From an optimization exercise on the open Yosys and OpenROAD flow, aimed at small area, a short achievable clock period and few clock cycles; shortcuts taken in it are not production practice.
Where RTL was checked, it was by simulation tests only, not by an equivalence proof against the original.
Some runs may be left out. An edit can pass the tests and still lose a function that they never use.
For runs 5 to 10 and 14 to 18, only the layout was checked, not whether the RTL still works.
Power is estimated from default activity; no workload was simulated.

==> flow/config.mk <==
export PLATFORM = sky130hd
export DESIGN_NAME = powlib_xbar_top
export DESIGN_NICKNAME = powlib_xbar_top
export VERILOG_FILES = /design/flow/design.v
export SDC_FILE = /design/flow/constraint.sdc
export NUM_CORES = 4
export LEC_CHECK = 0
export CAP_MARGIN = 20
export CORE_MARGIN = 2
export CORE_UTILIZATION = 40
export SLEW_MARGIN = 20
==> flow/run.sh <==
#!/bin/bash
# synth_recipe.tcl (not shown) runs the flow's synth.tcl, then flattens the netlist and writes it again
# the make line also repeats each setting of config.mk as NAME=value (left out here)
make -C /OpenROAD-flow-scripts/flow DESIGN_CONFIG=/design/flow/config.mk WORK_HOME=/design/flow/orfs CLKGATE_MAP_FILE= SYNTH_SCRIPT=/design/flow/synth_recipe.tcl finish
==> flow/design.v <==
function integer powlib_clogb2;
  input reg [32-1:0] value;
  begin
    value = value - 1;
    for (powlib_clogb2=0; value>0; powlib_clogb2=powlib_clogb2+1) begin
      value = value >> 1;
    end
  end
endfunction
function integer powlib_grayencode;
  input reg [32-1:0] value;
  begin
    powlib_grayencode = value^(value>>1);
  end
endfunction
function integer powlib_graydecode;
  input reg     [32-1:0] encoded;
        reg     [32-1:0] value;
        integer                  i;
  begin
    value[32-1] = encoded[32-1];
    for (i=32-2; i>=0; i=i-1) begin
      value[i] = encoded[i]^value[i+1];
    end
    powlib_graydecode = value;
  end 
endfunction
function integer powlib_digits;
  input reg     [32-1:0] value;
  input reg     [32-1:0] base;
        integer                  i;
  begin
    i = 0;
    while (value!=0) begin
      value = value/base;
      i     = i+1;
    end
    if (i==0) begin
      powlib_digits = 1;
    end else begin
      powlib_digits = i;
    end    
  end
endfunction
function integer powlib_itoaw;
  parameter                      BASE = 10;          
  parameter                      CW   = 8;  
  input     reg [32-1:0] value;
  begin
    powlib_itoaw = (powlib_digits(value,BASE)+1)*CW;
  end
endfunction    
function [32*8-1:0] powlib_itoa;
  parameter                      BASE = 10;          
  parameter                      CW   = 8;  
  input     reg [32-1:0] value;  
            reg [CW-1:0]         digit;
            integer              i;
  begin
    powlib_itoa = 0;
    i           = 1;
    while (value!=0) begin
      digit                 = value%BASE;
      value                 = value/BASE;
      powlib_itoa[i*CW+:CW] = digit + "0";
      i                     = i+1;
    end
    if (i==1) begin
      powlib_itoa[1*CW+:CW] = "0";
    end
  end
endfunction
`timescale 1ns / 1ps
module powlib_flipflop(d,q,clk,rst,vld);
  parameter              W    = 1;     
  parameter      [W-1:0] INIT = 0;     
  parameter              EAR  = 0;     
  parameter              EVLD = 0;     
  input     wire [W-1:0] d;            
  input     wire         vld;          
  input     wire         clk;          
  input     wire         rst;          
  output    reg  [W-1:0] q;            
            reg          vld0;
  always @(*) begin
    vld0 <= vld==1 || EVLD==0;
  end            
  if (EAR==0) begin
    always @(posedge clk) begin
      if (rst==1) begin
        q <= INIT;
      end else if (vld0==1) begin
        q <= d;
      end
    end
  end else begin
    always @(posedge clk or posedge rst) begin
      if (rst==1) begin
        q <= INIT;
      end else if (vld0==1) begin
        q <= d;
      end    
    end  
  end
endmodule
module powlib_ffsync(d,q,aclk,bclk,arst,brst,vld);
  parameter                W    = 1;     
  parameter        [W-1:0] INIT = 0;     
  parameter                EAR  = 0;     
  parameter                EVLD = 0;     
  parameter                S    = 2;     
  input     wire   [W-1:0] d;            
  input     wire           vld;          
  input     wire           aclk, bclk;   
  input     wire           arst, brst;   
  output    wire   [W-1:0] q;            
            genvar         i;
            wire   [W-1:0] ds [0:S];
            wire   [W-1:0] aq;
  powlib_flipflop #(.W(W),.INIT(INIT),.EAR(EAR),.EVLD(EVLD))  aff (.d(d),.q(aq),.clk(aclk),.rst(arst),.vld(vld));
  for (i=0; i<S; i=i+1) begin
    powlib_flipflop #(.W(W),.INIT(INIT),.EAR(EAR))  bffs (.d(ds[i]),.q(ds[i+1]),.clk(bclk),.rst(brst));
  end
  if (S<1) begin
    assign q     = aq;
  end else begin
    assign ds[0] = aq;
    assign q     = ds[S];
  end 
endmodule
module powlib_edge(d,q,clk,rst,vld);
  parameter              W    = 1;       
  parameter      [W-1:0] INIT = 0;       
  parameter              EAR  = 0;       
  parameter              EHP  = 1;       
  parameter              EHN  = 0;       
  parameter              EVLD = 0;       
  input     wire [W-1:0] d;              
  output    wire [W-1:0] q;              
  input     wire         vld;            
  input     wire         clk;            
  input     wire         rst;            
            wire [W-1:0] q_0;
  assign                 q = ( (EHP!=0) ? (d & ~q_0) : {W{1'd0}} ) |
                             ( (EHN!=0) ? (~d & q_0) : {W{1'd0}} );             
  powlib_flipflop #(.W(W),.INIT(INIT),.EAR(EAR),.EVLD(EVLD))  ff (.d(d),.q(q_0),.clk(clk),.rst(rst),.vld(vld));
endmodule
module powlib_pipe(d,q,clk,rst,vld);
  parameter              W    = 1;     
  parameter      [W-1:0] INIT = 0;     
  parameter              EAR  = 0;     
  parameter              EVLD = 0;     
  parameter              S    = 4;     
  input     wire [W-1:0] d;            
  output    wire [W-1:0] q;            
  input     wire         clk;          
  input     wire         rst;          
  input     wire         vld;          
  if (S<1) begin
    assign q = d;
  end else begin
    powlib_ffsync #(.W(W),.INIT(INIT),.EAR(EAR),.EVLD(EVLD),.S(S-1)) ffs (.d(d),.q(q),.aclk(clk),.bclk(clk),.arst(rst),.brst(rst),.vld(vld));
  end
endmodule
module powlib_flag(q,set,clr,clk,rst);
  parameter      INIT = 0;     
  parameter      EAR  = 0;     
  output    wire q;            
  input     wire set;          
  input     wire clr;          
  input     wire clk;          
  input     wire rst;          
  powlib_flipflop #(.W(1),.INIT(INIT),.EAR(EAR),.EVLD(1)) flag_inst (
    .d((clr) ? 1'd0 :
       (set) ? 1'd1 : q),
    .q(q),
    .clk(clk),
    .rst(rst),
    .vld(clr||set));
endmodule
module powlib_cntr(cntr,nval,adv,ld,dx,clr,clk,rst);
  parameter              W     = 32;  
  parameter      [W-1:0] X     = 1;   
  parameter      [W-1:0] INIT  = 0;   
  parameter              ELD   = 1;   
  parameter              EDX   = 0;   
  parameter              EAR   = 0;   
  output    wire [W-1:0] cntr;        
  input     wire [W-1:0] nval;        
  input     wire         adv;         
  input     wire         ld;          
  input     wire [W-1:0] dx;          
  input     wire         clr;         
  input     wire         clk;         
  input     wire         rst;         
            wire         ld0   = ld && (ELD!=0);
            wire [W-1:0] x0    = (EDX!=0) ? dx : X;        
  powlib_flipflop #(.W(W),.INIT(INIT),.EAR(EAR),.EVLD(1)) cntr_inst (
    .d((clr) ? INIT    : 
       (ld0) ? nval    :
       (adv) ? cntr+x0 : cntr),
    .q(cntr),
    .clk(clk),
    .rst(rst),
    .vld(clr||ld0||adv));
endmodule
module powlib_grayencodeff(d,q,clk,rst,vld);
function integer powlib_clogb2;
  input reg [32-1:0] value;
  begin
    value = value - 1;
    for (powlib_clogb2=0; value>0; powlib_clogb2=powlib_clogb2+1) begin
      value = value >> 1;
    end
  end
endfunction
function integer powlib_grayencode;
  input reg [32-1:0] value;
  begin
    powlib_grayencode = value^(value>>1);
  end
endfunction
function integer powlib_graydecode;
  input reg     [32-1:0] encoded;
        reg     [32-1:0] value;
        integer                  i;
  begin
    value[32-1] = encoded[32-1];
    for (i=32-2; i>=0; i=i-1) begin
      value[i] = encoded[i]^value[i+1];
    end
    powlib_graydecode = value;
  end 
endfunction
function integer powlib_digits;
  input reg     [32-1:0] value;
  input reg     [32-1:0] base;
        integer                  i;
  begin
    i = 0;
    while (value!=0) begin
      value = value/base;
      i     = i+1;
    end
    if (i==0) begin
      powlib_digits = 1;
    end else begin
      powlib_digits = i;
    end    
  end
endfunction
function integer powlib_itoaw;
  parameter                      BASE = 10;          
  parameter                      CW   = 8;  
  input     reg [32-1:0] value;
  begin
    powlib_itoaw = (powlib_digits(value,BASE)+1)*CW;
  end
endfunction    
function [32*8-1:0] powlib_itoa;
  parameter                      BASE = 10;          
  parameter                      CW   = 8;  
  input     reg [32-1:0] value;  
            reg [CW-1:0]         digit;
            integer              i;
  begin
    powlib_itoa = 0;
    i           = 1;
    while (value!=0) begin
      digit                 = value%BASE;
      value                 = value/BASE;
      powlib_itoa[i*CW+:CW] = digit + "0";
      i                     = i+1;
    end
    if (i==1) begin
      powlib_itoa[1*CW+:CW] = "0";
    end
  end
endfunction
  parameter                       W    = 1;            
  parameter      [W-1:0]          INIT = 0;            
  parameter                       EAR  = 0;            
  parameter                       EVLD = 0;            
  input     wire [W-1:0]          d;                   
  input     wire                  vld;                 
  input     wire                  clk;                 
  input     wire                  rst;                 
  output    wire [W-1:0]          q;                   
            wire [32-1:0] d0 = powlib_grayencode(d); 
            wire [W-1:0]          d1 = d0[W-1:0];
  powlib_flipflop #(.W(W),.INIT(powlib_grayencode(INIT)),.EAR(EAR),.EVLD(EVLD)) ff_inst (
    .d(d1),.q(q),.vld(vld),.clk(clk),.rst(rst));
endmodule
module powlib_graydecodeff(d,q,clk,rst,vld);
function integer powlib_clogb2;
  input reg [32-1:0] value;
  begin
    value = value - 1;
    for (powlib_clogb2=0; value>0; powlib_clogb2=powlib_clogb2+1) begin
      value = value >> 1;
    end
  end
endfunction
function integer powlib_grayencode;
  input reg [32-1:0] value;
  begin
    powlib_grayencode = value^(value>>1);
  end
endfunction
function integer powlib_graydecode;
  input reg     [32-1:0] encoded;
        reg     [32-1:0] value;
        integer                  i;
  begin
    value[32-1] = encoded[32-1];
    for (i=32-2; i>=0; i=i-1) begin
      value[i] = encoded[i]^value[i+1];
    end
    powlib_graydecode = value;
  end 
endfunction
function integer powlib_digits;
  input reg     [32-1:0] value;
  input reg     [32-1:0] base;
        integer                  i;
  begin
    i = 0;
    while (value!=0) begin
      value = value/base;
      i     = i+1;
    end
    if (i==0) begin
      powlib_digits = 1;
    end else begin
      powlib_digits = i;
    end    
  end
endfunction
function integer powlib_itoaw;
  parameter                      BASE = 10;          
  parameter                      CW   = 8;  
  input     reg [32-1:0] value;
  begin
    powlib_itoaw = (powlib_digits(value,BASE)+1)*CW;
  end
endfunction    
function [32*8-1:0] powlib_itoa;
  parameter                      BASE = 10;          
  parameter                      CW   = 8;  
  input     reg [32-1:0] value;  
            reg [CW-1:0]         digit;
            integer              i;
  begin
    powlib_itoa = 0;
    i           = 1;
    while (value!=0) begin
      digit                 = value%BASE;
      value                 = value/BASE;
      powlib_itoa[i*CW+:CW] = digit + "0";
      i                     = i+1;
    end
    if (i==1) begin
      powlib_itoa[1*CW+:CW] = "0";
    end
  end
endfunction
  parameter                       W    = 1;          
  parameter      [W-1:0]          INIT = 0;          
  parameter                       EAR  = 0;          
  parameter                       EVLD = 0;          
  input     wire [W-1:0]          d;                 
  input     wire                  vld;               
  input     wire                  clk;               
  input     wire                  rst;               
  output    wire [W-1:0]          q;                 
            wire [32-1:0] d0 = powlib_graydecode(d); 
            wire [W-1:0]          d1 = d0[W-1:0];
  powlib_flipflop #(.W(W),.INIT(powlib_graydecode(INIT)),.EAR(EAR),.EVLD(EVLD)) ff_inst (
    .d(d1),.q(q),.vld(vld),.clk(clk),.rst(rst));
endmodule
module powlib_dpram(wridx,wrdata,wrvld,wrbe,rdidx,rddata,rdrdy,clk,wrclk,rdclk);
function integer powlib_clogb2;
  input reg [32-1:0] value;
  begin
    value = value - 1;
    for (powlib_clogb2=0; value>0; powlib_clogb2=powlib_clogb2+1) begin
      value = value >> 1;
    end
  end
endfunction
function integer powlib_grayencode;
  input reg [32-1:0] value;
  begin
    powlib_grayencode = value^(value>>1);
  end
endfunction
function integer powlib_graydecode;
  input reg     [32-1:0] encoded;
        reg     [32-1:0] value;
        integer                  i;
  begin
    value[32-1] = encoded[32-1];
    for (i=32-2; i>=0; i=i-1) begin
      value[i] = encoded[i]^value[i+1];
    end
    powlib_graydecode = value;
  end 
endfunction
function integer powlib_digits;
  input reg     [32-1:0] value;
  input reg     [32-1:0] base;
        integer                  i;
  begin
    i = 0;
    while (value!=0) begin
      value = value/base;
      i     = i+1;
    end
    if (i==0) begin
      powlib_digits = 1;
    end else begin
      powlib_digits = i;
    end    
  end
endfunction
function integer powlib_itoaw;
  parameter                      BASE = 10;          
  parameter                      CW   = 8;  
  input     reg [32-1:0] value;
  begin
    powlib_itoaw = (powlib_digits(value,BASE)+1)*CW;
  end
endfunction    
function [32*8-1:0] powlib_itoa;
  parameter                      BASE = 10;          
  parameter                      CW   = 8;  
  input     reg [32-1:0] value;  
            reg [CW-1:0]         digit;
            integer              i;
  begin
    powlib_itoa = 0;
    i           = 1;
    while (value!=0) begin
      digit                 = value%BASE;
      value                 = value/BASE;
      powlib_itoa[i*CW+:CW] = digit + "0";
      i                     = i+1;
    end
    if (i==1) begin
      powlib_itoa[1*CW+:CW] = "0";
    end
  end
endfunction
  parameter                    W      = 32;                
  parameter                    D      = 128;               
  parameter         [W*D-1:0]  INIT   = 0;                 
  parameter                    WIDX   = powlib_clogb2(D);  
  parameter                    EWBE   = 0;                 
  parameter                    ERDRDY = 0;                 
  parameter                    ERRD   = 0;                 
  parameter                    EASYNC = 0;                 
  parameter                    EDBG   = 0;                 
  parameter                    ID     = "DPRAM";           
  input     wire    [WIDX-1:0] wridx;                      
  input     wire    [W-1:0]    wrdata;                     
  input     wire               wrvld;                      
  input     wire    [W-1:0]    wrbe;                       
  input     wire    [WIDX-1:0] rdidx;                      
  output    reg     [W-1:0]    rddata;                     
  input     wire               rdrdy;                      
  input     wire               clk;                        
  input     wire               wrclk;                      
  input     wire               rdclk;                      
            wire               wrclk0, rdclk0;
            reg     [W-1:0]    mem[D-1:0];                 
            reg                rdrdy0;
            integer            i; 
  assign wrclk0 = (EASYNC!=0) ? wrclk : clk; 
  assign rdclk0 = (EASYNC!=0) ? rdclk : clk;
  always @(*) begin
    rdrdy0 <= rdrdy==1 || ERDRDY==0;
  end    
  if (ERRD!=0) begin
    always @(posedge rdclk0) begin
      if (rdrdy0==1) begin
        rddata <= mem[rdidx];
      end
    end
  end else begin
    always @(*) begin
      rddata <= mem[rdidx];
    end
  end
  always @(posedge wrclk0) begin               
    if (EWBE==0) begin
      if (wrvld==1) begin
        mem[wridx] <= wrdata;
      end
    end else begin
      for (i=0; i<W; i=i+1) begin
        if (wrbe[i]==1) begin
          mem[wridx][i] <= wrdata[i];
        end
      end
    end    
  end
  if (EDBG!=0) begin
    always @(posedge wrclk0) begin      
      for (i=0; i<D; i=i+1) begin
        $display("ID: %s, i: %d, mem[i]: %h", ID, i, mem[i]);        
      end     
    end
  end
endmodule
`timescale 1ns / 1ps
module powlib_downfifo(wrdata,wrvld,wrrdy,wrnf,rddata,rdvld,rdrdy,wrclk,wrrst,rdclk,rdrst);
function integer powlib_clogb2;
  input reg [32-1:0] value;
  begin
    value = value - 1;
    for (powlib_clogb2=0; value>0; powlib_clogb2=powlib_clogb2+1) begin
      value = value >> 1;
    end
  end
endfunction
function integer powlib_grayencode;
  input reg [32-1:0] value;
  begin
    powlib_grayencode = value^(value>>1);
  end
endfunction
function integer powlib_graydecode;
  input reg     [32-1:0] encoded;
        reg     [32-1:0] value;
        integer                  i;
  begin
    value[32-1] = encoded[32-1];
    for (i=32-2; i>=0; i=i-1) begin
      value[i] = encoded[i]^value[i+1];
    end
    powlib_graydecode = value;
  end 
endfunction
function integer powlib_digits;
  input reg     [32-1:0] value;
  input reg     [32-1:0] base;
        integer                  i;
  begin
    i = 0;
    while (value!=0) begin
      value = value/base;
      i     = i+1;
    end
    if (i==0) begin
      powlib_digits = 1;
    end else begin
      powlib_digits = i;
    end    
  end
endfunction
function integer powlib_itoaw;
  parameter                      BASE = 10;          
  parameter                      CW   = 8;  
  input     reg [32-1:0] value;
  begin
    powlib_itoaw = (powlib_digits(value,BASE)+1)*CW;
  end
endfunction    
function [32*8-1:0] powlib_itoa;
  parameter                      BASE = 10;          
  parameter                      CW   = 8;  
  input     reg [32-1:0] value;  
            reg [CW-1:0]         digit;
            integer              i;
  begin
    powlib_itoa = 0;
    i           = 1;
    while (value!=0) begin
      digit                 = value%BASE;
      value                 = value/BASE;
      powlib_itoa[i*CW+:CW] = digit + "0";
      i                     = i+1;
    end
    if (i==1) begin
      powlib_itoa[1*CW+:CW] = "0";
    end
  end
endfunction
  parameter                  W      = 16;          
  parameter                  MULT   = 2;           
  parameter                  NFS    = 0;           
  parameter                  D      = 12;          
  parameter                  S      = 0;           
  parameter                  EASYNC = 0;           
  parameter                  DD     = 8;           
  parameter                  EAR    = 0;           
  parameter                  ID     = "DOWNFIFO";  
  parameter                  EDBG   = 0;           
  localparam                 WR_W   = W*MULT;      
  localparam                 PTR_W  = powlib_clogb2(WR_W);
  input      wire             wrclk;                
  input      wire             wrrst;                
  input      wire             rdclk;                
  input      wire             rdrst;                
  input      wire [WR_W-1:0]  wrdata;               
  input      wire             wrvld;                
  output     wire             wrrdy;                
  output     wire             wrnf;                 
  output     wire [W-1:0]     rddata;               
  output     wire             rdvld;                
  input      wire             rdrdy;                
             wire [WR_W-1:0]  data_s0_0, data_s1_0;
             wire [W-1:0]     data_s1_1 [0:MULT-1];
             reg  [W-1:0]     data_s2_0;
             wire [W-1:0]     data_s3_0;
             wire             vld_s0_0, vld_s0_1, vld_s1_0, 
                              vld_s1_1, vld_s2_0, vld_s3_0;
             wire             rdy_s0_0, rdy_s3_0;
             wire             nf_s3_0;             
             wire [PTR_W-1:0] ptr_s1_0;
             wire             adv_s0_0;
             wire             clr_s0_0;
             genvar           i;
  powlib_swissfifo #(.W(WR_W),.NFS(NFS),.D(D),.S(S),
    .EASYNC(EASYNC),.DD(DD),.EAR(EAR),
    .ID({ID,"_WR_FIFO"}),.EDBG(EDBG))
  fifo_wr_s0_inst (
    .wrdata(wrdata),.wrvld(wrvld),.wrrdy(wrrdy),.wrnf(wrnf),.wrclk(wrclk),.wrrst(wrrst),
    .rddata(data_s0_0),.rdvld(vld_s0_0),.rdrdy(rdy_s0_0),.rdclk(rdclk),.rdrst(rdrst));
  assign rdy_s0_0 = !nf_s3_0 && (!adv_s0_0 || clr_s0_0);
  assign vld_s0_1 = vld_s0_0 && rdy_s0_0;
  assign adv_s0_0 = vld_s1_0 || (ptr_s1_0!=0);
  assign clr_s0_0 = ptr_s1_0 == (MULT-1);
  powlib_flipflop #(.W(WR_W), .EAR(EAR),.EVLD(1)) data_s0_s1_0_inst (.d(data_s0_0),.q(data_s1_0),.vld(vld_s0_1),   .clk(rdclk),.rst(1'd0));
  powlib_flipflop #(.W(1),    .EAR(EAR))           vld_s0_s1_0_inst (.d(vld_s0_1), .q(vld_s1_0),                   .clk(rdclk),.rst(rdrst));  
  powlib_cntr     #(.W(PTR_W),.EAR(EAR),.ELD(0))  cntr_s0_s1_0_inst (.cntr(ptr_s1_0),.adv(adv_s0_0),.clr(clr_s0_0),.clk(rdclk),.rst(rdrst));
  for (i=0; i<MULT; i=i+1) assign data_s1_1[i] = data_s1_0[i*W+:W];
  assign vld_s1_1 = adv_s0_0;
  always @(posedge rdclk) data_s2_0 <= data_s1_1[ptr_s1_0];
  powlib_flipflop #(.W(1),    .EAR(EAR))           vld_s1_s2_0_inst (.d(vld_s1_1), .q(vld_s2_0),                   .clk(rdclk),.rst(rdrst));
  powlib_flipflop #(.W(W),    .EAR(EAR))          data_s2_s3_0_inst (.d(data_s2_0),.q(data_s3_0),                  .clk(rdclk),.rst(1'd0));
  powlib_flipflop #(.W(1),    .EAR(EAR))           vld_s2_s3_0_inst (.d(vld_s2_0), .q(vld_s3_0),                   .clk(rdclk),.rst(rdrst));   
  powlib_swissfifo #(.W(W),.NFS(3+(MULT-1)),.D(10+(MULT-1)),
    .EASYNC(0),.EAR(EAR),.ID({ID,"_RD_FIFO"}),.EDBG(EDBG))
  fifo_s3_rd_inst (
    .wrdata(data_s3_0),.wrvld(vld_s3_0),.wrrdy(rdy_s3_0),.wrnf(nf_s3_0),.wrclk(rdclk),.wrrst(rdrst),
    .rddata(rddata),.rdvld(rdvld),.rdrdy(rdrdy),.rdclk(rdclk),.rdrst(rdrst));   
endmodule
module powlib_upfifo(wrdata,wrvld,wrrdy,wrnf,rddata,rdvld,rdrdy,wrclk,wrrst,rdclk,rdrst);
function integer powlib_clogb2;
  input reg [32-1:0] value;
  begin
    value = value - 1;
    for (powlib_clogb2=0; value>0; powlib_clogb2=powlib_clogb2+1) begin
      value = value >> 1;
    end
  end
endfunction
function integer powlib_grayencode;
  input reg [32-1:0] value;
  begin
    powlib_grayencode = value^(value>>1);
  end
endfunction
function integer powlib_graydecode;
  input reg     [32-1:0] encoded;
        reg     [32-1:0] value;
        integer                  i;
  begin
    value[32-1] = encoded[32-1];
    for (i=32-2; i>=0; i=i-1) begin
      value[i] = encoded[i]^value[i+1];
    end
    powlib_graydecode = value;
  end 
endfunction
function integer powlib_digits;
  input reg     [32-1:0] value;
  input reg     [32-1:0] base;
        integer                  i;
  begin
    i = 0;
    while (value!=0) begin
      value = value/base;
      i     = i+1;
    end
    if (i==0) begin
      powlib_digits = 1;
    end else begin
      powlib_digits = i;
    end    
  end
endfunction
function integer powlib_itoaw;
  parameter                      BASE = 10;          
  parameter                      CW   = 8;  
  input     reg [32-1:0] value;
  begin
    powlib_itoaw = (powlib_digits(value,BASE)+1)*CW;
  end
endfunction    
function [32*8-1:0] powlib_itoa;
  parameter                      BASE = 10;          
  parameter                      CW   = 8;  
  input     reg [32-1:0] value;  
            reg [CW-1:0]         digit;
            integer              i;
  begin
    powlib_itoa = 0;
    i           = 1;
    while (value!=0) begin
      digit                 = value%BASE;
      value                 = value/BASE;
      powlib_itoa[i*CW+:CW] = digit + "0";
      i                     = i+1;
    end
    if (i==1) begin
      powlib_itoa[1*CW+:CW] = "0";
    end
  end
endfunction
  parameter                  W      = 16;          
  parameter                  MULT   = 2;           
  parameter                  NFS    = 0;           
  parameter                  D      = 8;           
  parameter                  S      = 0;           
  parameter                  EASYNC = 0;           
  parameter                  DD     = 4;           
  parameter                  EAR    = 0;           
  parameter                  ID     = "UPFIFO";    
  parameter                  EDBG   = 0;           
  localparam                 RD_W   = W*MULT;      
  localparam                 PTR_W  = powlib_clogb2(RD_W);
  input      wire             wrclk;                
  input      wire             wrrst;                
  input      wire             rdclk;                
  input      wire             rdrst;                
  input      wire [W-1:0]     wrdata;               
  input      wire             wrvld;                
  output     wire             wrrdy;                
  output     wire             wrnf;                 
  output     wire [RD_W-1:0]  rddata;               
  output     wire             rdvld;                
  input      wire             rdrdy;                
             wire [W-1:0]     data_s0_0, data_s1_0;
             reg  [W-1:0]     datas_s2_0 [0:MULT-1];
             wire [RD_W-1:0]  datas_s2_1, datas_s3_0;
             wire             vld_s0_0, vld_s0_1, 
                              vld_s1_0, vld_s1_1,
                              vld_s2_0, vld_s3_0;
             wire             rdy_s0_0, rdy_s3_0, nf_s3_0;
             wire [PTR_W-1:0] ptr_s2_0;
             wire             adv_s1_0, clr_s1_0;
             genvar           i;
  powlib_swissfifo #(.W(W),.NFS(NFS),.D(D),.S(S),
    .EASYNC(0),.DD(DD),.EAR(EAR),
    .ID({ID,"_WR_FIFO"}),.EDBG(EDBG))
  fifo_wr_s0_inst (
    .wrdata(wrdata),.wrvld(wrvld),.wrrdy(wrrdy),.wrnf(wrnf),.wrclk(wrclk),.wrrst(wrrst),
    .rddata(data_s0_0),.rdvld(vld_s0_0),.rdrdy(rdy_s0_0),.rdclk(wrclk),.rdrst(wrrst));
  assign rdy_s0_0 = !nf_s3_0;
  assign vld_s0_1 = vld_s0_0 && rdy_s0_0;
  powlib_flipflop #(.W(W),    .EAR(EAR))         data_s0_s1_inst  (.d(data_s0_0), .q(data_s1_0),                .clk(wrclk),.rst(1'd0));
  powlib_flipflop #(.W(1),    .EAR(EAR))          vld_s0_s1_inst  (.d(vld_s0_1),  .q(vld_s1_0),                 .clk(wrclk),.rst(wrrst));
  assign vld_s1_1 = (ptr_s2_0==(MULT-1)) && vld_s1_0;
  assign adv_s1_0 = vld_s1_0;
  assign clr_s1_0 = vld_s1_1;
  always @(posedge wrclk) datas_s2_0[ptr_s2_0] <= data_s1_0;  
  powlib_flipflop #(.W(1),    .EAR(EAR))          vld_s1_s2_inst  (.d(vld_s1_1),  .q(vld_s2_0),                 .clk(wrclk),.rst(wrrst));
  powlib_cntr     #(.W(PTR_W),.EAR(EAR),.ELD(0)) cntr_s1_s2_inst (.cntr(ptr_s2_0),.adv(adv_s1_0),.clr(clr_s1_0),.clk(wrclk),.rst(wrrst));
  for (i=0; i<MULT; i=i+1) assign datas_s2_1[i*W+:W] = datas_s2_0[i];
  powlib_flipflop #(.W(RD_W),.EAR(EAR))          data_s2_s3_inst  (.d(datas_s2_1),.q(datas_s3_0),               .clk(wrclk),.rst(1'd0));
  powlib_flipflop #(.W(1),   .EAR(EAR))          vld_s2_s3_inst   (.d(vld_s2_0),  .q(vld_s3_0),                 .clk(wrclk),.rst(wrrst));
  powlib_swissfifo #(.W(RD_W),.NFS(3),.D(10),
    .EASYNC(EASYNC),.EAR(EAR),
    .ID({ID,"_RD_FIFO"}),.EDBG(EDBG))
  fifo_s3_rd_inst (
    .wrdata(datas_s3_0),.wrvld(vld_s3_0),.wrrdy(rdy_s3_0),.wrnf(nf_s3_0),.wrclk(wrclk),.wrrst(wrrst),
    .rddata(rddata),.rdvld(rdvld),.rdrdy(rdrdy),.rdclk(rdclk),.rdrst(rdrst));  
endmodule
module powlib_swissfifo(wrdata,wrvld,wrrdy,wrnf,rddata,rdvld,rdrdy,wrclk,wrrst,rdclk,rdrst);
  parameter               W      = 16;          
  parameter               NFS    = 0;           
  parameter               D      = 8;           
  parameter               S      = 0;           
  parameter               EASYNC = 0;           
  parameter               DD     = 4;           
  parameter               EAR    = 0;           
  parameter               ID     = "SWISSFIFO"; 
  parameter               EDBG   = 0;           
  input      wire         wrclk;                
  input      wire         wrrst;                
  input      wire         rdclk;                
  input      wire         rdrst;                
  input      wire [W-1:0] wrdata;               
  input      wire         wrvld;                
  output     wire         wrrdy;                
  output     wire         wrnf;                 
  output     wire [W-1:0] rddata;               
  output     wire         rdvld;                
  input      wire         rdrdy;                
             wire [W-1:0] data_s0_0, data_s1_0, 
                          data_s2_0, data_s3_0,
                          data_s4_0;
             wire         vld_s0_0, vld_s1_0, vld_s1_1,
                          vld_s2_0, vld_s3_0, vld_s4_0,
                          rdy_s0_0, rdy_s1_0, rdy_s2_0,
                          rdy_s3_0, rdy_s4_0,
                          nf_s0_0, nf_s2_0;
  if (S!=0 && EASYNC!=0) begin
    localparam LD        = D-( 2*(S+1)+DD );
    assign     data_s0_0 = wrdata;
    assign     vld_s0_0  = wrvld;
    assign     wrrdy     = rdy_s0_0;
    assign     wrnf      = nf_s0_0;
    assign     rdy_s1_0  = ~nf_s2_0;
    assign     vld_s1_1  = vld_s1_0 & rdy_s1_0; 
    assign     rddata    = data_s4_0;
    assign     rdvld     = vld_s4_0;
    assign     rdy_s4_0  = rdrdy;
    powlib_sfifo #(.W(W),.D(S+1),.NFS(NFS),.EAR(EAR),.EDBG(EDBG),.ID({ID,"_SFIFO_0"})) sfifo_0_inst (
      .wrdata(data_s0_0),.wrvld(vld_s0_0),.wrrdy(rdy_s0_0),.wrnf(nf_s0_0),
      .rddata(data_s1_0),.rdvld(vld_s1_0),.rdrdy(rdy_s1_0), 
      .clk(wrclk),.rst(wrrst));
    powlib_pipe #(.W(W),.EAR(EAR),.S(S)) datapipe_inst (
      .d(data_s1_0),.q(data_s2_0),.clk(wrclk),.rst(0));
    powlib_pipe #(.W(1),.EAR(EAR),.S(S)) vldpipe_inst (
      .d(vld_s1_1),.q(vld_s2_0),.clk(wrclk),.rst(wrrst));  
    powlib_sfifo #(.W(W),.D(LD+S+1),.NFS(S),.EAR(EAR),.EDBG(EDBG),.ID({ID,"_SFIFO_1"})) sfifo_1_inst (
      .wrdata(data_s2_0),.wrvld(vld_s2_0),.wrrdy(rdy_s2_0),.wrnf(nf_s2_0),
      .rddata(data_s3_0),.rdvld(vld_s3_0),.rdrdy(rdy_s3_0), 
      .clk(wrclk),.rst(wrrst));  
    powlib_afifo #(.W(W),.D(DD),.EAR(EAR),.EDBG(EDBG),.ID({ID,"_AFIFO"})) afifo_inst (
      .wrdata(data_s3_0),.wrvld(vld_s3_0),.wrrdy(rdy_s3_0),.wrclk(wrclk),.wrrst(wrrst),
      .rddata(data_s4_0),.rdvld(vld_s4_0),.rdrdy(rdy_s4_0),.rdclk(rdclk),.rdrst(rdrst));
    initial begin
      if ( ( 2*(S+1)+DD )>=D ) begin
        $display("ID: %s, D: %d, S: %d, DD: %d, EASYNC: %d, D should be greater than ( 2*(S+1)+DD ).", ID, D, S, DD, EASYNC);
        $finish;
      end
    end
  end
  if (S!=0 && EASYNC==0) begin
    localparam LD        = D-( 2*(S+1) );
    assign     data_s0_0 = wrdata;
    assign     vld_s0_0  = wrvld;
    assign     wrrdy     = rdy_s0_0;
    assign     wrnf      = nf_s0_0;
    assign     rdy_s1_0  = ~nf_s2_0;
    assign     vld_s1_1  = vld_s1_0 & rdy_s1_0; 
    assign     rddata    = data_s3_0;
    assign     rdvld     = vld_s3_0;
    assign     rdy_s3_0  = rdrdy;
    powlib_sfifo #(.W(W),.D(S+1),.NFS(NFS),.EAR(EAR),.EDBG(EDBG),.ID({ID,"_SFIFO_0"})) sfifo_0_inst (
      .wrdata(data_s0_0),.wrvld(vld_s0_0),.wrrdy(rdy_s0_0),.wrnf(nf_s0_0),
      .rddata(data_s1_0),.rdvld(vld_s1_0),.rdrdy(rdy_s1_0), 
      .clk(wrclk),.rst(wrrst));
    powlib_pipe #(.W(W),.EAR(EAR),.S(S)) datapipe_inst (
      .d(data_s1_0),.q(data_s2_0),.clk(wrclk),.rst(0));
    powlib_pipe #(.W(1),.EAR(EAR),.S(S)) vldpipe_inst (
      .d(vld_s1_1),.q(vld_s2_0),.clk(wrclk),.rst(wrrst));  
    powlib_sfifo #(.W(W),.D(LD+S+1),.NFS(S),.EAR(EAR),.EDBG(EDBG),.ID({ID,"_SFIFO_1"})) sfifo_1_inst (
      .wrdata(data_s2_0),.wrvld(vld_s2_0),.wrrdy(rdy_s2_0),.wrnf(nf_s2_0),
      .rddata(data_s3_0),.rdvld(vld_s3_0),.rdrdy(rdy_s3_0), 
      .clk(wrclk),.rst(wrrst));  
    initial begin
      if ( ( 2*(S+1) )>=D ) begin
        $display("ID: %s, D: %d, S: %d, DD: %d, EASYNC: %d, D should be greater than ( 2*(S+1) ).", ID, D, S, DD, EASYNC);
        $finish;
      end    
    end
  end
  if (S==0 && EASYNC!=0) begin
    localparam LD        = D-( DD );
    assign     data_s0_0 = wrdata;
    assign     vld_s0_0  = wrvld;
    assign     wrrdy     = rdy_s0_0;
    assign     wrnf      = nf_s0_0;
    assign     rddata    = data_s2_0;
    assign     rdvld     = vld_s2_0;
    assign     rdy_s2_0  = rdrdy;
    powlib_sfifo #(.W(W),.D(LD),.NFS(NFS),.EAR(EAR),.EDBG(EDBG),.ID({ID,"_SFIFO"})) sfifo_inst (
      .wrdata(data_s0_0),.wrvld(vld_s0_0),.wrrdy(rdy_s0_0),.wrnf(nf_s0_0),
      .rddata(data_s1_0),.rdvld(vld_s1_0),.rdrdy(rdy_s1_0), 
      .clk(wrclk),.rst(wrrst));
    powlib_afifo #(.W(W),.D(DD),.EAR(EAR),.EDBG(EDBG),.ID({ID,"_AFIFO"})) afifo_inst (
      .wrdata(data_s1_0),.wrvld(vld_s1_0),.wrrdy(rdy_s1_0),.wrclk(wrclk),.wrrst(wrrst),
      .rddata(data_s2_0),.rdvld(vld_s2_0),.rdrdy(rdy_s2_0),.rdclk(rdclk),.rdrst(rdrst));
    initial begin
      if ( ( DD )>=D ) begin
        $display("ID: %s, D: %d, S: %d, DD: %d, EASYNC: %d, D should be greater than ( DD ).", ID, D, S, DD, EASYNC);
        $finish;
      end    
    end    
  end
  if (S==0 && EASYNC==0) begin
    assign data_s0_0 = wrdata;
    assign vld_s0_0  = wrvld;
    assign wrrdy     = rdy_s0_0;
    assign wrnf      = nf_s0_0;
    assign rddata    = data_s1_0;
    assign rdvld     = vld_s1_0;
    assign rdy_s1_0  = rdrdy;
    powlib_sfifo #(.W(W),.D(D),.NFS(NFS),.EAR(EAR),.EDBG(EDBG),.ID({ID,"_SFIFO"})) sfifo_inst (
      .wrdata(data_s0_0),.wrvld(vld_s0_0),.wrrdy(rdy_s0_0),.wrnf(nf_s0_0),
      .rddata(data_s1_0),.rdvld(vld_s1_0),.rdrdy(rdy_s1_0), 
      .clk(wrclk),.rst(wrrst));
  end
endmodule
module powlib_sfifo(wrdata,wrvld,wrrdy,wrnf,rddata,rdvld,rdrdy,clk,rst);
function integer powlib_clogb2;
  input reg [32-1:0] value;
  begin
    value = value - 1;
    for (powlib_clogb2=0; value>0; powlib_clogb2=powlib_clogb2+1) begin
      value = value >> 1;
    end
  end
endfunction
function integer powlib_grayencode;
  input reg [32-1:0] value;
  begin
    powlib_grayencode = value^(value>>1);
  end
endfunction
function integer powlib_graydecode;
  input reg     [32-1:0] encoded;
        reg     [32-1:0] value;
        integer                  i;
  begin
    value[32-1] = encoded[32-1];
    for (i=32-2; i>=0; i=i-1) begin
      value[i] = encoded[i]^value[i+1];
    end
    powlib_graydecode = value;
  end 
endfunction
function integer powlib_digits;
  input reg     [32-1:0] value;
  input reg     [32-1:0] base;
        integer                  i;
  begin
    i = 0;
    while (value!=0) begin
      value = value/base;
      i     = i+1;
    end
    if (i==0) begin
      powlib_digits = 1;
    end else begin
      powlib_digits = i;
    end    
  end
endfunction
function integer powlib_itoaw;
  parameter                      BASE = 10;          
  parameter                      CW   = 8;  
  input     reg [32-1:0] value;
  begin
    powlib_itoaw = (powlib_digits(value,BASE)+1)*CW;
  end
endfunction    
function [32*8-1:0] powlib_itoa;
  parameter                      BASE = 10;          
  parameter                      CW   = 8;  
  input     reg [32-1:0] value;  
            reg [CW-1:0]         digit;
            integer              i;
  begin
    powlib_itoa = 0;
    i           = 1;
    while (value!=0) begin
      digit                 = value%BASE;
      value                 = value/BASE;
      powlib_itoa[i*CW+:CW] = digit + "0";
      i                     = i+1;
    end
    if (i==1) begin
      powlib_itoa[1*CW+:CW] = "0";
    end
  end
endfunction
  parameter                     W     = 16;       
  parameter                     D     = 8;        
  parameter                     NFS   = 0;        
  parameter                     EAR   = 0;        
  parameter                     EDBG  = 0;        
  parameter                     ID    = "SFIFO";  
  localparam                    WPTR  = powlib_clogb2(D);
  localparam         [WPTR-1:0] NFT   = D-NFS-1;  
  input      wire               clk;              
  input      wire               rst;              
  input      wire    [W-1:0]    wrdata;           
  input      wire               wrvld;            
  output     wire               wrrdy;            
  output     wire               wrnf;             
  output     wire    [W-1:0]    rddata;           
  output     wire               rdvld;            
  input      wire               rdrdy;            
             wire    [WPTR-1:0] wrptr, rdptr0, rdptrm1;     
  assign                        wrrdy  = (wrptr!=rdptrm1) && !rst;
             wire               wrinc  =  wrvld && wrrdy; 
             wire               wrclr  = (wrptr==(D-1))   && wrinc;    
  assign                        rdvld  = rdvld1;
             wire               rdvld0 = (rdptr0!=wrptr)  && !rst;
             wire               rdinc  = rdvld0 && (rdrdy||!rdvld1);    
             wire               rdrdy0 = rdinc || (rdvld1 && rdrdy);             
             wire               rdclr0 = (rdptr0==(D-1))  && rdinc;   
             wire    [WPTR-1:0] amtcurr;
             wire               amtop  =  wrinc || rdinc;      
             wire    [WPTR-1:0] amtdx  = (wrinc!=0 && rdinc==0) ?  1 : 
                                         (wrinc==0 && rdinc!=0) ? -1 : 0;
  assign                        wrnf   = (amtcurr>=NFT)   || rst;                     
  powlib_cntr     #(.W(WPTR),.ELD(0),            .EAR(EAR))  wrcntr_inst (.cntr(wrptr),  .adv(wrinc),           .clr(wrclr), .clk(clk),.rst(rst));
  powlib_cntr     #(.W(WPTR),.ELD(0),            .EAR(EAR))  rdcntr_inst (.cntr(rdptr0), .adv(rdinc),           .clr(rdclr0),.clk(clk),.rst(rst));
  powlib_cntr     #(.W(WPTR),.ELD(0), .EDX(1),   .EAR(EAR))  nfcntr_inst (.cntr(amtcurr),.adv(amtop),.dx(amtdx),.clr(1'b0),  .clk(clk),.rst(rst));  
  powlib_flipflop #(.W(WPTR),.EVLD(1),.INIT(D-1),.EAR(EAR)) rdptrm1_inst (.d(rdptr0),.q(rdptrm1),.vld(rdinc),                .clk(clk),.rst(rst));  
  powlib_flipflop #(.W(1),   .EVLD(1),           .EAR(EAR))   rdvld_inst (.d(rdvld0),.q(rdvld1), .vld(rdrdy0),               .clk(clk),.rst(rst));
  powlib_dpram    #(.W(W),.D(D),.EDBG(EDBG),.ID({ID,"_DPRAM"}),.ERRD(1),.ERDRDY(1)) ram_inst (.wridx(wrptr),.wrdata(wrdata),.wrvld(wrinc),.rdidx(rdptr0),.rddata(rddata),.rdrdy(rdrdy0),.clk(clk));
  initial begin
    if ((NFS+1)>D) begin
      $display("ID: %s, NFS: %d, D: %d, NFS+1 should not be greater than D.", ID, NFS, D);
      $finish;
    end
    if (D<2) begin
      $display("ID: %s, D: %d, D should be at least 2.", ID, D);
      $finish;
    end
  end
endmodule
module powlib_afifo(wrdata,wrvld,wrrdy,rddata,rdvld,rdrdy,wrclk,wrrst,rdclk,rdrst);
function integer powlib_clogb2;
  input reg [32-1:0] value;
  begin
    value = value - 1;
    for (powlib_clogb2=0; value>0; powlib_clogb2=powlib_clogb2+1) begin
      value = value >> 1;
    end
  end
endfunction
function integer powlib_grayencode;
  input reg [32-1:0] value;
  begin
    powlib_grayencode = value^(value>>1);
  end
endfunction
function integer powlib_graydecode;
  input reg     [32-1:0] encoded;
        reg     [32-1:0] value;
        integer                  i;
  begin
    value[32-1] = encoded[32-1];
    for (i=32-2; i>=0; i=i-1) begin
      value[i] = encoded[i]^value[i+1];
    end
    powlib_graydecode = value;
  end 
endfunction
function integer powlib_digits;
  input reg     [32-1:0] value;
  input reg     [32-1:0] base;
        integer                  i;
  begin
    i = 0;
    while (value!=0) begin
      value = value/base;
      i     = i+1;
    end
    if (i==0) begin
      powlib_digits = 1;
    end else begin
      powlib_digits = i;
    end    
  end
endfunction
function integer powlib_itoaw;
  parameter                      BASE = 10;          
  parameter                      CW   = 8;  
  input     reg [32-1:0] value;
  begin
    powlib_itoaw = (powlib_digits(value,BASE)+1)*CW;
  end
endfunction    
function [32*8-1:0] powlib_itoa;
  parameter                      BASE = 10;          
  parameter                      CW   = 8;  
  input     reg [32-1:0] value;  
            reg [CW-1:0]         digit;
            integer              i;
  begin
    powlib_itoa = 0;
    i           = 1;
    while (value!=0) begin
      digit                 = value%BASE;
      value                 = value/BASE;
      powlib_itoa[i*CW+:CW] = digit + "0";
      i                     = i+1;
    end
    if (i==1) begin
      powlib_itoa[1*CW+:CW] = "0";
    end
  end
endfunction
  parameter                  W    = 16;        
  parameter                  D    = 8;         
  parameter                  EAR  = 0;         
  parameter                  EDBG = 0;         
  parameter                  ID   = "AFIFO";   
  localparam                 WPTR =  powlib_clogb2(D);
  input      wire [W-1:0]    wrdata;           
  input      wire            wrvld;            
  output     wire            wrrdy;            
  output     wire [W-1:0]    rddata;           
  output     wire            rdvld;            
  input      wire            rdrdy;            
  input      wire            wrclk;            
  input      wire            wrrst;            
  input      wire            rdclk;            
  input      wire            rdrst;            
             wire [WPTR-1:0] wrptr, graywrptr,   graywrptr0;
             wire [WPTR-1:0] rdptr, grayrdptrm1, grayrdptrm10;
             wire            rdrdy0 = rdinc || (rdvld1 && rdrdy); 
             assign          rdvld  = rdvld1;
  powlib_afifo_wrcntrl #(.W(WPTR),.EAR(EAR)) wrcntrl_inst (
    .wrptr(wrptr),.graywrptr(graywrptr),.grayrdptrm1(grayrdptrm10),
    .wrvld(wrvld),.wrrdy(wrrdy),.wrinc(wrinc),
    .wrclk(wrclk),.wrrst(wrrst));
  powlib_afifo_rdcntrl #(.W(WPTR),.EAR(EAR)) rdcntrl_inst (
    .rdptr(rdptr), .grayrdptrm1(grayrdptrm1),.graywrptr(graywrptr0),
    .rdvld(rdvld0),.rdvld1(rdvld1),.rdrdy(rdrdy),.rdinc(rdinc),
    .rdclk(rdclk), .rdrst(rdrst));
  powlib_ffsync #(.W(WPTR),.INIT(0),.EAR(EAR)) graywrptr_sync_inst (
    .d(graywrptr),.q(graywrptr0),
    .aclk(wrclk),.bclk(rdclk),.arst(wrrst),.brst(rdrst));
  powlib_ffsync #(.W(WPTR),.INIT(powlib_grayencode({WPTR{1'd1}})),.EAR(EAR)) grayrdptrm1_sync_inst (
    .d(grayrdptrm1),.q(grayrdptrm10),
    .aclk(rdclk),.bclk(wrclk),.arst(rdrst),.brst(wrrst));
  powlib_flipflop #(.W(1),.EVLD(1),.EAR(EAR)) rdvld_inst (.d(rdvld0),.q(rdvld1),.vld(rdrdy0),.clk(rdclk),.rst(rdrst));
  powlib_dpram #(.W(W),.D(D),.EDBG(EDBG),.ERRD(1),.ERDRDY(1),.EASYNC(1),.ID({ID,"_DPRAM"})) ram_inst (
    .wridx(wrptr),.wrdata(wrdata),.wrvld(wrinc), .wrclk(wrclk),
    .rdidx(rdptr),.rddata(rddata),.rdrdy(rdrdy0),.rdclk(rdclk));
  initial begin
    if ((1<<WPTR)!=D) begin
      $display("ID: %s, D: %d, D is not a power of 2.", ID, D);
      $finish;
    end
    if (D<2) begin
      $display("ID: %s, D: %d, D should be at least 2.", ID, D);
      $finish;
    end    
  end
endmodule
module powlib_afifo_wrcntrl(wrptr,graywrptr,grayrdptrm1,wrvld,wrrdy,wrinc,wrclk,wrrst);
function integer powlib_clogb2;
  input reg [32-1:0] value;
  begin
    value = value - 1;
    for (powlib_clogb2=0; value>0; powlib_clogb2=powlib_clogb2+1) begin
      value = value >> 1;
    end
  end
endfunction
function integer powlib_grayencode;
  input reg [32-1:0] value;
  begin
    powlib_grayencode = value^(value>>1);
  end
endfunction
function integer powlib_graydecode;
  input reg     [32-1:0] encoded;
        reg     [32-1:0] value;
        integer                  i;
  begin
    value[32-1] = encoded[32-1];
    for (i=32-2; i>=0; i=i-1) begin
      value[i] = encoded[i]^value[i+1];
    end
    powlib_graydecode = value;
  end 
endfunction
function integer powlib_digits;
  input reg     [32-1:0] value;
  input reg     [32-1:0] base;
        integer                  i;
  begin
    i = 0;
    while (value!=0) begin
      value = value/base;
      i     = i+1;
    end
    if (i==0) begin
      powlib_digits = 1;
    end else begin
      powlib_digits = i;
    end    
  end
endfunction
function integer powlib_itoaw;
  parameter                      BASE = 10;          
  parameter                      CW   = 8;  
  input     reg [32-1:0] value;
  begin
    powlib_itoaw = (powlib_digits(value,BASE)+1)*CW;
  end
endfunction    
function [32*8-1:0] powlib_itoa;
  parameter                      BASE = 10;          
  parameter                      CW   = 8;  
  input     reg [32-1:0] value;  
            reg [CW-1:0]         digit;
            integer              i;
  begin
    powlib_itoa = 0;
    i           = 1;
    while (value!=0) begin
      digit                 = value%BASE;
      value                 = value/BASE;
      powlib_itoa[i*CW+:CW] = digit + "0";
      i                     = i+1;
    end
    if (i==1) begin
      powlib_itoa[1*CW+:CW] = "0";
    end
  end
endfunction
  parameter              W   = 16;        
  parameter              EAR = 0;
  output    wire [W-1:0] wrptr;
  output    wire [W-1:0] graywrptr;
  input     wire [W-1:0] grayrdptrm1;
  input     wire         wrvld;
  output    wire         wrrdy;
  output    wire         wrinc;
  input     wire         wrclk;
  input     wire         wrrst;
            wire [W-1:0] wrptr0;
            wire         wrinc0 = wrvld && wrrdy0;
            wire         wrrdy0 = (graywrptr!=grayrdptrm1) && !wrrst;
  assign                 wrinc  = wrinc0;
  assign                 wrrdy  = wrrdy0;
  powlib_flipflop #(.W(W),.INIT(0),.EAR(EAR),.EVLD(1)) wrptr0_inst (
    .d(wrptr0),.q(wrptr),.vld(wrinc0),.clk(wrclk),.rst(wrrst));
  powlib_grayencodeff #(.W(W),.INIT(0),.EAR(EAR),.EVLD(1)) encode_inst (
    .d(wrptr0),.q(graywrptr),.vld(wrinc0),.clk(wrclk),.rst(wrrst));
  powlib_cntr #(.W(W),.INIT(1),.EAR(EAR),.ELD(0)) cntr_inst (
    .cntr(wrptr0),.adv(wrinc0),.clr(1'd0),.clk(wrclk),.rst(wrrst));
endmodule
module powlib_afifo_rdcntrl(rdptr,grayrdptrm1,graywrptr,rdvld,rdvld1,rdrdy,rdclk,rdrst,rdinc);
function integer powlib_clogb2;
  input reg [32-1:0] value;
  begin
    value = value - 1;
    for (powlib_clogb2=0; value>0; powlib_clogb2=powlib_clogb2+1) begin
      value = value >> 1;
    end
  end
endfunction
function integer powlib_grayencode;
  input reg [32-1:0] value;
  begin
    powlib_grayencode = value^(value>>1);
  end
endfunction
function integer powlib_graydecode;
  input reg     [32-1:0] encoded;
        reg     [32-1:0] value;
        integer                  i;
  begin
    value[32-1] = encoded[32-1];
    for (i=32-2; i>=0; i=i-1) begin
      value[i] = encoded[i]^value[i+1];
    end
    powlib_graydecode = value;
  end 
endfunction
function integer powlib_digits;
  input reg     [32-1:0] value;
  input reg     [32-1:0] base;
        integer                  i;
  begin
    i = 0;
    while (value!=0) begin
      value = value/base;
      i     = i+1;
    end
    if (i==0) begin
      powlib_digits = 1;
    end else begin
      powlib_digits = i;
    end    
  end
endfunction
function integer powlib_itoaw;
  parameter                      BASE = 10;          
  parameter                      CW   = 8;  
  input     reg [32-1:0] value;
  begin
    powlib_itoaw = (powlib_digits(value,BASE)+1)*CW;
  end
endfunction    
function [32*8-1:0] powlib_itoa;
  parameter                      BASE = 10;          
  parameter                      CW   = 8;  
  input     reg [32-1:0] value;  
            reg [CW-1:0]         digit;
            integer              i;
  begin
    powlib_itoa = 0;
    i           = 1;
    while (value!=0) begin
      digit                 = value%BASE;
      value                 = value/BASE;
      powlib_itoa[i*CW+:CW] = digit + "0";
      i                     = i+1;
    end
    if (i==1) begin
      powlib_itoa[1*CW+:CW] = "0";
    end
  end
endfunction
  parameter              W   = 16;        
  parameter              EAR = 0;
  output    wire [W-1:0] rdptr;
  output    wire [W-1:0] grayrdptrm1;
  input     wire [W-1:0] graywrptr;
  output    wire         rdvld;
  input     wire         rdvld1;
  input     wire         rdrdy;
  output    wire         rdinc;
  input     wire         rdclk;
  input     wire         rdrst;
            wire [W-1:0] grayrdptr;
            wire         rdvld0 = (graywrptr!=grayrdptr) && !rdrst;
            wire [W-1:0] rdptr0;
            wire         rdinc0 = rdvld0 && (rdrdy||!rdvld1);
  assign                 rdvld  = rdvld0;
  assign                 rdinc  = rdinc0;
  powlib_flipflop #(.W(W),.INIT(0),.EAR(EAR),.EVLD(1)) rdptr0_inst (
    .d(rdptr0),.q(rdptr),.vld(rdinc0),.clk(rdclk),.rst(rdrst));
  powlib_flipflop #(.W(W),.INIT(powlib_grayencode({W{1'd1}})),.EAR(EAR),.EVLD(1)) encodem1_inst (
    .d(grayrdptr),.q(grayrdptrm1),.vld(rdinc0),.clk(rdclk),.rst(rdrst));
  powlib_grayencodeff #(.W(W),.INIT(0),.EAR(EAR),.EVLD(1)) encode_inst (
    .d(rdptr0),.q(grayrdptr),.vld(rdinc0),.clk(rdclk),.rst(rdrst));
  powlib_cntr #(.W(W),.INIT(1),.EAR(EAR),.ELD(0)) cntr_inst (
    .cntr(rdptr0),.adv(rdinc0),.clr(1'd0),.clk(rdclk),.rst(rdrst));
endmodule
`timescale 1ns / 1ps
module powlib_buscross(wrclks,wrrsts,wrdatas,wraddrs,wrvlds,wrrdys,wrnfs,
                       rdclks,rdrsts,rddatas,rdaddrs,rdvlds,rdrdys);
function integer powlib_clogb2;
  input reg [32-1:0] value;
  begin
    value = value - 1;
    for (powlib_clogb2=0; value>0; powlib_clogb2=powlib_clogb2+1) begin
      value = value >> 1;
    end
  end
endfunction
function integer powlib_grayencode;
  input reg [32-1:0] value;
  begin
    powlib_grayencode = value^(value>>1);
  end
endfunction
function integer powlib_graydecode;
  input reg     [32-1:0] encoded;
        reg     [32-1:0] value;
        integer                  i;
  begin
    value[32-1] = encoded[32-1];
    for (i=32-2; i>=0; i=i-1) begin
      value[i] = encoded[i]^value[i+1];
    end
    powlib_graydecode = value;
  end 
endfunction
function integer powlib_digits;
  input reg     [32-1:0] value;
  input reg     [32-1:0] base;
        integer                  i;
  begin
    i = 0;
    while (value!=0) begin
      value = value/base;
      i     = i+1;
    end
    if (i==0) begin
      powlib_digits = 1;
    end else begin
      powlib_digits = i;
    end    
  end
endfunction
function integer powlib_itoaw;
  parameter                      BASE = 10;          
  parameter                      CW   = 8;  
  input     reg [32-1:0] value;
  begin
    powlib_itoaw = (powlib_digits(value,BASE)+1)*CW;
  end
endfunction    
function [32*8-1:0] powlib_itoa;
  parameter                      BASE = 10;          
  parameter                      CW   = 8;  
  input     reg [32-1:0] value;  
            reg [CW-1:0]         digit;
            integer              i;
  begin
    powlib_itoa = 0;
    i           = 1;
    while (value!=0) begin
      digit                 = value%BASE;
      value                 = value/BASE;
      powlib_itoa[i*CW+:CW] = digit + "0";
      i                     = i+1;
    end
    if (i==1) begin
      powlib_itoa[1*CW+:CW] = "0";
    end
  end
endfunction
  parameter                        NFS       = 0;                      
  parameter                        D         = 8;                      
  parameter                        S         = 0;                      
  parameter                        EAR       = 0;                      
  parameter                        ID        = "BUSCROSS";             
  parameter                        EDBG      = 0;                      
  parameter                        B_WRS     = 4;                      
  parameter                        B_RDS     = 3;                      
  parameter                        B_AW      = 2;                      
  parameter                        B_DW      = 4;                      
  parameter                        B_D       = 8;                      
  parameter                        B_S       = 0;                      
  parameter                        B_DD      = 4;                      
  parameter      [B_WRS*B_RDS-1:0] B_EASYNCS = {1'b0,1'b0,1'b0,1'b0,
                                                1'b0,1'b0,1'b0,1'b0,
                                                1'b0,1'b0,1'b0,1'b0};  
  parameter      [B_AW*B_RDS-1:0]  B_BASES   = {2'b00,2'b10,2'b11};    
  parameter      [B_AW*B_RDS-1:0]  B_SIZES   = {2'b01,2'b00,2'b00};    
  input     wire [B_WRS-1:0]       wrclks;                             
  input     wire [B_WRS-1:0]       wrrsts;                             
  input     wire [B_WRS*B_DW-1:0]  wrdatas;                            
  input     wire [B_WRS*B_AW-1:0]  wraddrs;                            
  input     wire [B_WRS-1:0]       wrvlds;                             
  output    wire [B_WRS-1:0]       wrrdys;                             
  output    wire [B_WRS-1:0]       wrnfs;                              
  input     wire [B_RDS-1:0]       rdclks;                             
  input     wire [B_RDS-1:0]       rdrsts;                             
  output    wire [B_RDS*B_DW-1:0]  rddatas;                            
  output    wire [B_RDS*B_AW-1:0]  rdaddrs;                            
  output    wire [B_RDS-1:0]       rdvlds;                             
  input     wire [B_RDS-1:0]       rdrdys;                             
            wire [B_WRS*B_DW-1:0]  datas_s0_0;
            wire [B_WRS*B_AW-1:0]  addrs_s0_0;
            wire [B_WRS-1:0]       vlds_s0_0;
            wire [B_RDS-1:0]       rdys_s0_0 [0:B_WRS-1];
            wire [B_WRS-1:0]       rdys_s0_1 [0:B_RDS-1];
            wire [B_WRS-1:0]       nfs_s0_0;
            genvar i, j;
  for (i=0; i<B_WRS; i=i+1) begin
    wire                             vld_s0_0;
    wire                             rdy_s0_0;    
    assign                           vlds_s0_0[i] = vld_s0_0 && rdy_s0_0;
    assign                           rdy_s0_0     = &rdys_s0_0[i];    
    powlib_busfifo #(.NFS(NFS),.D(D),.S(S),.EAR(EAR),.ID({ID,"_INPUTFIFO"}),.B_AW(B_AW),.B_DW(B_DW)) fifo_in_s0_inst (
      .wrclk(wrclks[i]),.wrrst(wrrsts[i]),.rdclk(wrclks[i]),.rdrst(wrrsts[i]),
      .wrdata(   wrdatas[i*B_DW+:B_DW]),.wraddr(   wraddrs[i*B_AW+:B_AW]),.wrvld(wrvlds[i]),.wrrdy(wrrdys[i]),.wrnf(wrnfs[i]),
      .rddata(datas_s0_0[i*B_DW+:B_DW]),.rdaddr(addrs_s0_0[i*B_AW+:B_AW]),.rdvld(vld_s0_0), .rdrdy(rdy_s0_0));    
  end
  for (j=0; j<B_RDS; j=j+1) begin    
    for (i=0; i<B_WRS; i=i+1) begin
      assign rdys_s0_0[i][j] = rdys_s0_1[j][i];
    end    
    powlib_buscross_lane #(
      .NFS(0),.D(B_D),.S(B_S),.DD(B_DD),.EAR(EAR),.ID({ID,"_LANE"}),.EDBG(EDBG),
      .B_WRS(B_WRS),.B_AW(B_AW),.B_DW(B_DW),.B_EASYNCS(B_EASYNCS[j*B_WRS+:B_WRS]),
      .B_BASE(B_BASES[j*B_AW+:B_AW]),.B_SIZE(B_SIZES[j*B_AW+:B_AW]))
    lane_s0_out_inst (
      .wrclks(wrclks),.wrrsts(wrrsts),.rdclk(rdclks[j]),.rdrst(rdrsts[j]),
      .wrdatas(datas_s0_0),.wraddrs(addrs_s0_0),.wrvlds(vlds_s0_0),.wrrdys(rdys_s0_1[j]),.wrnfs(nfs_s0_0),
      .rddata(rddatas[j*B_DW+:B_DW]),.rdaddr(rdaddrs[j*B_AW+:B_AW]),.rdvld(rdvlds[j]),.rdrdy(rdrdys[j]));    
  end
endmodule
module powlib_buscross_lane(wrdatas,wraddrs,wrvlds,wrrdys,wrnfs,wrclks,wrrsts,rddata,rdaddr,rdvld,rdrdy,rdclk,rdrst);
function integer powlib_clogb2;
  input reg [32-1:0] value;
  begin
    value = value - 1;
    for (powlib_clogb2=0; value>0; powlib_clogb2=powlib_clogb2+1) begin
      value = value >> 1;
    end
  end
endfunction
function integer powlib_grayencode;
  input reg [32-1:0] value;
  begin
    powlib_grayencode = value^(value>>1);
  end
endfunction
function integer powlib_graydecode;
  input reg     [32-1:0] encoded;
        reg     [32-1:0] value;
        integer                  i;
  begin
    value[32-1] = encoded[32-1];
    for (i=32-2; i>=0; i=i-1) begin
      value[i] = encoded[i]^value[i+1];
    end
    powlib_graydecode = value;
  end 
endfunction
function integer powlib_digits;
  input reg     [32-1:0] value;
  input reg     [32-1:0] base;
        integer                  i;
  begin
    i = 0;
    while (value!=0) begin
      value = value/base;
      i     = i+1;
    end
    if (i==0) begin
      powlib_digits = 1;
    end else begin
      powlib_digits = i;
    end    
  end
endfunction
function integer powlib_itoaw;
  parameter                      BASE = 10;          
  parameter                      CW   = 8;  
  input     reg [32-1:0] value;
  begin
    powlib_itoaw = (powlib_digits(value,BASE)+1)*CW;
  end
endfunction    
function [32*8-1:0] powlib_itoa;
  parameter                      BASE = 10;          
  parameter                      CW   = 8;  
  input     reg [32-1:0] value;  
            reg [CW-1:0]         digit;
            integer              i;
  begin
    powlib_itoa = 0;
    i           = 1;
    while (value!=0) begin
      digit                 = value%BASE;
      value                 = value/BASE;
      powlib_itoa[i*CW+:CW] = digit + "0";
      i                     = i+1;
    end
    if (i==1) begin
      powlib_itoa[1*CW+:CW] = "0";
    end
  end
endfunction
  parameter                        NFS       = 0;        
  parameter                        D         = 8;        
  parameter                        S         = 0;        
  parameter                        DD        = 4;        
  parameter                        EAR       = 0;        
  parameter                        ID        = "LANE";   
  parameter                        EDBG      = 0;        
  parameter                        B_WRS     = 4;
  parameter                        B_AW      = 2;
  parameter                        B_DW      = 4;
  parameter       [B_WRS-1:0]      B_EASYNCS = {1'b0,1'b0,1'b0,1'b0};           
  parameter       [B_AW-1:0]       B_BASE    = 0;        
  parameter       [B_AW-1:0]       B_SIZE    = 2;        
  localparam      [B_AW-1:0]       B_HIGH    = B_BASE+B_SIZE;  
  input      wire [B_WRS-1:0]      wrclks;
  input      wire [B_WRS-1:0]      wrrsts;
  input      wire [B_WRS*B_DW-1:0] wrdatas;
  input      wire [B_WRS*B_AW-1:0] wraddrs;
  input      wire [B_WRS-1:0]      wrvlds;
  output     wire [B_WRS-1:0]      wrrdys; 
  output     wire [B_WRS-1:0]      wrnfs;  
  input      wire                  rdclk;
  input      wire                  rdrst;
  output     wire [B_DW-1:0]       rddata;
  output     wire [B_AW-1:0]       rdaddr;
  output     wire                  rdvld;
  input      wire                  rdrdy;  
             wire [B_WRS-1:0]      conds_s0_0;    
             wire [B_WRS-1:0]      vlds_s1_0; 
             wire                  vld_s1_0;
             wire [B_DW-1:0]       data_s1_0;
             wire [B_AW-1:0]       addr_s1_0; 
             wire [B_DW-1:0]       data_s2_0;
             wire [B_AW-1:0]       addr_s2_0;             
             wire                  vld_s2_0;
             wire                  nf_s2_0;
             wire                  rdy_s2_0;
             wire [B_DW-1:0]       datas_s1_2 [0:B_WRS];
             wire [B_AW-1:0]       addrs_s1_2 [0:B_WRS];
             genvar                i;
             assign                vld_s1_0 = |vlds_s1_0;
             assign                datas_s1_2[0] = {B_DW{1'b0}};
             assign                addrs_s1_2[0] = {B_AW{1'b0}};
             assign                data_s1_0 = datas_s1_2[B_WRS];
             assign                addr_s1_0 = addrs_s1_2[B_WRS];
  for (i=0; i<B_WRS; i=i+1) begin
    wire [B_DW-1:0] data_in_0;
    wire [B_AW-1:0] addr_in_0;
    wire [B_DW-1:0] data_s0_0;
    wire [B_AW-1:0] addr_s0_0;
    wire            vld_s0_0;
    wire            rdy_s0_0;
    wire            cond_s0_0;
    wire            cond_s0_1;   
    wire            cond_in_0;
    wire            vld_in_0;
    wire            rdy_in_0;
    wire            nf_in_0;
    wire [B_DW-1:0] data_s1_1;
    wire [B_AW-1:0] addr_s1_1;     
    assign          addr_in_0     = wraddrs[i*B_AW+:B_AW];
    assign          data_in_0     = wrdatas[i*B_DW+:B_DW];
    assign          cond_in_0     = (addr_in_0>=B_BASE) && (addr_in_0<=B_HIGH);        
    assign          vld_in_0      = cond_in_0 && wrvlds[i];                            
    assign          wrrdys[i]     = rdy_in_0;
    assign          wrnfs[i]      = nf_in_0; 
    assign          conds_s0_0[i] = ((i==0) ? 0 :  conds_s0_0[i-1]) || vld_s0_0;       
    assign          cond_s0_0     = ((i==0) ? 1 : !conds_s0_0[i-1]) && conds_s0_0[i];  
    assign          cond_s0_1     = cond_s0_0 && !nf_s2_0;
    assign          rdy_s0_0      = cond_s0_1;
    assign          addrs_s1_2[i+1] = addrs_s1_2[i] | ((vlds_s1_0[i]) ? addr_s1_1 : {B_AW{1'b0}});  
    assign          datas_s1_2[i+1] = datas_s1_2[i] | ((vlds_s1_0[i]) ? data_s1_1 : {B_DW{1'b0}});  
    powlib_busfifo #(
      .D(D),.S(S),.EASYNC(B_EASYNCS[i]),.DD(DD),.EAR(EAR),
      .ID({ID,"_INFIFO"}),.EDBG(EDBG),
      .B_AW(B_AW),.B_DW(B_DW))
    fifo_in_s0_inst (
      .wrclk(wrclks[i]),.wrrst(wrrsts[i]),
      .rdclk(rdclk),    .rdrst(rdrst),
      .wrdata(data_in_0),.wraddr(addr_in_0),.wrvld(vld_in_0),.wrrdy(rdy_in_0),.wrnf(nf_in_0),
      .rddata(data_s0_0),.rdaddr(addr_s0_0),.rdvld(vld_s0_0),.rdrdy(rdy_s0_0));
    powlib_flipflop #(         .EAR(EAR))  vld_s0_s1_0_inst (.d(cond_s0_1),.q(vlds_s1_0[i]),.clk(rdclk),.rst(rdrst));
    powlib_flipflop #(.W(B_AW),.EAR(EAR)) addr_s0_s1_0_inst (.d(addr_s0_0),.q(addr_s1_1),   .clk(rdclk),.rst(1'b0));
    powlib_flipflop #(.W(B_DW),.EAR(EAR)) data_s0_s1_0_inst (.d(data_s0_0),.q(data_s1_1),   .clk(rdclk),.rst(1'b0));
  end
  powlib_flipflop #(         .EAR(EAR))  vld_s1_s2_0_inst (.d( vld_s1_0),.q( vld_s2_0),.clk(rdclk),.rst(rdrst));
  powlib_flipflop #(.W(B_AW),.EAR(EAR)) addr_s1_s2_0_inst (.d(addr_s1_0),.q(addr_s2_0),.clk(rdclk),.rst(1'b0));
  powlib_flipflop #(.W(B_DW),.EAR(EAR)) data_s1_s2_0_inst (.d(data_s1_0),.q(data_s2_0),.clk(rdclk),.rst(1'b0));  
  powlib_busfifo #(
    .NFS(2),.D(8),.EAR(EAR),.EDBG(EDBG),.ID({ID,"_OUTFIFO"}),
    .B_AW(B_AW),.B_DW(B_DW)) 
  fifo_s2_out_inst (
    .wrclk(rdclk),.wrrst(rdrst),.rdclk(rdclk),.rdrst(rdrst),
    .wrdata(data_s2_0),.wraddr(addr_s2_0),.wrvld(vld_s2_0),.wrrdy(rdy_s2_0),.wrnf(nf_s2_0),
    .rddata(rddata),   .rdaddr(rdaddr),   .rdvld(rdvld),   .rdrdy(rdrdy));
endmodule
module powlib_busfifo(wrdata,wraddr,wrvld,wrrdy,wrnf,wrclk,wrrst,
                      rddata,rdaddr,rdvld,rdrdy,     rdclk,rdrst);
  parameter                   NFS    = 0;           
  parameter                   D      = 8;           
  parameter                   S      = 0;           
  parameter                   EASYNC = 0;           
  parameter                   DD     = 4;           
  parameter                   EAR    = 0;           
  parameter                   ID     = "BUSFIFO";   
  parameter                   EDBG   = 0;           
  parameter                   B_AW   = 2;           
  parameter                   B_DW   = 4;           
  localparam                  OFF_0  = 0;
  localparam                  OFF_1  = OFF_0+B_DW;
  localparam                  OFF_2  = OFF_1+B_AW;
  localparam                  B_WW   = OFF_2;
  input      wire             wrclk;                
  input      wire             wrrst;                
  input      wire             rdclk;                
  input      wire             rdrst;                
  input      wire [B_DW-1:0]  wrdata;               
  input      wire [B_AW-1:0]  wraddr;               
  input      wire             wrvld;                
  output     wire             wrrdy;                
  output     wire             wrnf;                 
  output     wire [B_DW-1:0]  rddata;               
  output     wire [B_AW-1:0]  rdaddr;               
  output     wire             rdvld;                
  input      wire             rdrdy;                
             wire [B_WW-1:0]  wrword;  
             wire [B_WW-1:0]  rdword;
  assign                      wrword[OFF_0 +: B_DW]  = wrdata;
  assign                      wrword[OFF_1 +: B_AW]  = wraddr;                     
  assign                      rddata                 = rdword[OFF_0 +: B_DW];
  assign                      rdaddr                 = rdword[OFF_1 +: B_AW];
  powlib_swissfifo #(
    .W(B_WW),.NFS(NFS),.D(D),.S(S),.EASYNC(EASYNC),.DD(DD),.EAR(EAR),
    .ID({ID,"_SWISS"}),.EDBG(EDBG))
  swissfifo_inst (
    .wrdata(wrword),.wrvld(wrvld),.wrrdy(wrrdy),.wrnf(wrnf),.wrclk(wrclk),.wrrst(wrrst),
    .rddata(rdword),.rdvld(rdvld),.rdrdy(rdrdy),            .rdclk(rdclk),.rdrst(rdrst));
endmodule
`timescale 1ns / 1ps
module powlib_xbar_top(clk,rst,wrdatas,wraddrs,wrvlds,wrrdys,rddatas,rdaddrs,rdvlds,rdrdys);
  localparam                       B_WRS = 4;
  localparam                       B_RDS = 3;
  localparam                       B_AW  = 2;
  localparam                       B_DW  = 8;
  input     wire                   clk;
  input     wire                   rst;
  input     wire [B_WRS*B_DW-1:0]  wrdatas;
  input     wire [B_WRS*B_AW-1:0]  wraddrs;
  input     wire [B_WRS-1:0]       wrvlds;
  output    wire [B_WRS-1:0]       wrrdys;
  output    wire [B_RDS*B_DW-1:0]  rddatas;
  output    wire [B_RDS*B_AW-1:0]  rdaddrs;
  output    wire [B_RDS-1:0]       rdvlds;
  input     wire [B_RDS-1:0]       rdrdys;
            wire [B_WRS-1:0]       wrnfs;
  powlib_buscross #(.B_WRS(B_WRS),.B_RDS(B_RDS),.B_AW(B_AW),.B_DW(B_DW)) crossbar_inst (
    .wrclks({B_WRS{clk}}),.wrrsts({B_WRS{rst}}),
    .wrdatas(wrdatas),.wraddrs(wraddrs),.wrvlds(wrvlds),.wrrdys(wrrdys),.wrnfs(wrnfs),
    .rdclks({B_RDS{clk}}),.rdrsts({B_RDS{rst}}),
    .rddatas(rddatas),.rdaddrs(rdaddrs),.rdvlds(rdvlds),.rdrdys(rdrdys));
endmodule
==> flow/constraint.sdc <==
create_clock -name core_clock -period 3.6 [get_ports {clk}]
set_input_delay 0.7200 -clock core_clock [delete_from_list [all_inputs] [get_ports {clk}]]
set_output_delay 0.7200 -clock core_clock [all_outputs]
set_load 0.01 [all_outputs]
**Run 1: signal wires on met1**

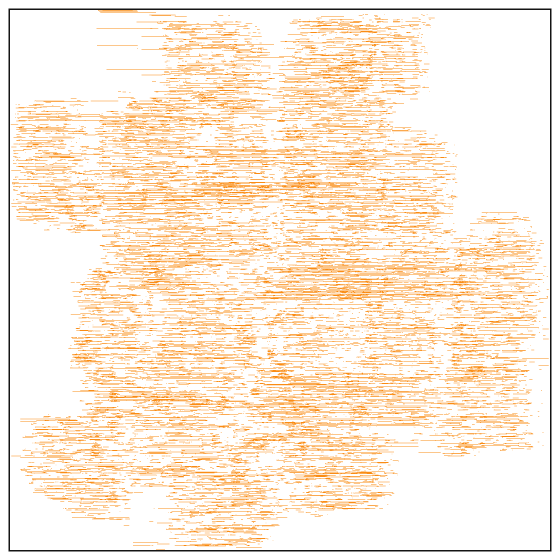
main direction = horizontal
nets with wire on the layer = 4,480
share of all routed wire = 45%
wire length on this layer = 72.6 mm
longest straight run = 128 um
grt met1 use: 0.224
Via Count: 37,240
final wirelength: 161,000 um

**Run 1: the metal 2 layer**

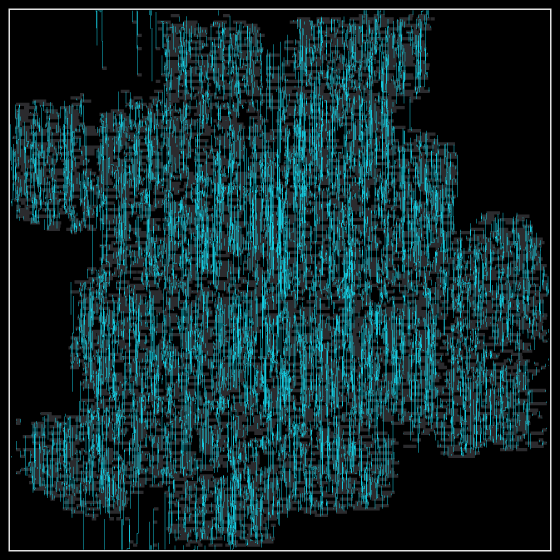
main direction = vertical
longest straight run = 117 um
share of all routed wire = 49%
met2 global-route usage: 0.264

==> results.tsv, run 1 <==
stage	metric	value	unit
placed_design	placed_cells	6909	
hold_path	holdPathStages	2	
clock_network	clock_sink_count	2074	
worst_setup_path	crit_arrival	2510	ps
synth	synth-seq-cells	2074	
layout	nets	4630	
worst_setup_path	cp.depth	3	
clock_network	cts_resized	0	
worst_setup_path	cp-end-kind	output pin	
synth	ys.flop_type	edfxtp_1	
power_and_ir_drop	pg_clk	20.8	mW
layout	n_antenna_cell	2	
worst_setup_path	worst-path-buf-inv	1	
clock_network	hold_buffers	0	
timing	max-slew-margin-rel	0.304	
clock_network	cts_buffer_depth	3	
worst_setup_path	cp.required	2880	ps
timing	finalHoldViolCount	0	
route	top_layer	met5	
route	met3WireLength	6110	um
synth	yosys.area_share.simple	0.0493	
synth	yosys_warnings	19	
synth	yosysTopAreaCell	edfxtp_1	
synth	synth_edf_count	1710	
global_route	grt_usage	0.161	
route	ant_nets	0	
layout	area_growth_syn_to_layout	15.2	%
layout	drive_above_1_share	0.249	
power_and_ir_drop	power_leakage	29.7	nW
layout	clkCellAreaFrac	0.0732	
layout	final_common_cell	edfxtp_1	
layout	inv_count	51	
synth	async_flop_share	0	
timing	finClkSkew	49.3	ps
synth	synth_cell_types	62	
layout	multi_input_area_share	0.207	
placed_design	place_area	83700	um^2
power_and_ir_drop	switchingPower	14.6	mW
global_route	antenna_found_initial	3	
timing	clock.fmax	0.310	GHz
synth	synthAdderAreaFrac	0.0143	
layout	final_cell_area	90300	um^2
power_and_ir_drop	pg_seq	31.3	mW
global_route	grt_busiest_layer	met2	
clock_network	cts_buffers	206	
placed_design	gp_congestion	0.777	
layout	n_clock_buffer	298	
layout	seq_cells	2074	
clock_network	cts-root-buf	clkbuf_16	
worst_setup_path	cp_top_family	buffers and inverters	
timing	whs	257	ps
synth	synth_common_cells	edfxtp_1 (1,710), mux4_2 (380), dfxtp_1 (364)	
worst_setup_path	crit_slowest_cell	clkdlybuf4s50_1	
floorplanning	pin_count	86	
power_and_ir_drop	total_power	58.8	mW
power_and_ir_drop	internal_power	44.2	mW
floorplanning	core_area	195000	um^2
power_and_ir_drop	ir_drop	0.000424	V
worst_setup_path	crit_fanout	9	
route	drt_iter0_drc	2848	
hold_path	hold_start	rst	
synth	muxShareOfSynthArea	0.140	
floorplanning	well_tap_count	2624	
worst_setup_path	rrSetupSlack	770	ps
route	wl_per_cell	22.0	um
layout	fillers	16431	
placed_design	place_hpwl	102000	um
power_and_ir_drop	share_clk_of_total_power	0.354	
floorplanning	dieArea	200000	um^2
hold_path	hp-class	in -> reg	
route	first_pass_iters	7	
clock_network	cts_tree	done	
power_and_ir_drop	power.group.top	registers	
outcome	status	timing/DRC/antenna clean	
synth	synthTopCellsByArea	edfxtp_1 (66%), mux4_2 (11%), dfxtp_1 (9.3%)	
route	dr_wl_met2	78300	um
placed_design	port_buffers	85	
timing	setup_violations	0	
clock_network	clk_latency	820	ps
synth	synth_xor_area_frac	0.0136	
power_and_ir_drop	comb_power_share	0.113	
timing	finalCritPeriodShare	0.897	
floorplanning	fp-row-count	162	
timing	fin_ws	372	ps
layout	buffers	337	
worst_setup_path	reg2regPathDepth	10	
layout	final_cell_mix	edfxtp_1 (1,710), mux4_2 (380), dfxtp_1 (364)	
floorplanning	dieHeight	447	um
timing	rsz0062_at_grt	false	
global_route	grt_first_pass_wirelength	242000	um
synth	syn-cell-area	78400	um^2
layout	largest_class	registers	
worst_setup_path	worstSetupPathType	reg -> out	
timing	maxSlewViolCount	0	
layout	final_core_util	0.463	
layout	seq_area	58600	um^2
global_route	grt_max_degree	59	
layout	comb.multi_input.count	1823	
global_route	grt_pass1_vias	38260	
layout	multi_input_area	18700	um^2
synth	postSynthAreaPerCell	18.7	um^2
power_and_ir_drop	p_seq_frac	0.532	
layout	final_cell_count_no_fill	7300	
worst_setup_path	worstSetupStartpointType	flop	
timing	tightest_slew	1040	ps
Testbench counts for the RTL of run 1, summed over its fixed seeds: cycles 5,071.
**Run 1: signal wires on met3**

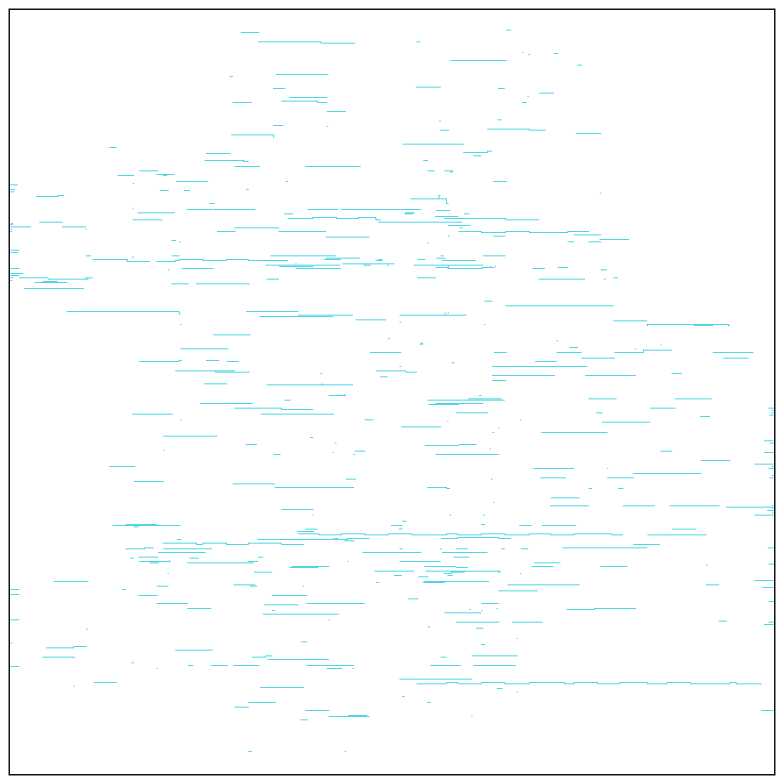
wire length on this layer = 6,110 um
share of all routed wire = 3.8%

## Run 2: files that changed since run 1, shown whole
==> flow/design.v <==
`timescale 1ns / 1ps
module powlib_xbar_top(clk,rst,wrdatas,wraddrs,wrvlds,wrrdys,rddatas,rdaddrs,rdvlds,rdrdys);
  localparam                       B_WRS = 4;
  localparam                       B_RDS = 3;
  localparam                       B_AW  = 2;
  localparam                       B_DW  = 8;
  input     wire                   clk;
  input     wire                   rst;
  input     wire [B_WRS*B_DW-1:0]  wrdatas;
  input     wire [B_WRS*B_AW-1:0]  wraddrs;
  input     wire [B_WRS-1:0]       wrvlds;
  output    wire [B_WRS-1:0]       wrrdys;
  output    wire [B_RDS*B_DW-1:0]  rddatas;
  output    wire [B_RDS*B_AW-1:0]  rdaddrs;
  output    wire [B_RDS-1:0]       rdvlds;
  input     wire [B_RDS-1:0]       rdrdys;
  wire [B_WRS-1:0] req [0:B_RDS-1];
  wire [B_WRS-1:0] gnt [0:B_RDS-1];
  wire [B_RDS-1:0] acc;
  wire [B_RDS-1:0] ld;
  reg  [B_RDS-1:0] vld_q;
  reg  [B_RDS*B_DW-1:0] dat_q;
  reg              a0_q;                  
  reg  [2*B_RDS-1:0]   ptr_q;     
  genvar i, j;
  for (i=0; i<B_WRS; i=i+1) begin : g_req
    wire [1:0] a = wraddrs[i*B_AW+:B_AW];
    assign req[0][i] = wrvlds[i] &  a[1] &  a[0];
    assign req[1][i] = wrvlds[i] &  a[1] & ~a[0];
    assign req[2][i] = wrvlds[i] & ~a[1];
    assign wrrdys[i] = (gnt[0][i] & acc[0]) | (gnt[1][i] & acc[1]) | (gnt[2][i] & acc[2]);
  end
  for (j=0; j<B_RDS; j=j+1) begin : g_rd
    wire [2*B_WRS-1:0] rr = {req[j],req[j]} >> ptr_q[2*j+:2];
    wire [B_WRS-1:0]   rg = rr[0] ? 4'b0001 : rr[1] ? 4'b0010 : rr[2] ? 4'b0100 : rr[3] ? 4'b1000 : 4'b0000;
    wire [2*B_WRS-1:0] gg = {rg,rg} << ptr_q[2*j+:2];
    assign gnt[j] = gg[2*B_WRS-1:B_WRS];
    assign acc[j] = ~vld_q[j] | rdrdys[j];
    assign ld[j]  = acc[j] & (|req[j]);
    wire [B_DW-1:0] d = ({B_DW{gnt[j][0]}} & wrdatas[0*B_DW+:B_DW]) |
                        ({B_DW{gnt[j][1]}} & wrdatas[1*B_DW+:B_DW]) |
                        ({B_DW{gnt[j][2]}} & wrdatas[2*B_DW+:B_DW]) |
                        ({B_DW{gnt[j][3]}} & wrdatas[3*B_DW+:B_DW]);
    always @(posedge clk) begin
      if (rst)
        vld_q[j] <= 1'b0;
      else if (acc[j])
        vld_q[j] <= |req[j];
      if (ld[j]) begin
        dat_q[j*B_DW+:B_DW] <= d;
      end
      if (rst)
        ptr_q[2*j+:2] <= 2'd0;
      else if (ld[j])
        ptr_q[2*j+:2] <= gnt[j][0] ? 2'd1 : gnt[j][1] ? 2'd2 : gnt[j][2] ? 2'd3 : 2'd0;
    end
    assign rddatas[j*B_DW+:B_DW] = dat_q[j*B_DW+:B_DW];
    assign rdvlds[j]             = vld_q[j];
  end
  always @(posedge clk) begin
    if (ld[2])
      a0_q <= (gnt[2][0] & wraddrs[0]) | (gnt[2][1] & wraddrs[2]) |
              (gnt[2][2] & wraddrs[4]) | (gnt[2][3] & wraddrs[6]);
  end
  assign rdaddrs = {1'b0, a0_q, 2'b10, 2'b11};
endmodule
==> flow/config.mk <==
export PLATFORM = sky130hd
export DESIGN_NAME = powlib_xbar_top
export DESIGN_NICKNAME = powlib_xbar_top
export VERILOG_FILES = /design/flow/design.v
export SDC_FILE = /design/flow/constraint.sdc
export NUM_CORES = 4
export LEC_CHECK = 0
export CAP_MARGIN = 20
export CORE_MARGIN = 2
export CORE_UTILIZATION = 40
export SETUP_SLACK_MARGIN = 2.5
export SLEW_MARGIN = 20
**Run 2: the whole layout, all layers**

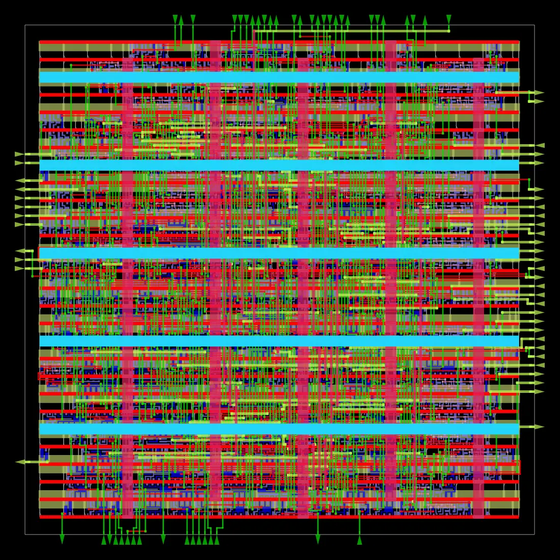
fin util: 0.752
die span in x: 78.8 um
Die H: 78.8 um
final wirelength: 9310 um

**Run 2: the metal 2 layer**

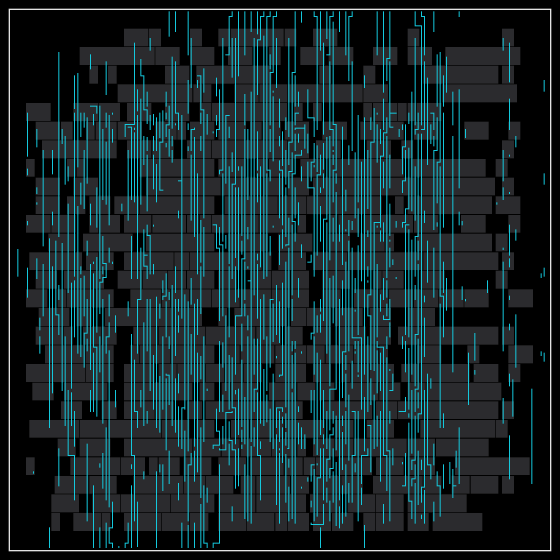
share of all routed wire = 48%
longest straight run = 51.0 um
wire length on this layer = 4,490 um
nets with wire on the layer = 364
met2 global-route usage: 0.493
Via Count: 2,614

==> run 2 against run 1 <==
Area after synthesis down 97%. Power decreased by 98%. Cell count decreased by 94%. Wire length is 94% lower. Critical path type is now in -> out. Highest routed layer is now met4. Clock skew shrank 42 ps.
==> results.tsv, run 2 <==
stage	metric	value	unit	change
synth	synth_xor_area_frac	0		was 0.0136
layout	final_cell_area	4090	um^2	was 90,300 um^2
layout	fillers	361		was 16,431
hold_path	hp-class	reg -> reg		was in -> reg
power_and_ir_drop	ir_drop	0.000265	V	was 0.000424 V
clock_network	cts_buffer_depth	2		was 3
power_and_ir_drop	power.group.top	registers		unchanged
global_route	grt_first_pass_wirelength	13700	um	was 242,000 um
placed_design	place_area	3300	um^2	was 83,700 um^2
clock_network	cts_tree	done		unchanged
timing	tightest_slew	525	ps	was 1040 ps
layout	n_antenna_cell	0		was 2
layout	final_cell_count_no_fill	429		was 7,300
layout	final_common_cell	buf_6		was edfxtp_1
power_and_ir_drop	pg_clk	436	uW	
synth	postSynthAreaPerCell	10.3	um^2	was 18.7 um^2
route	ant_nets	0		unchanged
synth	yosysTopAreaCell	edfxtp_1		unchanged
global_route	antenna_found_initial	0		was 3
layout	seq_area	942	um^2	was 58,600 um^2
timing	finalCritPeriodShare	0.762		was 0.897
clock_network	clock_sink_count	34		was 2,074
power_and_ir_drop	total_power	1.44	mW	was 58.8 mW
worst_setup_path	cp-end-kind	output pin		unchanged
global_route	met1_usage	0.366		was 0.224
timing	clock.fmax	0.365	GHz	was 0.310 GHz
worst_setup_path	cp.required	2880	ps	about the same
timing	fin_ws	857	ps	was 372 ps
hold_path	hold_start	vld_q[0]		was rst
synth	synthAdderAreaFrac	0		was 0.0143
timing	finClkSkew	7.74	ps	was 49.3 ps
power_and_ir_drop	share_clk_of_total_power	0.304		was 0.354
synth	muxShareOfSynthArea	0		was 0.140
clock_network	hold_buffers	0		unchanged
timing	max-slew-margin-rel	0.650		was 0.304
layout	n_clock_buffer	5		was 298
hold_path	holdPathStages	2		unchanged
synth	synth_common_cells	edfxtp_1 (25), nand2_1 (24), a221o_1 (18)		was edfxtp_1 (1,710), mux4_2 (380), dfxtp_1 (364)
route	top_layer	met4		was met5
worst_setup_path	crit_slowest_cell	a222oi_1		was clkdlybuf4s50_1
route	wl_per_cell	21.7	um	was 22.0 um
worst_setup_path	crit_arrival	2020	ps	was 2510 ps
worst_setup_path	cp_top_family	compound AO/OA/AOI/OAI gates		was buffers and inverters
layout	multi_input_area	1550	um^2	was 18,700 um^2
layout	final_cell_mix	buf_6 (36), clkdlybuf4s50_1 (33), buf_2 (30)		was edfxtp_1 (1,710), mux4_2 (380), dfxtp_1 (364)
layout	multi_input_area_share	0.378		was 0.207
layout	nets	405		was 4,630
timing	finalHoldViolCount	0		unchanged
floorplanning	core_area	5440	um^2	was 195,000 um^2
layout	seq_cells	34		was 2,074
placed_design	port_buffers	80		was 85
global_route	grt_usage	0.296		was 0.161
synth	synth-seq-cells	34		was 2,074
power_and_ir_drop	internal_power	1.01	mW	was 44.2 mW
synth	synthTopCellsByArea	edfxtp_1 (34%), a221o_1 (8.0%), dfxtp_1 (8.0%)		was edfxtp_1 (66%), mux4_2 (11%), dfxtp_1 (9.3%)
synth	synth_cell_types	51		was 62
outcome	status	timing/DRC/antenna clean		unchanged
power_and_ir_drop	p_seq_frac	0.353		was 0.532
global_route	grt_max_degree	13		was 59
layout	area_growth_syn_to_layout	82.6	%	was 15.2%
global_route	grt_busiest_layer	met2		unchanged
route	dr_wl_met2	4490	um	was 78,300 um
floorplanning	dieArea	6210	um^2	was 200,000 um^2
route	met3WireLength	874	um	was 6110 um
timing	setup_violations	0		unchanged
timing	maxSlewViolCount	0		unchanged
worst_setup_path	reg2regPathDepth	12		was 10
Testbench counts for the RTL of run 2, summed over its fixed seeds: cycles 4,900.
**Run 2: signal wires on met3**

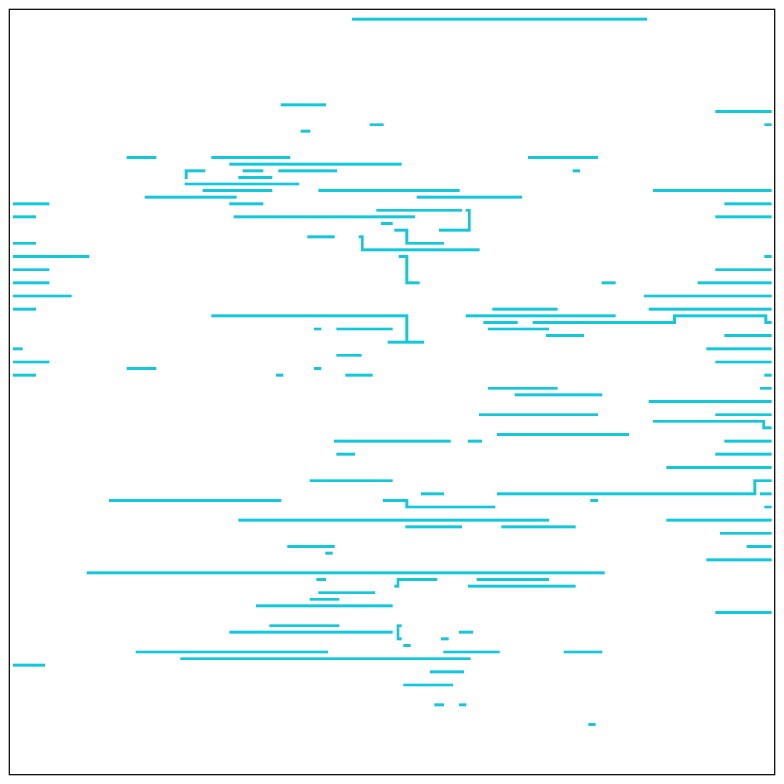
wire length on this layer = 874 um
longest straight run = 53.1 um
nets with wire on the layer = 97
main direction = horizontal
met3 Use GR: 0.0648

==> inputs of run 3 (changes only) <==
--- a/flow/config.mk
+++ b/flow/config.mk
@@ -9,4 +9,4 @@
 export CORE_MARGIN = 2
 export CORE_UTILIZATION = 40
-export SETUP_SLACK_MARGIN = 2.5
+export SETUP_SLACK_MARGIN = 1.5
 export SLEW_MARGIN = 20
**Run 3: the metal 2 layer**

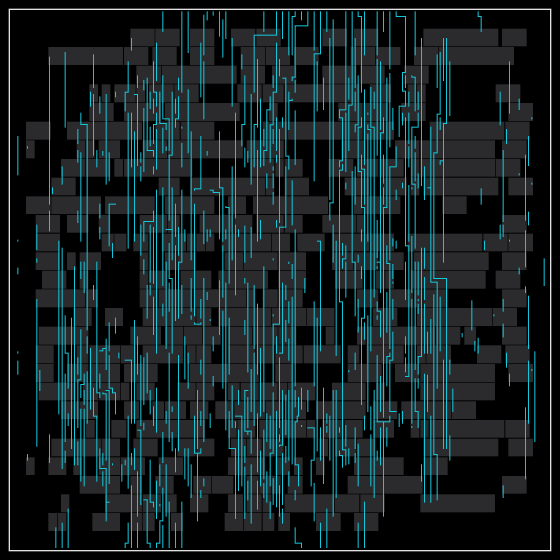
nets with wire on the layer = 325
share of all routed wire = 48%
wire length on this layer = 3,640 um
longest straight run = 32.3 um

**Run 3: the whole layout, all layers**

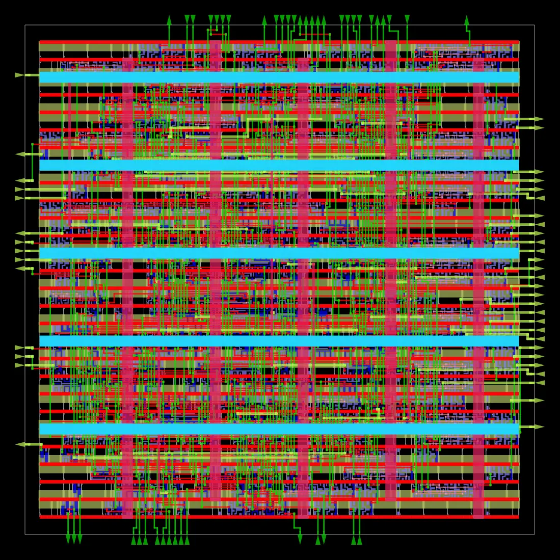
I/O pins: 86
FP Rows: 27
DIE AREA: 6210 um^2
fin area: 3570 um^2

==> run 3 against run 2 <==
Die area stayed put. Register-to-register slack improved by 200 ps. Combinational power shrank 18%. Sequential share of layout area rose by 3.0 points. Setup slack better by 68 ps. Non-clock buffer count is 27 lower. Clock-buffer cell count grew 1. Synthesized cell count is the same. Cell count is 7.0% lower. Core utilization is 9.5 points lower. Critical path type unchanged.
==> results.tsv, run 3 <==
stage	metric	value	unit	change
layout	final_cell_mix	clkdlybuf4s50_1 (64), buf_4 (27), edfxtp_1 (25)		was buf_6 (36), clkdlybuf4s50_1 (33), buf_2 (30)
route	drt_iter0_drc	126		was 291
global_route	met3_usage	0.0455		was 0.0648
global_route	grt_busiest_layer	met2		unchanged
power_and_ir_drop	pg_seq	501	uW	was 507 uW
timing	fin_ws	925	ps	was 857 ps
layout	n_antenna_cell	0		unchanged
route	first_pass_iters	5		was 6
global_route	grt_first_pass_wirelength	11700	um	was 13,700 um
worst_setup_path	worstSetupStartpointType	input port		unchanged
worst_setup_path	crit_slowest_cell	clkdlybuf4s50_1		was a222oi_1
global_route	grt-ovfl-total	0		unchanged
global_route	antenna_found_initial	0		unchanged
placed_design	port_buffers	80		unchanged
power_and_ir_drop	powerDensity	339	nW/um^2	was 351 nW/um^2
power_and_ir_drop	ir_drop	0.000190	V	was 0.000265 V
layout	buffers	112		was 139
layout	nets	375		was 405
worst_setup_path	cp.depth	5		was 8
clock_network	cts_tree	done		unchanged
layout	inv_count	16		was 18
synth	ys.flop_type	edfxtp_1		unchanged
layout	clkCellAreaFrac	0.0266		was 0.0337
synth	yosys.area_share.simple	0.179		unchanged
power_and_ir_drop	comb_power_share	0.333		was 0.343
outcome	status	timing/DRC/antenna clean		unchanged
placed_design	place_hpwl	5060	um	was 5260 um
clock_network	cts_resized	97		was 270
synth	synth-seq-cells	34		unchanged
route	top_layer	met4		unchanged
synth	synth_xor_area_frac	0		unchanged
synth	synthAdderAreaFrac	0		unchanged
synth	synthTopCellsByArea	edfxtp_1 (34%), a221o_1 (8.0%), dfxtp_1 (8.0%)		unchanged
worst_setup_path	crit_arrival	1950	ps	was 2020 ps
timing	tightest_slew	755	ps	was 525 ps
synth	yosysTopAreaCell	edfxtp_1		unchanged
power_and_ir_drop	power_leakage	1.42	nW	was 1.71 nW
timing	clock.fmax	0.374	GHz	was 0.365 GHz
timing	maxSlewViolCount	0		unchanged
worst_setup_path	cp.required	2880	ps	about the same
route	route.detailed.drc	0		unchanged
worst_setup_path	cp_cell_sequence	clkdlybuf4s50_1 > nand2b_2 > a222oi_1 > inv_1 > buf_2		was buf_6 > nand2b_4 > buf_6 > a21oi_4 > a211oi_4 > a222oi_1 > inv_1 > buf_2
placed_design	gp_congestion	0.965		was 0.927
placed_design	pre_cts_slack	75.5	ps	was 28.0 ps
timing	finClkSkew	15.4	ps	was 7.74 ps
synth	synth_cell_types	51		unchanged
floorplanning	die_x	78.8	um	unchanged
layout	largest_register_ff_count	24		unchanged
route	routed_via_density	5.71		was 6.09
layout	drive_above_1_share	0.269		was 0.496
clock_network	clock_sink_count	34		unchanged
layout	largest_class	multi-input gates		unchanged
timing	max-slew-margin-rel	0.496		was 0.650
floorplanning	well_tap_count	72		unchanged
floorplanning	core_area	5440	um^2	unchanged
synth	synth_edf_count	25		unchanged
synth	synth_common_cells	edfxtp_1 (25), nand2_1 (24), a221o_1 (18)		unchanged
layout	final_core_util	0.656		was 0.752
placed_design	place_area	3180	um^2	was 3300 um^2
layout	fillers	462		was 361
worst_setup_path	crit_fanout	6		unchanged
worst_setup_path	worstSetupPathType	in -> out		unchanged
route	ant_nets	0		unchanged
timing	min_period	2670	ps	was 2740 ps
timing	rsz0062_at_grt	true		unchanged
synth	yosys_warnings	1		unchanged
worst_setup_path	reg2regPathDepth	12		unchanged
clock_network	cts_buffer_depth	2		unchanged
timing	setup_violations	0		unchanged
global_route	grt_use_met2	0.424		was 0.493
clock_network	clk_pin_slew	70	ps	was 80 ps
timing	finalCritPeriodShare	0.743		was 0.762
clock_network	hold_buffers	0		unchanged
worst_setup_path	worst-path-buf-inv	3		was 4
hold_path	hp-class	reg -> reg		unchanged
power_and_ir_drop	p_sw_frac	0.301		was 0.298
hold_path	holdPathStages	2		unchanged
synth	synth-compound-area-share	0.332		unchanged
timing	finalHoldViolCount	0		unchanged
power_and_ir_drop	p_seq_frac	0.414		was 0.353
power_and_ir_drop	switchingPower	365	uW	was 428 uW
route	wl_per_cell	19.0	um	was 21.7 um
floorplanning	dieHeight	78.8	um	unchanged
power_and_ir_drop	power.group.top	registers		unchanged
layout	seq_cells	34		unchanged
layout	comb.multi_input.count	157		was 158
worst_setup_path	timing.rr.start	ptr_q[2]		unchanged
route	dr_wl_met2	3640	um	was 4490 um
layout	buffer_area_frac	0.293		was 0.312
power_and_ir_drop	total_power	1.21	mW	was 1.44 mW
layout	multi_input_area	1350	um^2	was 1550 um^2
global_route	grt_max_degree	13		unchanged
placed_design	placed_cells	372		was 375
clock_network	post-cts-setup-buffer-count	17		was 31
layout	n_clock_buffer	6		was 5
layout	area_growth_syn_to_layout	59.5	%	was 82.6%
layout	multi_input_area_share	0.377		was 0.378
layout	seq_area	931	um^2	was 942 um^2
synth	postSynthAreaPerCell	10.3	um^2	unchanged
synth	muxShareOfSynthArea	0		unchanged
worst_setup_path	cp_top_family	buffers and inverters		was compound AO/OA/AOI/OAI gates
layout	final_cell_count_no_fill	399		was 429
layout	final_common_cell	clkdlybuf4s50_1		was buf_6
synth	synth.most_common_cell	edfxtp_1		unchanged
clock_network	cts-root-buf	clkbuf_8		unchanged
clock_network	cts_buffers	5		unchanged
power_and_ir_drop	internal_power	846	uW	was 1.01 mW
power_and_ir_drop	share_clk_of_total_power	0.254		was 0.304
global_route	grt_usage	0.249		was 0.296
synth	async_flop_share	0		unchanged
layout	top_register	dat_q		unchanged
route	met3WireLength	666	um	was 874 um
worst_setup_path	cp-end-kind	output pin		unchanged
hold_path	hold_start	ptr_q[1]		was vld_q[0]
global_route	grt_pass1_vias	2219		was 2,571
synth	syn-cell-area	2240	um^2	unchanged
clock_network	clk_latency	300	ps	was 290 ps
worst_setup_path	rrSetupSlack	1210	ps	was 1010 ps
power_and_ir_drop	pg_clk	307	uW	was 436 uW
timing	whs	567	ps	was 553 ps
**Run 3: signal wires on met1**

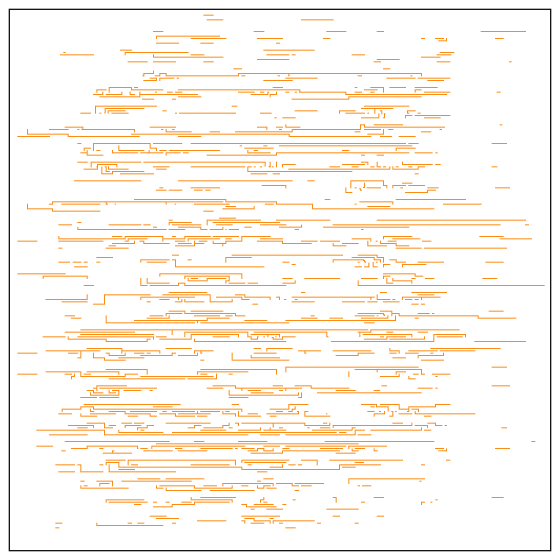
longest straight run = 41.9 um
nets with wire on the layer = 331
wire length on this layer = 3,120 um
grt met1 use: 0.319
final wirelength: 7590 um
Via Count: 2,279

==> inputs of run 4 (changes only) <==
--- a/flow/config.mk
+++ b/flow/config.mk
@@ -9,4 +9,3 @@
 export CORE_MARGIN = 2
 export CORE_UTILIZATION = 40
-export SETUP_SLACK_MARGIN = 1.5
 export SLEW_MARGIN = 20
**Run 4: signal wires on met3**

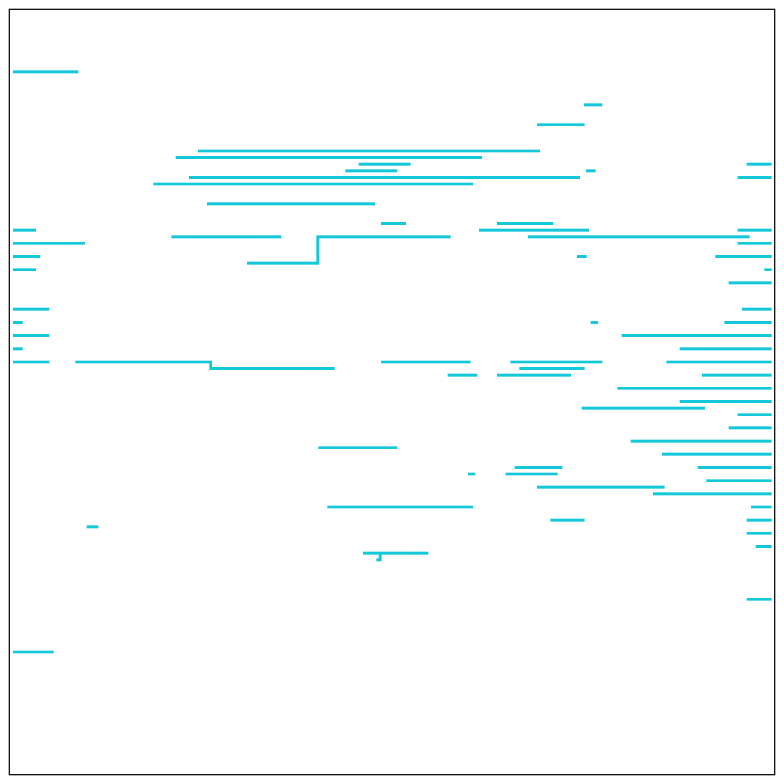
nets with wire on the layer = 61
share of all routed wire = 8.0%
main direction = horizontal
longest straight run = 40.0 um

**Run 4: sizing map**

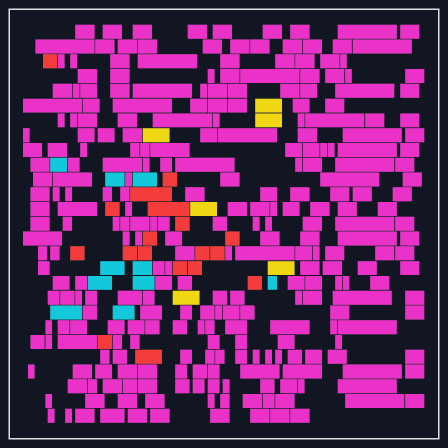
yellow -> _6 and larger  # cells 6, share 1.9%, most used clkbuf_8
cyan -> _2 cells  # cells 10, share 3.2%
red -> _3 and _4 cells  # cells 18, share 5.8%, most used buf_4
magenta -> _0 and _1 cells  # cells 275, share 89%, most used clkdlybuf4s50_1
Final WS setup: 88.5 ps
Non-clk bufs: 94

==> run 4 against run 3 <==
Still clean on timing, DRC and antenna. Sequential power hardly changed. Die area stayed put. Via count is 1.2% lower.
==> results.tsv, run 4 <==
stage	metric	value	unit	change
worst_setup_path	cp.required	2880	ps	about the same
worst_setup_path	rrSetupSlack	1690	ps	was 1210 ps
layout	n_clock_buffer	6		unchanged
route	top_layer	met4		unchanged
timing	finalHoldViolCount	0		unchanged
worst_setup_path	crit_slowest_cell	clkdlybuf4s50_1		unchanged
placed_design	pre_cts_slack	58.5	ps	was 75.5 ps
synth	muxShareOfSynthArea	0		unchanged
global_route	met3_usage	0.0466		was 0.0455
global_route	grt_use_met2	0.395		was 0.424
clock_network	cts_max_level	2		unchanged
layout	inv_count	16		unchanged
power_and_ir_drop	total_power	1.18	mW	was 1.21 mW
route	routed_via_density	5.91		was 5.71
synth	postSynthAreaPerCell	10.3	um^2	unchanged
floorplanning	core_area	5440	um^2	unchanged
worst_setup_path	worstSetupStartpointType	input port		unchanged
power_and_ir_drop	comb-power	373	uW	was 403 uW
clock_network	post-cts-setup-buffer-count	0		was 17
global_route	grt_first_pass_wirelength	11300	um	was 11,700 um
synth	synth_edf_count	25		unchanged
worst_setup_path	cp_cell_sequence	clkdlybuf4s50_1 > nand3b_1 > a22oi_2 > o31ai_4 > a22o_1 > a21o_1 > clkdlybuf4s50_1		was clkdlybuf4s50_1 > nand2b_2 > a222oi_1 > inv_1 > buf_2
timing	finalCritPeriodShare	0.975		was 0.743
synth	synthAdderAreaFrac	0		unchanged
worst_setup_path	startpoint	wrvlds[2]		was rdrdys[1]
route	ant_nets	0		unchanged
clock_network	cts_buffers	5		unchanged
floorplanning	pin_count	86		unchanged
synth	yosys_warnings	1		unchanged
layout	buffer_area_frac	0.279		was 0.293
floorplanning	dieArea	6210	um^2	unchanged
worst_setup_path	cp-end-kind	output pin		unchanged
global_route	grt-ovfl-total	0		unchanged
worst_setup_path	crit_fanout	7		was 6
synth	synthTopCellsByArea	edfxtp_1 (34%), a221o_1 (8.0%), dfxtp_1 (8.0%)		unchanged
route	wl_met1	3070	um	was 3120 um
synth	yosys.area_share.simple	0.179		unchanged
synth	synth-seq-cells	34		unchanged
layout	final_cell_count_no_fill	381		was 399
placed_design	port_buffers	80		unchanged
layout	clkCellAreaFrac	0.0292		was 0.0266
route	route.detailed.drc	0		unchanged
global_route	grt_usage	0.238		was 0.249
synth	synth_top_family_by_area	compound AO/OA/AOI/OAI gates		unchanged
power_and_ir_drop	switchingPower	347	uW	was 365 uW
timing	rsz0062_at_grt	false		was true
layout	largest_class	multi-input gates		unchanged
layout	final_cell_mix	clkdlybuf4s50_1 (79), edfxtp_1 (25), nand2_1 (24)		was clkdlybuf4s50_1 (64), buf_4 (27), edfxtp_1 (25)
layout	largest_register_ff_count	24		unchanged
clock_network	hold_buffers	0		unchanged
layout	reg_top3	dat_q (24), ptr_q (6), vld_q (3)		unchanged
synth	seq_area_frac_synth	0.416		unchanged
power_and_ir_drop	ir_drop	0.000159	V	was 0.000190 V
layout	top_register	dat_q		unchanged
worst_setup_path	crit_end	wrrdys[0]		was wrrdys[1]
layout	fillers	483		was 462
worst_setup_path	worst-path-buf-inv	2		was 3
timing	tightest_slew	588	ps	was 755 ps
clock_network	cts_buffer_depth	2		unchanged
route	wl_per_cell	19.1	um	was 19.0 um
job	cap_viol_max_count	0		unchanged
timing	finClkSkew	11.8	ps	was 15.4 ps
power_and_ir_drop	power_leakage	1.27	nW	was 1.42 nW
power_and_ir_drop	pg_clk	304	uW	was 307 uW
layout	area_growth_syn_to_layout	45.3	%	was 59.5%
worst_setup_path	timing.rr.start	ptr_q[5]		was ptr_q[2]
worst_setup_path	cp.depth	7		was 5
layout	multi_input_area	1170	um^2	was 1350 um^2
synth	yosysTopAreaCell	edfxtp_1		unchanged
worst_setup_path	reg2regPathDepth	5		was 12
clock_network	clk_latency	300	ps	about the same
global_route	grt_max_degree	12		was 13
global_route	antenna_found_initial	0		unchanged
synth	synth.most_common_cell	edfxtp_1		unchanged
synth	synth_xor_area_frac	0		unchanged
synth	synth_cell_types	51		unchanged
layout	drive_above_1_share	0.110		was 0.269
layout	final_common_cell	clkdlybuf4s50_1		unchanged
layout	multi_input_area_share	0.359		was 0.377
timing	maxSlewViolCount	0		unchanged
synth	synth-compound-area-share	0.332		unchanged
timing	fin_tns_setup	0	ps	unchanged
floorplanning	die_x	78.8	um	unchanged
clock_network	cts-root-buf	clkbuf_8		unchanged
placed_design	gp_congestion	0.851		was 0.965
power_and_ir_drop	pg_seq	499	uW	was 501 uW
synth	synth_common_cells	edfxtp_1 (25), nand2_1 (24), a221o_1 (18)		unchanged
placed_design	placed_cells	373		was 372
hold_path	holdPathStages	2		unchanged
placed_design	place_area	3150	um^2	was 3180 um^2
power_and_ir_drop	power.group.top	registers		unchanged
clock_network	cts_resized	0		was 97
layout	final_core_util	0.598		was 0.656
layout	seq_share	0.286		was 0.261
layout	n_antenna_cell	0		unchanged
global_route	grt_busiest_layer	met2		unchanged
synth	ys.flop_type	edfxtp_1		unchanged
floorplanning	start_util	0.412		unchanged
worst_setup_path	cp_top_family	buffers and inverters		unchanged
power_and_ir_drop	p_seq_frac	0.424		was 0.414
clock_network	clock_sink_count	34		unchanged
global_route	grt_pass1_vias	2174		was 2,219
placed_design	place_hpwl	5220	um	was 5060 um
worst_setup_path	crit_arrival	2790	ps	was 1950 ps
floorplanning	fp-row-count	27		unchanged
hold_path	hp-class	reg -> reg		unchanged
layout	seq_cells	34		unchanged
outcome	status	timing/DRC/antenna clean		unchanged
hold_path	hold_start	ptr_q[1]		unchanged
floorplanning	dieHeight	78.8	um	unchanged
timing	whs	544	ps	was 567 ps
layout	nets	357		was 375
timing	min_period	3510	ps	was 2670 ps
timing	setup_violations	0		unchanged
layout	comb.multi_input.count	157		unchanged
hold_path	worstHoldEndpoint	ptr_q[1]		unchanged
layout	final_cell_area	3250	um^2	was 3570 um^2
power_and_ir_drop	powerDensity	362	nW/um^2	was 339 nW/um^2
floorplanning	well_tap_count	72		unchanged
synth	yosysTopAreaCellShare	0.335		unchanged
clock_network	clk_pin_slew	80	ps	was 70 ps
power_and_ir_drop	comb_power_share	0.317		was 0.333
timing	clock.fmax	0.285	GHz	was 0.374 GHz
layout	seq_area	931	um^2	unchanged
worst_setup_path	crit_path_max_incr_delay	590	ps	was 380 ps
synth	syn-cell-area	2240	um^2	unchanged
power_and_ir_drop	p_sw_frac	0.295		was 0.301
power_and_ir_drop	share_clk_of_total_power	0.259		was 0.254
worst_setup_path	cpMostUsedCell	clkdlybuf4s50_1		
route	first_pass_iters	5		unchanged
worst_setup_path	worstSetupPathType	in -> out		unchanged
synth	netlist_instances	218		unchanged
worst_setup_path	r2r_end	a0_q		was dat_q[10]
route	dr_wl_met2	3560	um	was 3640 um
route	drt_iter0_drc	130		was 126
power_and_ir_drop	internal_power	830	uW	was 846 uW
clock_network	cts_tree	done		unchanged
route	met3WireLength	580	um	was 666 um
timing	max-slew-margin-rel	0.608		was 0.496
synth	async_flop_share	0		unchanged
**Run 4: signal wires on met1**

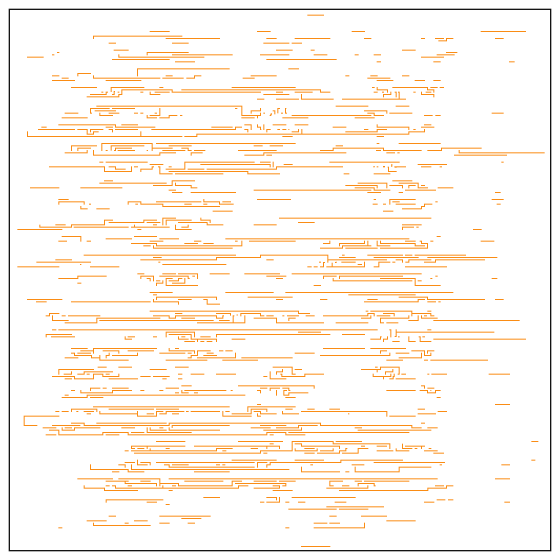
share of all routed wire = 42%
longest straight run = 46.5 um
wire length on this layer = 3,070 um
main direction = horizontal
final wirelength: 7280 um
grt met1 use: 0.311
Via Count: 2,252

==> inputs of run 5 (changes only) <==
--- a/flow/design.v
+++ b/flow/design.v
@@ -22,5 +22,5 @@
   reg  [B_RDS*B_DW-1:0] dat_q;
   reg              a0_q;                  
-  reg  [2*B_RDS-1:0]   ptr_q;     
+  reg  [1:0]       ptr_q;                 
   genvar i, j;
   for (i=0; i<B_WRS; i=i+1) begin : g_req
@@ -32,7 +32,7 @@
   end
   for (j=0; j<B_RDS; j=j+1) begin : g_rd
-    wire [2*B_WRS-1:0] rr = {req[j],req[j]} >> ptr_q[2*j+:2];
+    wire [2*B_WRS-1:0] rr = {req[j],req[j]} >> ptr_q;
     wire [B_WRS-1:0]   rg = rr[0] ? 4'b0001 : rr[1] ? 4'b0010 : rr[2] ? 4'b0100 : rr[3] ? 4'b1000 : 4'b0000;
-    wire [2*B_WRS-1:0] gg = {rg,rg} << ptr_q[2*j+:2];
+    wire [2*B_WRS-1:0] gg = {rg,rg} << ptr_q;
     assign gnt[j] = gg[2*B_WRS-1:B_WRS];
     assign acc[j] = ~vld_q[j] | rdrdys[j];
@@ -50,8 +50,4 @@
         dat_q[j*B_DW+:B_DW] <= d;
       end
-      if (rst)
-        ptr_q[2*j+:2] <= 2'd0;
-      else if (ld[j])
-        ptr_q[2*j+:2] <= gnt[j][0] ? 2'd1 : gnt[j][1] ? 2'd2 : gnt[j][2] ? 2'd3 : 2'd0;
     end
     assign rddatas[j*B_DW+:B_DW] = dat_q[j*B_DW+:B_DW];
@@ -59,4 +55,8 @@
   end
   always @(posedge clk) begin
+    if (rst)
+      ptr_q <= 2'd0;
+    else
+      ptr_q <= ptr_q + 2'd1;
     if (ld[2])
       a0_q <= (gnt[2][0] & wraddrs[0]) | (gnt[2][1] & wraddrs[2]) |
--- a/flow/config.mk
+++ b/flow/config.mk
@@ -9,3 +9,4 @@
 export CORE_MARGIN = 2
 export CORE_UTILIZATION = 40
+export SETUP_SLACK_MARGIN = 1.5
 export SLEW_MARGIN = 20
**Run 5: the whole layout, all layers**

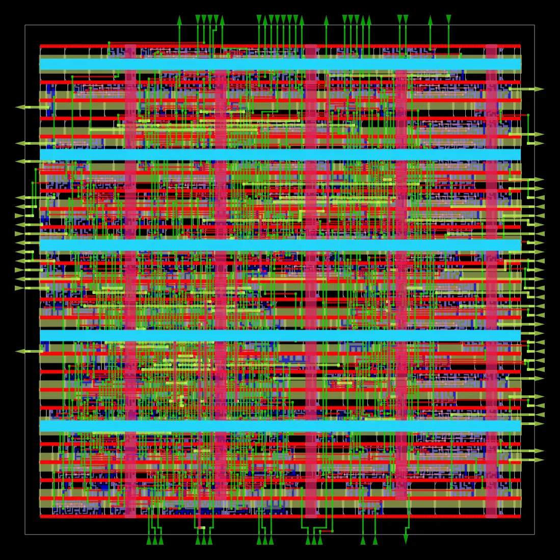
FP Rows: 26
die span in x: 76.6 um
fin area: 3360 um^2
final wirelength: 7300 um

**Run 5: signal wires on met3**

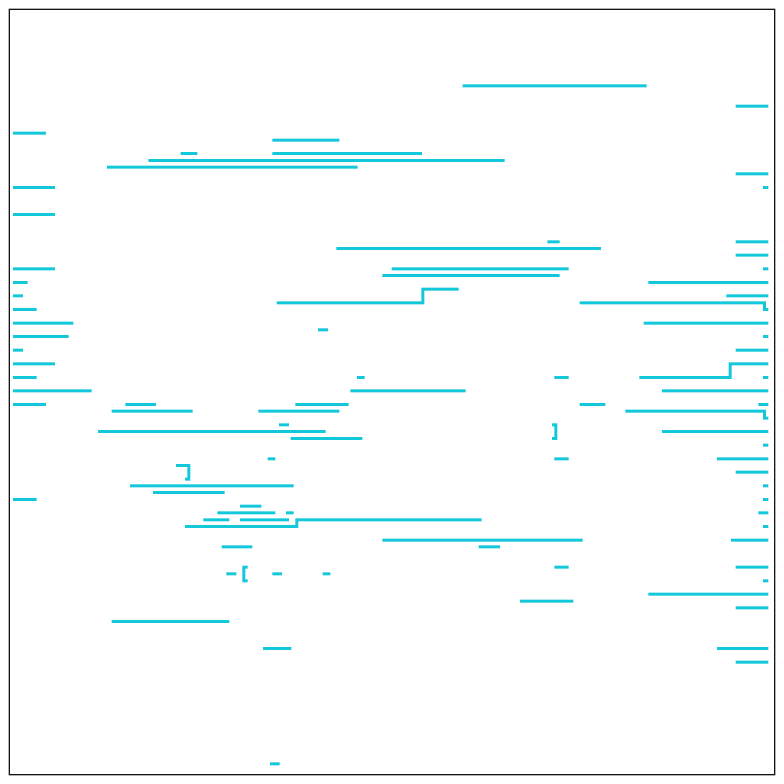
share of all routed wire = 7.9%
nets with wire on the layer = 76
longest straight run = 35.4 um
wire length on this layer = 575 um
main direction = horizontal
Via Count: 2,247
met3 Use GR: 0.0486

==> run 5 against run 4 <==
Hold slack better by 24 ps. Sequential share of layout area fell by 3.1 points. Maximum frequency increased by 28%. Critical endpoint is now wrrdys[1]. Clock-buffer cell count fell by 1. Critical path depth grew 1. First-iteration DRC count down 16%. Highest routed layer unchanged.
==> results.tsv, run 5 <==
stage	metric	value	unit	change
worst_setup_path	cp_top_family	compound AO/OA/AOI/OAI gates		was buffers and inverters
route	first_pass_iters	4		was 5
route	wl_met1	2900	um	was 3070 um
synth	seq_area_frac_synth	0.403		was 0.416
layout	largest_class	multi-input gates		unchanged
timing	min_period	2740	ps	was 3510 ps
hold_path	hold_start	ptr_q[0]		was ptr_q[1]
synth	syn-cell-area	2110	um^2	was 2240 um^2
floorplanning	well_tap_count	70		was 72
worst_setup_path	timing.rr.start	ptr_q[1]		was ptr_q[5]
synth	synth-compound-area-share	0.349		was 0.332
layout	n_clock_buffer	5		was 6
global_route	grt_first_pass_wirelength	11100	um	was 11,300 um
worst_setup_path	cpMostUsedCell	buf_6		was clkdlybuf4s50_1
global_route	grt_max_degree	18		was 12
synth	yosysTopAreaCell	edfxtp_1		unchanged
layout	comb.multi_input.count	149		was 157
worst_setup_path	crit_path_max_incr_delay	370	ps	was 590 ps
layout	final_cell_mix	clkdlybuf4s50_1 (64), buf_4 (32), edfxtp_1 (25)		was clkdlybuf4s50_1 (79), edfxtp_1 (25), nand2_1 (24)
layout	fillers	417		was 483
power_and_ir_drop	ir_drop	0.000150	V	was 0.000159 V
worst_setup_path	worstSetupStartpointType	input port		unchanged
layout	final_cell_count_no_fill	392		was 381
synth	synthAdderAreaFrac	0		unchanged
worst_setup_path	rrSetupSlack	1640	ps	was 1690 ps
worst_setup_path	worst-path-buf-inv	4		was 2
layout	area_growth_syn_to_layout	59.3	%	was 45.3%
route	ant_nets	0		unchanged
synth	synth_edf_count	25		unchanged
route	drt_iter0_drc	109		was 130
synth	synth_cell_types	45		was 51
timing	finClkSkew	9.67	ps	was 11.8 ps
placed_design	gp_congestion	0.935		was 0.851
synth	synth-seq-cells	30		was 34
synth	synthTopCellsByArea	edfxtp_1 (36%), a221o_1 (9.0%), a22oi_1 (6.0%)		was edfxtp_1 (34%), a221o_1 (8.0%), dfxtp_1 (8.0%)
route	wl_per_cell	18.6	um	was 19.1 um
layout	buffers	116		was 94
synth	yosys_warnings	1		unchanged
clock_network	clk_latency	280	ps	was 300 ps
worst_setup_path	cp.required	2880	ps	about the same
layout	buffer_area_frac	0.314		was 0.279
timing	setup_violations	0		unchanged
worst_setup_path	worstSetupPathType	in -> out		unchanged
clock_network	cts_max_level	2		unchanged
power_and_ir_drop	comb_power_share	0.359		was 0.317
placed_design	pre_cts_slack	106	ps	was 58.5 ps
worst_setup_path	reg2regPathDepth	5		unchanged
outcome	status	timing/DRC/antenna clean		unchanged
worst_setup_path	cp-end-kind	output pin		unchanged
global_route	grt_usage	0.245		was 0.238
synth	synth.most_common_cell	edfxtp_1		unchanged
power_and_ir_drop	share_clk_of_total_power	0.239		was 0.259
worst_setup_path	startpoint	wraddrs[5]		was wrvlds[2]
global_route	grt_pass1_vias	2171		was 2,174
layout	seq_share	0.255		was 0.286
power_and_ir_drop	p_sw_frac	0.305		was 0.295
worst_setup_path	r2r_end	dat_q[21]		was a0_q
synth	muxShareOfSynthArea	0		unchanged
layout	largest_register_ff_count	24		unchanged
global_route	grt_busiest_layer	met2		unchanged
floorplanning	pin_count	86		unchanged
floorplanning	core_area	5110	um^2	was 5440 um^2
layout	final_common_cell	clkdlybuf4s50_1		unchanged
global_route	met1_usage	0.297		was 0.311
power_and_ir_drop	switchingPower	343	uW	was 347 uW
route	route.detailed.drc	0		unchanged
layout	clkCellAreaFrac	0.0253		was 0.0292
clock_network	cts_tree	done		unchanged
power_and_ir_drop	p_seq_frac	0.402		was 0.424
clock_network	clock_sink_count	30		was 34
clock_network	cts_buffers	5		unchanged
synth	yosys.area_share.simple	0.153		was 0.179
**Run 5: the metal 2 layer**

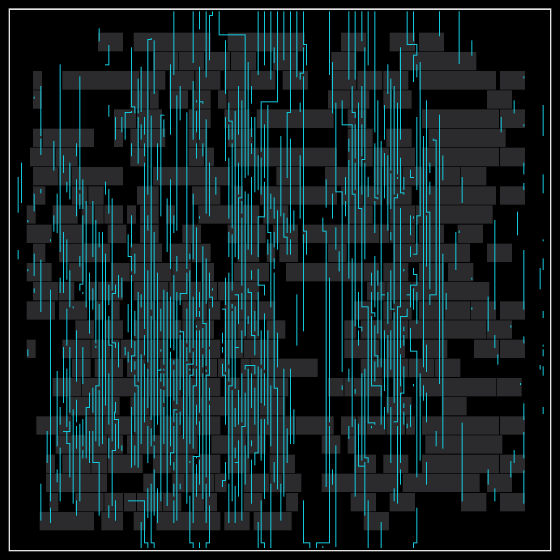
longest straight run = 38.1 um
nets with wire on the layer = 321
met2 global-route usage: 0.425

==> inputs of run 6 (changes only) <==
==> flow/design.v (replaced) <==
`timescale 1ns / 1ps
module powlib_xbar_top(clk,rst,wrdatas,wraddrs,wrvlds,wrrdys,rddatas,rdaddrs,rdvlds,rdrdys);
  localparam                       B_WRS = 4;
  localparam                       B_RDS = 3;
  localparam                       B_AW  = 2;
  localparam                       B_DW  = 8;
  localparam                       B_WW  = B_AW+B_DW;
  input     wire                   clk;
  input     wire                   rst;
  input     wire [B_WRS*B_DW-1:0]  wrdatas;
  input     wire [B_WRS*B_AW-1:0]  wraddrs;
  input     wire [B_WRS-1:0]       wrvlds;
  output    wire [B_WRS-1:0]       wrrdys;
  output    wire [B_RDS*B_DW-1:0]  rddatas;
  output    wire [B_RDS*B_AW-1:0]  rdaddrs;
  output    wire [B_RDS-1:0]       rdvlds;
  input     wire [B_RDS-1:0]       rdrdys;
  reg  [B_WRS-1:0]      sv_q;             
  reg  [B_WRS*B_WW-1:0] sk_q;             
  reg  [B_RDS-1:0]      vld_q;            
  reg  [B_RDS*B_DW-1:0] dat_q;
  reg                   a0_q;             
  reg  [1:0]            ptr_q;            
  wire [B_WRS*B_WW-1:0] ow;               
  wire [B_WRS-1:0]      ov;               
  wire [B_WRS-1:0]      req [0:B_RDS-1];
  wire [B_WRS-1:0]      gnt [0:B_RDS-1];
  wire [B_WRS-1:0]      tkn;              
  wire [B_RDS-1:0]      acc;
  wire [B_RDS-1:0]      ld;
  genvar i, j;
  for (i=0; i<B_WRS; i=i+1) begin : g_wr
    assign ov[i]           = sv_q[i] | wrvlds[i];
    assign ow[i*B_WW+:B_WW] = sv_q[i] ? sk_q[i*B_WW+:B_WW] : {wraddrs[i*B_AW+:B_AW], wrdatas[i*B_DW+:B_DW]};
    wire [1:0] a = ow[i*B_WW+B_DW+:B_AW];
    assign req[0][i] = ov[i] &  a[1] &  a[0];
    assign req[1][i] = ov[i] &  a[1] & ~a[0];
    assign req[2][i] = ov[i] & ~a[1];
    assign tkn[i]    = (gnt[0][i] & acc[0]) | (gnt[1][i] & acc[1]) | (gnt[2][i] & acc[2]);
    assign wrrdys[i] = ~sv_q[i];
    always @(posedge clk) begin
      if (rst)
        sv_q[i] <= 1'b0;
      else
        sv_q[i] <= ov[i] & ~tkn[i];
      if (~sv_q[i])
        sk_q[i*B_WW+:B_WW] <= {wraddrs[i*B_AW+:B_AW], wrdatas[i*B_DW+:B_DW]};
    end
  end
  for (j=0; j<B_RDS; j=j+1) begin : g_rd
    wire [2*B_WRS-1:0] rr = {req[j],req[j]} >> ptr_q;
    wire [B_WRS-1:0]   rg = rr[0] ? 4'b0001 : rr[1] ? 4'b0010 : rr[2] ? 4'b0100 : rr[3] ? 4'b1000 : 4'b0000;
    wire [2*B_WRS-1:0] gg = {rg,rg} << ptr_q;
    assign gnt[j] = gg[2*B_WRS-1:B_WRS];
    assign acc[j] = ~vld_q[j] | rdrdys[j];
    assign ld[j]  = acc[j] & (|req[j]);
    wire [B_DW-1:0] d = ({B_DW{gnt[j][0]}} & ow[0*B_WW+:B_DW]) |
                        ({B_DW{gnt[j][1]}} & ow[1*B_WW+:B_DW]) |
                        ({B_DW{gnt[j][2]}} & ow[2*B_WW+:B_DW]) |
                        ({B_DW{gnt[j][3]}} & ow[3*B_WW+:B_DW]);
    always @(posedge clk) begin
      if (rst)
        vld_q[j] <= 1'b0;
      else if (acc[j])
        vld_q[j] <= |req[j];
      if (ld[j])
        dat_q[j*B_DW+:B_DW] <= d;
    end
    assign rddatas[j*B_DW+:B_DW] = dat_q[j*B_DW+:B_DW];
    assign rdvlds[j]             = vld_q[j];
  end
  always @(posedge clk) begin
    if (ld[2])
      a0_q <= (gnt[2][0] & ow[0*B_WW+B_DW]) | (gnt[2][1] & ow[1*B_WW+B_DW]) |
              (gnt[2][2] & ow[2*B_WW+B_DW]) | (gnt[2][3] & ow[3*B_WW+B_DW]);
    if (rst)
      ptr_q <= 2'd0;
    else
      ptr_q <= ptr_q + 2'd1;
  end
  assign rdaddrs = {1'b0, a0_q, 2'b10, 2'b11};
endmodule
--- a/flow/config.mk
+++ b/flow/config.mk
@@ -9,4 +9,4 @@
 export CORE_MARGIN = 2
 export CORE_UTILIZATION = 40
-export SETUP_SLACK_MARGIN = 1.5
+export SETUP_SLACK_MARGIN = 2.2
 export SLEW_MARGIN = 20
**Run 6: signal wires on met1**

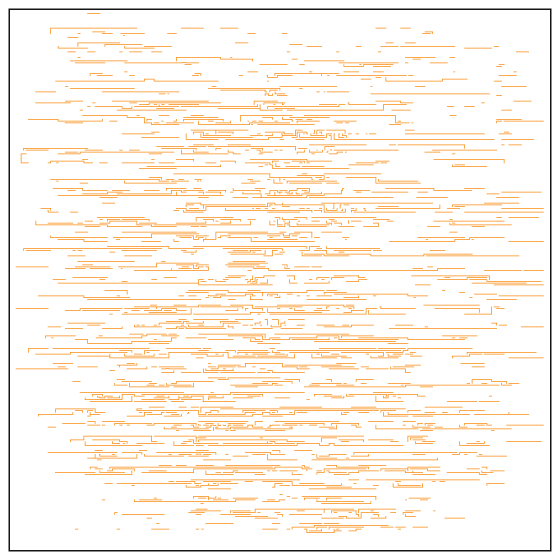
main direction = horizontal
share of all routed wire = 41%
nets with wire on the layer = 531
wire length on this layer = 5,760 um
longest straight run = 34.5 um

**Run 6: signal wires on met3**

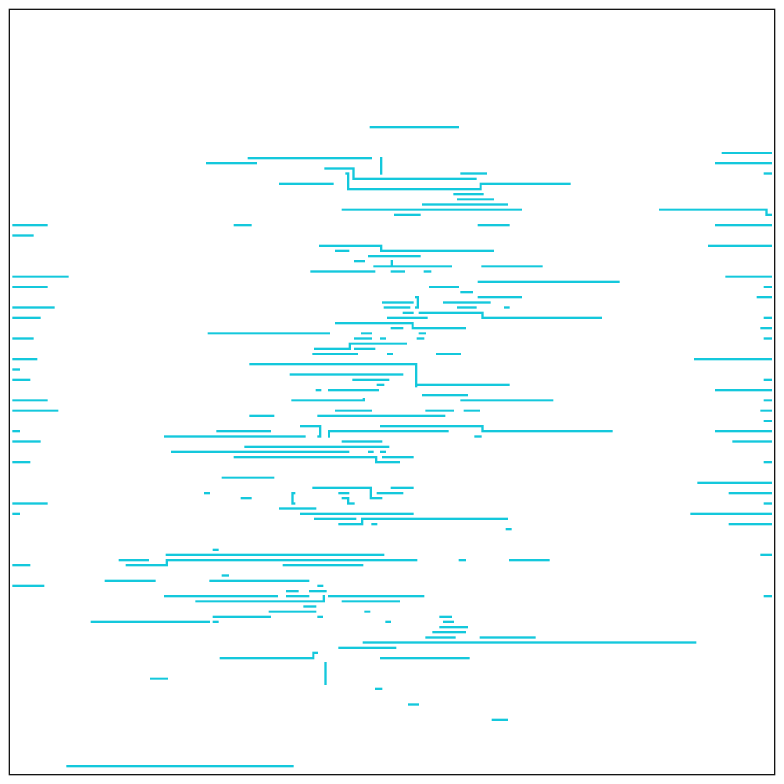
longest straight run = 43.7 um
wire length on this layer = 1,220 um
share of all routed wire = 8.6%
main direction = horizontal
met3 Use GR: 0.0298
final wirelength: 14,200 um

==> run 6 against run 5 <==
Wire length increased by 95%. Setup slack improved by 550 ps. Clock power increased to 2.6 times the previous value. Core utilization increased by 3.8 points. Maximum frequency increased by 25%. Clock-buffer cell count increased by 5. First-iteration DRC count increased to 3.9 times the previous value. Sequential share of layout area increased by 2.1 points. Via count increased by 75%. Largest cell class unchanged.
==> results.tsv, run 6 <==
stage	metric	value	unit	change
power_and_ir_drop	switchingPower	1.13	mW	was 343 uW
hold_path	holdPathStages	2		was 1
synth	yosys_warnings	1		unchanged
route	top_layer	met4		unchanged
clock_network	cts_tree	done		unchanged
hold_path	worstHoldEndpoint	sk_q[38]		was ptr_q[0]
synth	yosysTopAreaCell	dfxtp_1		was edfxtp_1
placed_design	place_hpwl	8430	um	was 4990 um
worst_setup_path	startpoint	wraddrs[5]		unchanged
layout	inv_count	32		was 19
synth	postSynthAreaPerCell	9.94	um^2	was 10.1 um^2
clock_network	hold_buffers	0		unchanged
timing	whs	533	ps	was 567 ps
floorplanning	start_util	0.410		was 0.413
synth	muxShareOfSynthArea	0.0958		was 0
layout	clkCellAreaFrac	0.0344		was 0.0253
global_route	met1_usage	0.369		was 0.297
layout	seq_share	0.276		was 0.255
worst_setup_path	crit_slowest_cell	or3b_4		was a221o_2
worst_setup_path	crit_path_max_incr_delay	410	ps	was 370 ps
global_route	grt_first_pass_wirelength	20500	um	was 11,100 um
layout	drive_above_1_share	0.561		was 0.289
timing	tightest_slew	518	ps	
route	ant_nets	0		unchanged
layout	largest_class	multi-input gates		unchanged
global_route	antenna_found_initial	0		unchanged
timing	fin_ws	1410	ps	was 861 ps
clock_network	clk_pin_slew	70	ps	about the same
layout	seq_cells	74		was 30
placed_design	pre_cts_slack	415	ps	was 106 ps
layout	multi_input_area_share	0.416		was 0.359
route	route.detailed.drc	0		unchanged
layout	final_cell_mix	buf_4 (49), dfxtp_1 (40), clkdlybuf4s50_1 (36)		was clkdlybuf4s50_1 (64), buf_4 (32), edfxtp_1 (25)
worst_setup_path	cp.depth	8		unchanged
power_and_ir_drop	internal_power	2.15	mW	was 779 uW
timing	max-slew-margin-rel	0.653		
hold_path	hold_start	sk_q[38]		was ptr_q[0]
route	num_vias	3929		was 2,247
worst_setup_path	worst-path-buf-inv	2		was 4
synth	synth-seq-cells	74		was 30
timing	finalHoldViolCount	0		unchanged
layout	buffer_area_frac	0.233		was 0.314
timing	rsz0062_at_grt	true		unchanged
timing	finalCritPeriodShare	0.607		was 0.761
clock_network	clock_sink_count	74		was 30
worst_setup_path	crit_end	a0_q		was wrrdys[1]
synth	ys.flop_type	dfxtp_1		was edfxtp_1
route	met3WireLength	1220	um	was 574 um
power_and_ir_drop	total_power	3.28	mW	was 1.12 mW
placed_design	port_buffers	80		unchanged
global_route	grt_busiest_layer	met2		unchanged
power_and_ir_drop	comb_power_share	0.427		was 0.359
route	wl_met1	5760	um	was 2900 um
timing	finClkSkew	8.21	ps	was 9.67 ps
layout	reg_top3	sk_q (40), dat_q (24), sv_q (4)		was dat_q (24), vld_q (3), ptr_q (2)
synth	yosys.area_share.simple	0.122		was 0.153
layout	largest_register_ff_count	40		was 24
synth	synth-compound-area-share	0.248		was 0.349
synth	syn-cell-area	3750	um^2	was 2110 um^2
power_and_ir_drop	power_leakage	2.53	nW	was 1.40 nW
global_route	grt_max_degree	25		was 18
placed_design	gp_congestion	0.941		was 0.935
synth	netlist_instances	377		was 208
clock_network	cts-root-buf	clkbuf_8		unchanged
worst_setup_path	timing.rr.start	sv_q[2]		was ptr_q[1]
global_route	grt_pass1_vias	3716		was 2,171
synth	synthAdderAreaFrac	0		unchanged
floorplanning	dieArea	10200	um^2	was 5870 um^2
worst_setup_path	worstSetupPathType	in -> reg		was in -> out
worst_setup_path	reg2regPathDepth	7		was 5
layout	multi_input_area	2650	um^2	was 1200 um^2
synth	synth_top_family_by_area	compound AO/OA/AOI/OAI gates		unchanged
power_and_ir_drop	p_sw_frac	0.345		was 0.305
layout	n_antenna_cell	0		unchanged
clock_network	cts_resized	273		was 89
synth	synth_edf_count	25		unchanged
placed_design	place_area	4900	um^2	was 3040 um^2
route	drt_iter0_drc	424		was 109
synth	synth_common_cells	dfxtp_1 (49), inv_1 (31), mux2_2 (31)		was edfxtp_1 (25), a221o_1 (19), inv_1 (19)
layout	top_register	sk_q		was dat_q
hold_path	hp-class	reg -> reg		unchanged
power_and_ir_drop	ir_drop	0.000314	V	was 0.000150 V
worst_setup_path	crit_fanout	3		unchanged
worst_setup_path	rrSetupSlack	1490	ps	was 1640 ps
timing	fin_tns_setup	0	ps	unchanged
power_and_ir_drop	share_clk_of_total_power	0.217		was 0.239
clock_network	cts_buffers	9		was 5
layout	seq_area	1760	um^2	was 856 um^2
job	cap_viol_max_count	0		unchanged
route	first_pass_iters	8		was 4
power_and_ir_drop	p_seq_frac	0.356		was 0.402
worst_setup_path	r2r_end	a0_q		was dat_q[21]
outcome	status	timing/DRC/antenna clean		unchanged
synth	synth_cell_types	58		was 45
clock_network	post-cts-setup-buffer-count	55		was 15
placed_design	placed_cells	550		was 365
power_and_ir_drop	power.group.top	combinational logic		was registers
route	dr_wl_met2	6560	um	was 3660 um
layout	nets	582		was 370
global_route	grt_usage	0.264		was 0.245
layout	final_common_cell	buf_4		was clkdlybuf4s50_1
clock_network	cts_buffer_depth	2		unchanged
timing	setup_violations	0		unchanged
layout	comb.multi_input.count	257		was 149
synth	yosysTopAreaCellShare	0.262		was 0.356
worst_setup_path	crit_arrival	2270	ps	was 2020 ps
power_and_ir_drop	comb-power	1.40	mW	was 403 uW
layout	area_growth_syn_to_layout	70.0	%	was 59.3%
floorplanning	die_x	101	um	was 76.6 um
synth	synth.most_common_cell	dfxtp_1		was edfxtp_1
timing	clock.fmax	0.457	GHz	was 0.365 GHz
synth	synth_xor_area_frac	0.00234		was 0.00415
timing	maxSlewViolCount	0		unchanged
power_and_ir_drop	powerDensity	514	nW/um^2	was 334 nW/um^2
layout	buffers	159		was 116
global_route	grt-ovfl-total	0		unchanged
clock_network	cts_max_level	3		was 2
synth	synthTopCellsByArea	dfxtp_1 (26%), edfxtp_1 (20%), mux2_2 (9.3%)		was edfxtp_1 (36%), a221o_1 (9.0%), a22oi_1 (6.0%)
power_and_ir_drop	pg_seq	1.17	mW	was 451 uW
worst_setup_path	cp-end-kind	flop		was output pin
floorplanning	well_tap_count	111		was 70
synth	seq_area_frac_synth	0.462		was 0.403
synth	async_flop_share	0		unchanged
**Run 6: the whole layout, all layers**

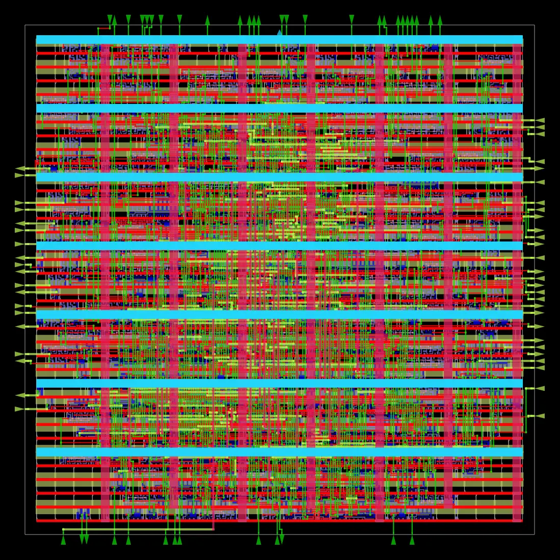
Die H: 101 um
Finished Layout Cells: 649
FP Rows: 35
fin util: 0.696
fin area: 6370 um^2

==> inputs of run 7 (changes only) <==
==> flow/design.v (replaced) <==
`timescale 1ns / 1ps
module powlib_xbar_top(clk,rst,wrdatas,wraddrs,wrvlds,wrrdys,rddatas,rdaddrs,rdvlds,rdrdys);
  localparam                       B_WRS = 4;
  localparam                       B_RDS = 3;
  localparam                       B_AW  = 2;
  localparam                       B_DW  = 8;
  input     wire                   clk;
  input     wire                   rst;
  input     wire [B_WRS*B_DW-1:0]  wrdatas;
  input     wire [B_WRS*B_AW-1:0]  wraddrs;
  input     wire [B_WRS-1:0]       wrvlds;
  output    wire [B_WRS-1:0]       wrrdys;
  output    wire [B_RDS*B_DW-1:0]  rddatas;
  output    wire [B_RDS*B_AW-1:0]  rdaddrs;
  output    wire [B_RDS-1:0]       rdvlds;
  input     wire [B_RDS-1:0]       rdrdys;
  reg  [B_RDS-1:0]      vld_q;            
  reg  [B_RDS*B_DW-1:0] dat_q;            
  reg                   a0_q;             
  reg  [B_WRS-1:0]      top_q;            
  wire [B_WRS-1:0]      dec [0:B_RDS-1];  
  wire [B_WRS-1:0]      req [0:B_RDS-1];  
  wire [B_WRS-1:0]      gnt [0:B_RDS-1];  
  wire [B_WRS-1:0]      blk [0:B_RDS-1];  
  wire [B_RDS-1:0]      acc;              
  wire [B_RDS-1:0]      ld;
  wire [B_WRS*B_WRS-1:0] pri;
  genvar i, j, k;
  for (k=0; k<B_WRS; k=k+1) begin : g_pk
    for (i=0; i<B_WRS; i=i+1) begin : g_pi
      if (k==i) begin : g_same
        assign pri[k*B_WRS+i] = 1'b0;
      end else begin : g_other
        wire [B_WRS-1:0] m;
        for (j=0; j<B_WRS; j=j+1) begin : g_m
          assign m[j] = (((j-i-1+2*B_WRS)%B_WRS) <= ((k-i-1+2*B_WRS)%B_WRS)) ? top_q[j] : 1'b0;
        end
        assign pri[k*B_WRS+i] = |m;
      end
    end
  end
  for (i=0; i<B_WRS; i=i+1) begin : g_wr
    wire [1:0] a = wraddrs[i*B_AW+:B_AW];
    assign dec[0][i] =  a[1] &  a[0];
    assign dec[1][i] =  a[1] & ~a[0];
    assign dec[2][i] = ~a[1];
    assign req[0][i] = wrvlds[i] & dec[0][i];
    assign req[1][i] = wrvlds[i] & dec[1][i];
    assign req[2][i] = wrvlds[i] & dec[2][i];
    assign wrrdys[i] = (dec[0][i] & acc[0] & ~blk[0][i]) |
                       (dec[1][i] & acc[1] & ~blk[1][i]) |
                       (dec[2][i] & acc[2] & ~blk[2][i]);
  end
  for (j=0; j<B_RDS; j=j+1) begin : g_rd
    for (i=0; i<B_WRS; i=i+1) begin : g_blk
      wire [B_WRS-1:0] b;
      for (k=0; k<B_WRS; k=k+1) begin : g_b
        assign b[k] = req[j][k] & pri[k*B_WRS+i];
      end
      assign blk[j][i] = |b;
      assign gnt[j][i] = req[j][i] & ~blk[j][i];
    end
    assign acc[j] = ~vld_q[j] | rdrdys[j];
    assign ld[j]  = acc[j] & (|req[j]);
    wire [B_DW-1:0] d = ({B_DW{gnt[j][0]}} & wrdatas[0*B_DW+:B_DW]) |
                        ({B_DW{gnt[j][1]}} & wrdatas[1*B_DW+:B_DW]) |
                        ({B_DW{gnt[j][2]}} & wrdatas[2*B_DW+:B_DW]) |
                        ({B_DW{gnt[j][3]}} & wrdatas[3*B_DW+:B_DW]);
    always @(posedge clk) begin
      if (rst)
        vld_q[j] <= 1'b0;
      else if (acc[j])
        vld_q[j] <= |req[j];
      if (ld[j])
        dat_q[j*B_DW+:B_DW] <= d;
    end
    assign rddatas[j*B_DW+:B_DW] = dat_q[j*B_DW+:B_DW];
    assign rdvlds[j]             = vld_q[j];
  end
  always @(posedge clk) begin
    if (rst)
      top_q <= 4'b0001;
    else
      top_q <= {top_q[B_WRS-2:0], top_q[B_WRS-1]};
    if (ld[2])
      a0_q <= (gnt[2][0] & wraddrs[0]) | (gnt[2][1] & wraddrs[2]) |
              (gnt[2][2] & wraddrs[4]) | (gnt[2][3] & wraddrs[6]);
  end
  assign rdaddrs = {1'b0, a0_q, 2'b10, 2'b11};
endmodule
--- a/flow/config.mk
+++ b/flow/config.mk
@@ -6,7 +6,8 @@
 export NUM_CORES = 4
 export LEC_CHECK = 0
+export ABC_CLOCK_PERIOD_IN_PS = 1000
 export CAP_MARGIN = 20
 export CORE_MARGIN = 2
 export CORE_UTILIZATION = 40
-export SETUP_SLACK_MARGIN = 2.2
+export SETUP_SLACK_MARGIN = 1.5
 export SLEW_MARGIN = 20
**Run 7: the metal 2 layer**

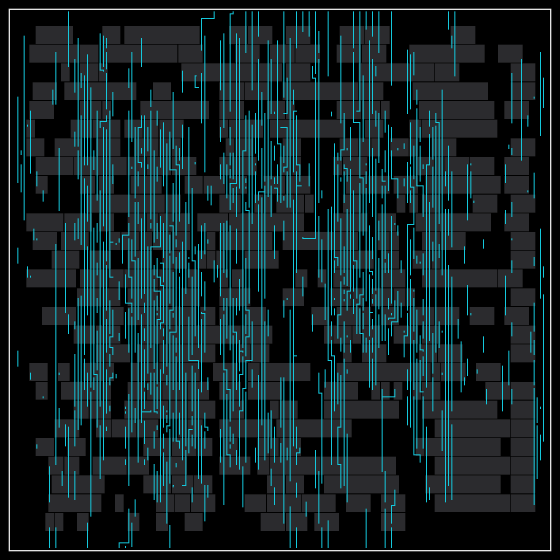
share of all routed wire = 50%
main direction = vertical
nets with wire on the layer = 341
longest straight run = 43.5 um
met2 global-route usage: 0.447
Via Count: 2,506
final wirelength: 8150 um

**Run 7: met4 routing**

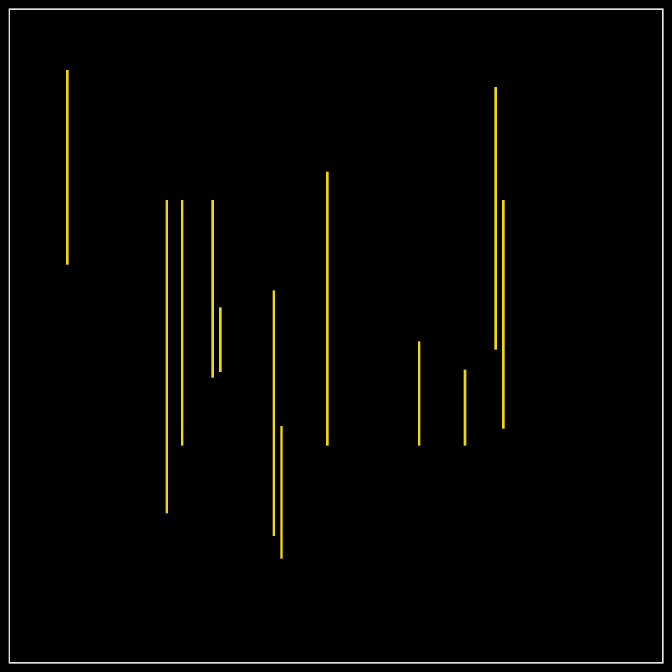
longest straight run = 37.4 um
wire length on this layer = 275 um
main direction = vertical
nets with wire on the layer = 12
share of all routed wire = 3.4%

==> run 7 against run 6 <==
Setup slack got worse by 380 ps. Non-clock buffer count is 50 lower. Sequential power down about 60%. Critical endpoint is now wrrdys[2]. Core utilization is 3.7 points lower. Via count shrank 36%. Synthesized cell count fell by 35%. Clock power down 52%. Combinational power decreased by 73%. Critical path depth fell by 2.
==> results.tsv, run 7 <==
stage	metric	value	unit	change
outcome	status	timing/DRC/antenna clean		unchanged
layout	final_core_util	0.659		was 0.696
route	top_layer	met4		unchanged
synth	seq_area_frac_synth	0.402		was 0.462
timing	fin_ws	1030	ps	was 1410 ps
timing	setup_violations	0		unchanged
floorplanning	dieArea	6150	um^2	was 10,200 um^2
route	drt_iter0_drc	249		was 424
layout	largest_class	multi-input gates		unchanged
layout	multi_input_area	1470	um^2	was 2650 um^2
synth	yosysTopAreaCellShare	0.339		was 0.262
synth	synth-seq-cells	32		was 74
global_route	grt_usage	0.264		about the same
synth	synth.most_common_cell	nand2_1		was dfxtp_1
layout	seq_area	896	um^2	was 1760 um^2
timing	rsz0062_at_grt	true		unchanged
floorplanning	dieHeight	78.4	um	was 101 um
power_and_ir_drop	pg_clk	340	uW	was 710 uW
worst_setup_path	reg2regPathDepth	6		was 7
power_and_ir_drop	comb_power_share	0.321		was 0.427
layout	reg_top3	dat_q (24), top_q (4), vld_q (3)		was sk_q (40), dat_q (24), sv_q (4)
worst_setup_path	cp_top_family	compound AO/OA/AOI/OAI gates		was simple AND/OR/NAND/NOR gates
worst_setup_path	cp.required	2880	ps	was 3690 ps
global_route	grt_max_degree	15		was 25
worst_setup_path	cp_cell_sequence	clkbuf_4 > and4b_1 > o22ai_1 > a31oi_2 > o31ai_4 > buf_2		was buf_8 > or3b_4 > buf_6 > a41oi_4 > o22ai_2 > nand2_2 > a21oi_2 > or3_1
placed_design	pre_cts_slack	81.3	ps	was 415 ps
clock_network	clock_sink_count	32		was 74
clock_network	hold_buffers	0		unchanged
power_and_ir_drop	powerDensity	331	nW/um^2	was 514 nW/um^2
synth	synth_common_cells	nand2_1 (41), a22oi_1 (27), edfxtp_1 (25)		was dfxtp_1 (49), inv_1 (31), mux2_2 (31)
timing	whs	577	ps	was 533 ps
layout	seq_share	0.250		was 0.276
route	met3WireLength	623	um	was 1220 um
layout	nets	398		was 582
power_and_ir_drop	internal_power	852	uW	was 2.15 mW
synth	yosys_warnings	1		unchanged
worst_setup_path	cp.depth	6		was 8
synth	synthTopCellsByArea	edfxtp_1 (34%), a22oi_1 (9.1%), nand2_1 (6.9%)		was dfxtp_1 (26%), edfxtp_1 (20%), mux2_2 (9.3%)
layout	final_cell_area	3590	um^2	was 6370 um^2
layout	final_common_cell	clkdlybuf4s50_1		was buf_4
layout	n_antenna_cell	0		unchanged
clock_network	cts_buffers	5		was 9
timing	finalCritPeriodShare	0.713		was 0.607
synth	synth_xor_area_frac	0		was 0.00234
global_route	antenna_found_initial	0		unchanged
floorplanning	core_area	5440	um^2	was 9150 um^2
power_and_ir_drop	pg_seq	466	uW	was 1.17 mW
hold_path	hp-class	reg -> reg		unchanged
global_route	grt_pass1_vias	2394		was 3,716
placed_design	port_buffers	80		unchanged
layout	largest_register_ff_count	24		was 40
synth	ys.flop_type	edfxtp_1		was dfxtp_1
synth	synth_top_family_by_area	simple AND/OR/NAND/NOR gates		was compound AO/OA/AOI/OAI gates
route	wl_met1	3180	um	was 5760 um
floorplanning	start_util	0.407		was 0.410
synth	synthAdderAreaFrac	0		unchanged
clock_network	cts_resized	111		was 273
power_and_ir_drop	share_clk_of_total_power	0.286		was 0.217
floorplanning	pin_count	86		unchanged
worst_setup_path	crit_fanout	7		was 3
power_and_ir_drop	comb-power	382	uW	was 1.40 mW
layout	comb.multi_input.count	199		was 257
route	dr_wl_met2	4070	um	was 6560 um
timing	finalHoldViolCount	0		unchanged
layout	n_clock_buffer	6		was 10
synth	yosysTopAreaCell	edfxtp_1		was dfxtp_1
worst_setup_path	worstSetupStartpointType	input port		unchanged
power_and_ir_drop	power_leakage	1.40	nW	was 2.53 nW
layout	final_cell_mix	clkdlybuf4s50_1 (62), nand2_1 (39), buf_4 (29)		was buf_4 (49), dfxtp_1 (40), clkdlybuf4s50_1 (36)
synth	synth_cell_types	50		was 58
worst_setup_path	cp-end-kind	output pin		was flop
clock_network	cts_max_level	2		was 3
synth	synth_edf_count	25		unchanged
worst_setup_path	r2r_end	dat_q[7]		was a0_q
synth	syn-cell-area	2220	um^2	was 3750 um^2
synth	synth-compound-area-share	0.216		was 0.248
layout	inv_count	2		was 32
layout	drive_above_1_share	0.309		was 0.561
route	ant_nets	0		unchanged
timing	maxSlewViolCount	0		unchanged
worst_setup_path	worst-path-buf-inv	2		unchanged
global_route	grt_busiest_layer	met2		unchanged
layout	multi_input_area_share	0.409		was 0.416
floorplanning	fp-row-count	27		was 35
hold_path	worstHoldEndpoint	top_q[1]		was sk_q[38]
power_and_ir_drop	power.group.top	registers		was combinational logic
synth	yosys.area_share.simple	0.338		was 0.122
placed_design	place_hpwl	5810	um	was 8430 um
power_and_ir_drop	switchingPower	337	uW	was 1.13 mW
worst_setup_path	timing.rr.start	top_q[1]		was sv_q[2]
clock_network	clk_latency	280	ps	was 350 ps
global_route	met1_usage	0.326		was 0.369
power_and_ir_drop	total_power	1.19	mW	was 3.28 mW
layout	top_register	dat_q		was sk_q
timing	clock.fmax	0.390	GHz	was 0.457 GHz
hold_path	hold_start	top_q[0]		was sk_q[38]
floorplanning	well_tap_count	72		was 111
floorplanning	die_x	78.4	um	was 101 um
layout	buffers	109		was 159
job	cap_viol_max_count	0		unchanged
route	wl_per_cell	19.3	um	was 21.9 um
placed_design	placed_cells	401		was 550
placed_design	gp_congestion	0.959		was 0.941
clock_network	cts_tree	done		unchanged
timing	min_period	2570	ps	was 2190 ps
power_and_ir_drop	p_sw_frac	0.283		was 0.345
layout	final_cell_count_no_fill	422		was 649
hold_path	holdPathStages	1		was 2
synth	async_flop_share	0		unchanged
placed_design	place_area	3230	um^2	was 4900 um^2
worst_setup_path	crit_path_max_incr_delay	320	ps	was 410 ps
global_route	grt_first_pass_wirelength	12500	um	was 20,500 um
route	first_pass_iters	6		was 8
timing	max-slew-margin-rel	0.585		was 0.653
timing	tightest_slew	621	ps	was 518 ps
layout	clkCellAreaFrac	0.0300		was 0.0344
timing	finClkSkew	2.89	ps	was 8.21 ps
route	routed_via_density	5.94		was 6.05
synth	postSynthAreaPerCell	9.04	um^2	was 9.94 um^2
worst_setup_path	startpoint	wraddrs[0]		was wraddrs[5]
synth	netlist_instances	245		was 377
worst_setup_path	crit_slowest_cell	o22ai_1		was or3b_4
timing	fin_tns_setup	0	ps	unchanged
clock_network	cts_buffer_depth	2		unchanged
layout	seq_cells	32		was 74
clock_network	clk_pin_slew	70	ps	about the same
power_and_ir_drop	ir_drop	0.000182	V	was 0.000314 V
layout	area_growth_syn_to_layout	61.8	%	was 70.0%
worst_setup_path	crit_end	wrrdys[2]		was a0_q
worst_setup_path	rrSetupSlack	1610	ps	was 1490 ps
clock_network	post-cts-setup-buffer-count	12		was 55
worst_setup_path	crit_arrival	1850	ps	was 2270 ps
clock_network	cts-root-buf	clkbuf_8		unchanged
power_and_ir_drop	p_seq_frac	0.393		was 0.356
layout	fillers	452		was 659
layout	buffer_area_frac	0.284		was 0.233
worst_setup_path	worstSetupPathType	in -> out		was in -> reg
route	route.detailed.drc	0		unchanged
synth	muxShareOfSynthArea	0		was 0.0958
global_route	grt-ovfl-total	0		unchanged
**Run 7: signal wires on met3**

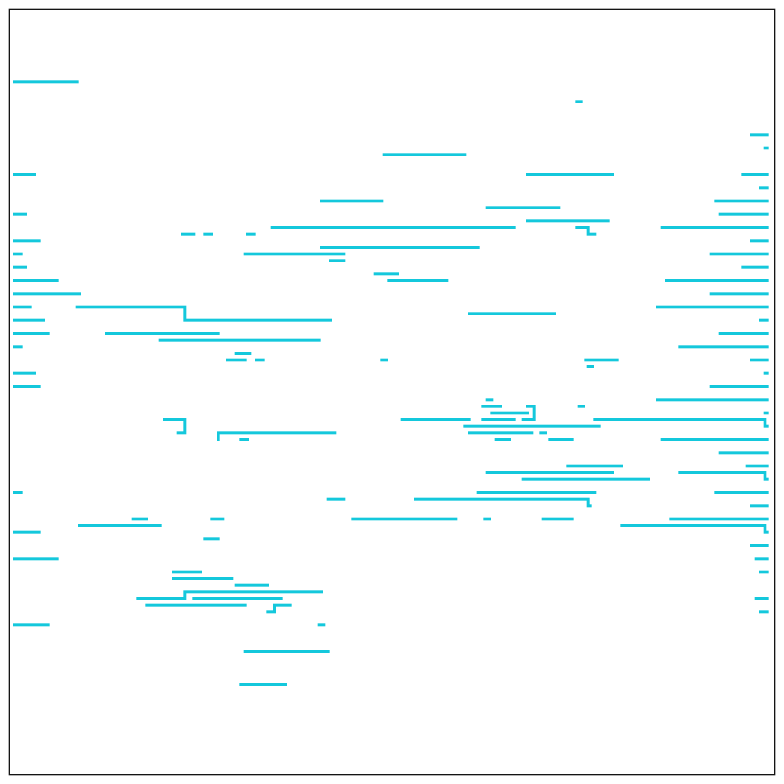
share of all routed wire = 7.6%
nets with wire on the layer = 92
wire length on this layer = 623 um
met3 Use GR: 0.0494

==> inputs of run 8 (changes only) <==
--- a/flow/config.mk
+++ b/flow/config.mk
@@ -6,5 +6,4 @@
 export NUM_CORES = 4
 export LEC_CHECK = 0
-export ABC_CLOCK_PERIOD_IN_PS = 1000
 export CAP_MARGIN = 20
 export CORE_MARGIN = 2
**Run 8: signal wires on met1**

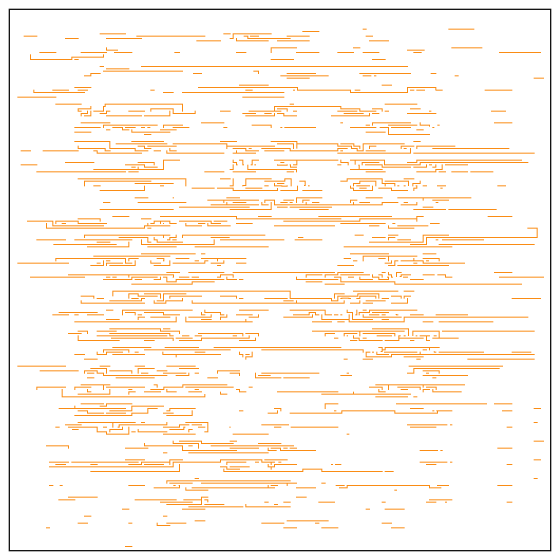
nets with wire on the layer = 348
longest straight run = 38.6 um
wire length on this layer = 3,180 um
main direction = horizontal
share of all routed wire = 39%
grt met1 use: 0.326

==> run 8 against run 7 <==
Cell count is the same. Final area did not move. Maximum frequency unchanged. Hold slack unchanged. Highest routed layer unchanged. Non-clock buffer count unchanged.
==> results.tsv, run 8 <==
stage	metric	value	unit	change
synth	postSynthAreaPerCell	9.04	um^2	unchanged
timing	fin_tns_setup	0	ps	unchanged
layout	comb.multi_input.count	199		unchanged
synth	synth_cell_types	50		unchanged
placed_design	port_buffers	80		unchanged
synth	async_flop_share	0		unchanged
timing	finClkSkew	2.89	ps	unchanged
worst_setup_path	cp.required	2880	ps	about the same
worst_setup_path	timing.rr.start	top_q[1]		unchanged
layout	seq_share	0.250		unchanged
timing	fin_ws	1030	ps	unchanged
floorplanning	well_tap_count	72		unchanged
synth	netlist_instances	245		unchanged
timing	min_period	2570	ps	unchanged
synth	synth-seq-cells	32		unchanged
worst_setup_path	reg2regPathDepth	6		unchanged
power_and_ir_drop	share_clk_of_total_power	0.286		about the same
worst_setup_path	cp_top_family	compound AO/OA/AOI/OAI gates		unchanged
placed_design	place_area	3230	um^2	unchanged
hold_path	hp-class	reg -> reg		unchanged
floorplanning	dieArea	6150	um^2	unchanged
worst_setup_path	r2r_end	dat_q[7]		unchanged
route	dr_wl_met2	4070	um	unchanged
global_route	grt_pass1_vias	2394		unchanged
layout	seq_area	896	um^2	unchanged
power_and_ir_drop	ir_drop	0.000182	V	unchanged
worst_setup_path	startpoint	wraddrs[0]		unchanged
power_and_ir_drop	p_seq_frac	0.393		about the same
synth	synthAdderAreaFrac	0		unchanged
global_route	grt_busiest_layer	met2		unchanged
hold_path	hold_start	top_q[0]		unchanged
synth	seq_area_frac_synth	0.402		unchanged
clock_network	cts_max_level	2		unchanged
worst_setup_path	rrSetupSlack	1610	ps	about the same
worst_setup_path	worstSetupStartpointType	input port		unchanged
route	route.detailed.drc	0		unchanged
layout	n_clock_buffer	6		unchanged
outcome	status	timing/DRC/antenna clean		unchanged
timing	tightest_slew	621	ps	unchanged
power_and_ir_drop	total_power	1.19	mW	unchanged
power_and_ir_drop	internal_power	852	uW	unchanged
layout	fillers	452		unchanged
route	met3WireLength	623	um	unchanged
synth	synth_edf_count	25		unchanged
power_and_ir_drop	power_leakage	1.40	nW	unchanged
route	num_vias	2506		unchanged
synth	yosys_warnings	1		unchanged
layout	final_cell_area	3590	um^2	unchanged
synth	synth.most_common_cell	nand2_1		unchanged
worst_setup_path	worst-path-buf-inv	2		unchanged
synth	yosysTopAreaCell	edfxtp_1		unchanged
clock_network	cts_resized	111		unchanged
layout	seq_cells	32		unchanged
global_route	grt-ovfl-total	0		unchanged
placed_design	pre_cts_slack	81.3	ps	unchanged
worst_setup_path	crit_fanout	7		unchanged
timing	rsz0062_at_grt	true		unchanged
power_and_ir_drop	p_sw_frac	0.283		unchanged
route	wl_per_cell	19.3	um	unchanged
power_and_ir_drop	powerDensity	331	nW/um^2	unchanged
timing	finalHoldViolCount	0		unchanged
global_route	grt_use_met2	0.447		unchanged
clock_network	clk_pin_slew	70	ps	about the same
clock_network	clk_latency	280	ps	about the same
hold_path	worstHoldEndpoint	top_q[1]		unchanged
global_route	antenna_found_initial	0		unchanged
layout	inv_count	2		unchanged
timing	whs	577	ps	unchanged
layout	multi_input_area_share	0.409		unchanged
timing	clock.fmax	0.390	GHz	unchanged
clock_network	cts-root-buf	clkbuf_8		unchanged
layout	multi_input_area	1470	um^2	unchanged
layout	top_register	dat_q		unchanged
synth	yosys.area_share.simple	0.338		unchanged
floorplanning	fp-row-count	27		unchanged
route	routed_via_density	5.94		unchanged
layout	largest_register_ff_count	24		unchanged
clock_network	cts_buffer_depth	2		unchanged
clock_network	clock_sink_count	32		unchanged
floorplanning	pin_count	86		unchanged
placed_design	place_hpwl	5810	um	unchanged
global_route	grt_usage	0.264		unchanged
layout	largest_class	multi-input gates		unchanged
synth	synth_top_family_by_area	simple AND/OR/NAND/NOR gates		unchanged
clock_network	hold_buffers	0		unchanged
hold_path	holdPathStages	1		unchanged
placed_design	placed_cells	401		unchanged
layout	clkCellAreaFrac	0.0300		unchanged
synth	ys.flop_type	edfxtp_1		unchanged
timing	setup_violations	0		unchanged
timing	maxSlewViolCount	0		unchanged
clock_network	post-cts-setup-buffer-count	12		unchanged
floorplanning	start_util	0.407		unchanged
worst_setup_path	worstSetupPathType	in -> out		unchanged
power_and_ir_drop	comb-power	382	uW	about the same
route	first_pass_iters	6		unchanged
global_route	grt_max_degree	15		unchanged
power_and_ir_drop	power.group.top	registers		unchanged
clock_network	cts_buffers	5		unchanged
global_route	met3_usage	0.0494		unchanged
layout	drive_above_1_share	0.309		unchanged
worst_setup_path	cp_cell_sequence	clkbuf_4 > and4b_1 > o22ai_1 > a31oi_2 > o31ai_4 > buf_2		unchanged
route	drt_iter0_drc	249		unchanged
layout	final_cell_mix	clkdlybuf4s50_1 (62), nand2_1 (39), buf_4 (29)		unchanged
synth	muxShareOfSynthArea	0		unchanged
worst_setup_path	crit_slowest_cell	o22ai_1		unchanged
floorplanning	core_area	5440	um^2	unchanged
layout	buffers	109		unchanged
synth	synth_common_cells	nand2_1 (41), a22oi_1 (27), edfxtp_1 (25)		unchanged
synth	yosysTopAreaCellShare	0.339		unchanged
layout	nets	398		unchanged
worst_setup_path	cp-end-kind	output pin		unchanged
worst_setup_path	crit_path_max_incr_delay	320	ps	about the same
route	postRouteWirelength	8150	um	unchanged
placed_design	gp_congestion	0.959		unchanged
layout	final_common_cell	clkdlybuf4s50_1		unchanged
route	wl_met1	3180	um	unchanged
route	top_layer	met4		unchanged
synth	synthTopCellsByArea	edfxtp_1 (34%), a22oi_1 (9.1%), nand2_1 (6.9%)		unchanged
route	ant_nets	0		unchanged
layout	n_antenna_cell	0		unchanged
power_and_ir_drop	comb_power_share	0.321		about the same
timing	finalCritPeriodShare	0.713		unchanged
layout	reg_top3	dat_q (24), top_q (4), vld_q (3)		unchanged
global_route	grt_first_pass_wirelength	12500	um	unchanged
synth	synth_xor_area_frac	0		unchanged
power_and_ir_drop	switchingPower	337	uW	unchanged
layout	final_core_util	0.659		unchanged
worst_setup_path	crit_arrival	1850	ps	about the same
power_and_ir_drop	pg_seq	466	uW	about the same
layout	area_growth_syn_to_layout	61.8	%	unchanged
job	cap_viol_max_count	0		unchanged
layout	buffer_area_frac	0.284		unchanged
clock_network	cts_tree	done		unchanged
synth	syn-cell-area	2220	um^2	unchanged
synth	synth-compound-area-share	0.216		unchanged
timing	max-slew-margin-rel	0.585		unchanged
power_and_ir_drop	pg_clk	340	uW	about the same
worst_setup_path	crit_end	wrrdys[2]		unchanged
worst_setup_path	cp.depth	6		unchanged
**Run 8: the whole layout, all layers**

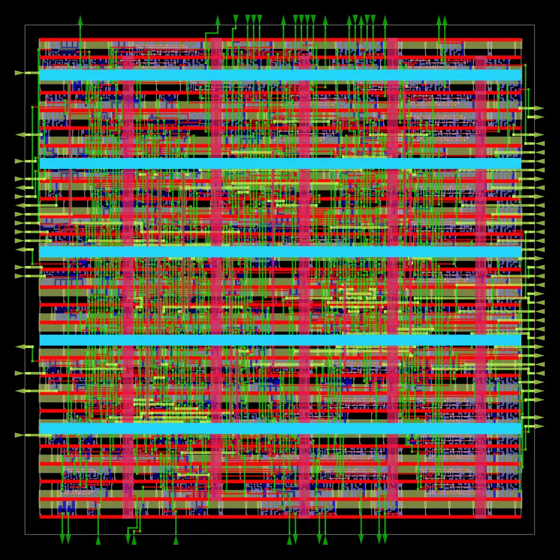
Finished Layout Cells: 422
die span in x: 78.4 um

==> inputs of run 9 (changes only) <==
==> flow/flow/run.sh (new file) <==
#!/bin/bash
# Standard layout, except that the port buffers are the smallest plain
# buffer (the resizer upsizes the ones on critical paths) instead of the
# delay buffer buffer_ports picks by default.
set -euo pipefail
export BUFFER_PORTS_ARGS="-buffer_cell sky130_fd_sc_hd__buf_1"
bash standard.sh > standard.log 2>&1
==> flow/standard.sh (new file) <==
#!/bin/bash
# synth_recipe.tcl (not shown) runs the flow's synth.tcl, then flattens the netlist and writes it again
# the make line also repeats each setting of config.mk as NAME=value (left out here)
make -C /OpenROAD-flow-scripts/flow DESIGN_CONFIG=/design/flow/config.mk WORK_HOME=/design/flow/orfs CLKGATE_MAP_FILE= SYNTH_SCRIPT=/design/flow/synth_recipe.tcl "${@:-finish}"
removed: flow/run.sh
**Run 9: the whole layout, all layers**

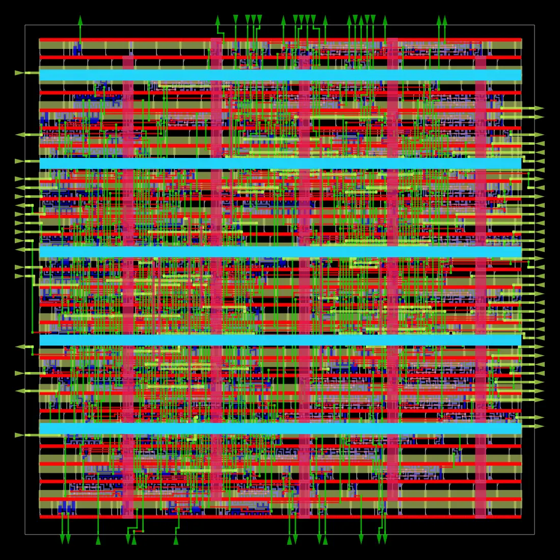
final wirelength: 7770 um
Die H: 78.4 um
DIE AREA: 6150 um^2

**Run 9: the metal 2 layer**

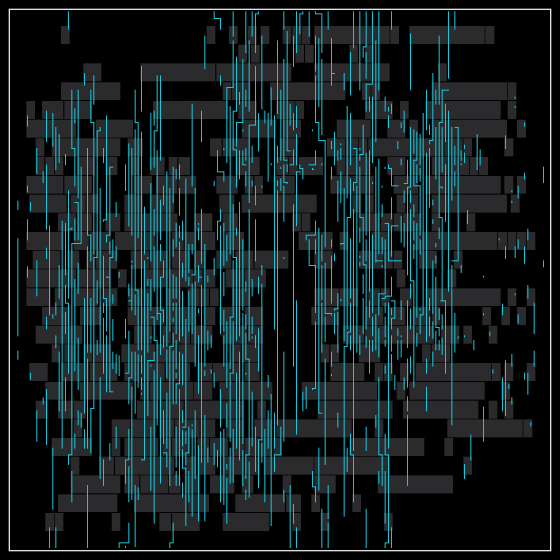
share of all routed wire = 48%
wire length on this layer = 3,760 um
longest straight run = 35.0 um
nets with wire on the layer = 336

==> run 9 against run 8 <==
Critical path depth did not move. Largest power group unchanged. Sequential power about the same. Still clean. Sequential share of layout area grew 4.2 points. Clock-buffer cell count is the same. Combinational power is 21% lower.
==> results.tsv, run 9 <==
stage	metric	value	unit	change
timing	rsz0062_at_grt	true		unchanged
clock_network	cts_max_level	2		unchanged
worst_setup_path	cp-end-kind	output pin		unchanged
timing	finalHoldViolCount	0		unchanged
global_route	grt-ovfl-total	0		unchanged
power_and_ir_drop	internal_power	777	uW	was 852 uW
synth	async_flop_share	0		unchanged
global_route	grt_use_met2	0.409		was 0.447
hold_path	worstHoldEndpoint	top_q[1]		unchanged
hold_path	holdPathStages	1		unchanged
outcome	status	timing/DRC/antenna clean		unchanged
synth	synthTopCellsByArea	edfxtp_1 (34%), a22oi_1 (9.1%), nand2_1 (6.9%)		unchanged
layout	largest_class	multi-input gates		unchanged
placed_design	place_hpwl	5340	um	was 5810 um
layout	seq_share	0.292		was 0.250
global_route	grt_usage	0.246		was 0.264
synth	netlist_instances	245		unchanged
layout	reg_top3	dat_q (24), top_q (4), vld_q (3)		unchanged
timing	min_period	2560	ps	was 2570 ps
timing	whs	593	ps	was 577 ps
layout	seq_area	903	um^2	was 896 um^2
global_route	grt_pass1_vias	2229		was 2,394
synth	seq_area_frac_synth	0.402		unchanged
worst_setup_path	worstSetupPathType	in -> out		unchanged
synth	synth_xor_area_frac	0		unchanged
layout	largest_register_ff_count	24		unchanged
timing	maxSlewViolCount	0		unchanged
synth	ys.flop_type	edfxtp_1		unchanged
layout	multi_input_area	1380	um^2	was 1470 um^2
layout	drive_above_1_share	0.252		was 0.309
worst_setup_path	crit_fanout	5		was 7
layout	n_clock_buffer	6		unchanged
synth	yosys_warnings	1		unchanged
job	cap_viol_max_count	0		unchanged
power_and_ir_drop	switchingPower	332	uW	was 337 uW
worst_setup_path	timing.rr.start	top_q[2]		was top_q[1]
layout	inv_count	2		unchanged
timing	fin_tns_setup	0	ps	unchanged
layout	top_register	dat_q		unchanged
timing	fin_ws	1040	ps	was 1030 ps
clock_network	cts_resized	56		was 111
layout	n_antenna_cell	0		unchanged
worst_setup_path	crit_slowest_cell	a221o_1		was o22ai_1
timing	finalCritPeriodShare	0.712		was 0.713
worst_setup_path	crit_path_max_incr_delay	370	ps	was 320 ps
worst_setup_path	startpoint	wrvlds[1]		was wraddrs[0]
layout	comb.multi_input.count	199		unchanged
worst_setup_path	cp.depth	6		unchanged
clock_network	clk_latency	280	ps	about the same
placed_design	place_area	2640	um^2	was 3230 um^2
timing	tightest_slew	766	ps	was 621 ps
power_and_ir_drop	p_seq_frac	0.417		was 0.393
layout	final_common_cell	buf_1		was clkdlybuf4s50_1
timing	setup_violations	0		unchanged
floorplanning	pin_count	86		unchanged
route	top_layer	met4		unchanged
power_and_ir_drop	share_clk_of_total_power	0.312		was 0.286
timing	max-slew-margin-rel	0.487		was 0.585
power_and_ir_drop	comb-power	300	uW	was 382 uW
global_route	antenna_found_initial	0		unchanged
layout	area_growth_syn_to_layout	39.8	%	was 61.8%
synth	yosysTopAreaCellShare	0.339		unchanged
synth	synth_common_cells	nand2_1 (41), a22oi_1 (27), edfxtp_1 (25)		unchanged
route	drt_iter0_drc	218		was 249
synth	yosysTopAreaCell	edfxtp_1		unchanged
layout	final_core_util	0.570		was 0.659
power_and_ir_drop	comb_power_share	0.271		was 0.321
route	dr_wl_met2	3760	um	was 4070 um
power_and_ir_drop	pg_seq	463	uW	was 466 uW
route	wl_met1	3160	um	was 3180 um
clock_network	clk_pin_slew	70	ps	about the same
placed_design	gp_congestion	0.914		was 0.959
power_and_ir_drop	ir_drop	0.000155	V	was 0.000182 V
layout	final_cell_count_no_fill	417		was 422
clock_network	clock_sink_count	32		unchanged
synth	postSynthAreaPerCell	9.04	um^2	unchanged
synth	syn-cell-area	2220	um^2	unchanged
clock_network	hold_buffers	0		unchanged
placed_design	placed_cells	389		was 401
worst_setup_path	rrSetupSlack	1560	ps	was 1610 ps
synth	synth_cell_types	50		unchanged
worst_setup_path	cpMostUsedCell	buf_6		
worst_setup_path	cp.required	2880	ps	about the same
floorplanning	fp-row-count	27		unchanged
route	wl_per_cell	18.6	um	was 19.3 um
layout	clkCellAreaFrac	0.0347		was 0.0300
global_route	met1_usage	0.312		was 0.326
placed_design	port_buffers	80		unchanged
layout	seq_cells	32		unchanged
**Run 9: signal wires on met3**

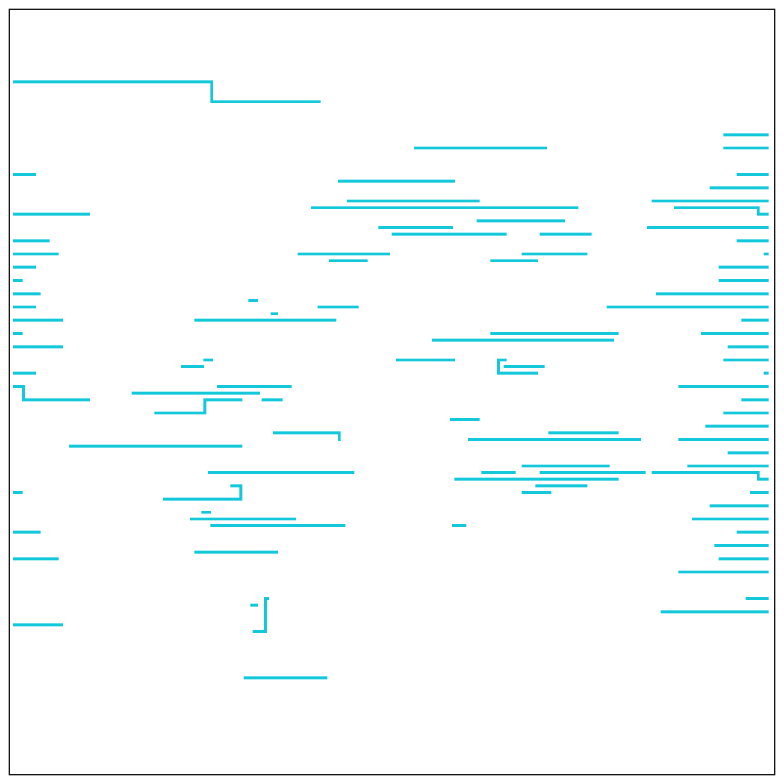
wire length on this layer = 701 um
share of all routed wire = 9.0%
nets with wire on the layer = 89
main direction = horizontal
Via Count: 2,500
met3 Use GR: 0.0586

==> inputs of run 10 (changes only) <==
--- a/flow/flow/run.sh
+++ b/flow/flow/run.sh
@@ -5,3 +5,3 @@
 set -euo pipefail
 export BUFFER_PORTS_ARGS="-buffer_cell sky130_fd_sc_hd__buf_1"
-bash standard.sh > standard.log 2>&1
+bash standard.sh MATCH_CELL_FOOTPRINT=0 finish > standard.log 2>&1
**Run 10: met4 routing**

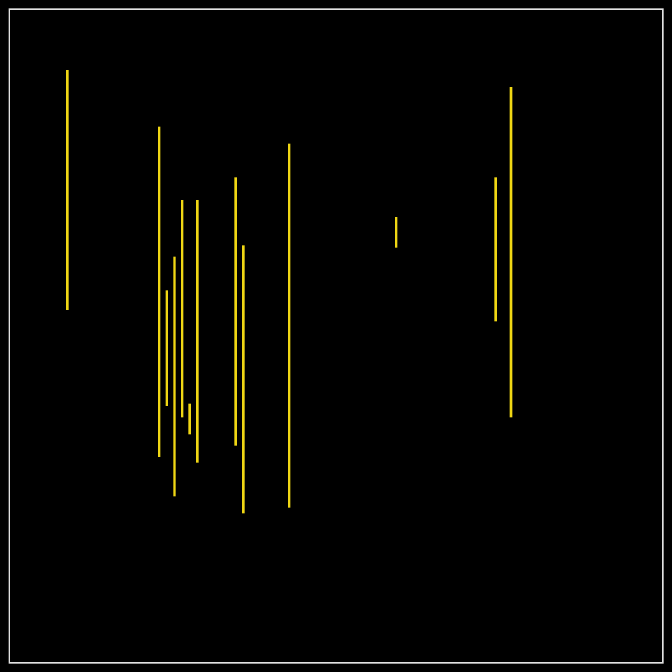
share of all routed wire = 4.0%
nets with wire on the layer = 13
longest straight run = 43.5 um
main direction = vertical
wire length on this layer = 338 um

**Run 10: the metal 2 layer**

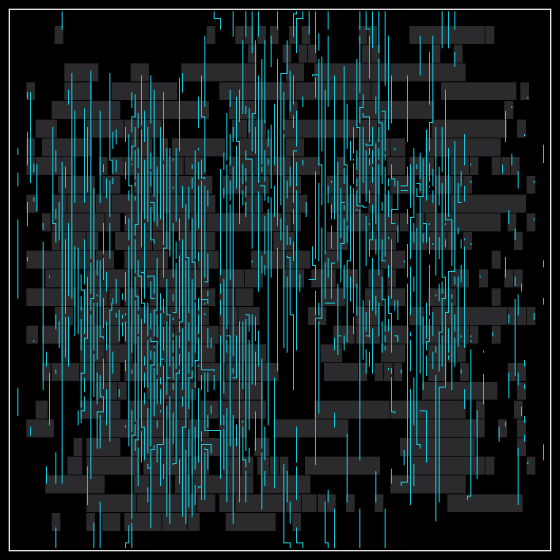
longest straight run = 46.6 um
nets with wire on the layer = 355
wire length on this layer = 3,970 um
main direction = vertical
share of all routed wire = 47%
final wirelength: 8430 um
Via Count: 2,640
met2 global-route usage: 0.409

==> run 10 against run 9 <==
Sequential share of layout area shrank 1.9 points. Wire length rose by 8.5%. Core utilization grew 4.0 points. Maximum frequency down 1.1%. Highest routed layer unchanged. Final area grew 7.1%. Combinational power grew 11%. Area after synthesis unchanged. Clock skew increased by 4.0 ps. Die area unchanged. Critical path type unchanged. Hold slack got worse by 58 ps. Critical path depth up 2. Setup slack lost 29 ps. Critical endpoint is now wrrdys[2].
==> results.tsv, run 10 <==
stage	metric	value	unit	change
layout	multi_input_area	1480	um^2	was 1380 um^2
synth	yosysTopAreaCellShare	0.339		unchanged
floorplanning	dieArea	6150	um^2	unchanged
job	cap_viol_max_count	0		unchanged
timing	maxSlewViolCount	0		unchanged
route	drt_iter0_drc	321		was 218
layout	nets	404		was 393
power_and_ir_drop	total_power	1.14	mW	was 1.11 mW
layout	buffer_area_frac	0.221		was 0.196
layout	area_growth_syn_to_layout	49.7	%	was 39.8%
power_and_ir_drop	share_clk_of_total_power	0.300		was 0.312
synth	synthAdderAreaFrac	0		unchanged
worst_setup_path	crit_arrival	1870	ps	was 1840 ps
power_and_ir_drop	comb_power_share	0.294		was 0.271
worst_setup_path	timing.rr.start	top_q[2]		unchanged
synth	synth-seq-cells	32		unchanged
synth	synth.most_common_cell	nand2_1		unchanged
global_route	grt_first_pass_wirelength	12000	um	was 11,700 um
layout	final_cell_mix	buf_1 (64), nand2_1 (32), buf_4 (31)		was buf_1 (64), nand2_1 (39), a22oi_1 (26), buf_4 (26), edfxtp_1 (25)
timing	finClkSkew	7.43	ps	was 3.40 ps
worst_setup_path	crit_slowest_cell	a21oi_2		was a221o_1
route	dr_wl_met2	3970	um	was 3760 um
global_route	grt_pass1_vias	2339		was 2,229
worst_setup_path	cp_top_family	compound AO/OA/AOI/OAI gates		was simple AND/OR/NAND/NOR gates
layout	comb.multi_input.count	199		unchanged
timing	rsz0062_at_grt	true		unchanged
power_and_ir_drop	pg_seq	462	uW	was 463 uW
hold_path	hp-class	reg -> reg		unchanged
layout	final_core_util	0.610		was 0.570
synth	synth_common_cells	nand2_1 (41), a22oi_1 (27), edfxtp_1 (25)		unchanged
hold_path	hold_start	top_q[1]		was top_q[0]
placed_design	placed_cells	389		unchanged
route	wl_met1	3330	um	was 3160 um
floorplanning	pin_count	86		unchanged
route	first_pass_iters	5		was 7
layout	largest_class	multi-input gates		unchanged
worst_setup_path	crit_path_max_incr_delay	230	ps	was 370 ps
clock_network	cts_max_level	2		unchanged
layout	inv_count	2		unchanged
layout	n_antenna_cell	0		unchanged
layout	n_clock_buffer	6		unchanged
timing	clock.fmax	0.385	GHz	was 0.390 GHz
power_and_ir_drop	switchingPower	343	uW	was 332 uW
global_route	met1_usage	0.326		was 0.312
power_and_ir_drop	comb-power	334	uW	was 300 uW
timing	tightest_slew	972	ps	was 766 ps
hold_path	holdPathStages	1		unchanged
synth	yosys_warnings	1		unchanged
timing	finalCritPeriodShare	0.721		was 0.712
worst_setup_path	worstSetupPathType	in -> out		unchanged
route	ant_nets	0		unchanged
worst_setup_path	cp.required	2880	ps	about the same
clock_network	cts_buffers	5		unchanged
floorplanning	core_area	5440	um^2	unchanged
clock_network	cts_tree	done		unchanged
layout	drive_above_1_share	0.331		was 0.252
layout	top_register	dat_q		unchanged
global_route	antenna_found_initial	0		unchanged
clock_network	clock_sink_count	32		unchanged
floorplanning	start_util	0.407		unchanged
power_and_ir_drop	p_seq_frac	0.406		was 0.417
synth	yosys.area_share.simple	0.338		unchanged
clock_network	hold_buffers	0		unchanged
timing	setup_violations	0		unchanged
synth	syn-cell-area	2220	um^2	unchanged
layout	buffers	115		was 104
floorplanning	well_tap_count	72		unchanged
outcome	status	timing/DRC/antenna clean		unchanged
worst_setup_path	startpoint	wraddrs[7]		was wrvlds[1]
synth	synth-compound-area-share	0.216		unchanged
timing	whs	535	ps	was 593 ps
power_and_ir_drop	pg_clk	341	uW	was 346 uW
layout	final_common_cell	buf_1		unchanged
synth	muxShareOfSynthArea	0		unchanged
layout	seq_cells	32		unchanged
timing	fin_tns_setup	0	ps	unchanged
route	top_layer	met4		unchanged
synth	async_flop_share	0		unchanged
timing	max-slew-margin-rel	0.349		was 0.487
route	wl_per_cell	19.7	um	was 18.6 um
clock_network	cts-root-buf	clkbuf_8		unchanged
synth	synthTopCellsByArea	edfxtp_1 (34%), a22oi_1 (9.1%), nand2_1 (6.9%)		unchanged
worst_setup_path	worst-path-buf-inv	3		was 2
placed_design	place_area	2640	um^2	unchanged
global_route	grt-ovfl-total	0		unchanged
timing	finalHoldViolCount	0		unchanged
global_route	grt_busiest_layer	met2		unchanged
placed_design	port_buffers	80		unchanged
layout	clkCellAreaFrac	0.0324		was 0.0347
clock_network	clk_pin_slew	60	ps	was 70 ps
worst_setup_path	cp_cell_sequence	buf_12 > buf_4 > nand3_2 > a21oi_2 > nor3_1 > a31oi_2 > o31ai_4 > buf_2		was buf_6 > and3b_2 > a221o_1 > nand4bb_1 > nand3_2 > buf_6
global_route	grt_usage	0.253		was 0.246
synth	netlist_instances	245		unchanged
synth	ys.flop_type	edfxtp_1		unchanged
synth	synth_xor_area_frac	0		unchanged
power_and_ir_drop	power_leakage	1.31	nW	was 1.19 nW
timing	fin_ws	1010	ps	was 1040 ps
synth	postSynthAreaPerCell	9.04	um^2	unchanged
worst_setup_path	crit_end	wrrdys[2]		was wrrdys[3]
placed_design	place_hpwl	5440	um	was 5340 um
layout	final_cell_area	3320	um^2	was 3100 um^2
timing	min_period	2590	ps	was 2560 ps
power_and_ir_drop	p_sw_frac	0.302		was 0.300
power_and_ir_drop	ir_drop	0.000166	V	was 0.000155 V
placed_design	pre_cts_slack	678	ps	was 671 ps
floorplanning	dieHeight	78.4	um	unchanged
power_and_ir_drop	internal_power	794	uW	was 777 uW
layout	seq_share	0.272		was 0.292
clock_network	cts_buffer_depth	2		unchanged
route	routed_via_density	6.17		was 6.00
route	route.detailed.drc	0		unchanged
worst_setup_path	cp-end-kind	output pin		unchanged
route	met3WireLength	802	um	was 700 um
global_route	grt_max_degree	15		unchanged
layout	multi_input_area_share	0.445		was 0.446
synth	synth_top_family_by_area	simple AND/OR/NAND/NOR gates		unchanged
worst_setup_path	worstSetupStartpointType	input port		unchanged
synth	synth_edf_count	25		unchanged
clock_network	clk_latency	280	ps	about the same
worst_setup_path	cp.depth	8		was 6
worst_setup_path	reg2regPathDepth	7		was 6
power_and_ir_drop	powerDensity	343	nW/um^2	was 358 nW/um^2
synth	yosysTopAreaCell	edfxtp_1		unchanged
worst_setup_path	r2r_end	dat_q[11]		was dat_q[14]
floorplanning	fp-row-count	27		unchanged
worst_setup_path	crit_fanout	5		unchanged
layout	reg_top3	dat_q (24), top_q (4), vld_q (3)		unchanged
**Run 10: signal wires on met3**

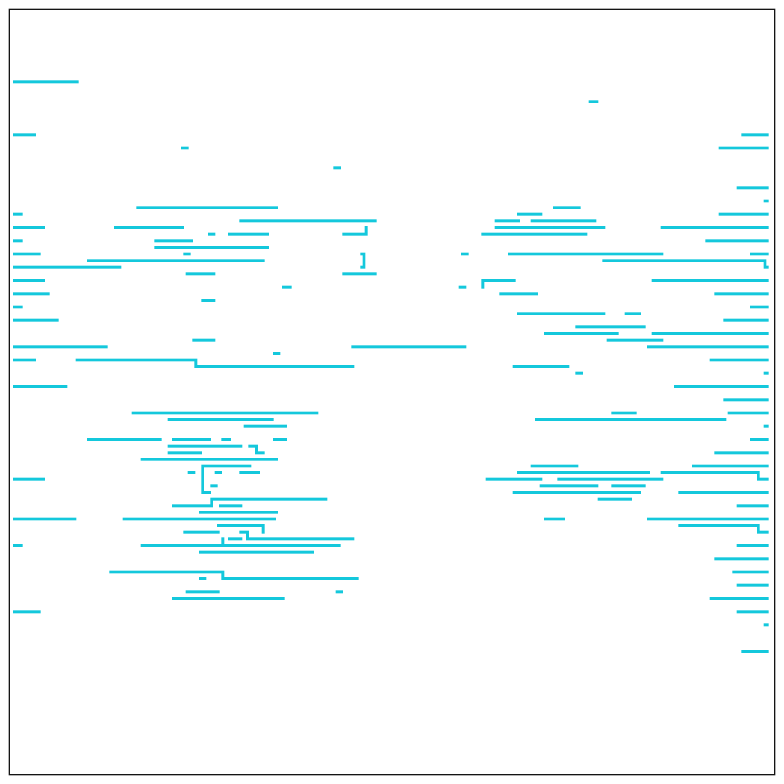
wire length on this layer = 802 um
share of all routed wire = 9.5%
longest straight run = 20.2 um
nets with wire on the layer = 115
main direction = horizontal
met3 Use GR: 0.0529

==> inputs of run 11 (changes only) <==
--- a/flow/design.v
+++ b/flow/design.v
@@ -18,24 +18,16 @@
   reg  [B_RDS*B_DW-1:0] dat_q;            
   reg                   a0_q;             
-  reg  [B_WRS-1:0]      top_q;            
+  reg  [1:0]            top_q;            
   wire [B_WRS-1:0]      dec [0:B_RDS-1];  
   wire [B_WRS-1:0]      req [0:B_RDS-1];  
-  wire [B_WRS-1:0]      gnt [0:B_RDS-1];  
+  wire [B_WRS-1:0]      tk  [0:B_RDS-1];  
   wire [B_WRS-1:0]      blk [0:B_RDS-1];  
   wire [B_RDS-1:0]      acc;              
-  wire [B_RDS-1:0]      ld;
+  wire [B_RDS-1:0]      hold;             
   wire [B_WRS*B_WRS-1:0] pri;
   genvar i, j, k;
   for (k=0; k<B_WRS; k=k+1) begin : g_pk
     for (i=0; i<B_WRS; i=i+1) begin : g_pi
-      if (k==i) begin : g_same
-        assign pri[k*B_WRS+i] = 1'b0;
-      end else begin : g_other
-        wire [B_WRS-1:0] m;
-        for (j=0; j<B_WRS; j=j+1) begin : g_m
-          assign m[j] = (((j-i-1+2*B_WRS)%B_WRS) <= ((k-i-1+2*B_WRS)%B_WRS)) ? top_q[j] : 1'b0;
-        end
-        assign pri[k*B_WRS+i] = |m;
-      end
+      assign pri[k*B_WRS+i] = (k!=i) && (((top_q-i-1)&2'd3) <= ((k-i-1)&3));
     end
   end
@@ -59,19 +51,19 @@
       end
       assign blk[j][i] = |b;
-      assign gnt[j][i] = req[j][i] & ~blk[j][i];
+      assign tk[j][i]  = req[j][i] & ~blk[j][i] & acc[j];
     end
-    assign acc[j] = ~vld_q[j] | rdrdys[j];
-    assign ld[j]  = acc[j] & (|req[j]);
-    wire [B_DW-1:0] d = ({B_DW{gnt[j][0]}} & wrdatas[0*B_DW+:B_DW]) |
-                        ({B_DW{gnt[j][1]}} & wrdatas[1*B_DW+:B_DW]) |
-                        ({B_DW{gnt[j][2]}} & wrdatas[2*B_DW+:B_DW]) |
-                        ({B_DW{gnt[j][3]}} & wrdatas[3*B_DW+:B_DW]);
+    assign acc[j]  = ~vld_q[j] | rdrdys[j];
+    assign hold[j] = ~acc[j];
+    wire [B_DW-1:0] d = ({B_DW{tk[j][0]}} & wrdatas[0*B_DW+:B_DW]) |
+                        ({B_DW{tk[j][1]}} & wrdatas[1*B_DW+:B_DW]) |
+                        ({B_DW{tk[j][2]}} & wrdatas[2*B_DW+:B_DW]) |
+                        ({B_DW{tk[j][3]}} & wrdatas[3*B_DW+:B_DW]) |
+                        ({B_DW{hold[j]}}  & dat_q[j*B_DW+:B_DW]);
     always @(posedge clk) begin
       if (rst)
         vld_q[j] <= 1'b0;
-      else if (acc[j])
-        vld_q[j] <= |req[j];
-      if (ld[j])
-        dat_q[j*B_DW+:B_DW] <= d;
+      else
+        vld_q[j] <= hold[j] | (|req[j]);
+      dat_q[j*B_DW+:B_DW] <= d;
     end
     assign rddatas[j*B_DW+:B_DW] = dat_q[j*B_DW+:B_DW];
@@ -80,10 +72,9 @@
   always @(posedge clk) begin
     if (rst)
-      top_q <= 4'b0001;
+      top_q <= 2'd0;
     else
-      top_q <= {top_q[B_WRS-2:0], top_q[B_WRS-1]};
-    if (ld[2])
-      a0_q <= (gnt[2][0] & wraddrs[0]) | (gnt[2][1] & wraddrs[2]) |
-              (gnt[2][2] & wraddrs[4]) | (gnt[2][3] & wraddrs[6]);
+      top_q <= top_q + 2'd1;
+    a0_q <= (tk[2][0] & wraddrs[0]) | (tk[2][1] & wraddrs[2]) |
+            (tk[2][2] & wraddrs[4]) | (tk[2][3] & wraddrs[6]) | (hold[2] & a0_q);
   end
   assign rdaddrs = {1'b0, a0_q, 2'b10, 2'b11};
--- a/flow/flow/run.sh
+++ b/flow/flow/run.sh
@@ -5,3 +5,3 @@
 set -euo pipefail
 export BUFFER_PORTS_ARGS="-buffer_cell sky130_fd_sc_hd__buf_1"
-bash standard.sh MATCH_CELL_FOOTPRINT=0 finish > standard.log 2>&1
+bash standard.sh > standard.log 2>&1
--- a/flow/config.mk
+++ b/flow/config.mk
@@ -9,4 +9,4 @@
 export CORE_MARGIN = 2
 export CORE_UTILIZATION = 40
-export SETUP_SLACK_MARGIN = 1.5
+export SETUP_SLACK_MARGIN = 2.0
 export SLEW_MARGIN = 20
**Run 11: the whole layout, all layers**

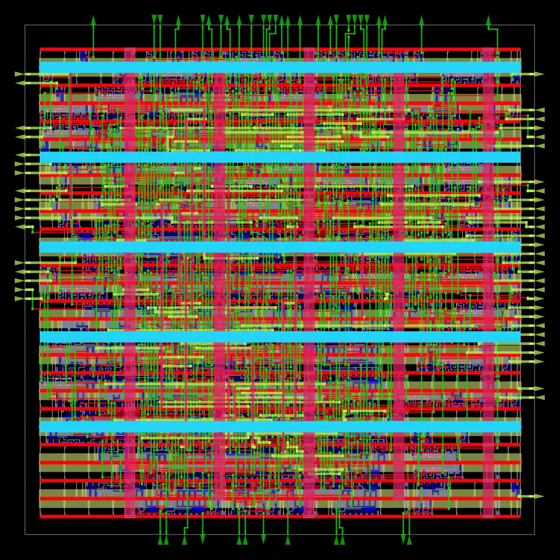
FP Rows: 26
final wirelength: 9100 um
DIE AREA: 5950 um^2
Die H: 77.1 um

**Run 11: met4 routing**

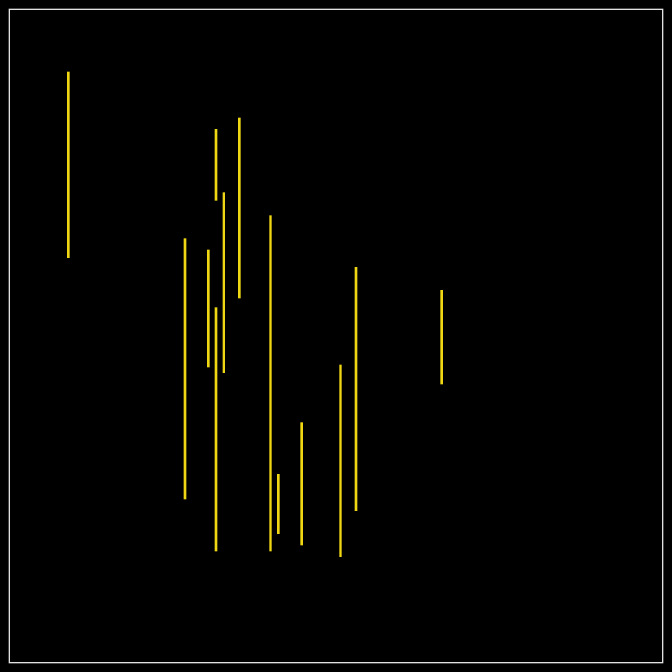
nets with wire on the layer = 12
share of all routed wire = 2.9%
main direction = vertical
wire length on this layer = 267 um

==> run 11 against run 10 <==
Non-clock buffer count grew 12. Wire length grew 7.9%. Die area shrank 3.3%. Still clean. Cell count grew 1.9%. Power grew 6.1%. Synthesized cell count is the same.
==> results.tsv, run 11 <==
stage	metric	value	unit	change
outcome	status	timing/DRC/antenna clean		unchanged
synth	synth-compound-area-share	0.308		was 0.216
timing	clock.fmax	0.382	GHz	was 0.385 GHz
route	ant_nets	0		unchanged
clock_network	cts-root-buf	clkbuf_8		unchanged
worst_setup_path	startpoint	wraddrs[6]		was wraddrs[7]
worst_setup_path	r2r_end	dat_q[10]		was dat_q[11]
worst_setup_path	crit_end	wrrdys[1]		was wrrdys[2]
worst_setup_path	cp_top_family	compound AO/OA/AOI/OAI gates		unchanged
power_and_ir_drop	comb_power_share	0.388		was 0.294
floorplanning	well_tap_count	70		was 72
hold_path	hold_start	a0_q		was top_q[1]
floorplanning	core_area	5140	um^2	was 5440 um^2
worst_setup_path	timing.rr.start	top_q[1]		was top_q[2]
timing	fin_tns_setup	0	ps	unchanged
clock_network	cts_buffers	5		unchanged
global_route	grt_use_met2	0.445		was 0.409
synth	seq_area_frac_synth	0.281		was 0.402
route	num_vias	2716		was 2,640
route	dr_wl_met2	4110	um	was 3970 um
synth	yosysTopAreaCellShare	0.281		was 0.339
synth	synthTopCellsByArea	dfxtp_1 (28%), a222oi_1 (7.5%), nand2_1 (6.5%)		was edfxtp_1 (34%), a22oi_1 (9.1%), nand2_1 (6.9%)
synth	syn-cell-area	2140	um^2	was 2220 um^2
global_route	grt_pass1_vias	2612		was 2,339
synth	ys.flop_type	dfxtp_1		was edfxtp_1
power_and_ir_drop	power.group.top	combinational logic		was registers
hold_path	worstHoldEndpoint	a0_q		was top_q[2]
clock_network	cts_resized	91		was 85
layout	buffer_area_frac	0.241		was 0.221
route	top_layer	met4		unchanged
route	wl_per_cell	20.9	um	was 19.7 um
synth	yosysTopAreaCell	dfxtp_1		was edfxtp_1
power_and_ir_drop	comb-power	469	uW	was 334 uW
global_route	grt_first_pass_wirelength	13900	um	was 12,000 um
layout	seq_cells	30		was 32
power_and_ir_drop	p_sw_frac	0.345		was 0.302
placed_design	pre_cts_slack	690	ps	was 678 ps
worst_setup_path	crit_path_max_incr_delay	300	ps	was 230 ps
timing	finClkSkew	7.20	ps	was 7.43 ps
layout	buffers	127		was 115
clock_network	clk_latency	290	ps	was 280 ps
power_and_ir_drop	powerDensity	344	nW/um^2	was 343 nW/um^2
synth	synth_cell_types	58		was 50
timing	whs	464	ps	was 535 ps
route	met3WireLength	1010	um	was 802 um
layout	final_cell_mix	buf_1 (64), nand2_1 (29), buf_4 (29)		was buf_1 (64), nand2_1 (32), buf_4 (31)
job	cap_viol_max_count	0		unchanged
floorplanning	die_x	77.1	um	was 78.4 um
synth	synth_top_family_by_area	compound AO/OA/AOI/OAI gates		was simple AND/OR/NAND/NOR gates
worst_setup_path	worst-path-buf-inv	2		was 3
layout	seq_share	0.174		was 0.272
route	first_pass_iters	5		unchanged
layout	nets	421		was 404
layout	final_common_cell	buf_1		unchanged
global_route	grt-ovfl-total	0		unchanged
hold_path	hp-class	reg -> reg		unchanged
layout	multi_input_area_share	0.519		was 0.445
clock_network	clk_pin_slew	70	ps	was 60 ps
synth	yosys.area_share.simple	0.296		was 0.338
synth	synth_common_cells	nand2_1 (37), dfxtp_1 (30), a222oi_1 (16)		was nand2_1 (41), a22oi_1 (27), edfxtp_1 (25)
worst_setup_path	cp_cell_sequence	buf_4 > nand3b_1 > o221ai_2 > a211oi_2 > a21oi_1 > o21ai_2 > buf_2		was buf_12 > buf_4 > nand3_2 > a21oi_2 > nor3_1 > a31oi_2 > o31ai_4 > buf_2
layout	final_cell_area	3500	um^2	was 3320 um^2
worst_setup_path	worstSetupStartpointType	input port		unchanged
worst_setup_path	cp.depth	7		was 8
clock_network	clock_sink_count	30		was 32
global_route	grt_max_degree	15		unchanged
power_and_ir_drop	total_power	1.21	mW	was 1.14 mW
worst_setup_path	reg2regPathDepth	18		was 7
layout	reg_top3	dat_q (24), vld_q (3), top_q (2)		was dat_q (24), top_q (4), vld_q (3)
timing	finalCritPeriodShare	0.728		was 0.721
power_and_ir_drop	power_leakage	1.29	nW	was 1.31 nW
layout	largest_register_ff_count	24		unchanged
hold_path	holdPathStages	2		was 1
route	routed_via_density	6.23		was 6.17
clock_network	hold_buffers	0		unchanged
global_route	grt_busiest_layer	met2		unchanged
synth	synth-seq-cells	30		was 32
layout	n_clock_buffer	5		was 6
placed_design	placed_cells	384		was 389
layout	clkCellAreaFrac	0.0311		was 0.0324
worst_setup_path	worstSetupPathType	in -> out		unchanged
worst_setup_path	crit_arrival	1900	ps	was 1870 ps
worst_setup_path	cp.required	2880	ps	about the same
layout	inv_count	7		was 2
synth	synth.most_common_cell	nand2_1		unchanged
synth	synth_xor_area_frac	0		unchanged
timing	max-slew-margin-rel	0.421		was 0.349
power_and_ir_drop	pg_clk	339	uW	was 341 uW
route	route.detailed.drc	0		unchanged
power_and_ir_drop	ir_drop	0.000382	V	was 0.000166 V
placed_design	place_area	2610	um^2	was 2640 um^2
synth	netlist_instances	245		unchanged
power_and_ir_drop	switchingPower	416	uW	was 343 uW
global_route	met3_usage	0.0682		was 0.0529
layout	seq_area	608	um^2	was 903 um^2
layout	drive_above_1_share	0.383		was 0.331
timing	finalHoldViolCount	0		unchanged
layout	final_core_util	0.682		was 0.610
synth	async_flop_share	0		unchanged
synth	synthAdderAreaFrac	0.0409		was 0
clock_network	cts_buffer_depth	2		unchanged
timing	rsz0062_at_grt	true		unchanged
layout	final_cell_count_no_fill	436		was 428
floorplanning	pin_count	86		unchanged
placed_design	place_hpwl	5730	um	was 5440 um
floorplanning	start_util	0.416		was 0.407
clock_network	cts_tree	done		unchanged
layout	multi_input_area	1820	um^2	was 1480 um^2
clock_network	post-cts-setup-buffer-count	40		was 18
placed_design	port_buffers	80		unchanged
layout	area_growth_syn_to_layout	63.8	%	was 49.7%
global_route	met1_usage	0.400		was 0.326
timing	maxSlewViolCount	0		unchanged
synth	postSynthAreaPerCell	8.73	um^2	was 9.04 um^2
power_and_ir_drop	p_seq_frac	0.331		was 0.406
layout	fillers	435		was 471
layout	n_antenna_cell	0		unchanged
synth	muxShareOfSynthArea	0		unchanged
layout	largest_class	multi-input gates		unchanged
timing	min_period	2620	ps	was 2590 ps
power_and_ir_drop	internal_power	791	uW	was 794 uW
layout	comb.multi_input.count	194		was 199
Testbench counts for the RTL of run 11, summed over its fixed seeds: cycles 4,878.
**Run 11: signal wires on met3**

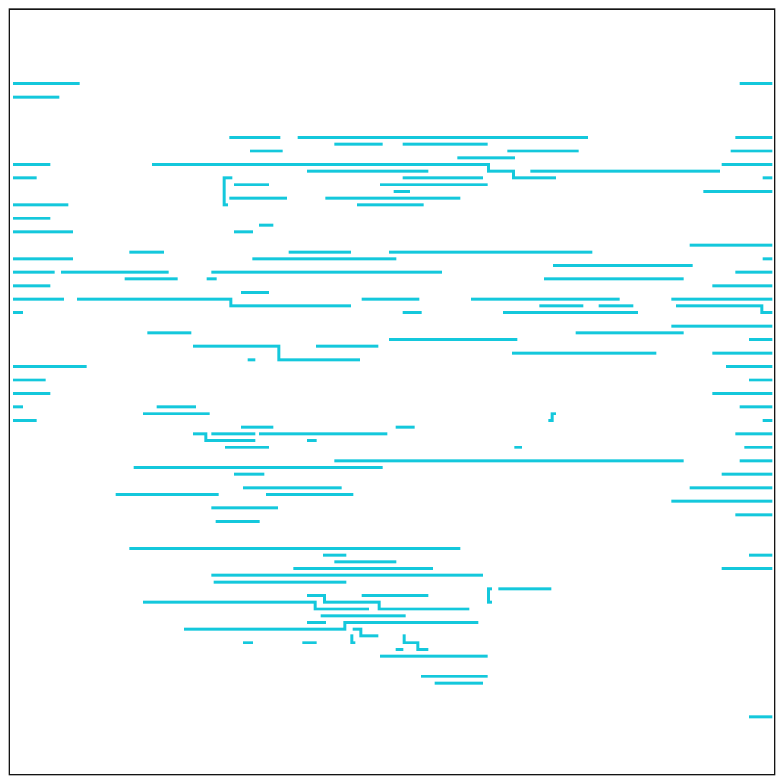
share of all routed wire = 11%
longest straight run = 35.0 um
nets with wire on the layer = 108
wire length on this layer = 1,010 um

==> inputs of run 12 (changes only) <==
--- a/flow/config.mk
+++ b/flow/config.mk
@@ -9,4 +9,4 @@
 export CORE_MARGIN = 2
 export CORE_UTILIZATION = 40
-export SETUP_SLACK_MARGIN = 2.0
+export SETUP_SLACK_MARGIN = 1.5
 export SLEW_MARGIN = 20
**Run 12: signal wires on met3**

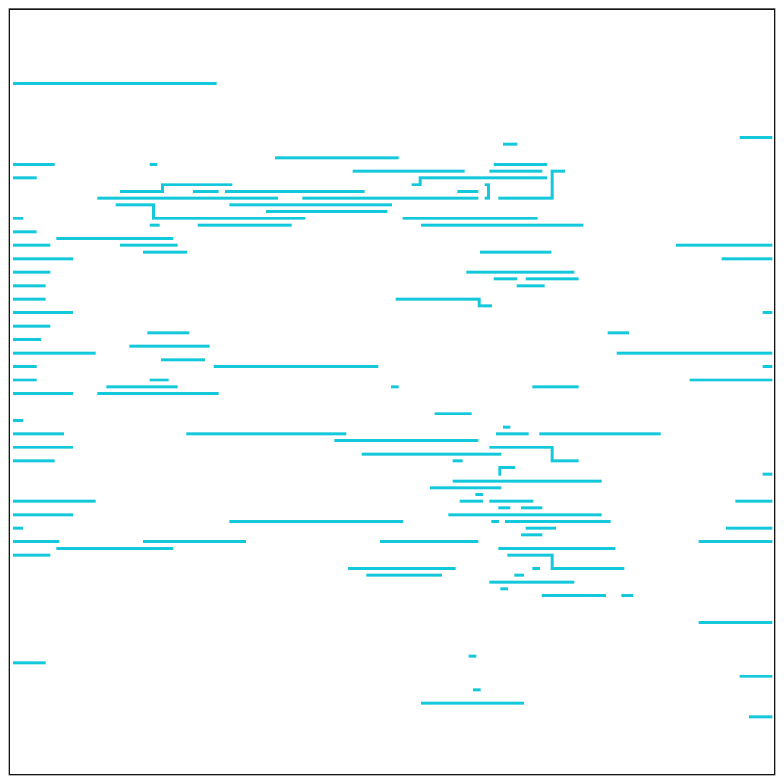
main direction = horizontal
nets with wire on the layer = 94
Via Count: 2,565
met3 Use GR: 0.0588

**Run 12: met4 routing**

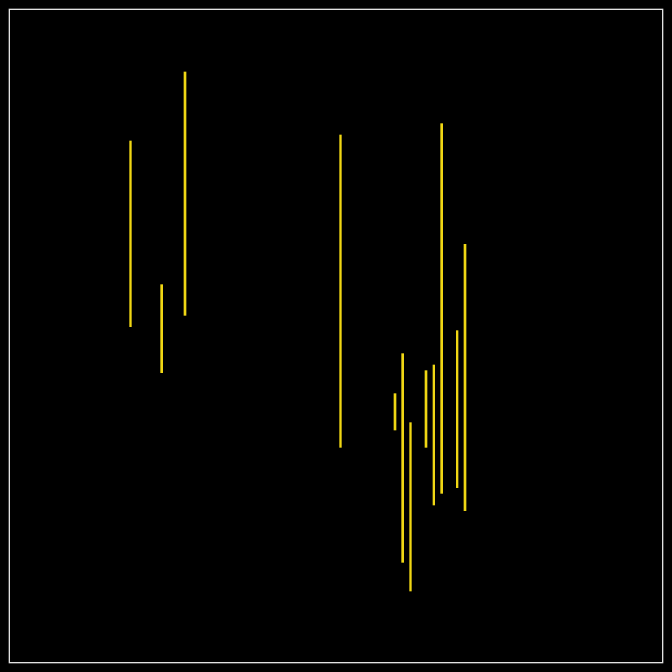
main direction = vertical
share of all routed wire = 3.3%
longest straight run = 43.5 um
nets with wire on the layer = 11
wire length on this layer = 264 um

==> run 12 against run 11 <==
Still clean. Sequential share of layout area grew 3.3 points. Die area unchanged. Register-to-register slack improved by 470 ps. Critical path depth unchanged. Setup slack worse by 3.4 ps. Power shrank 11%. Via count is 5.6% lower. Core utilization shrank 11 points. Synthesized cell count stayed put. Global-route usage is 3.1 points lower. Cell count shrank 5.3%. Non-clock buffer count shrank 23. Critical path type unchanged. Largest cell class unchanged. Highest routed layer unchanged.
==> results.tsv, run 12 <==
stage	metric	value	unit	change
power_and_ir_drop	ir_drop	0.000153	V	was 0.000382 V
clock_network	cts_buffer_depth	2		unchanged
job	cap_viol_max_count	0		unchanged
synth	yosysTopAreaCellShare	0.281		unchanged
layout	n_clock_buffer	6		was 5
power_and_ir_drop	p_sw_frac	0.362		was 0.345
timing	fin_ws	976	ps	was 979 ps
route	wl_per_cell	19.5	um	was 20.9 um
clock_network	cts_tree	done		unchanged
power_and_ir_drop	pg_seq	398	uW	was 399 uW
route	ant_nets	0		unchanged
synth	synth-seq-cells	30		unchanged
worst_setup_path	cp-end-kind	output pin		unchanged
worst_setup_path	cp.depth	7		unchanged
global_route	grt_max_degree	16		was 15
route	dr_wl_met2	3910	um	was 4110 um
timing	finalCritPeriodShare	0.729		was 0.728
power_and_ir_drop	power_leakage	1.09	nW	was 1.29 nW
floorplanning	well_tap_count	70		unchanged
hold_path	hold_start	dat_q[16]		was a0_q
synth	yosys.area_share.simple	0.296		unchanged
global_route	met1_usage	0.333		was 0.400
hold_path	holdPathStages	2		unchanged
layout	multi_input_area	1600	um^2	was 1820 um^2
layout	multi_input_area_share	0.544		was 0.519
synth	async_flop_share	0		unchanged
floorplanning	fp-row-count	26		unchanged
timing	min_period	2620	ps	about the same
clock_network	post-cts-setup-buffer-count	14		was 40
layout	comb.multi_input.count	194		unchanged
global_route	grt_pass1_vias	2469		was 2,612
placed_design	pre_cts_slack	736	ps	was 690 ps
layout	seq_area	608	um^2	unchanged
worst_setup_path	cp_top_family	simple AND/OR/NAND/NOR gates		was compound AO/OA/AOI/OAI gates
clock_network	clk_pin_slew	70	ps	about the same
placed_design	place_hpwl	5590	um	was 5730 um
layout	clkCellAreaFrac	0.0323		was 0.0311
worst_setup_path	cp.required	2880	ps	about the same
worst_setup_path	startpoint	wrvlds[2]		was wraddrs[6]
route	first_pass_iters	8		was 5
worst_setup_path	crit_path_max_incr_delay	410	ps	was 300 ps
layout	final_cell_area	2950	um^2	was 3500 um^2
synth	yosysTopAreaCell	dfxtp_1		unchanged
power_and_ir_drop	internal_power	681	uW	was 791 uW
layout	fillers	517		was 435
worst_setup_path	r2r_end	dat_q[6]		was dat_q[10]
floorplanning	core_area	5140	um^2	unchanged
route	route.detailed.drc	0		unchanged
hold_path	hp-class	reg -> reg		unchanged
synth	ys.flop_type	dfxtp_1		unchanged
floorplanning	pin_count	86		unchanged
power_and_ir_drop	powerDensity	363	nW/um^2	was 344 nW/um^2
synth	synthTopCellsByArea	dfxtp_1 (28%), a222oi_1 (7.5%), nand2_1 (6.5%)		unchanged
worst_setup_path	crit_slowest_cell	or3b_4		was o221ai_2
worst_setup_path	worst-path-buf-inv	3		was 2
timing	tightest_slew	950	ps	was 867 ps
synth	seq_area_frac_synth	0.281		unchanged
worst_setup_path	crit_arrival	1900	ps	about the same
synth	synth_xor_area_frac	0		unchanged
timing	fin_tns_setup	0	ps	unchanged
layout	buffers	104		was 127
worst_setup_path	rrSetupSlack	1580	ps	was 1110 ps
synth	synth_top_family_by_area	compound AO/OA/AOI/OAI gates		unchanged
timing	maxSlewViolCount	0		unchanged
power_and_ir_drop	power.group.top	registers		was combinational logic
route	routed_via_density	6.21		was 6.23
timing	clock.fmax	0.381	GHz	was 0.382 GHz
synth	synth_common_cells	nand2_1 (37), dfxtp_1 (30), a222oi_1 (16)		unchanged
worst_setup_path	crit_end	wrrdys[0]		was wrrdys[1]
timing	setup_violations	0		unchanged
worst_setup_path	cp_cell_sequence	buf_6 > buf_6 > and3b_4 > a211oi_2 > or3b_4 > nand3_2 > buf_6		was buf_4 > nand3b_1 > o221ai_2 > a211oi_2 > a21oi_1 > o21ai_2 > buf_2
timing	rsz0062_at_grt	true		unchanged
layout	seq_share	0.206		was 0.174
power_and_ir_drop	p_seq_frac	0.372		was 0.331
clock_network	clk_latency	290	ps	about the same
synth	synth_edf_count	0		unchanged
layout	largest_register_ff_count	24		unchanged
worst_setup_path	worstSetupStartpointType	input port		unchanged
floorplanning	dieArea	5950	um^2	unchanged
clock_network	clock_sink_count	30		unchanged
route	wl_met1	3130	um	was 3710 um
placed_design	placed_cells	386		was 384
worst_setup_path	reg2regPathDepth	8		was 18
placed_design	port_buffers	80		unchanged
timing	finClkSkew	12.0	ps	was 7.20 ps
clock_network	cts_buffers	5		unchanged
timing	max-slew-margin-rel	0.362		was 0.421
floorplanning	start_util	0.416		unchanged
route	met3WireLength	771	um	was 1010 um
synth	netlist_instances	245		unchanged
hold_path	worstHoldEndpoint	dat_q[16]		was a0_q
layout	buffer_area_frac	0.178		was 0.241
floorplanning	dieHeight	77.1	um	unchanged
power_and_ir_drop	total_power	1.07	mW	was 1.21 mW
power_and_ir_drop	share_clk_of_total_power	0.284		was 0.281
layout	final_common_cell	buf_1		unchanged
synth	syn-cell-area	2140	um^2	unchanged
power_and_ir_drop	comb-power	367	uW	was 469 uW
layout	n_antenna_cell	0		unchanged
clock_network	cts_resized	48		was 91
timing	whs	453	ps	was 464 ps
timing	finalHoldViolCount	0		unchanged
global_route	grt_busiest_layer	met2		unchanged
layout	final_core_util	0.574		was 0.682
global_route	antenna_found_initial	0		unchanged
placed_design	gp_congestion	0.985		was 0.977
synth	yosys_warnings	1		unchanged
synth	muxShareOfSynthArea	0		unchanged
clock_network	hold_buffers	0		unchanged
route	drt_iter0_drc	514		was 393
layout	nets	398		was 421
layout	seq_cells	30		unchanged
layout	top_register	dat_q		unchanged
floorplanning	die_x	77.1	um	unchanged
synth	synth-compound-area-share	0.308		unchanged
layout	inv_count	7		unchanged
power_and_ir_drop	switchingPower	387	uW	was 416 uW
global_route	grt_usage	0.268		was 0.299
worst_setup_path	timing.rr.start	top_q[1]		unchanged
power_and_ir_drop	pg_clk	304	uW	was 339 uW
placed_design	place_area	2510	um^2	was 2610 um^2
route	top_layer	met4		unchanged
outcome	status	timing/DRC/antenna clean		unchanged
layout	final_cell_mix	buf_1 (65), nand2_1 (36), dfxtp_1 (28)		was buf_1 (64), nand2_1 (29), buf_4 (29)
synth	synthAdderAreaFrac	0.0409		unchanged
synth	synth.most_common_cell	nand2_1		unchanged
synth	postSynthAreaPerCell	8.73	um^2	unchanged
global_route	grt-ovfl-total	0		unchanged
power_and_ir_drop	comb_power_share	0.344		was 0.388
worst_setup_path	worstSetupPathType	in -> out		unchanged
clock_network	cts-root-buf	clkbuf_8		unchanged
synth	synth_cell_types	58		unchanged
clock_network	cts_max_level	2		unchanged
worst_setup_path	cpMostUsedCell	buf_6		
layout	drive_above_1_share	0.292		was 0.383
worst_setup_path	crit_fanout	3		was 7
layout	area_growth_syn_to_layout	37.8	%	was 63.8%
layout	final_cell_count_no_fill	413		was 436
layout	largest_class	multi-input gates		unchanged
layout	reg_top3	dat_q (24), vld_q (3), top_q (2)		unchanged
global_route	grt_first_pass_wirelength	12500	um	was 13,900 um
**Run 12: the metal 2 layer**

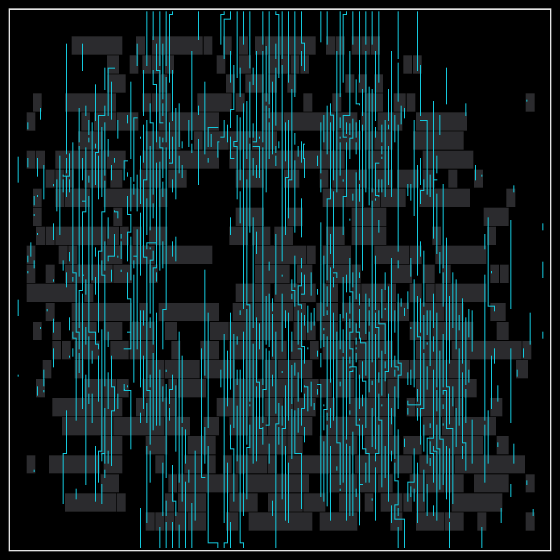
wire length on this layer = 3,910 um
nets with wire on the layer = 345
longest straight run = 33.8 um
share of all routed wire = 48%
main direction = vertical
met2 global-route usage: 0.440
final wirelength: 8070 um

==> inputs of run 13 (changes only) <==
--- a/flow/config.mk
+++ b/flow/config.mk
@@ -9,4 +9,4 @@
 export CORE_MARGIN = 2
 export CORE_UTILIZATION = 40
-export SETUP_SLACK_MARGIN = 1.5
+export SETUP_SLACK_MARGIN = 1.0
 export SLEW_MARGIN = 20
**Run 13: met4 routing**

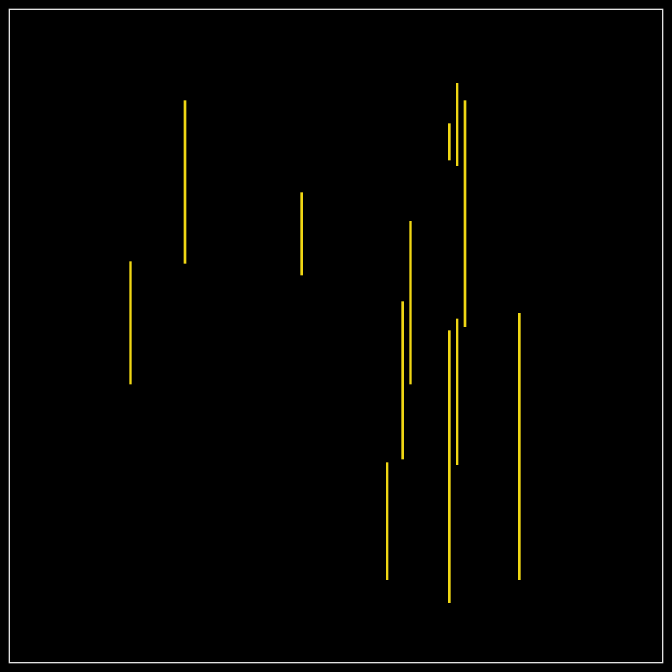
main direction = vertical
longest straight run = 32.0 um
share of all routed wire = 2.6%
nets with wire on the layer = 11

**Run 13: the metal 2 layer**

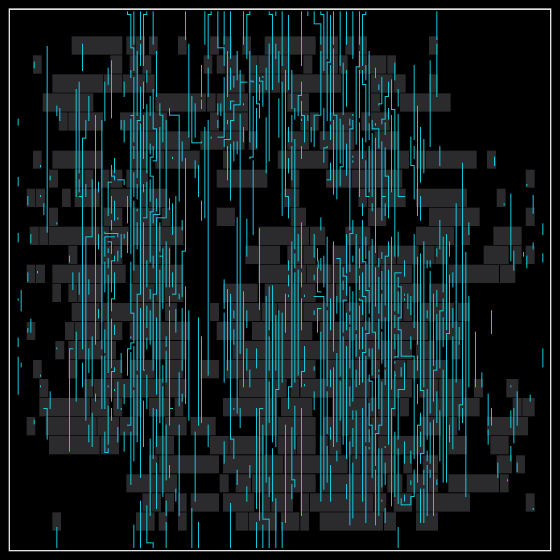
wire length on this layer = 3,820 um
nets with wire on the layer = 347

==> run 13 against run 12 <==
Critical endpoint unchanged. Clock skew shrank 0.53 ps. Clock-buffer cell count stayed put. Wire length is 2.0% higher. Non-clock buffer count decreased by 7. Largest power group unchanged. Highest routed layer unchanged.
==> results.tsv, run 13 <==
stage	metric	value	unit	change
power_and_ir_drop	ir_drop	0.000192	V	was 0.000153 V
hold_path	holdPathStages	2		unchanged
global_route	grt_first_pass_wirelength	12700	um	was 12,500 um
layout	buffer_area_frac	0.166		was 0.178
route	num_vias	2533		was 2,565
synth	syn-cell-area	2140	um^2	unchanged
layout	buffers	97		was 104
power_and_ir_drop	internal_power	746	uW	was 681 uW
synth	async_flop_share	0		unchanged
hold_path	worstHoldEndpoint	dat_q[19]		was dat_q[16]
timing	clock.fmax	0.381	GHz	about the same
placed_design	port_buffers	80		unchanged
floorplanning	well_tap_count	70		unchanged
timing	finalHoldViolCount	0		unchanged
global_route	grt_busiest_layer	met2		unchanged
route	ant_nets	0		unchanged
worst_setup_path	startpoint	top_q[0]		was wrvlds[2]
job	cap_viol_max_count	0		unchanged
global_route	antenna_found_initial	0		unchanged
synth	synth_edf_count	0		unchanged
worst_setup_path	cp-end-kind	output pin		unchanged
clock_network	cts_resized	51		was 48
route	top_layer	met4		unchanged
outcome	status	timing/DRC/antenna clean		unchanged
route	first_pass_iters	10		was 8
worst_setup_path	crit_path_max_incr_delay	420	ps	was 410 ps
timing	finClkSkew	11.5	ps	was 12.0 ps
floorplanning	pin_count	86		unchanged
worst_setup_path	worstSetupPathType	reg -> out		was in -> out
global_route	grt_usage	0.264		was 0.268
layout	clkCellAreaFrac	0.0385		was 0.0323
global_route	grt_use_met2	0.435		was 0.440
clock_network	clock_sink_count	30		unchanged
synth	synth_top_family_by_area	compound AO/OA/AOI/OAI gates		unchanged
clock_network	post-cts-setup-buffer-count	8		was 14
synth	synthTopCellsByArea	dfxtp_1 (28%), a222oi_1 (7.5%), nand2_1 (6.5%)		unchanged
timing	fin_tns_setup	0	ps	unchanged
layout	largest_class	multi-input gates		unchanged
synth	synth_xor_area_frac	0		unchanged
layout	seq_share	0.208		was 0.206
worst_setup_path	worstSetupStartpointType	flop		was input port
layout	seq_area	608	um^2	unchanged
power_and_ir_drop	total_power	1.13	mW	was 1.07 mW
clock_network	cts_buffer_depth	2		unchanged
clock_network	cts-root-buf	clkbuf_8		unchanged
timing	rsz0062_at_grt	true		unchanged
synth	yosysTopAreaCell	dfxtp_1		unchanged
placed_design	place_hpwl	5560	um	was 5590 um
layout	reg_top3	dat_q (24), vld_q (3), top_q (2)		unchanged
route	routed_via_density	6.25		was 6.21
power_and_ir_drop	share_clk_of_total_power	0.321		was 0.284
clock_network	clk_latency	290	ps	about the same
placed_design	pre_cts_slack	745	ps	was 736 ps
clock_network	cts_max_level	2		unchanged
layout	nets	391		was 398
synth	ys.flop_type	dfxtp_1		unchanged
placed_design	placed_cells	386		unchanged
layout	n_antenna_cell	0		unchanged
worst_setup_path	r2r_end	dat_q[22]		was dat_q[6]
synth	synth-seq-cells	30		unchanged
timing	tightest_slew	841	ps	was 950 ps
clock_network	clk_pin_slew	80	ps	was 70 ps
worst_setup_path	cp.depth	7		unchanged
layout	seq_cells	30		unchanged
power_and_ir_drop	switchingPower	381	uW	was 387 uW
synth	synth_cell_types	58		unchanged
layout	fillers	491		was 517
power_and_ir_drop	power.group.top	registers		unchanged
route	drt_iter0_drc	409		was 514
synth	synth-compound-area-share	0.308		unchanged
synth	postSynthAreaPerCell	8.73	um^2	unchanged
timing	finalCritPeriodShare	0.729		about the same
worst_setup_path	crit_end	wrrdys[0]		unchanged
power_and_ir_drop	power_leakage	1.05	nW	was 1.09 nW
layout	multi_input_area	1600	um^2	about the same
clock_network	cts_buffers	5		unchanged
route	route.detailed.drc	0		unchanged
worst_setup_path	timing.rr.start	top_q[0]		was top_q[1]
layout	area_growth_syn_to_layout	36.8	%	was 37.8%
timing	maxSlewViolCount	0		unchanged
timing	min_period	2620	ps	about the same
hold_path	hold_start	dat_q[19]		was dat_q[16]
route	dr_wl_met2	3820	um	was 3910 um
layout	inv_count	7		unchanged
layout	top_register	dat_q		unchanged
timing	setup_violations	0		unchanged
worst_setup_path	crit_slowest_cell	or3b_4		unchanged
floorplanning	dieArea	5950	um^2	unchanged
worst_setup_path	reg2regPathDepth	7		was 8
clock_network	cts_tree	done		unchanged
timing	fin_ws	976	ps	about the same
power_and_ir_drop	p_seq_frac	0.352		was 0.372
worst_setup_path	worst-path-buf-inv	2		was 3
global_route	grt_max_degree	21		was 16
route	met3WireLength	780	um	was 771 um
layout	multi_input_area_share	0.547		was 0.544
synth	netlist_instances	245		unchanged
floorplanning	core_area	5140	um^2	unchanged
route	wl_met1	3420	um	was 3130 um
placed_design	gp_congestion	1.04		was 0.985
synth	synth_common_cells	nand2_1 (37), dfxtp_1 (30), a222oi_1 (16)		unchanged
synth	seq_area_frac_synth	0.281		unchanged
layout	n_clock_buffer	6		unchanged
hold_path	hp-class	reg -> reg		unchanged
floorplanning	start_util	0.416		unchanged
global_route	met1_usage	0.337		was 0.333
route	wl_per_cell	20.3	um	was 19.5 um
placed_design	place_area	2450	um^2	was 2510 um^2
clock_network	hold_buffers	0		unchanged
power_and_ir_drop	p_sw_frac	0.338		was 0.362
layout	largest_register_ff_count	24		unchanged
worst_setup_path	crit_arrival	1900	ps	about the same
synth	muxShareOfSynthArea	0		unchanged
layout	final_common_cell	buf_1		unchanged
layout	final_cell_mix	buf_1 (66), nand2_1 (37), dfxtp_1 (28)		was buf_1 (65), nand2_1 (36), dfxtp_1 (28)
synth	yosys.area_share.simple	0.296		unchanged
floorplanning	fp-row-count	26		unchanged
power_and_ir_drop	comb_power_share	0.327		was 0.344
worst_setup_path	cp_top_family	simple AND/OR/NAND/NOR gates		unchanged
power_and_ir_drop	powerDensity	385	nW/um^2	was 363 nW/um^2
layout	comb.multi_input.count	194		unchanged
timing	whs	461	ps	was 453 ps
global_route	met3_usage	0.0494		was 0.0588
synth	yosys_warnings	1		unchanged
power_and_ir_drop	pg_clk	362	uW	was 304 uW
synth	synth.most_common_cell	nand2_1		unchanged
**Run 13: the whole layout, all layers**

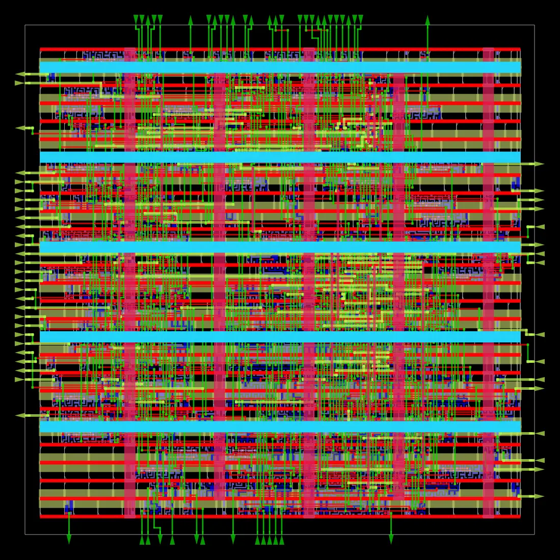
die span in x: 77.1 um
fin util: 0.570
final wirelength: 8230 um
fin area: 2930 um^2
Finished Layout Cells: 405

==> inputs of run 14 (changes only) <==
--- a/flow/design.v
+++ b/flow/design.v
@@ -29,5 +29,9 @@
   for (k=0; k<B_WRS; k=k+1) begin : g_pk
     for (i=0; i<B_WRS; i=i+1) begin : g_pi
-      assign pri[k*B_WRS+i] = (k!=i) && (((top_q-i-1)&2'd3) <= ((k-i-1)&3));
+      wire [B_WRS-1:0] m;
+      for (j=0; j<B_WRS; j=j+1) begin : g_pm
+        assign m[j] = (k!=i) && (((j-i-1)&3) <= ((k-i-1)&3));
+      end
+      assign pri[k*B_WRS+i] = m[top_q];
     end
   end
@@ -74,5 +78,5 @@
       top_q <= 2'd0;
     else
-      top_q <= top_q + 2'd1;
+      top_q <= {top_q[1]^top_q[0], ~top_q[0]};
     a0_q <= (tk[2][0] & wraddrs[0]) | (tk[2][1] & wraddrs[2]) |
             (tk[2][2] & wraddrs[4]) | (tk[2][3] & wraddrs[6]) | (hold[2] & a0_q);
**Run 14: signal wires on met3**

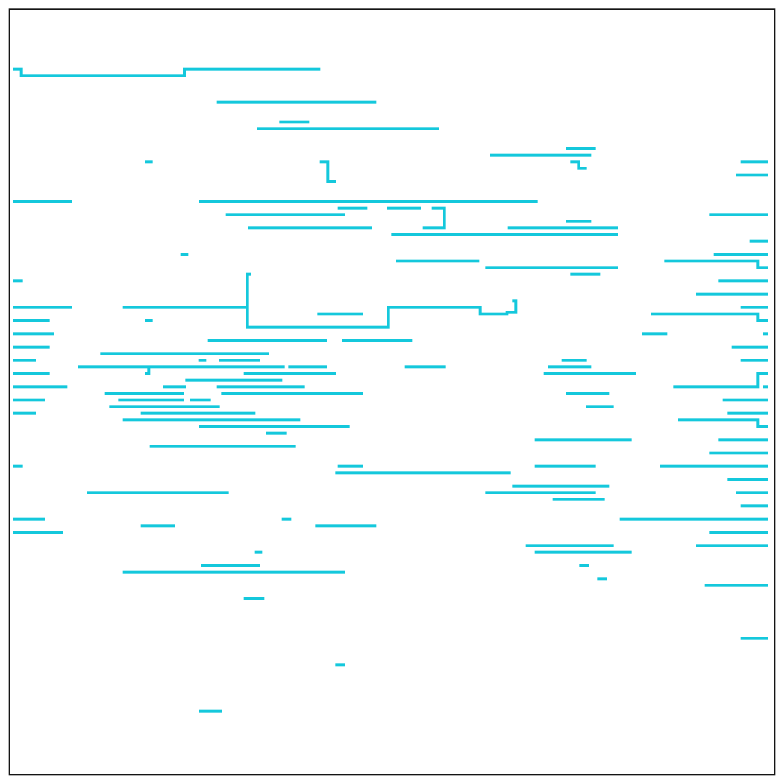
share of all routed wire = 9.5%
wire length on this layer = 845 um
main direction = horizontal
nets with wire on the layer = 91
longest straight run = 34.5 um

**Run 14: signal wires on met1**

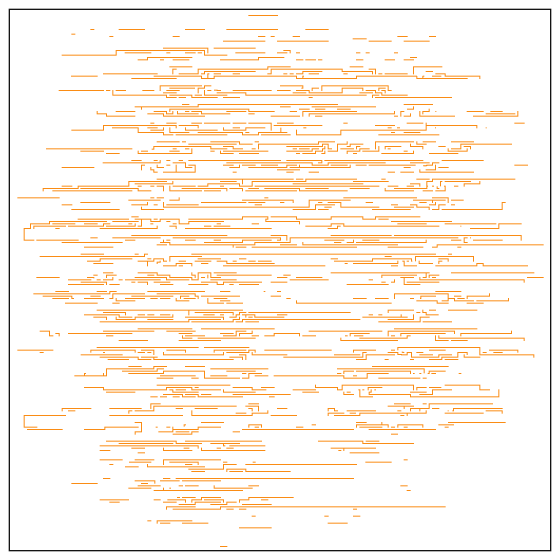
wire length on this layer = 3,740 um
nets with wire on the layer = 365
main direction = horizontal

==> run 14 against run 13 <==
Largest power group unchanged. Power fell by 5.3%. Non-clock buffer count rose by 10. Still clean on timing, DRC and antenna. Critical endpoint is now wrrdys[1]. Synthesized cell count rose by 11%. Final area rose by 2.3%. First-iteration DRC count fell by 44%. Combinational power rose by 2%. Highest routed layer unchanged. Wire length rose by 8.2%.
==> results.tsv, run 14 <==
stage	metric	value	unit	change
synth	synth-compound-area-share	0.266		was 0.308
timing	max-slew-margin-rel	0.546		was 0.435
floorplanning	die_x	78.5	um	was 77.1 um
placed_design	place_hpwl	5930	um	was 5560 um
worst_setup_path	rrSetupSlack	1660	ps	was 1510 ps
placed_design	place_area	2600	um^2	was 2450 um^2
route	met3WireLength	845	um	was 780 um
timing	finalCritPeriodShare	0.728		was 0.729
synth	yosys.area_share.simple	0.357		was 0.296
layout	comb.multi_input.count	217		was 194
worst_setup_path	r2r_end	dat_q[3]		was dat_q[22]
power_and_ir_drop	comb_power_share	0.350		was 0.327
clock_network	cts_resized	42		was 51
timing	finClkSkew	9.90	ps	was 11.5 ps
power_and_ir_drop	share_clk_of_total_power	0.277		was 0.321
layout	fillers	542		was 491
layout	area_growth_syn_to_layout	34.9	%	was 36.8%
worst_setup_path	crit_slowest_cell	or4_4		was or3b_4
route	drt_iter0_drc	229		was 409
layout	multi_input_area_share	0.538		was 0.547
power_and_ir_drop	switchingPower	383	uW	was 381 uW
global_route	grt_usage	0.280		was 0.264
global_route	grt_pass1_vias	2615		was 2,512
synth	yosysTopAreaCellShare	0.271		was 0.281
layout	final_cell_mix	buf_1 (66), nand2_1 (32), dfxtp_1 (28)		was buf_1 (66), nand2_1 (37), dfxtp_1 (28)
synth	synthAdderAreaFrac	0.0395		was 0.0409
layout	multi_input_area	1610	um^2	was 1600 um^2
synth	synthTopCellsByArea	dfxtp_1 (27%), a22oi_1 (7.1%), nand3_1 (6.1%)		was dfxtp_1 (28%), a222oi_1 (7.5%), nand2_1 (6.5%)
global_route	grt_busiest_layer	met2		unchanged
global_route	met3_usage	0.0609		was 0.0494
floorplanning	pin_count	86		unchanged
clock_network	cts-root-buf	clkbuf_8		unchanged
route	wl_met1	3740	um	was 3420 um
synth	netlist_instances	272		was 245
layout	inv_count	6		was 7
layout	clkCellAreaFrac	0.0317		was 0.0385
layout	buffers	107		was 97
layout	nets	423		was 391
power_and_ir_drop	comb-power	374	uW	was 368 uW
layout	seq_cells	30		unchanged
synth	synth_cell_types	50		was 58
synth	synth_common_cells	nand2_1 (33), dfxtp_1 (30), nand3_1 (27)		was nand2_1 (37), dfxtp_1 (30), a222oi_1 (16)
floorplanning	core_area	5440	um^2	was 5140 um^2
synth	async_flop_share	0		unchanged
worst_setup_path	crit_fanout	3		was 5
worst_setup_path	crit_arrival	1900	ps	about the same
layout	final_common_cell	buf_1		unchanged
power_and_ir_drop	internal_power	684	uW	was 746 uW
timing	min_period	2620	ps	about the same
clock_network	post-cts-setup-buffer-count	12		was 8
worst_setup_path	worst-path-buf-inv	2		unchanged
timing	rsz0062_at_grt	true		unchanged
route	first_pass_iters	5		was 10
layout	seq_area	608	um^2	unchanged
layout	buffer_area_frac	0.190		was 0.166
worst_setup_path	timing.rr.start	top_q[1]		was top_q[0]
hold_path	hp-class	reg -> reg		unchanged
route	top_layer	met4		unchanged
layout	final_core_util	0.551		was 0.570
clock_network	cts_buffers	5		unchanged
route	routed_via_density	6.25		about the same
worst_setup_path	cp_cell_sequence	inv_1 > ha_2 > nor3b_2 > or4_4 > nor2_4 > or3_4 > buf_6		was buf_8 > ha_4 > and4b_4 > a211oi_2 > or3b_4 > nand3_2 > buf_6
placed_design	gp_congestion	1.00		was 1.04
synth	yosys_warnings	1		unchanged
layout	final_cell_area	3000	um^2	was 2930 um^2
clock_network	cts_buffer_depth	2		unchanged
layout	seq_share	0.203		was 0.208
worst_setup_path	worstSetupStartpointType	flop		unchanged
worst_setup_path	cp.required	2880	ps	about the same
floorplanning	fp-row-count	27		was 26
power_and_ir_drop	powerDensity	356	nW/um^2	was 385 nW/um^2
synth	syn-cell-area	2220	um^2	was 2140 um^2
timing	setup_violations	0		unchanged
power_and_ir_drop	p_sw_frac	0.359		was 0.338
hold_path	holdPathStages	1		was 2
synth	synth-seq-cells	30		unchanged
synth	seq_area_frac_synth	0.271		was 0.281
floorplanning	dieArea	6160	um^2	was 5950 um^2
timing	tightest_slew	678	ps	was 841 ps
worst_setup_path	reg2regPathDepth	9		was 7
power_and_ir_drop	pg_clk	295	uW	was 362 uW
outcome	status	timing/DRC/antenna clean		unchanged
worst_setup_path	cp-end-kind	output pin		unchanged
synth	synth_edf_count	0		unchanged
placed_design	port_buffers	80		unchanged
timing	finalHoldViolCount	0		unchanged
synth	yosysTopAreaCell	dfxtp_1		unchanged
layout	top_register	dat_q		unchanged
global_route	antenna_found_initial	0		unchanged
global_route	grt_max_degree	22		was 21
power_and_ir_drop	p_seq_frac	0.373		was 0.352
power_and_ir_drop	pg_seq	398	uW	was 397 uW
timing	fin_ws	979	ps	was 976 ps
layout	largest_register_ff_count	24		unchanged
hold_path	worstHoldEndpoint	top_q[0]		was dat_q[19]
floorplanning	well_tap_count	72		was 70
timing	whs	458	ps	was 461 ps
layout	n_clock_buffer	6		unchanged
worst_setup_path	worstSetupPathType	reg -> out		unchanged
hold_path	hold_start	top_q[0]		was dat_q[19]
layout	largest_class	multi-input gates		unchanged
layout	reg_top3	dat_q (24), vld_q (3), top_q (2)		unchanged
clock_network	hold_buffers	0		unchanged
job	cap_viol_max_count	0		unchanged
route	route.detailed.drc	0		unchanged
floorplanning	start_util	0.408		was 0.416
timing	fin_tns_setup	0	ps	unchanged
layout	n_antenna_cell	0		unchanged
timing	maxSlewViolCount	0		unchanged
**Run 14: the metal 2 layer**

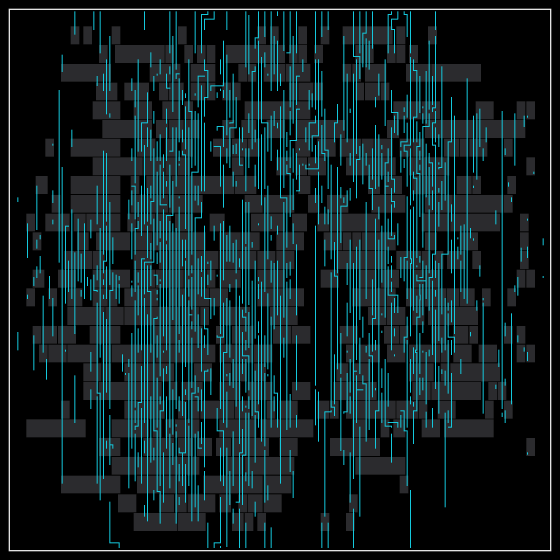
main direction = vertical
nets with wire on the layer = 361
wire length on this layer = 4,100 um
Via Count: 2,748
final wirelength: 8900 um
met2 global-route usage: 0.430

==> inputs of run 15 (changes only) <==
--- a/flow/config.mk
+++ b/flow/config.mk
@@ -11,2 +11,3 @@
 export SETUP_SLACK_MARGIN = 1.0
 export SLEW_MARGIN = 20
+export TNS_END_PERCENT = 0
**Run 15: met4 routing**

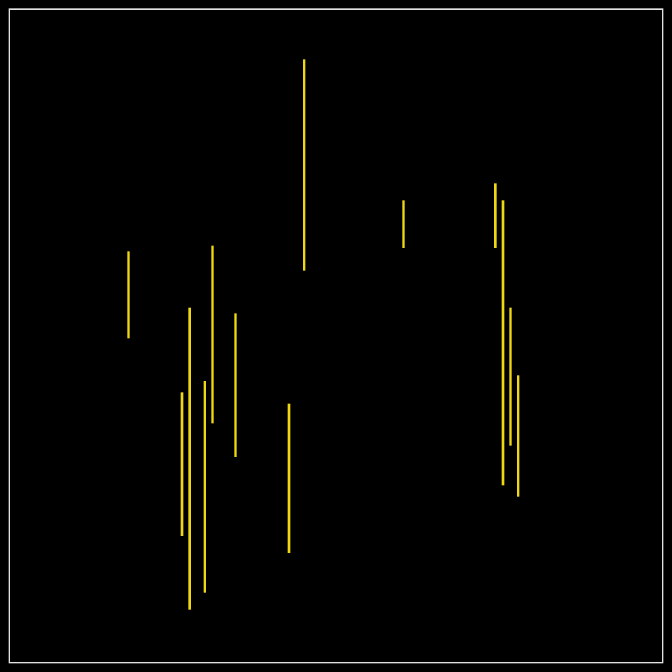
longest straight run = 36.0 um
nets with wire on the layer = 12
share of all routed wire = 2.8%
main direction = vertical
wire length on this layer = 247 um
Via Count: 2,745
final wirelength: 8720 um

**Run 15: the whole layout, all layers**

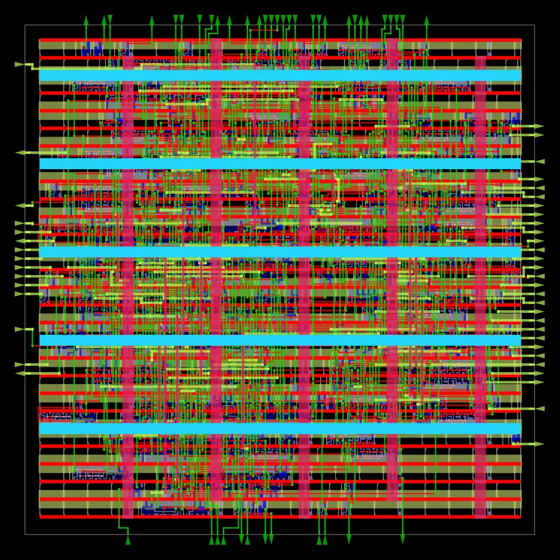
die span in x: 78.5 um
DIE AREA: 6160 um^2

==> run 15 against run 14 <==
Sequential cell count stayed put. Sequential power hardly changed. Core utilization is 0.25 points lower. Clock skew is 1.5 ps higher. Cell count stayed put. Largest cell class unchanged. Power is 0.63% lower. Highest routed layer unchanged. Clock-buffer cell count stayed put.
==> results.tsv, run 15 <==
stage	metric	value	unit	change
power_and_ir_drop	internal_power	683	uW	was 684 uW
layout	multi_input_area_share	0.538		about the same
clock_network	cts_resized	40		was 42
clock_network	clk_pin_slew	60	ps	about the same
power_and_ir_drop	power_leakage	1.18	nW	about the same
layout	seq_share	0.204		was 0.203
timing	finClkSkew	11.4	ps	was 9.90 ps
worst_setup_path	crit_slowest_cell	or3_4		was or4_4
clock_network	hold_buffers	0		unchanged
route	met3WireLength	863	um	was 845 um
floorplanning	well_tap_count	72		unchanged
route	dr_wl_met2	3980	um	was 4100 um
layout	buffers	107		unchanged
job	cap_viol_max_count	0		unchanged
layout	largest_register_ff_count	24		unchanged
hold_path	holdPathStages	1		unchanged
synth	ys.flop_type	dfxtp_1		unchanged
layout	seq_cells	30		unchanged
synth	synth-compound-area-share	0.266		unchanged
global_route	grt_first_pass_wirelength	13500	um	about the same
synth	postSynthAreaPerCell	8.16	um^2	unchanged
synth	synth.most_common_cell	nand2_1		unchanged
global_route	grt_usage	0.280		about the same
worst_setup_path	reg2regPathDepth	8		was 9
worst_setup_path	cp_cell_sequence	buf_2 > and3_1 > a22o_4 > nor4_4 > or3_4 > buf_6		was inv_1 > ha_2 > nor3b_2 > or4_4 > nor2_4 > or3_4 > buf_6
layout	inv_count	6		unchanged
global_route	grt_use_met2	0.423		was 0.430
global_route	met1_usage	0.378		was 0.376
power_and_ir_drop	power.group.top	registers		unchanged
route	top_layer	met4		unchanged
worst_setup_path	worstSetupStartpointType	input port		was flop
synth	netlist_instances	272		unchanged
global_route	antenna_found_initial	0		unchanged
power_and_ir_drop	p_sw_frac	0.356		was 0.359
worst_setup_path	crit_arrival	1890	ps	was 1900 ps
global_route	met3_usage	0.0621		was 0.0609
layout	final_common_cell	buf_1		unchanged
power_and_ir_drop	ir_drop	0.000231	V	was 0.000246 V
layout	fillers	539		was 542
synth	synth_top_family_by_area	simple AND/OR/NAND/NOR gates		unchanged
layout	final_core_util	0.548		was 0.551
worst_setup_path	r2r_end	dat_q[13]		was dat_q[3]
power_and_ir_drop	comb-power	370	uW	was 374 uW
global_route	grt_busiest_layer	met2		unchanged
layout	n_clock_buffer	6		unchanged
synth	synthTopCellsByArea	dfxtp_1 (27%), a22oi_1 (7.1%), nand3_1 (6.1%)		unchanged
worst_setup_path	crit_path_max_incr_delay	400	ps	was 500 ps
layout	reg_top3	dat_q (24), vld_q (3), top_q (2)		unchanged
timing	tightest_slew	717	ps	was 678 ps
worst_setup_path	rrSetupSlack	1670	ps	was 1660 ps
placed_design	placed_cells	418		unchanged
clock_network	clk_latency	280	ps	was 290 ps
power_and_ir_drop	switchingPower	377	uW	was 383 uW
global_route	grt_max_degree	22		unchanged
route	routed_via_density	6.24		was 6.25
placed_design	port_buffers	80		unchanged
layout	final_cell_count_no_fill	440		unchanged
synth	synth_xor_area_frac	0		unchanged
timing	maxSlewViolCount	0		unchanged
synth	synthAdderAreaFrac	0.0395		unchanged
placed_design	gp_congestion	1.00		unchanged
worst_setup_path	crit_fanout	5		was 3
route	wl_per_cell	19.8	um	was 20.2 um
outcome	status	timing/DRC/antenna clean		unchanged
synth	synth_edf_count	0		unchanged
worst_setup_path	startpoint	wraddrs[6]		was top_q[1]
layout	nets	423		unchanged
timing	setup_violations	0		unchanged
worst_setup_path	worst-path-buf-inv	2		unchanged
floorplanning	core_area	5440	um^2	unchanged
synth	yosys_warnings	1		unchanged
worst_setup_path	timing.rr.start	top_q[1]		unchanged
power_and_ir_drop	share_clk_of_total_power	0.276		was 0.277
layout	seq_area	608	um^2	unchanged
power_and_ir_drop	pg_clk	293	uW	was 295 uW
worst_setup_path	cp.depth	6		was 7
worst_setup_path	cp-end-kind	output pin		unchanged
layout	n_antenna_cell	0		unchanged
route	wl_met1	3630	um	was 3740 um
layout	comb.multi_input.count	217		unchanged
layout	top_register	dat_q		unchanged
floorplanning	pin_count	86		unchanged
placed_design	place_hpwl	5930	um	unchanged
layout	buffer_area_frac	0.189		was 0.190
**Run 15: signal wires on met3**

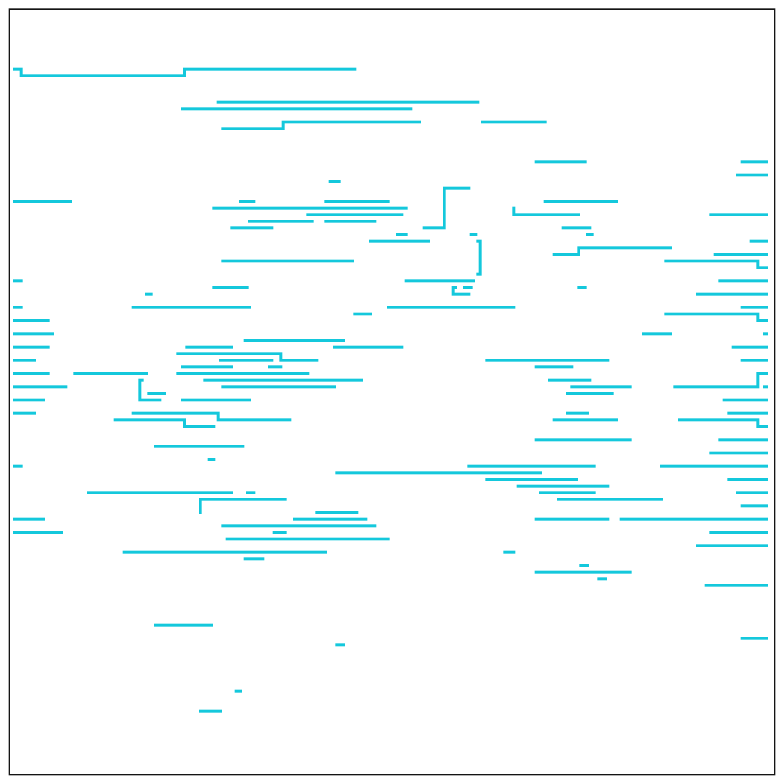
nets with wire on the layer = 99
share of all routed wire = 9.9%
longest straight run = 26.7 um

==> inputs of run 16 (changes only) <==
--- a/flow/config.mk
+++ b/flow/config.mk
@@ -11,3 +11,3 @@
 export SETUP_SLACK_MARGIN = 1.0
 export SLEW_MARGIN = 20
-export TNS_END_PERCENT = 0
+export TNS_END_PERCENT = 10
**Run 16: the metal 2 layer**

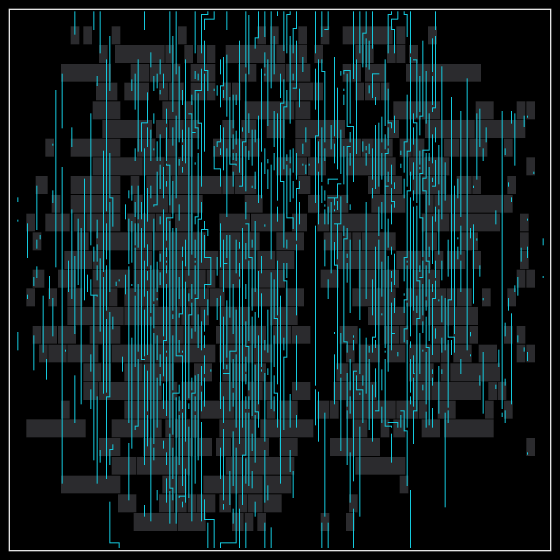
main direction = vertical
wire length on this layer = 3,980 um
nets with wire on the layer = 361
longest straight run = 45.9 um
share of all routed wire = 46%

==> run 16 against run 15 <==
Combinational power about the same. Critical path depth unchanged. Clock power about the same. Cell count unchanged. Synthesized cell count unchanged. Setup slack unchanged. Register-to-register slack about the same. Power unchanged. Die area unchanged. Clock skew unchanged. Highest routed layer unchanged.
==> results.tsv, run 16 <==
stage	metric	value	unit	change
synth	synth.most_common_cell	nand2_1		unchanged
route	wl_met1	3630	um	unchanged
layout	n_clock_buffer	6		unchanged
clock_network	clock_sink_count	30		unchanged
clock_network	clk_latency	280	ps	about the same
layout	area_growth_syn_to_layout	34.3	%	unchanged
layout	seq_cells	30		unchanged
power_and_ir_drop	share_clk_of_total_power	0.276		about the same
route	route.detailed.drc	0		unchanged
timing	rsz0062_at_grt	true		unchanged
power_and_ir_drop	comb_power_share	0.349		about the same
floorplanning	dieArea	6160	um^2	unchanged
layout	final_cell_area	2980	um^2	unchanged
layout	fillers	539		unchanged
route	top_layer	met4		unchanged
layout	largest_class	multi-input gates		unchanged
timing	fin_ws	990	ps	unchanged
layout	n_antenna_cell	0		unchanged
worst_setup_path	cp.depth	6		unchanged
route	dr_wl_met2	3980	um	unchanged
global_route	met1_usage	0.378		unchanged
worst_setup_path	cp-end-kind	output pin		unchanged
timing	tightest_slew	717	ps	unchanged
synth	postSynthAreaPerCell	8.16	um^2	unchanged
placed_design	place_hpwl	5930	um	unchanged
worst_setup_path	startpoint	wraddrs[6]		unchanged
floorplanning	well_tap_count	72		unchanged
route	num_vias	2745		unchanged
timing	setup_violations	0		unchanged
power_and_ir_drop	p_sw_frac	0.356		unchanged
route	met3WireLength	863	um	unchanged
clock_network	cts-root-buf	clkbuf_8		unchanged
power_and_ir_drop	internal_power	683	uW	unchanged
layout	final_common_cell	buf_1		unchanged
synth	synth_cell_types	50		unchanged
placed_design	port_buffers	80		unchanged
job	cap_viol_max_count	0		unchanged
global_route	grt-ovfl-total	0		unchanged
synth	synth-compound-area-share	0.266		unchanged
timing	finClkSkew	11.4	ps	unchanged
timing	max-slew-margin-rel	0.520		unchanged
layout	drive_above_1_share	0.220		unchanged
global_route	grt_usage	0.280		unchanged
synth	synth-seq-cells	30		unchanged
synth	async_flop_share	0		unchanged
route	drt_iter0_drc	281		unchanged
placed_design	place_area	2600	um^2	unchanged
layout	clkCellAreaFrac	0.0319		unchanged
worst_setup_path	worstSetupPathType	in -> out		unchanged
floorplanning	dieHeight	78.5	um	unchanged
power_and_ir_drop	pg_clk	293	uW	about the same
timing	whs	457	ps	unchanged
route	postRouteWirelength	8720	um	unchanged
synth	syn-cell-area	2220	um^2	unchanged
layout	multi_input_area	1600	um^2	unchanged
synth	synth_xor_area_frac	0		unchanged
synth	yosysTopAreaCellShare	0.271		unchanged
worst_setup_path	crit_slowest_cell	or3_4		unchanged
synth	synth_top_family_by_area	simple AND/OR/NAND/NOR gates		unchanged
floorplanning	die_x	78.5	um	unchanged
synth	seq_area_frac_synth	0.271		unchanged
worst_setup_path	crit_path_max_incr_delay	400	ps	about the same
clock_network	cts_max_level	2		unchanged
worst_setup_path	crit_arrival	1890	ps	about the same
worst_setup_path	rrSetupSlack	1670	ps	about the same
timing	min_period	2610	ps	unchanged
synth	yosys.area_share.simple	0.357		unchanged
layout	largest_register_ff_count	24		unchanged
layout	buffer_area_frac	0.189		unchanged
clock_network	cts_resized	40		unchanged
layout	seq_share	0.204		unchanged
worst_setup_path	cp_cell_sequence	buf_2 > and3_1 > a22o_4 > nor4_4 > or3_4 > buf_6		unchanged
synth	ys.flop_type	dfxtp_1		unchanged
placed_design	pre_cts_slack	619	ps	unchanged
hold_path	hold_start	top_q[0]		unchanged
route	ant_nets	0		unchanged
clock_network	clk_pin_slew	60	ps	about the same
global_route	grt_first_pass_wirelength	13500	um	unchanged
hold_path	worstHoldEndpoint	top_q[0]		unchanged
timing	maxSlewViolCount	0		unchanged
power_and_ir_drop	powerDensity	356	nW/um^2	unchanged
worst_setup_path	crit_fanout	5		unchanged
hold_path	holdPathStages	1		unchanged
floorplanning	core_area	5440	um^2	unchanged
worst_setup_path	timing.rr.start	top_q[1]		unchanged
hold_path	hp-class	reg -> reg		unchanged
route	routed_via_density	6.24		unchanged
power_and_ir_drop	ir_drop	0.000231	V	unchanged
clock_network	cts_tree	done		unchanged
global_route	antenna_found_initial	0		unchanged
layout	final_cell_mix	buf_1 (67), nand2_1 (32), dfxtp_1 (28)		unchanged
layout	top_register	dat_q		unchanged
timing	clock.fmax	0.383	GHz	unchanged
worst_setup_path	worst-path-buf-inv	2		unchanged
worst_setup_path	worstSetupStartpointType	input port		unchanged
synth	muxShareOfSynthArea	0		unchanged
layout	multi_input_area_share	0.538		unchanged
synth	synth_edf_count	0		unchanged
power_and_ir_drop	power.group.top	registers		unchanged
placed_design	placed_cells	418		unchanged
clock_network	post-cts-setup-buffer-count	10		unchanged
synth	netlist_instances	272		unchanged
synth	synthAdderAreaFrac	0.0395		unchanged
power_and_ir_drop	switchingPower	377	uW	unchanged
worst_setup_path	reg2regPathDepth	8		unchanged
floorplanning	fp-row-count	27		unchanged
synth	synthTopCellsByArea	dfxtp_1 (27%), a22oi_1 (7.1%), nand3_1 (6.1%)		unchanged
timing	finalCritPeriodShare	0.725		unchanged
route	first_pass_iters	5		unchanged
worst_setup_path	crit_end	wrrdys[1]		unchanged
layout	seq_area	608	um^2	unchanged
layout	final_core_util	0.548		unchanged
worst_setup_path	cp.required	2880	ps	about the same
layout	reg_top3	dat_q (24), vld_q (3), top_q (2)		unchanged
power_and_ir_drop	pg_seq	397	uW	about the same
layout	nets	423		unchanged
worst_setup_path	cp_top_family	simple AND/OR/NAND/NOR gates		unchanged
power_and_ir_drop	comb-power	370	uW	about the same
route	wl_per_cell	19.8	um	unchanged
global_route	grt_busiest_layer	met2		unchanged
power_and_ir_drop	total_power	1.06	mW	unchanged
global_route	met3_usage	0.0621		unchanged
placed_design	gp_congestion	1.00		unchanged
layout	comb.multi_input.count	217		unchanged
timing	finalHoldViolCount	0		unchanged
floorplanning	start_util	0.408		unchanged
timing	fin_tns_setup	0	ps	unchanged
clock_network	cts_buffers	5		unchanged
layout	buffers	107		unchanged
outcome	status	timing/DRC/antenna clean		unchanged
layout	inv_count	6		unchanged
floorplanning	pin_count	86		unchanged
global_route	grt_max_degree	22		unchanged
global_route	grt_use_met2	0.423		unchanged
power_and_ir_drop	p_seq_frac	0.375		about the same
power_and_ir_drop	power_leakage	1.18	nW	unchanged
global_route	grt_pass1_vias	2620		unchanged
synth	yosysTopAreaCell	dfxtp_1		unchanged
clock_network	hold_buffers	0		unchanged
layout	final_cell_count_no_fill	440		unchanged
synth	yosys_warnings	1		unchanged
clock_network	cts_buffer_depth	2		unchanged
worst_setup_path	r2r_end	dat_q[13]		unchanged
synth	synth_common_cells	nand2_1 (33), dfxtp_1 (30), nand3_1 (27)		unchanged
**Run 16: signal wires on met1**

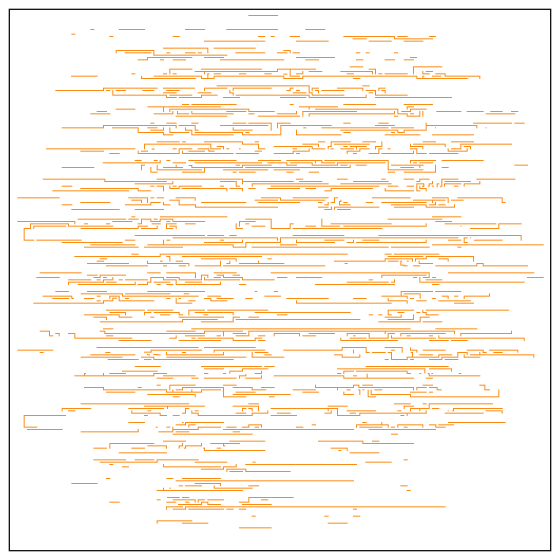
main direction = horizontal
share of all routed wire = 42%
wire length on this layer = 3,630 um
longest straight run = 37.7 um
nets with wire on the layer = 362

==> inputs of run 17 (changes only) <==
--- a/flow/config.mk
+++ b/flow/config.mk
@@ -9,5 +9,6 @@
 export CORE_MARGIN = 2
 export CORE_UTILIZATION = 40
+export CTS_BUF_LIST = sky130_fd_sc_hd__clkbuf_4
+export CTS_CLUSTER_SIZE = 30
 export SETUP_SLACK_MARGIN = 1.0
 export SLEW_MARGIN = 20
-export TNS_END_PERCENT = 10
**Run 17: signal wires on met3**

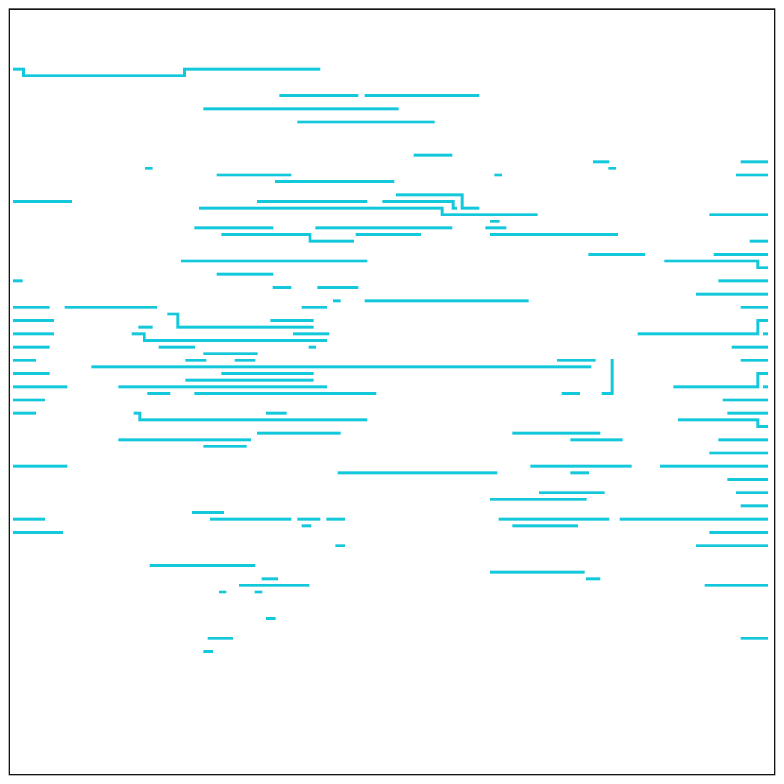
wire length on this layer = 865 um
main direction = horizontal

**Run 17: met4 routing**

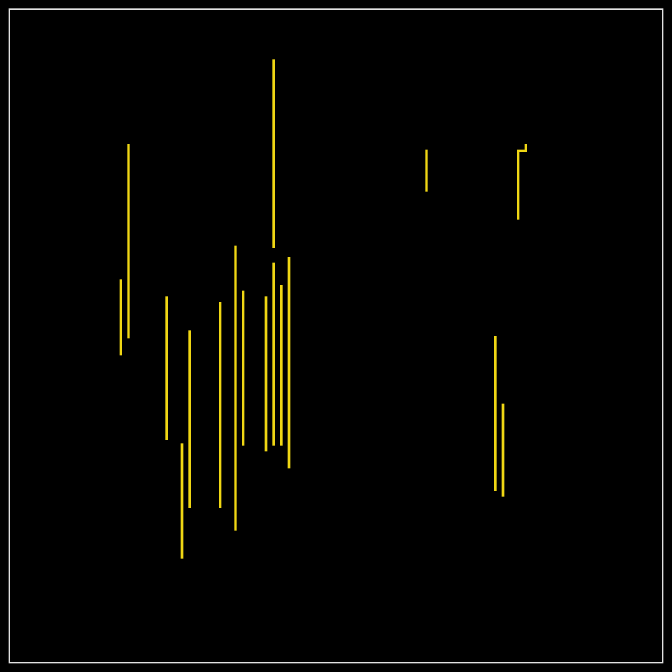
share of all routed wire = 3.6%
wire length on this layer = 311 um

==> run 17 against run 16 <==
Die area unchanged. Sequential cell count stayed put. Core utilization increased by 0.069 points. Final area is 0.13% higher. Critical path depth did not move.
==> results.tsv, run 17 <==
stage	metric	value	unit	change
synth	yosysTopAreaCell	dfxtp_1		unchanged
layout	nets	426		was 423
layout	drive_above_1_share	0.229		was 0.220
worst_setup_path	worst-path-buf-inv	2		unchanged
hold_path	worstHoldEndpoint	dat_q[1]		was top_q[0]
power_and_ir_drop	powerDensity	329	nW/um^2	was 356 nW/um^2
timing	tightest_slew	660	ps	was 717 ps
clock_network	cts_buffers	5		unchanged
clock_network	cts_tree	done		unchanged
synth	postSynthAreaPerCell	8.16	um^2	unchanged
global_route	grt-ovfl-total	0		unchanged
floorplanning	die_x	78.5	um	unchanged
route	drt_iter0_drc	248		was 281
global_route	met1_usage	0.366		was 0.378
layout	n_antenna_cell	0		unchanged
layout	largest_register_ff_count	24		unchanged
power_and_ir_drop	p_sw_frac	0.381		was 0.356
worst_setup_path	cp.depth	6		unchanged
worst_setup_path	startpoint	wraddrs[6]		unchanged
route	top_layer	met4		unchanged
power_and_ir_drop	comb-power	379	uW	was 370 uW
synth	synth_common_cells	nand2_1 (33), dfxtp_1 (30), nand3_1 (27)		unchanged
layout	inv_count	6		unchanged
synth	syn-cell-area	2220	um^2	unchanged
layout	buffers	110		was 107
route	wl_met1	3570	um	was 3630 um
layout	clkCellAreaFrac	0.0180		was 0.0319
synth	ys.flop_type	dfxtp_1		unchanged
power_and_ir_drop	ir_drop	0.000225	V	was 0.000231 V
clock_network	hold_buffers	0		unchanged
worst_setup_path	worstSetupPathType	in -> out		unchanged
power_and_ir_drop	pg_clk	205	uW	was 293 uW
global_route	grt_first_pass_wirelength	13500	um	about the same
worst_setup_path	crit_arrival	1980	ps	was 1890 ps
route	routed_via_density	6.17		was 6.24
power_and_ir_drop	switchingPower	375	uW	was 377 uW
layout	seq_cells	30		unchanged
synth	synthTopCellsByArea	dfxtp_1 (27%), a22oi_1 (7.1%), nand3_1 (6.1%)		unchanged
placed_design	port_buffers	80		unchanged
synth	yosys.area_share.simple	0.357		unchanged
route	wl_per_cell	19.5	um	was 19.8 um
placed_design	place_area	2600	um^2	unchanged
worst_setup_path	cp_cell_sequence	buf_1 > and3_1 > a22o_1 > nor4_4 > or3_4 > buf_6		was buf_2 > and3_1 > a22o_4 > nor4_4 > or3_4 > buf_6
timing	whs	475	ps	was 457 ps
worst_setup_path	crit_end	wrrdys[1]		unchanged
worst_setup_path	cp-end-kind	output pin		unchanged
hold_path	holdPathStages	1		unchanged
worst_setup_path	crit_fanout	5		unchanged
clock_network	clk_pin_slew	110	ps	was 60 ps
route	first_pass_iters	5		unchanged
layout	comb.multi_input.count	217		unchanged
synth	yosysTopAreaCellShare	0.271		unchanged
clock_network	cts_buffer_depth	2		unchanged
worst_setup_path	r2r_end	dat_q[13]		unchanged
hold_path	hp-class	reg -> reg		unchanged
synth	synthAdderAreaFrac	0.0395		unchanged
global_route	grt_max_degree	22		unchanged
synth	netlist_instances	272		unchanged
timing	min_period	2700	ps	was 2610 ps
worst_setup_path	worstSetupStartpointType	input port		unchanged
synth	synth-compound-area-share	0.266		unchanged
clock_network	clk_latency	330	ps	was 280 ps
outcome	status	timing/DRC/antenna clean		unchanged
global_route	met3_usage	0.0701		was 0.0621
placed_design	place_hpwl	5930	um	unchanged
timing	maxSlewViolCount	0		unchanged
timing	clock.fmax	0.371	GHz	was 0.383 GHz
global_route	grt_pass1_vias	2666		was 2,620
worst_setup_path	reg2regPathDepth	7		was 8
floorplanning	dieHeight	78.5	um	unchanged
**Run 17: signal wires on met1**

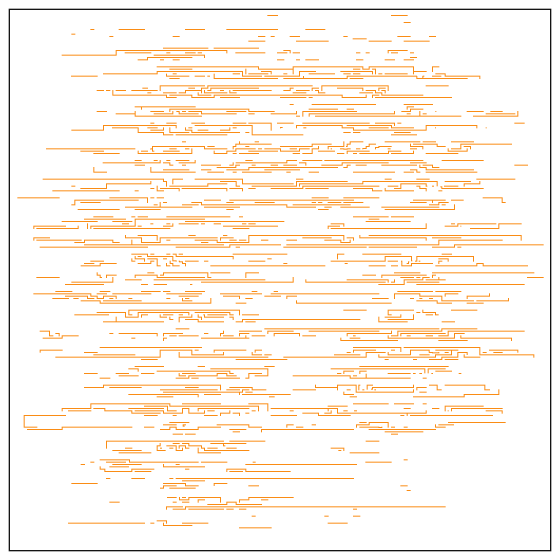
nets with wire on the layer = 365
share of all routed wire = 41%
wire length on this layer = 3,570 um
longest straight run = 37.7 um
main direction = horizontal

==> inputs of run 18 (changes only) <==
--- a/flow/design.v
+++ b/flow/design.v
@@ -18,5 +18,6 @@
   reg  [B_RDS*B_DW-1:0] dat_q;            
   reg                   a0_q;             
-  reg  [1:0]            top_q;            
+  localparam            B_NP = B_WRS*(B_WRS-1)/2;
+  reg  [B_NP-1:0]       pri_q;            
   wire [B_WRS-1:0]      dec [0:B_RDS-1];  
   wire [B_WRS-1:0]      req [0:B_RDS-1];  
@@ -29,10 +30,21 @@
   for (k=0; k<B_WRS; k=k+1) begin : g_pk
     for (i=0; i<B_WRS; i=i+1) begin : g_pi
-      wire [B_WRS-1:0] m;
-      for (j=0; j<B_WRS; j=j+1) begin : g_pm
-        assign m[j] = (k!=i) && (((j-i-1)&3) <= ((k-i-1)&3));
+      if (k==i) begin : g_eq
+        assign pri[k*B_WRS+i] = 1'b0;
+      end else if (k<i) begin : g_lt
+        assign pri[k*B_WRS+i] = pri_q[(k*(2*B_WRS-1-k))/2+i-k-1];
+      end else begin : g_gt
+        assign pri[k*B_WRS+i] = ~pri_q[(i*(2*B_WRS-1-i))/2+k-i-1];
       end
-      assign pri[k*B_WRS+i] = m[top_q];
     end
+  end
+  always @(posedge clk) begin : p_pri
+    integer pk, pi;
+    for (pk=0; pk<B_WRS; pk=pk+1)
+      for (pi=pk+1; pi<B_WRS; pi=pi+1)
+        if (rst)
+          pri_q[(pk*(2*B_WRS-1-pk))/2+pi-pk-1] <= 1'b1;
+        else
+          pri_q[(pk*(2*B_WRS-1-pk))/2+pi-pk-1] <= pri[((pk+B_WRS-1)%B_WRS)*B_WRS+((pi+B_WRS-1)%B_WRS)];
   end
   for (i=0; i<B_WRS; i=i+1) begin : g_wr
@@ -75,8 +87,4 @@
   end
   always @(posedge clk) begin
-    if (rst)
-      top_q <= 2'd0;
-    else
-      top_q <= {top_q[1]^top_q[0], ~top_q[0]};
     a0_q <= (tk[2][0] & wraddrs[0]) | (tk[2][1] & wraddrs[2]) |
             (tk[2][2] & wraddrs[4]) | (tk[2][3] & wraddrs[6]) | (hold[2] & a0_q);
--- a/flow/config.mk
+++ b/flow/config.mk
@@ -9,6 +9,4 @@
 export CORE_MARGIN = 2
 export CORE_UTILIZATION = 40
-export CTS_BUF_LIST = sky130_fd_sc_hd__clkbuf_4
-export CTS_CLUSTER_SIZE = 30
 export SETUP_SLACK_MARGIN = 1.0
 export SLEW_MARGIN = 20
**Run 18: met4 routing**

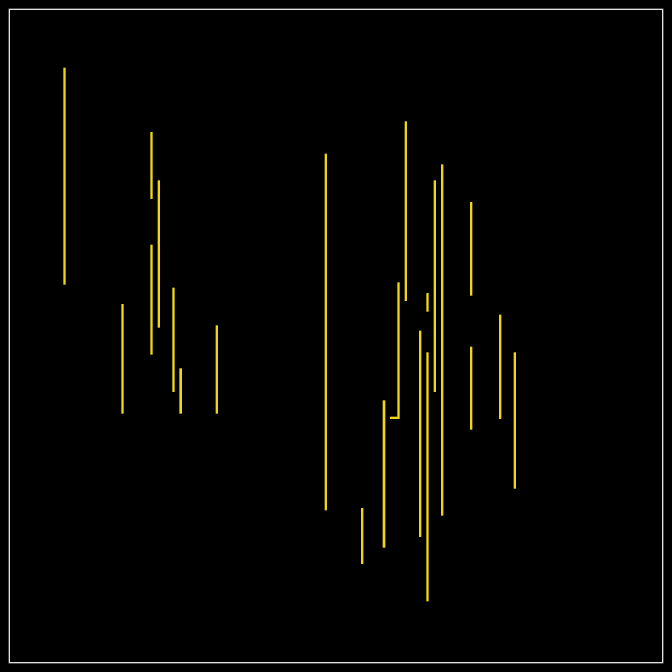
wire length on this layer = 402 um
nets with wire on the layer = 20
final wirelength: 10,100 um
Via Count: 3,132

**Run 18: signal wires on met1**

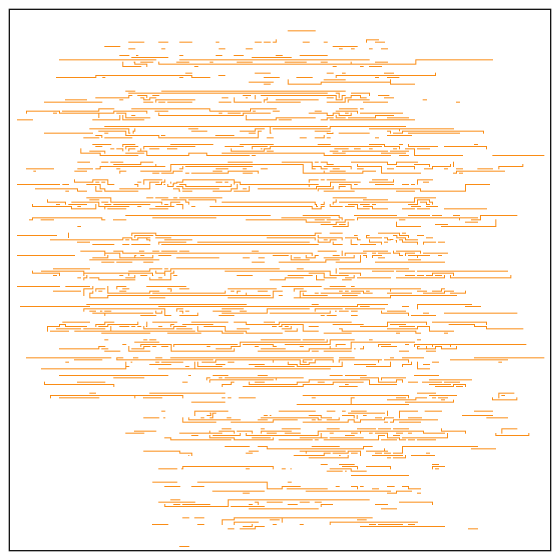
share of all routed wire = 40%
nets with wire on the layer = 388
wire length on this layer = 4,010 um

==> run 18 against run 17 <==
Critical path depth increased by 1. Combinational power decreased by 6.6%. Register-to-register slack got worse by 50 ps. Hold slack improved by 25 ps. Maximum frequency increased by 2.5%. Highest routed layer unchanged. Still clean. Wire length increased by 17%. Die area increased by 11%.
==> results.tsv, run 18 <==
stage	metric	value	unit	change
floorplanning	fp-row-count	28		was 27
power_and_ir_drop	comb_power_share	0.319		was 0.386
layout	seq_share	0.209		was 0.204
synth	synth.most_common_cell	nand3_1		was nand2_1
clock_network	cts_resized	35		was 41
worst_setup_path	startpoint	wrvlds[3]		was wraddrs[6]
synth	synth_edf_count	0		unchanged
synth	yosys.area_share.simple	0.433		was 0.357
route	routed_via_density	6.54		was 6.17
timing	setup_violations	0		unchanged
layout	n_clock_buffer	6		was 5
outcome	status	timing/DRC/antenna clean		unchanged
placed_design	gp_congestion	0.986		was 1.00
worst_setup_path	crit_path_max_incr_delay	260	ps	was 350 ps
route	route.detailed.drc	0		unchanged
layout	seq_area	681	um^2	was 608 um^2
synth	postSynthAreaPerCell	8.21	um^2	was 8.16 um^2
hold_path	hp-class	reg -> reg		unchanged
worst_setup_path	timing.rr.start	vld_q[1]		was top_q[1]
layout	largest_register_ff_count	24		unchanged
synth	synth-seq-cells	34		was 30
synth	synth-compound-area-share	0.211		was 0.266
power_and_ir_drop	pg_clk	309	uW	was 205 uW
timing	whs	500	ps	was 475 ps
placed_design	port_buffers	80		unchanged
**Run 18: signal wires on met3**

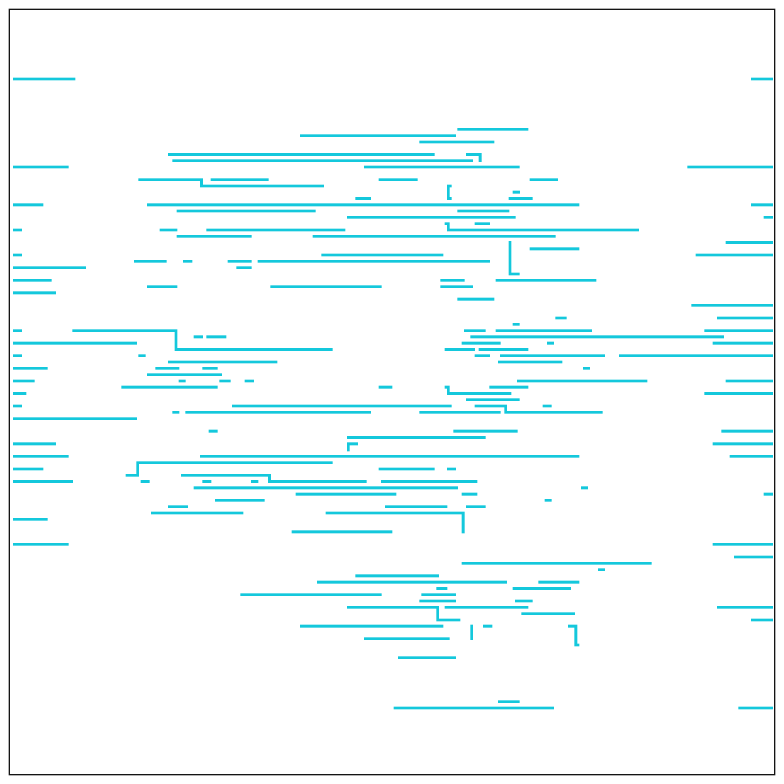
share of all routed wire = 12%
nets with wire on the layer = 113
met3 Use GR: 0.0717


==> screenshots <==
Signal wires on met1.
image #1
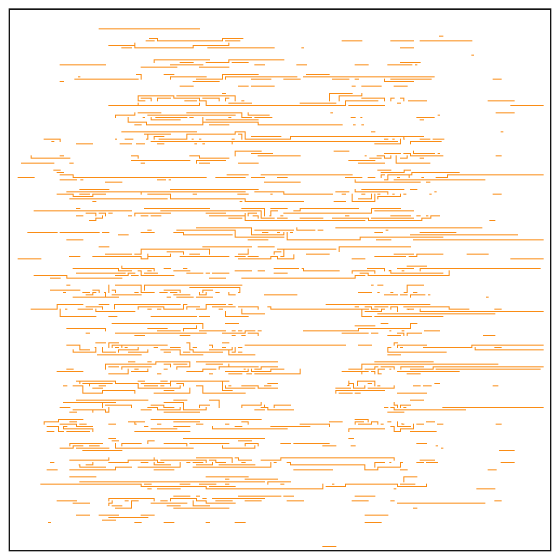
image #2
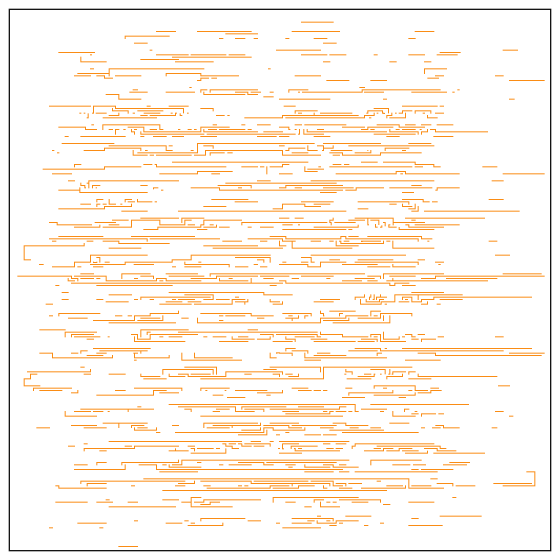
image #3
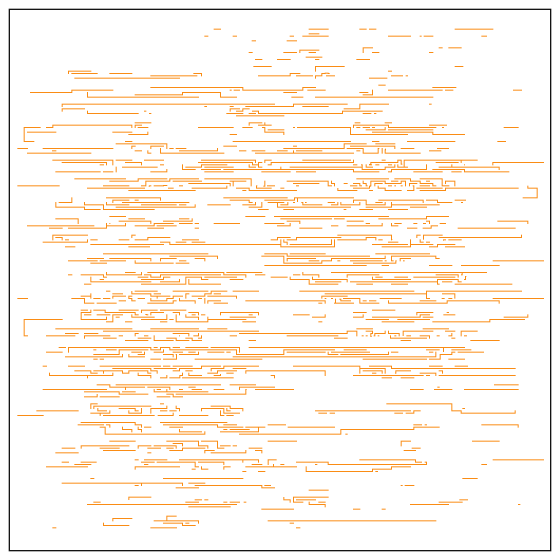
image #4
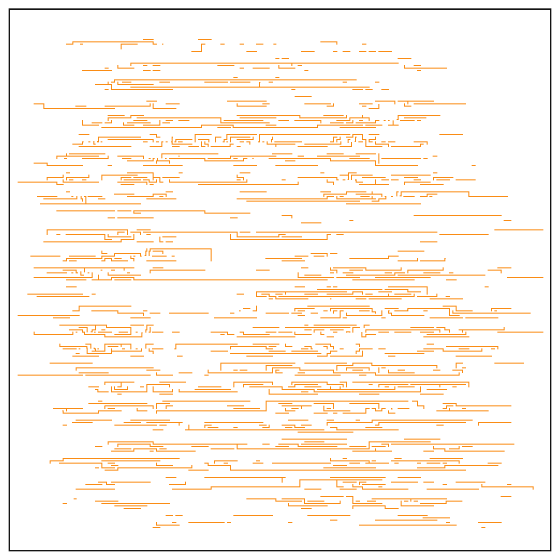
image #5
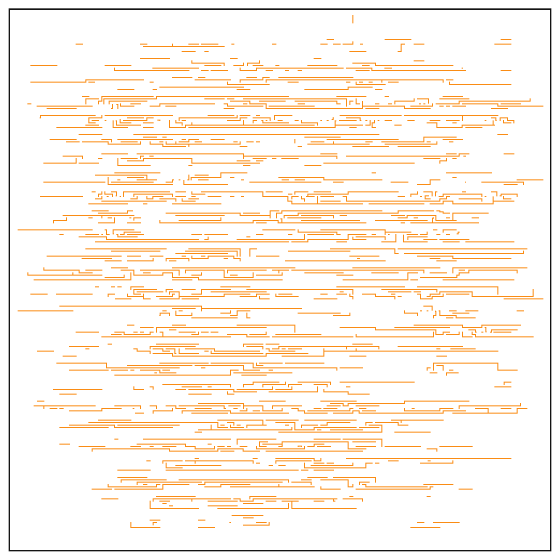
- image #5 = run 11
- image #1 = run 5
- image #2 = run 2
- image #3 = run 10
- image #4 = run 12


## Gallery

The whole layout, all layers.
Plate I
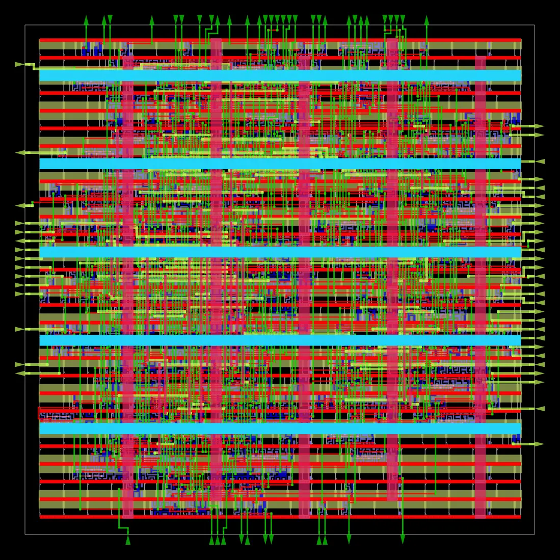
Plate II
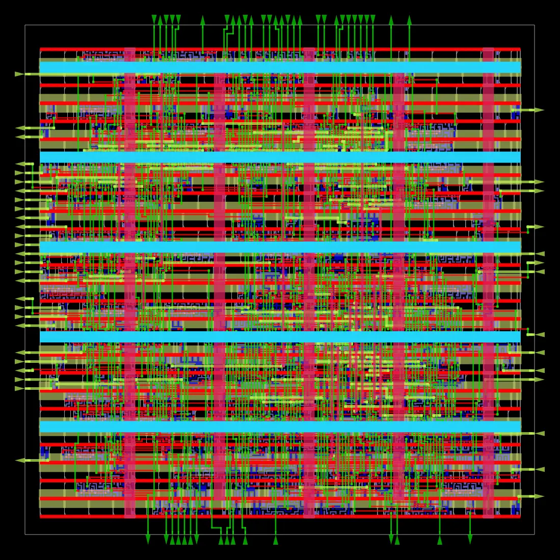
Plate III
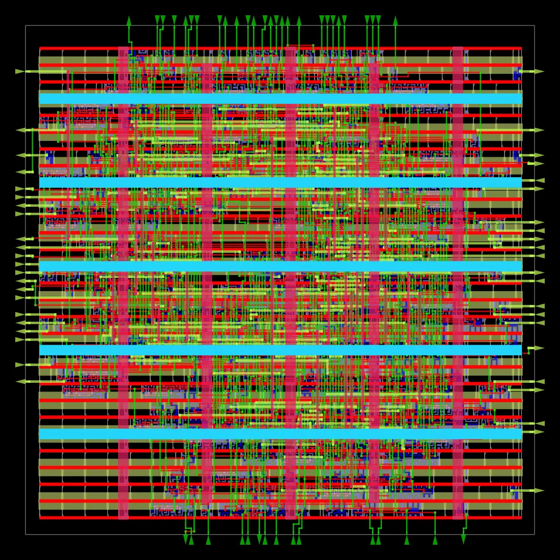
Plate IV
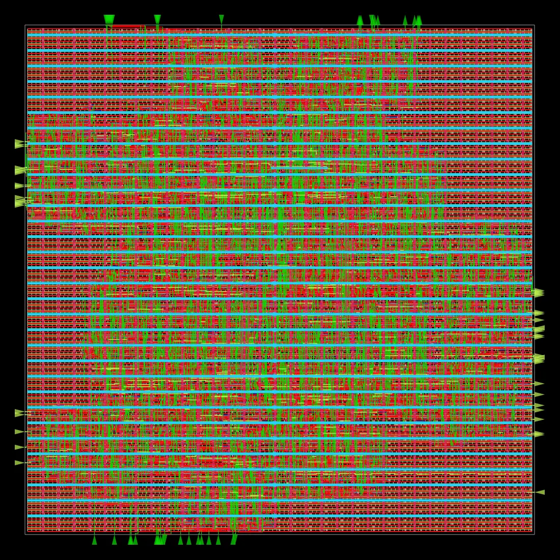
Of these, lowest utilization: Plate IV
Run 12 is Plate II.
Run 17 is Plate I.
Run 1 is Plate IV.
Run 18 is Plate III.

-- re-timing with driven ports --
Ports are ideal in the flow. The routed layouts listed here were re-timed in OpenROAD.
Step 1, drivers: a clkbuf_16 drives clk and a buf_2 each remaining input, both assumed.
Step 2 times the ports against the registers' clock, not the clock port: input delays grow and output delays shrink by t, the midpoint of the rising clock arrivals with the driver on.
Three values: ideal, step 1, step 2; two values: the first two.
run | t, ns | setup slack, ns
run 1 | 0.885 | 0.372 / 0.285 / 0.263
run 2 | 0.320 | 0.857 / 0.825 / 0.671
run 3 | 0.318 | 0.925 / 0.886 / 0.764
run 4 | 0.318 | 0.088 / 0.057 / 0.057
run 5 | 0.308 | 0.861 / 0.814 / 0.814
run 6 | 0.377 | 1.414 / 1.407 / 1.030
run 7 | 0.306 | 1.033 / 0.992 / 0.992
run 8 | 0.306 | 1.033 / 0.992 / 0.992
run 9 | 0.311 | 1.035 / 0.996 / 0.996
run 10 | 0.305 | 1.006 / 0.945 / 0.945
run 11 | 0.314 | 0.979 / 0.951 / 0.743
run 12 | 0.318 | 0.976 / 0.940 / 0.940
run 13 | 0.309 | 0.976 / 0.948 / 0.969
run 14 | 0.311 | 0.979 / 0.950 / 0.960
run 15 | 0.307 | 0.990 / 0.961 / 0.961
run 16 | 0.307 | 0.990 / 0.961 / 0.961
run 17 | 0.352 | 0.905 / 0.883 / 0.883
run 18 | 0.322 | 0.971 / 0.947 / 0.947
After both steps setup and hold are still met in every run listed.
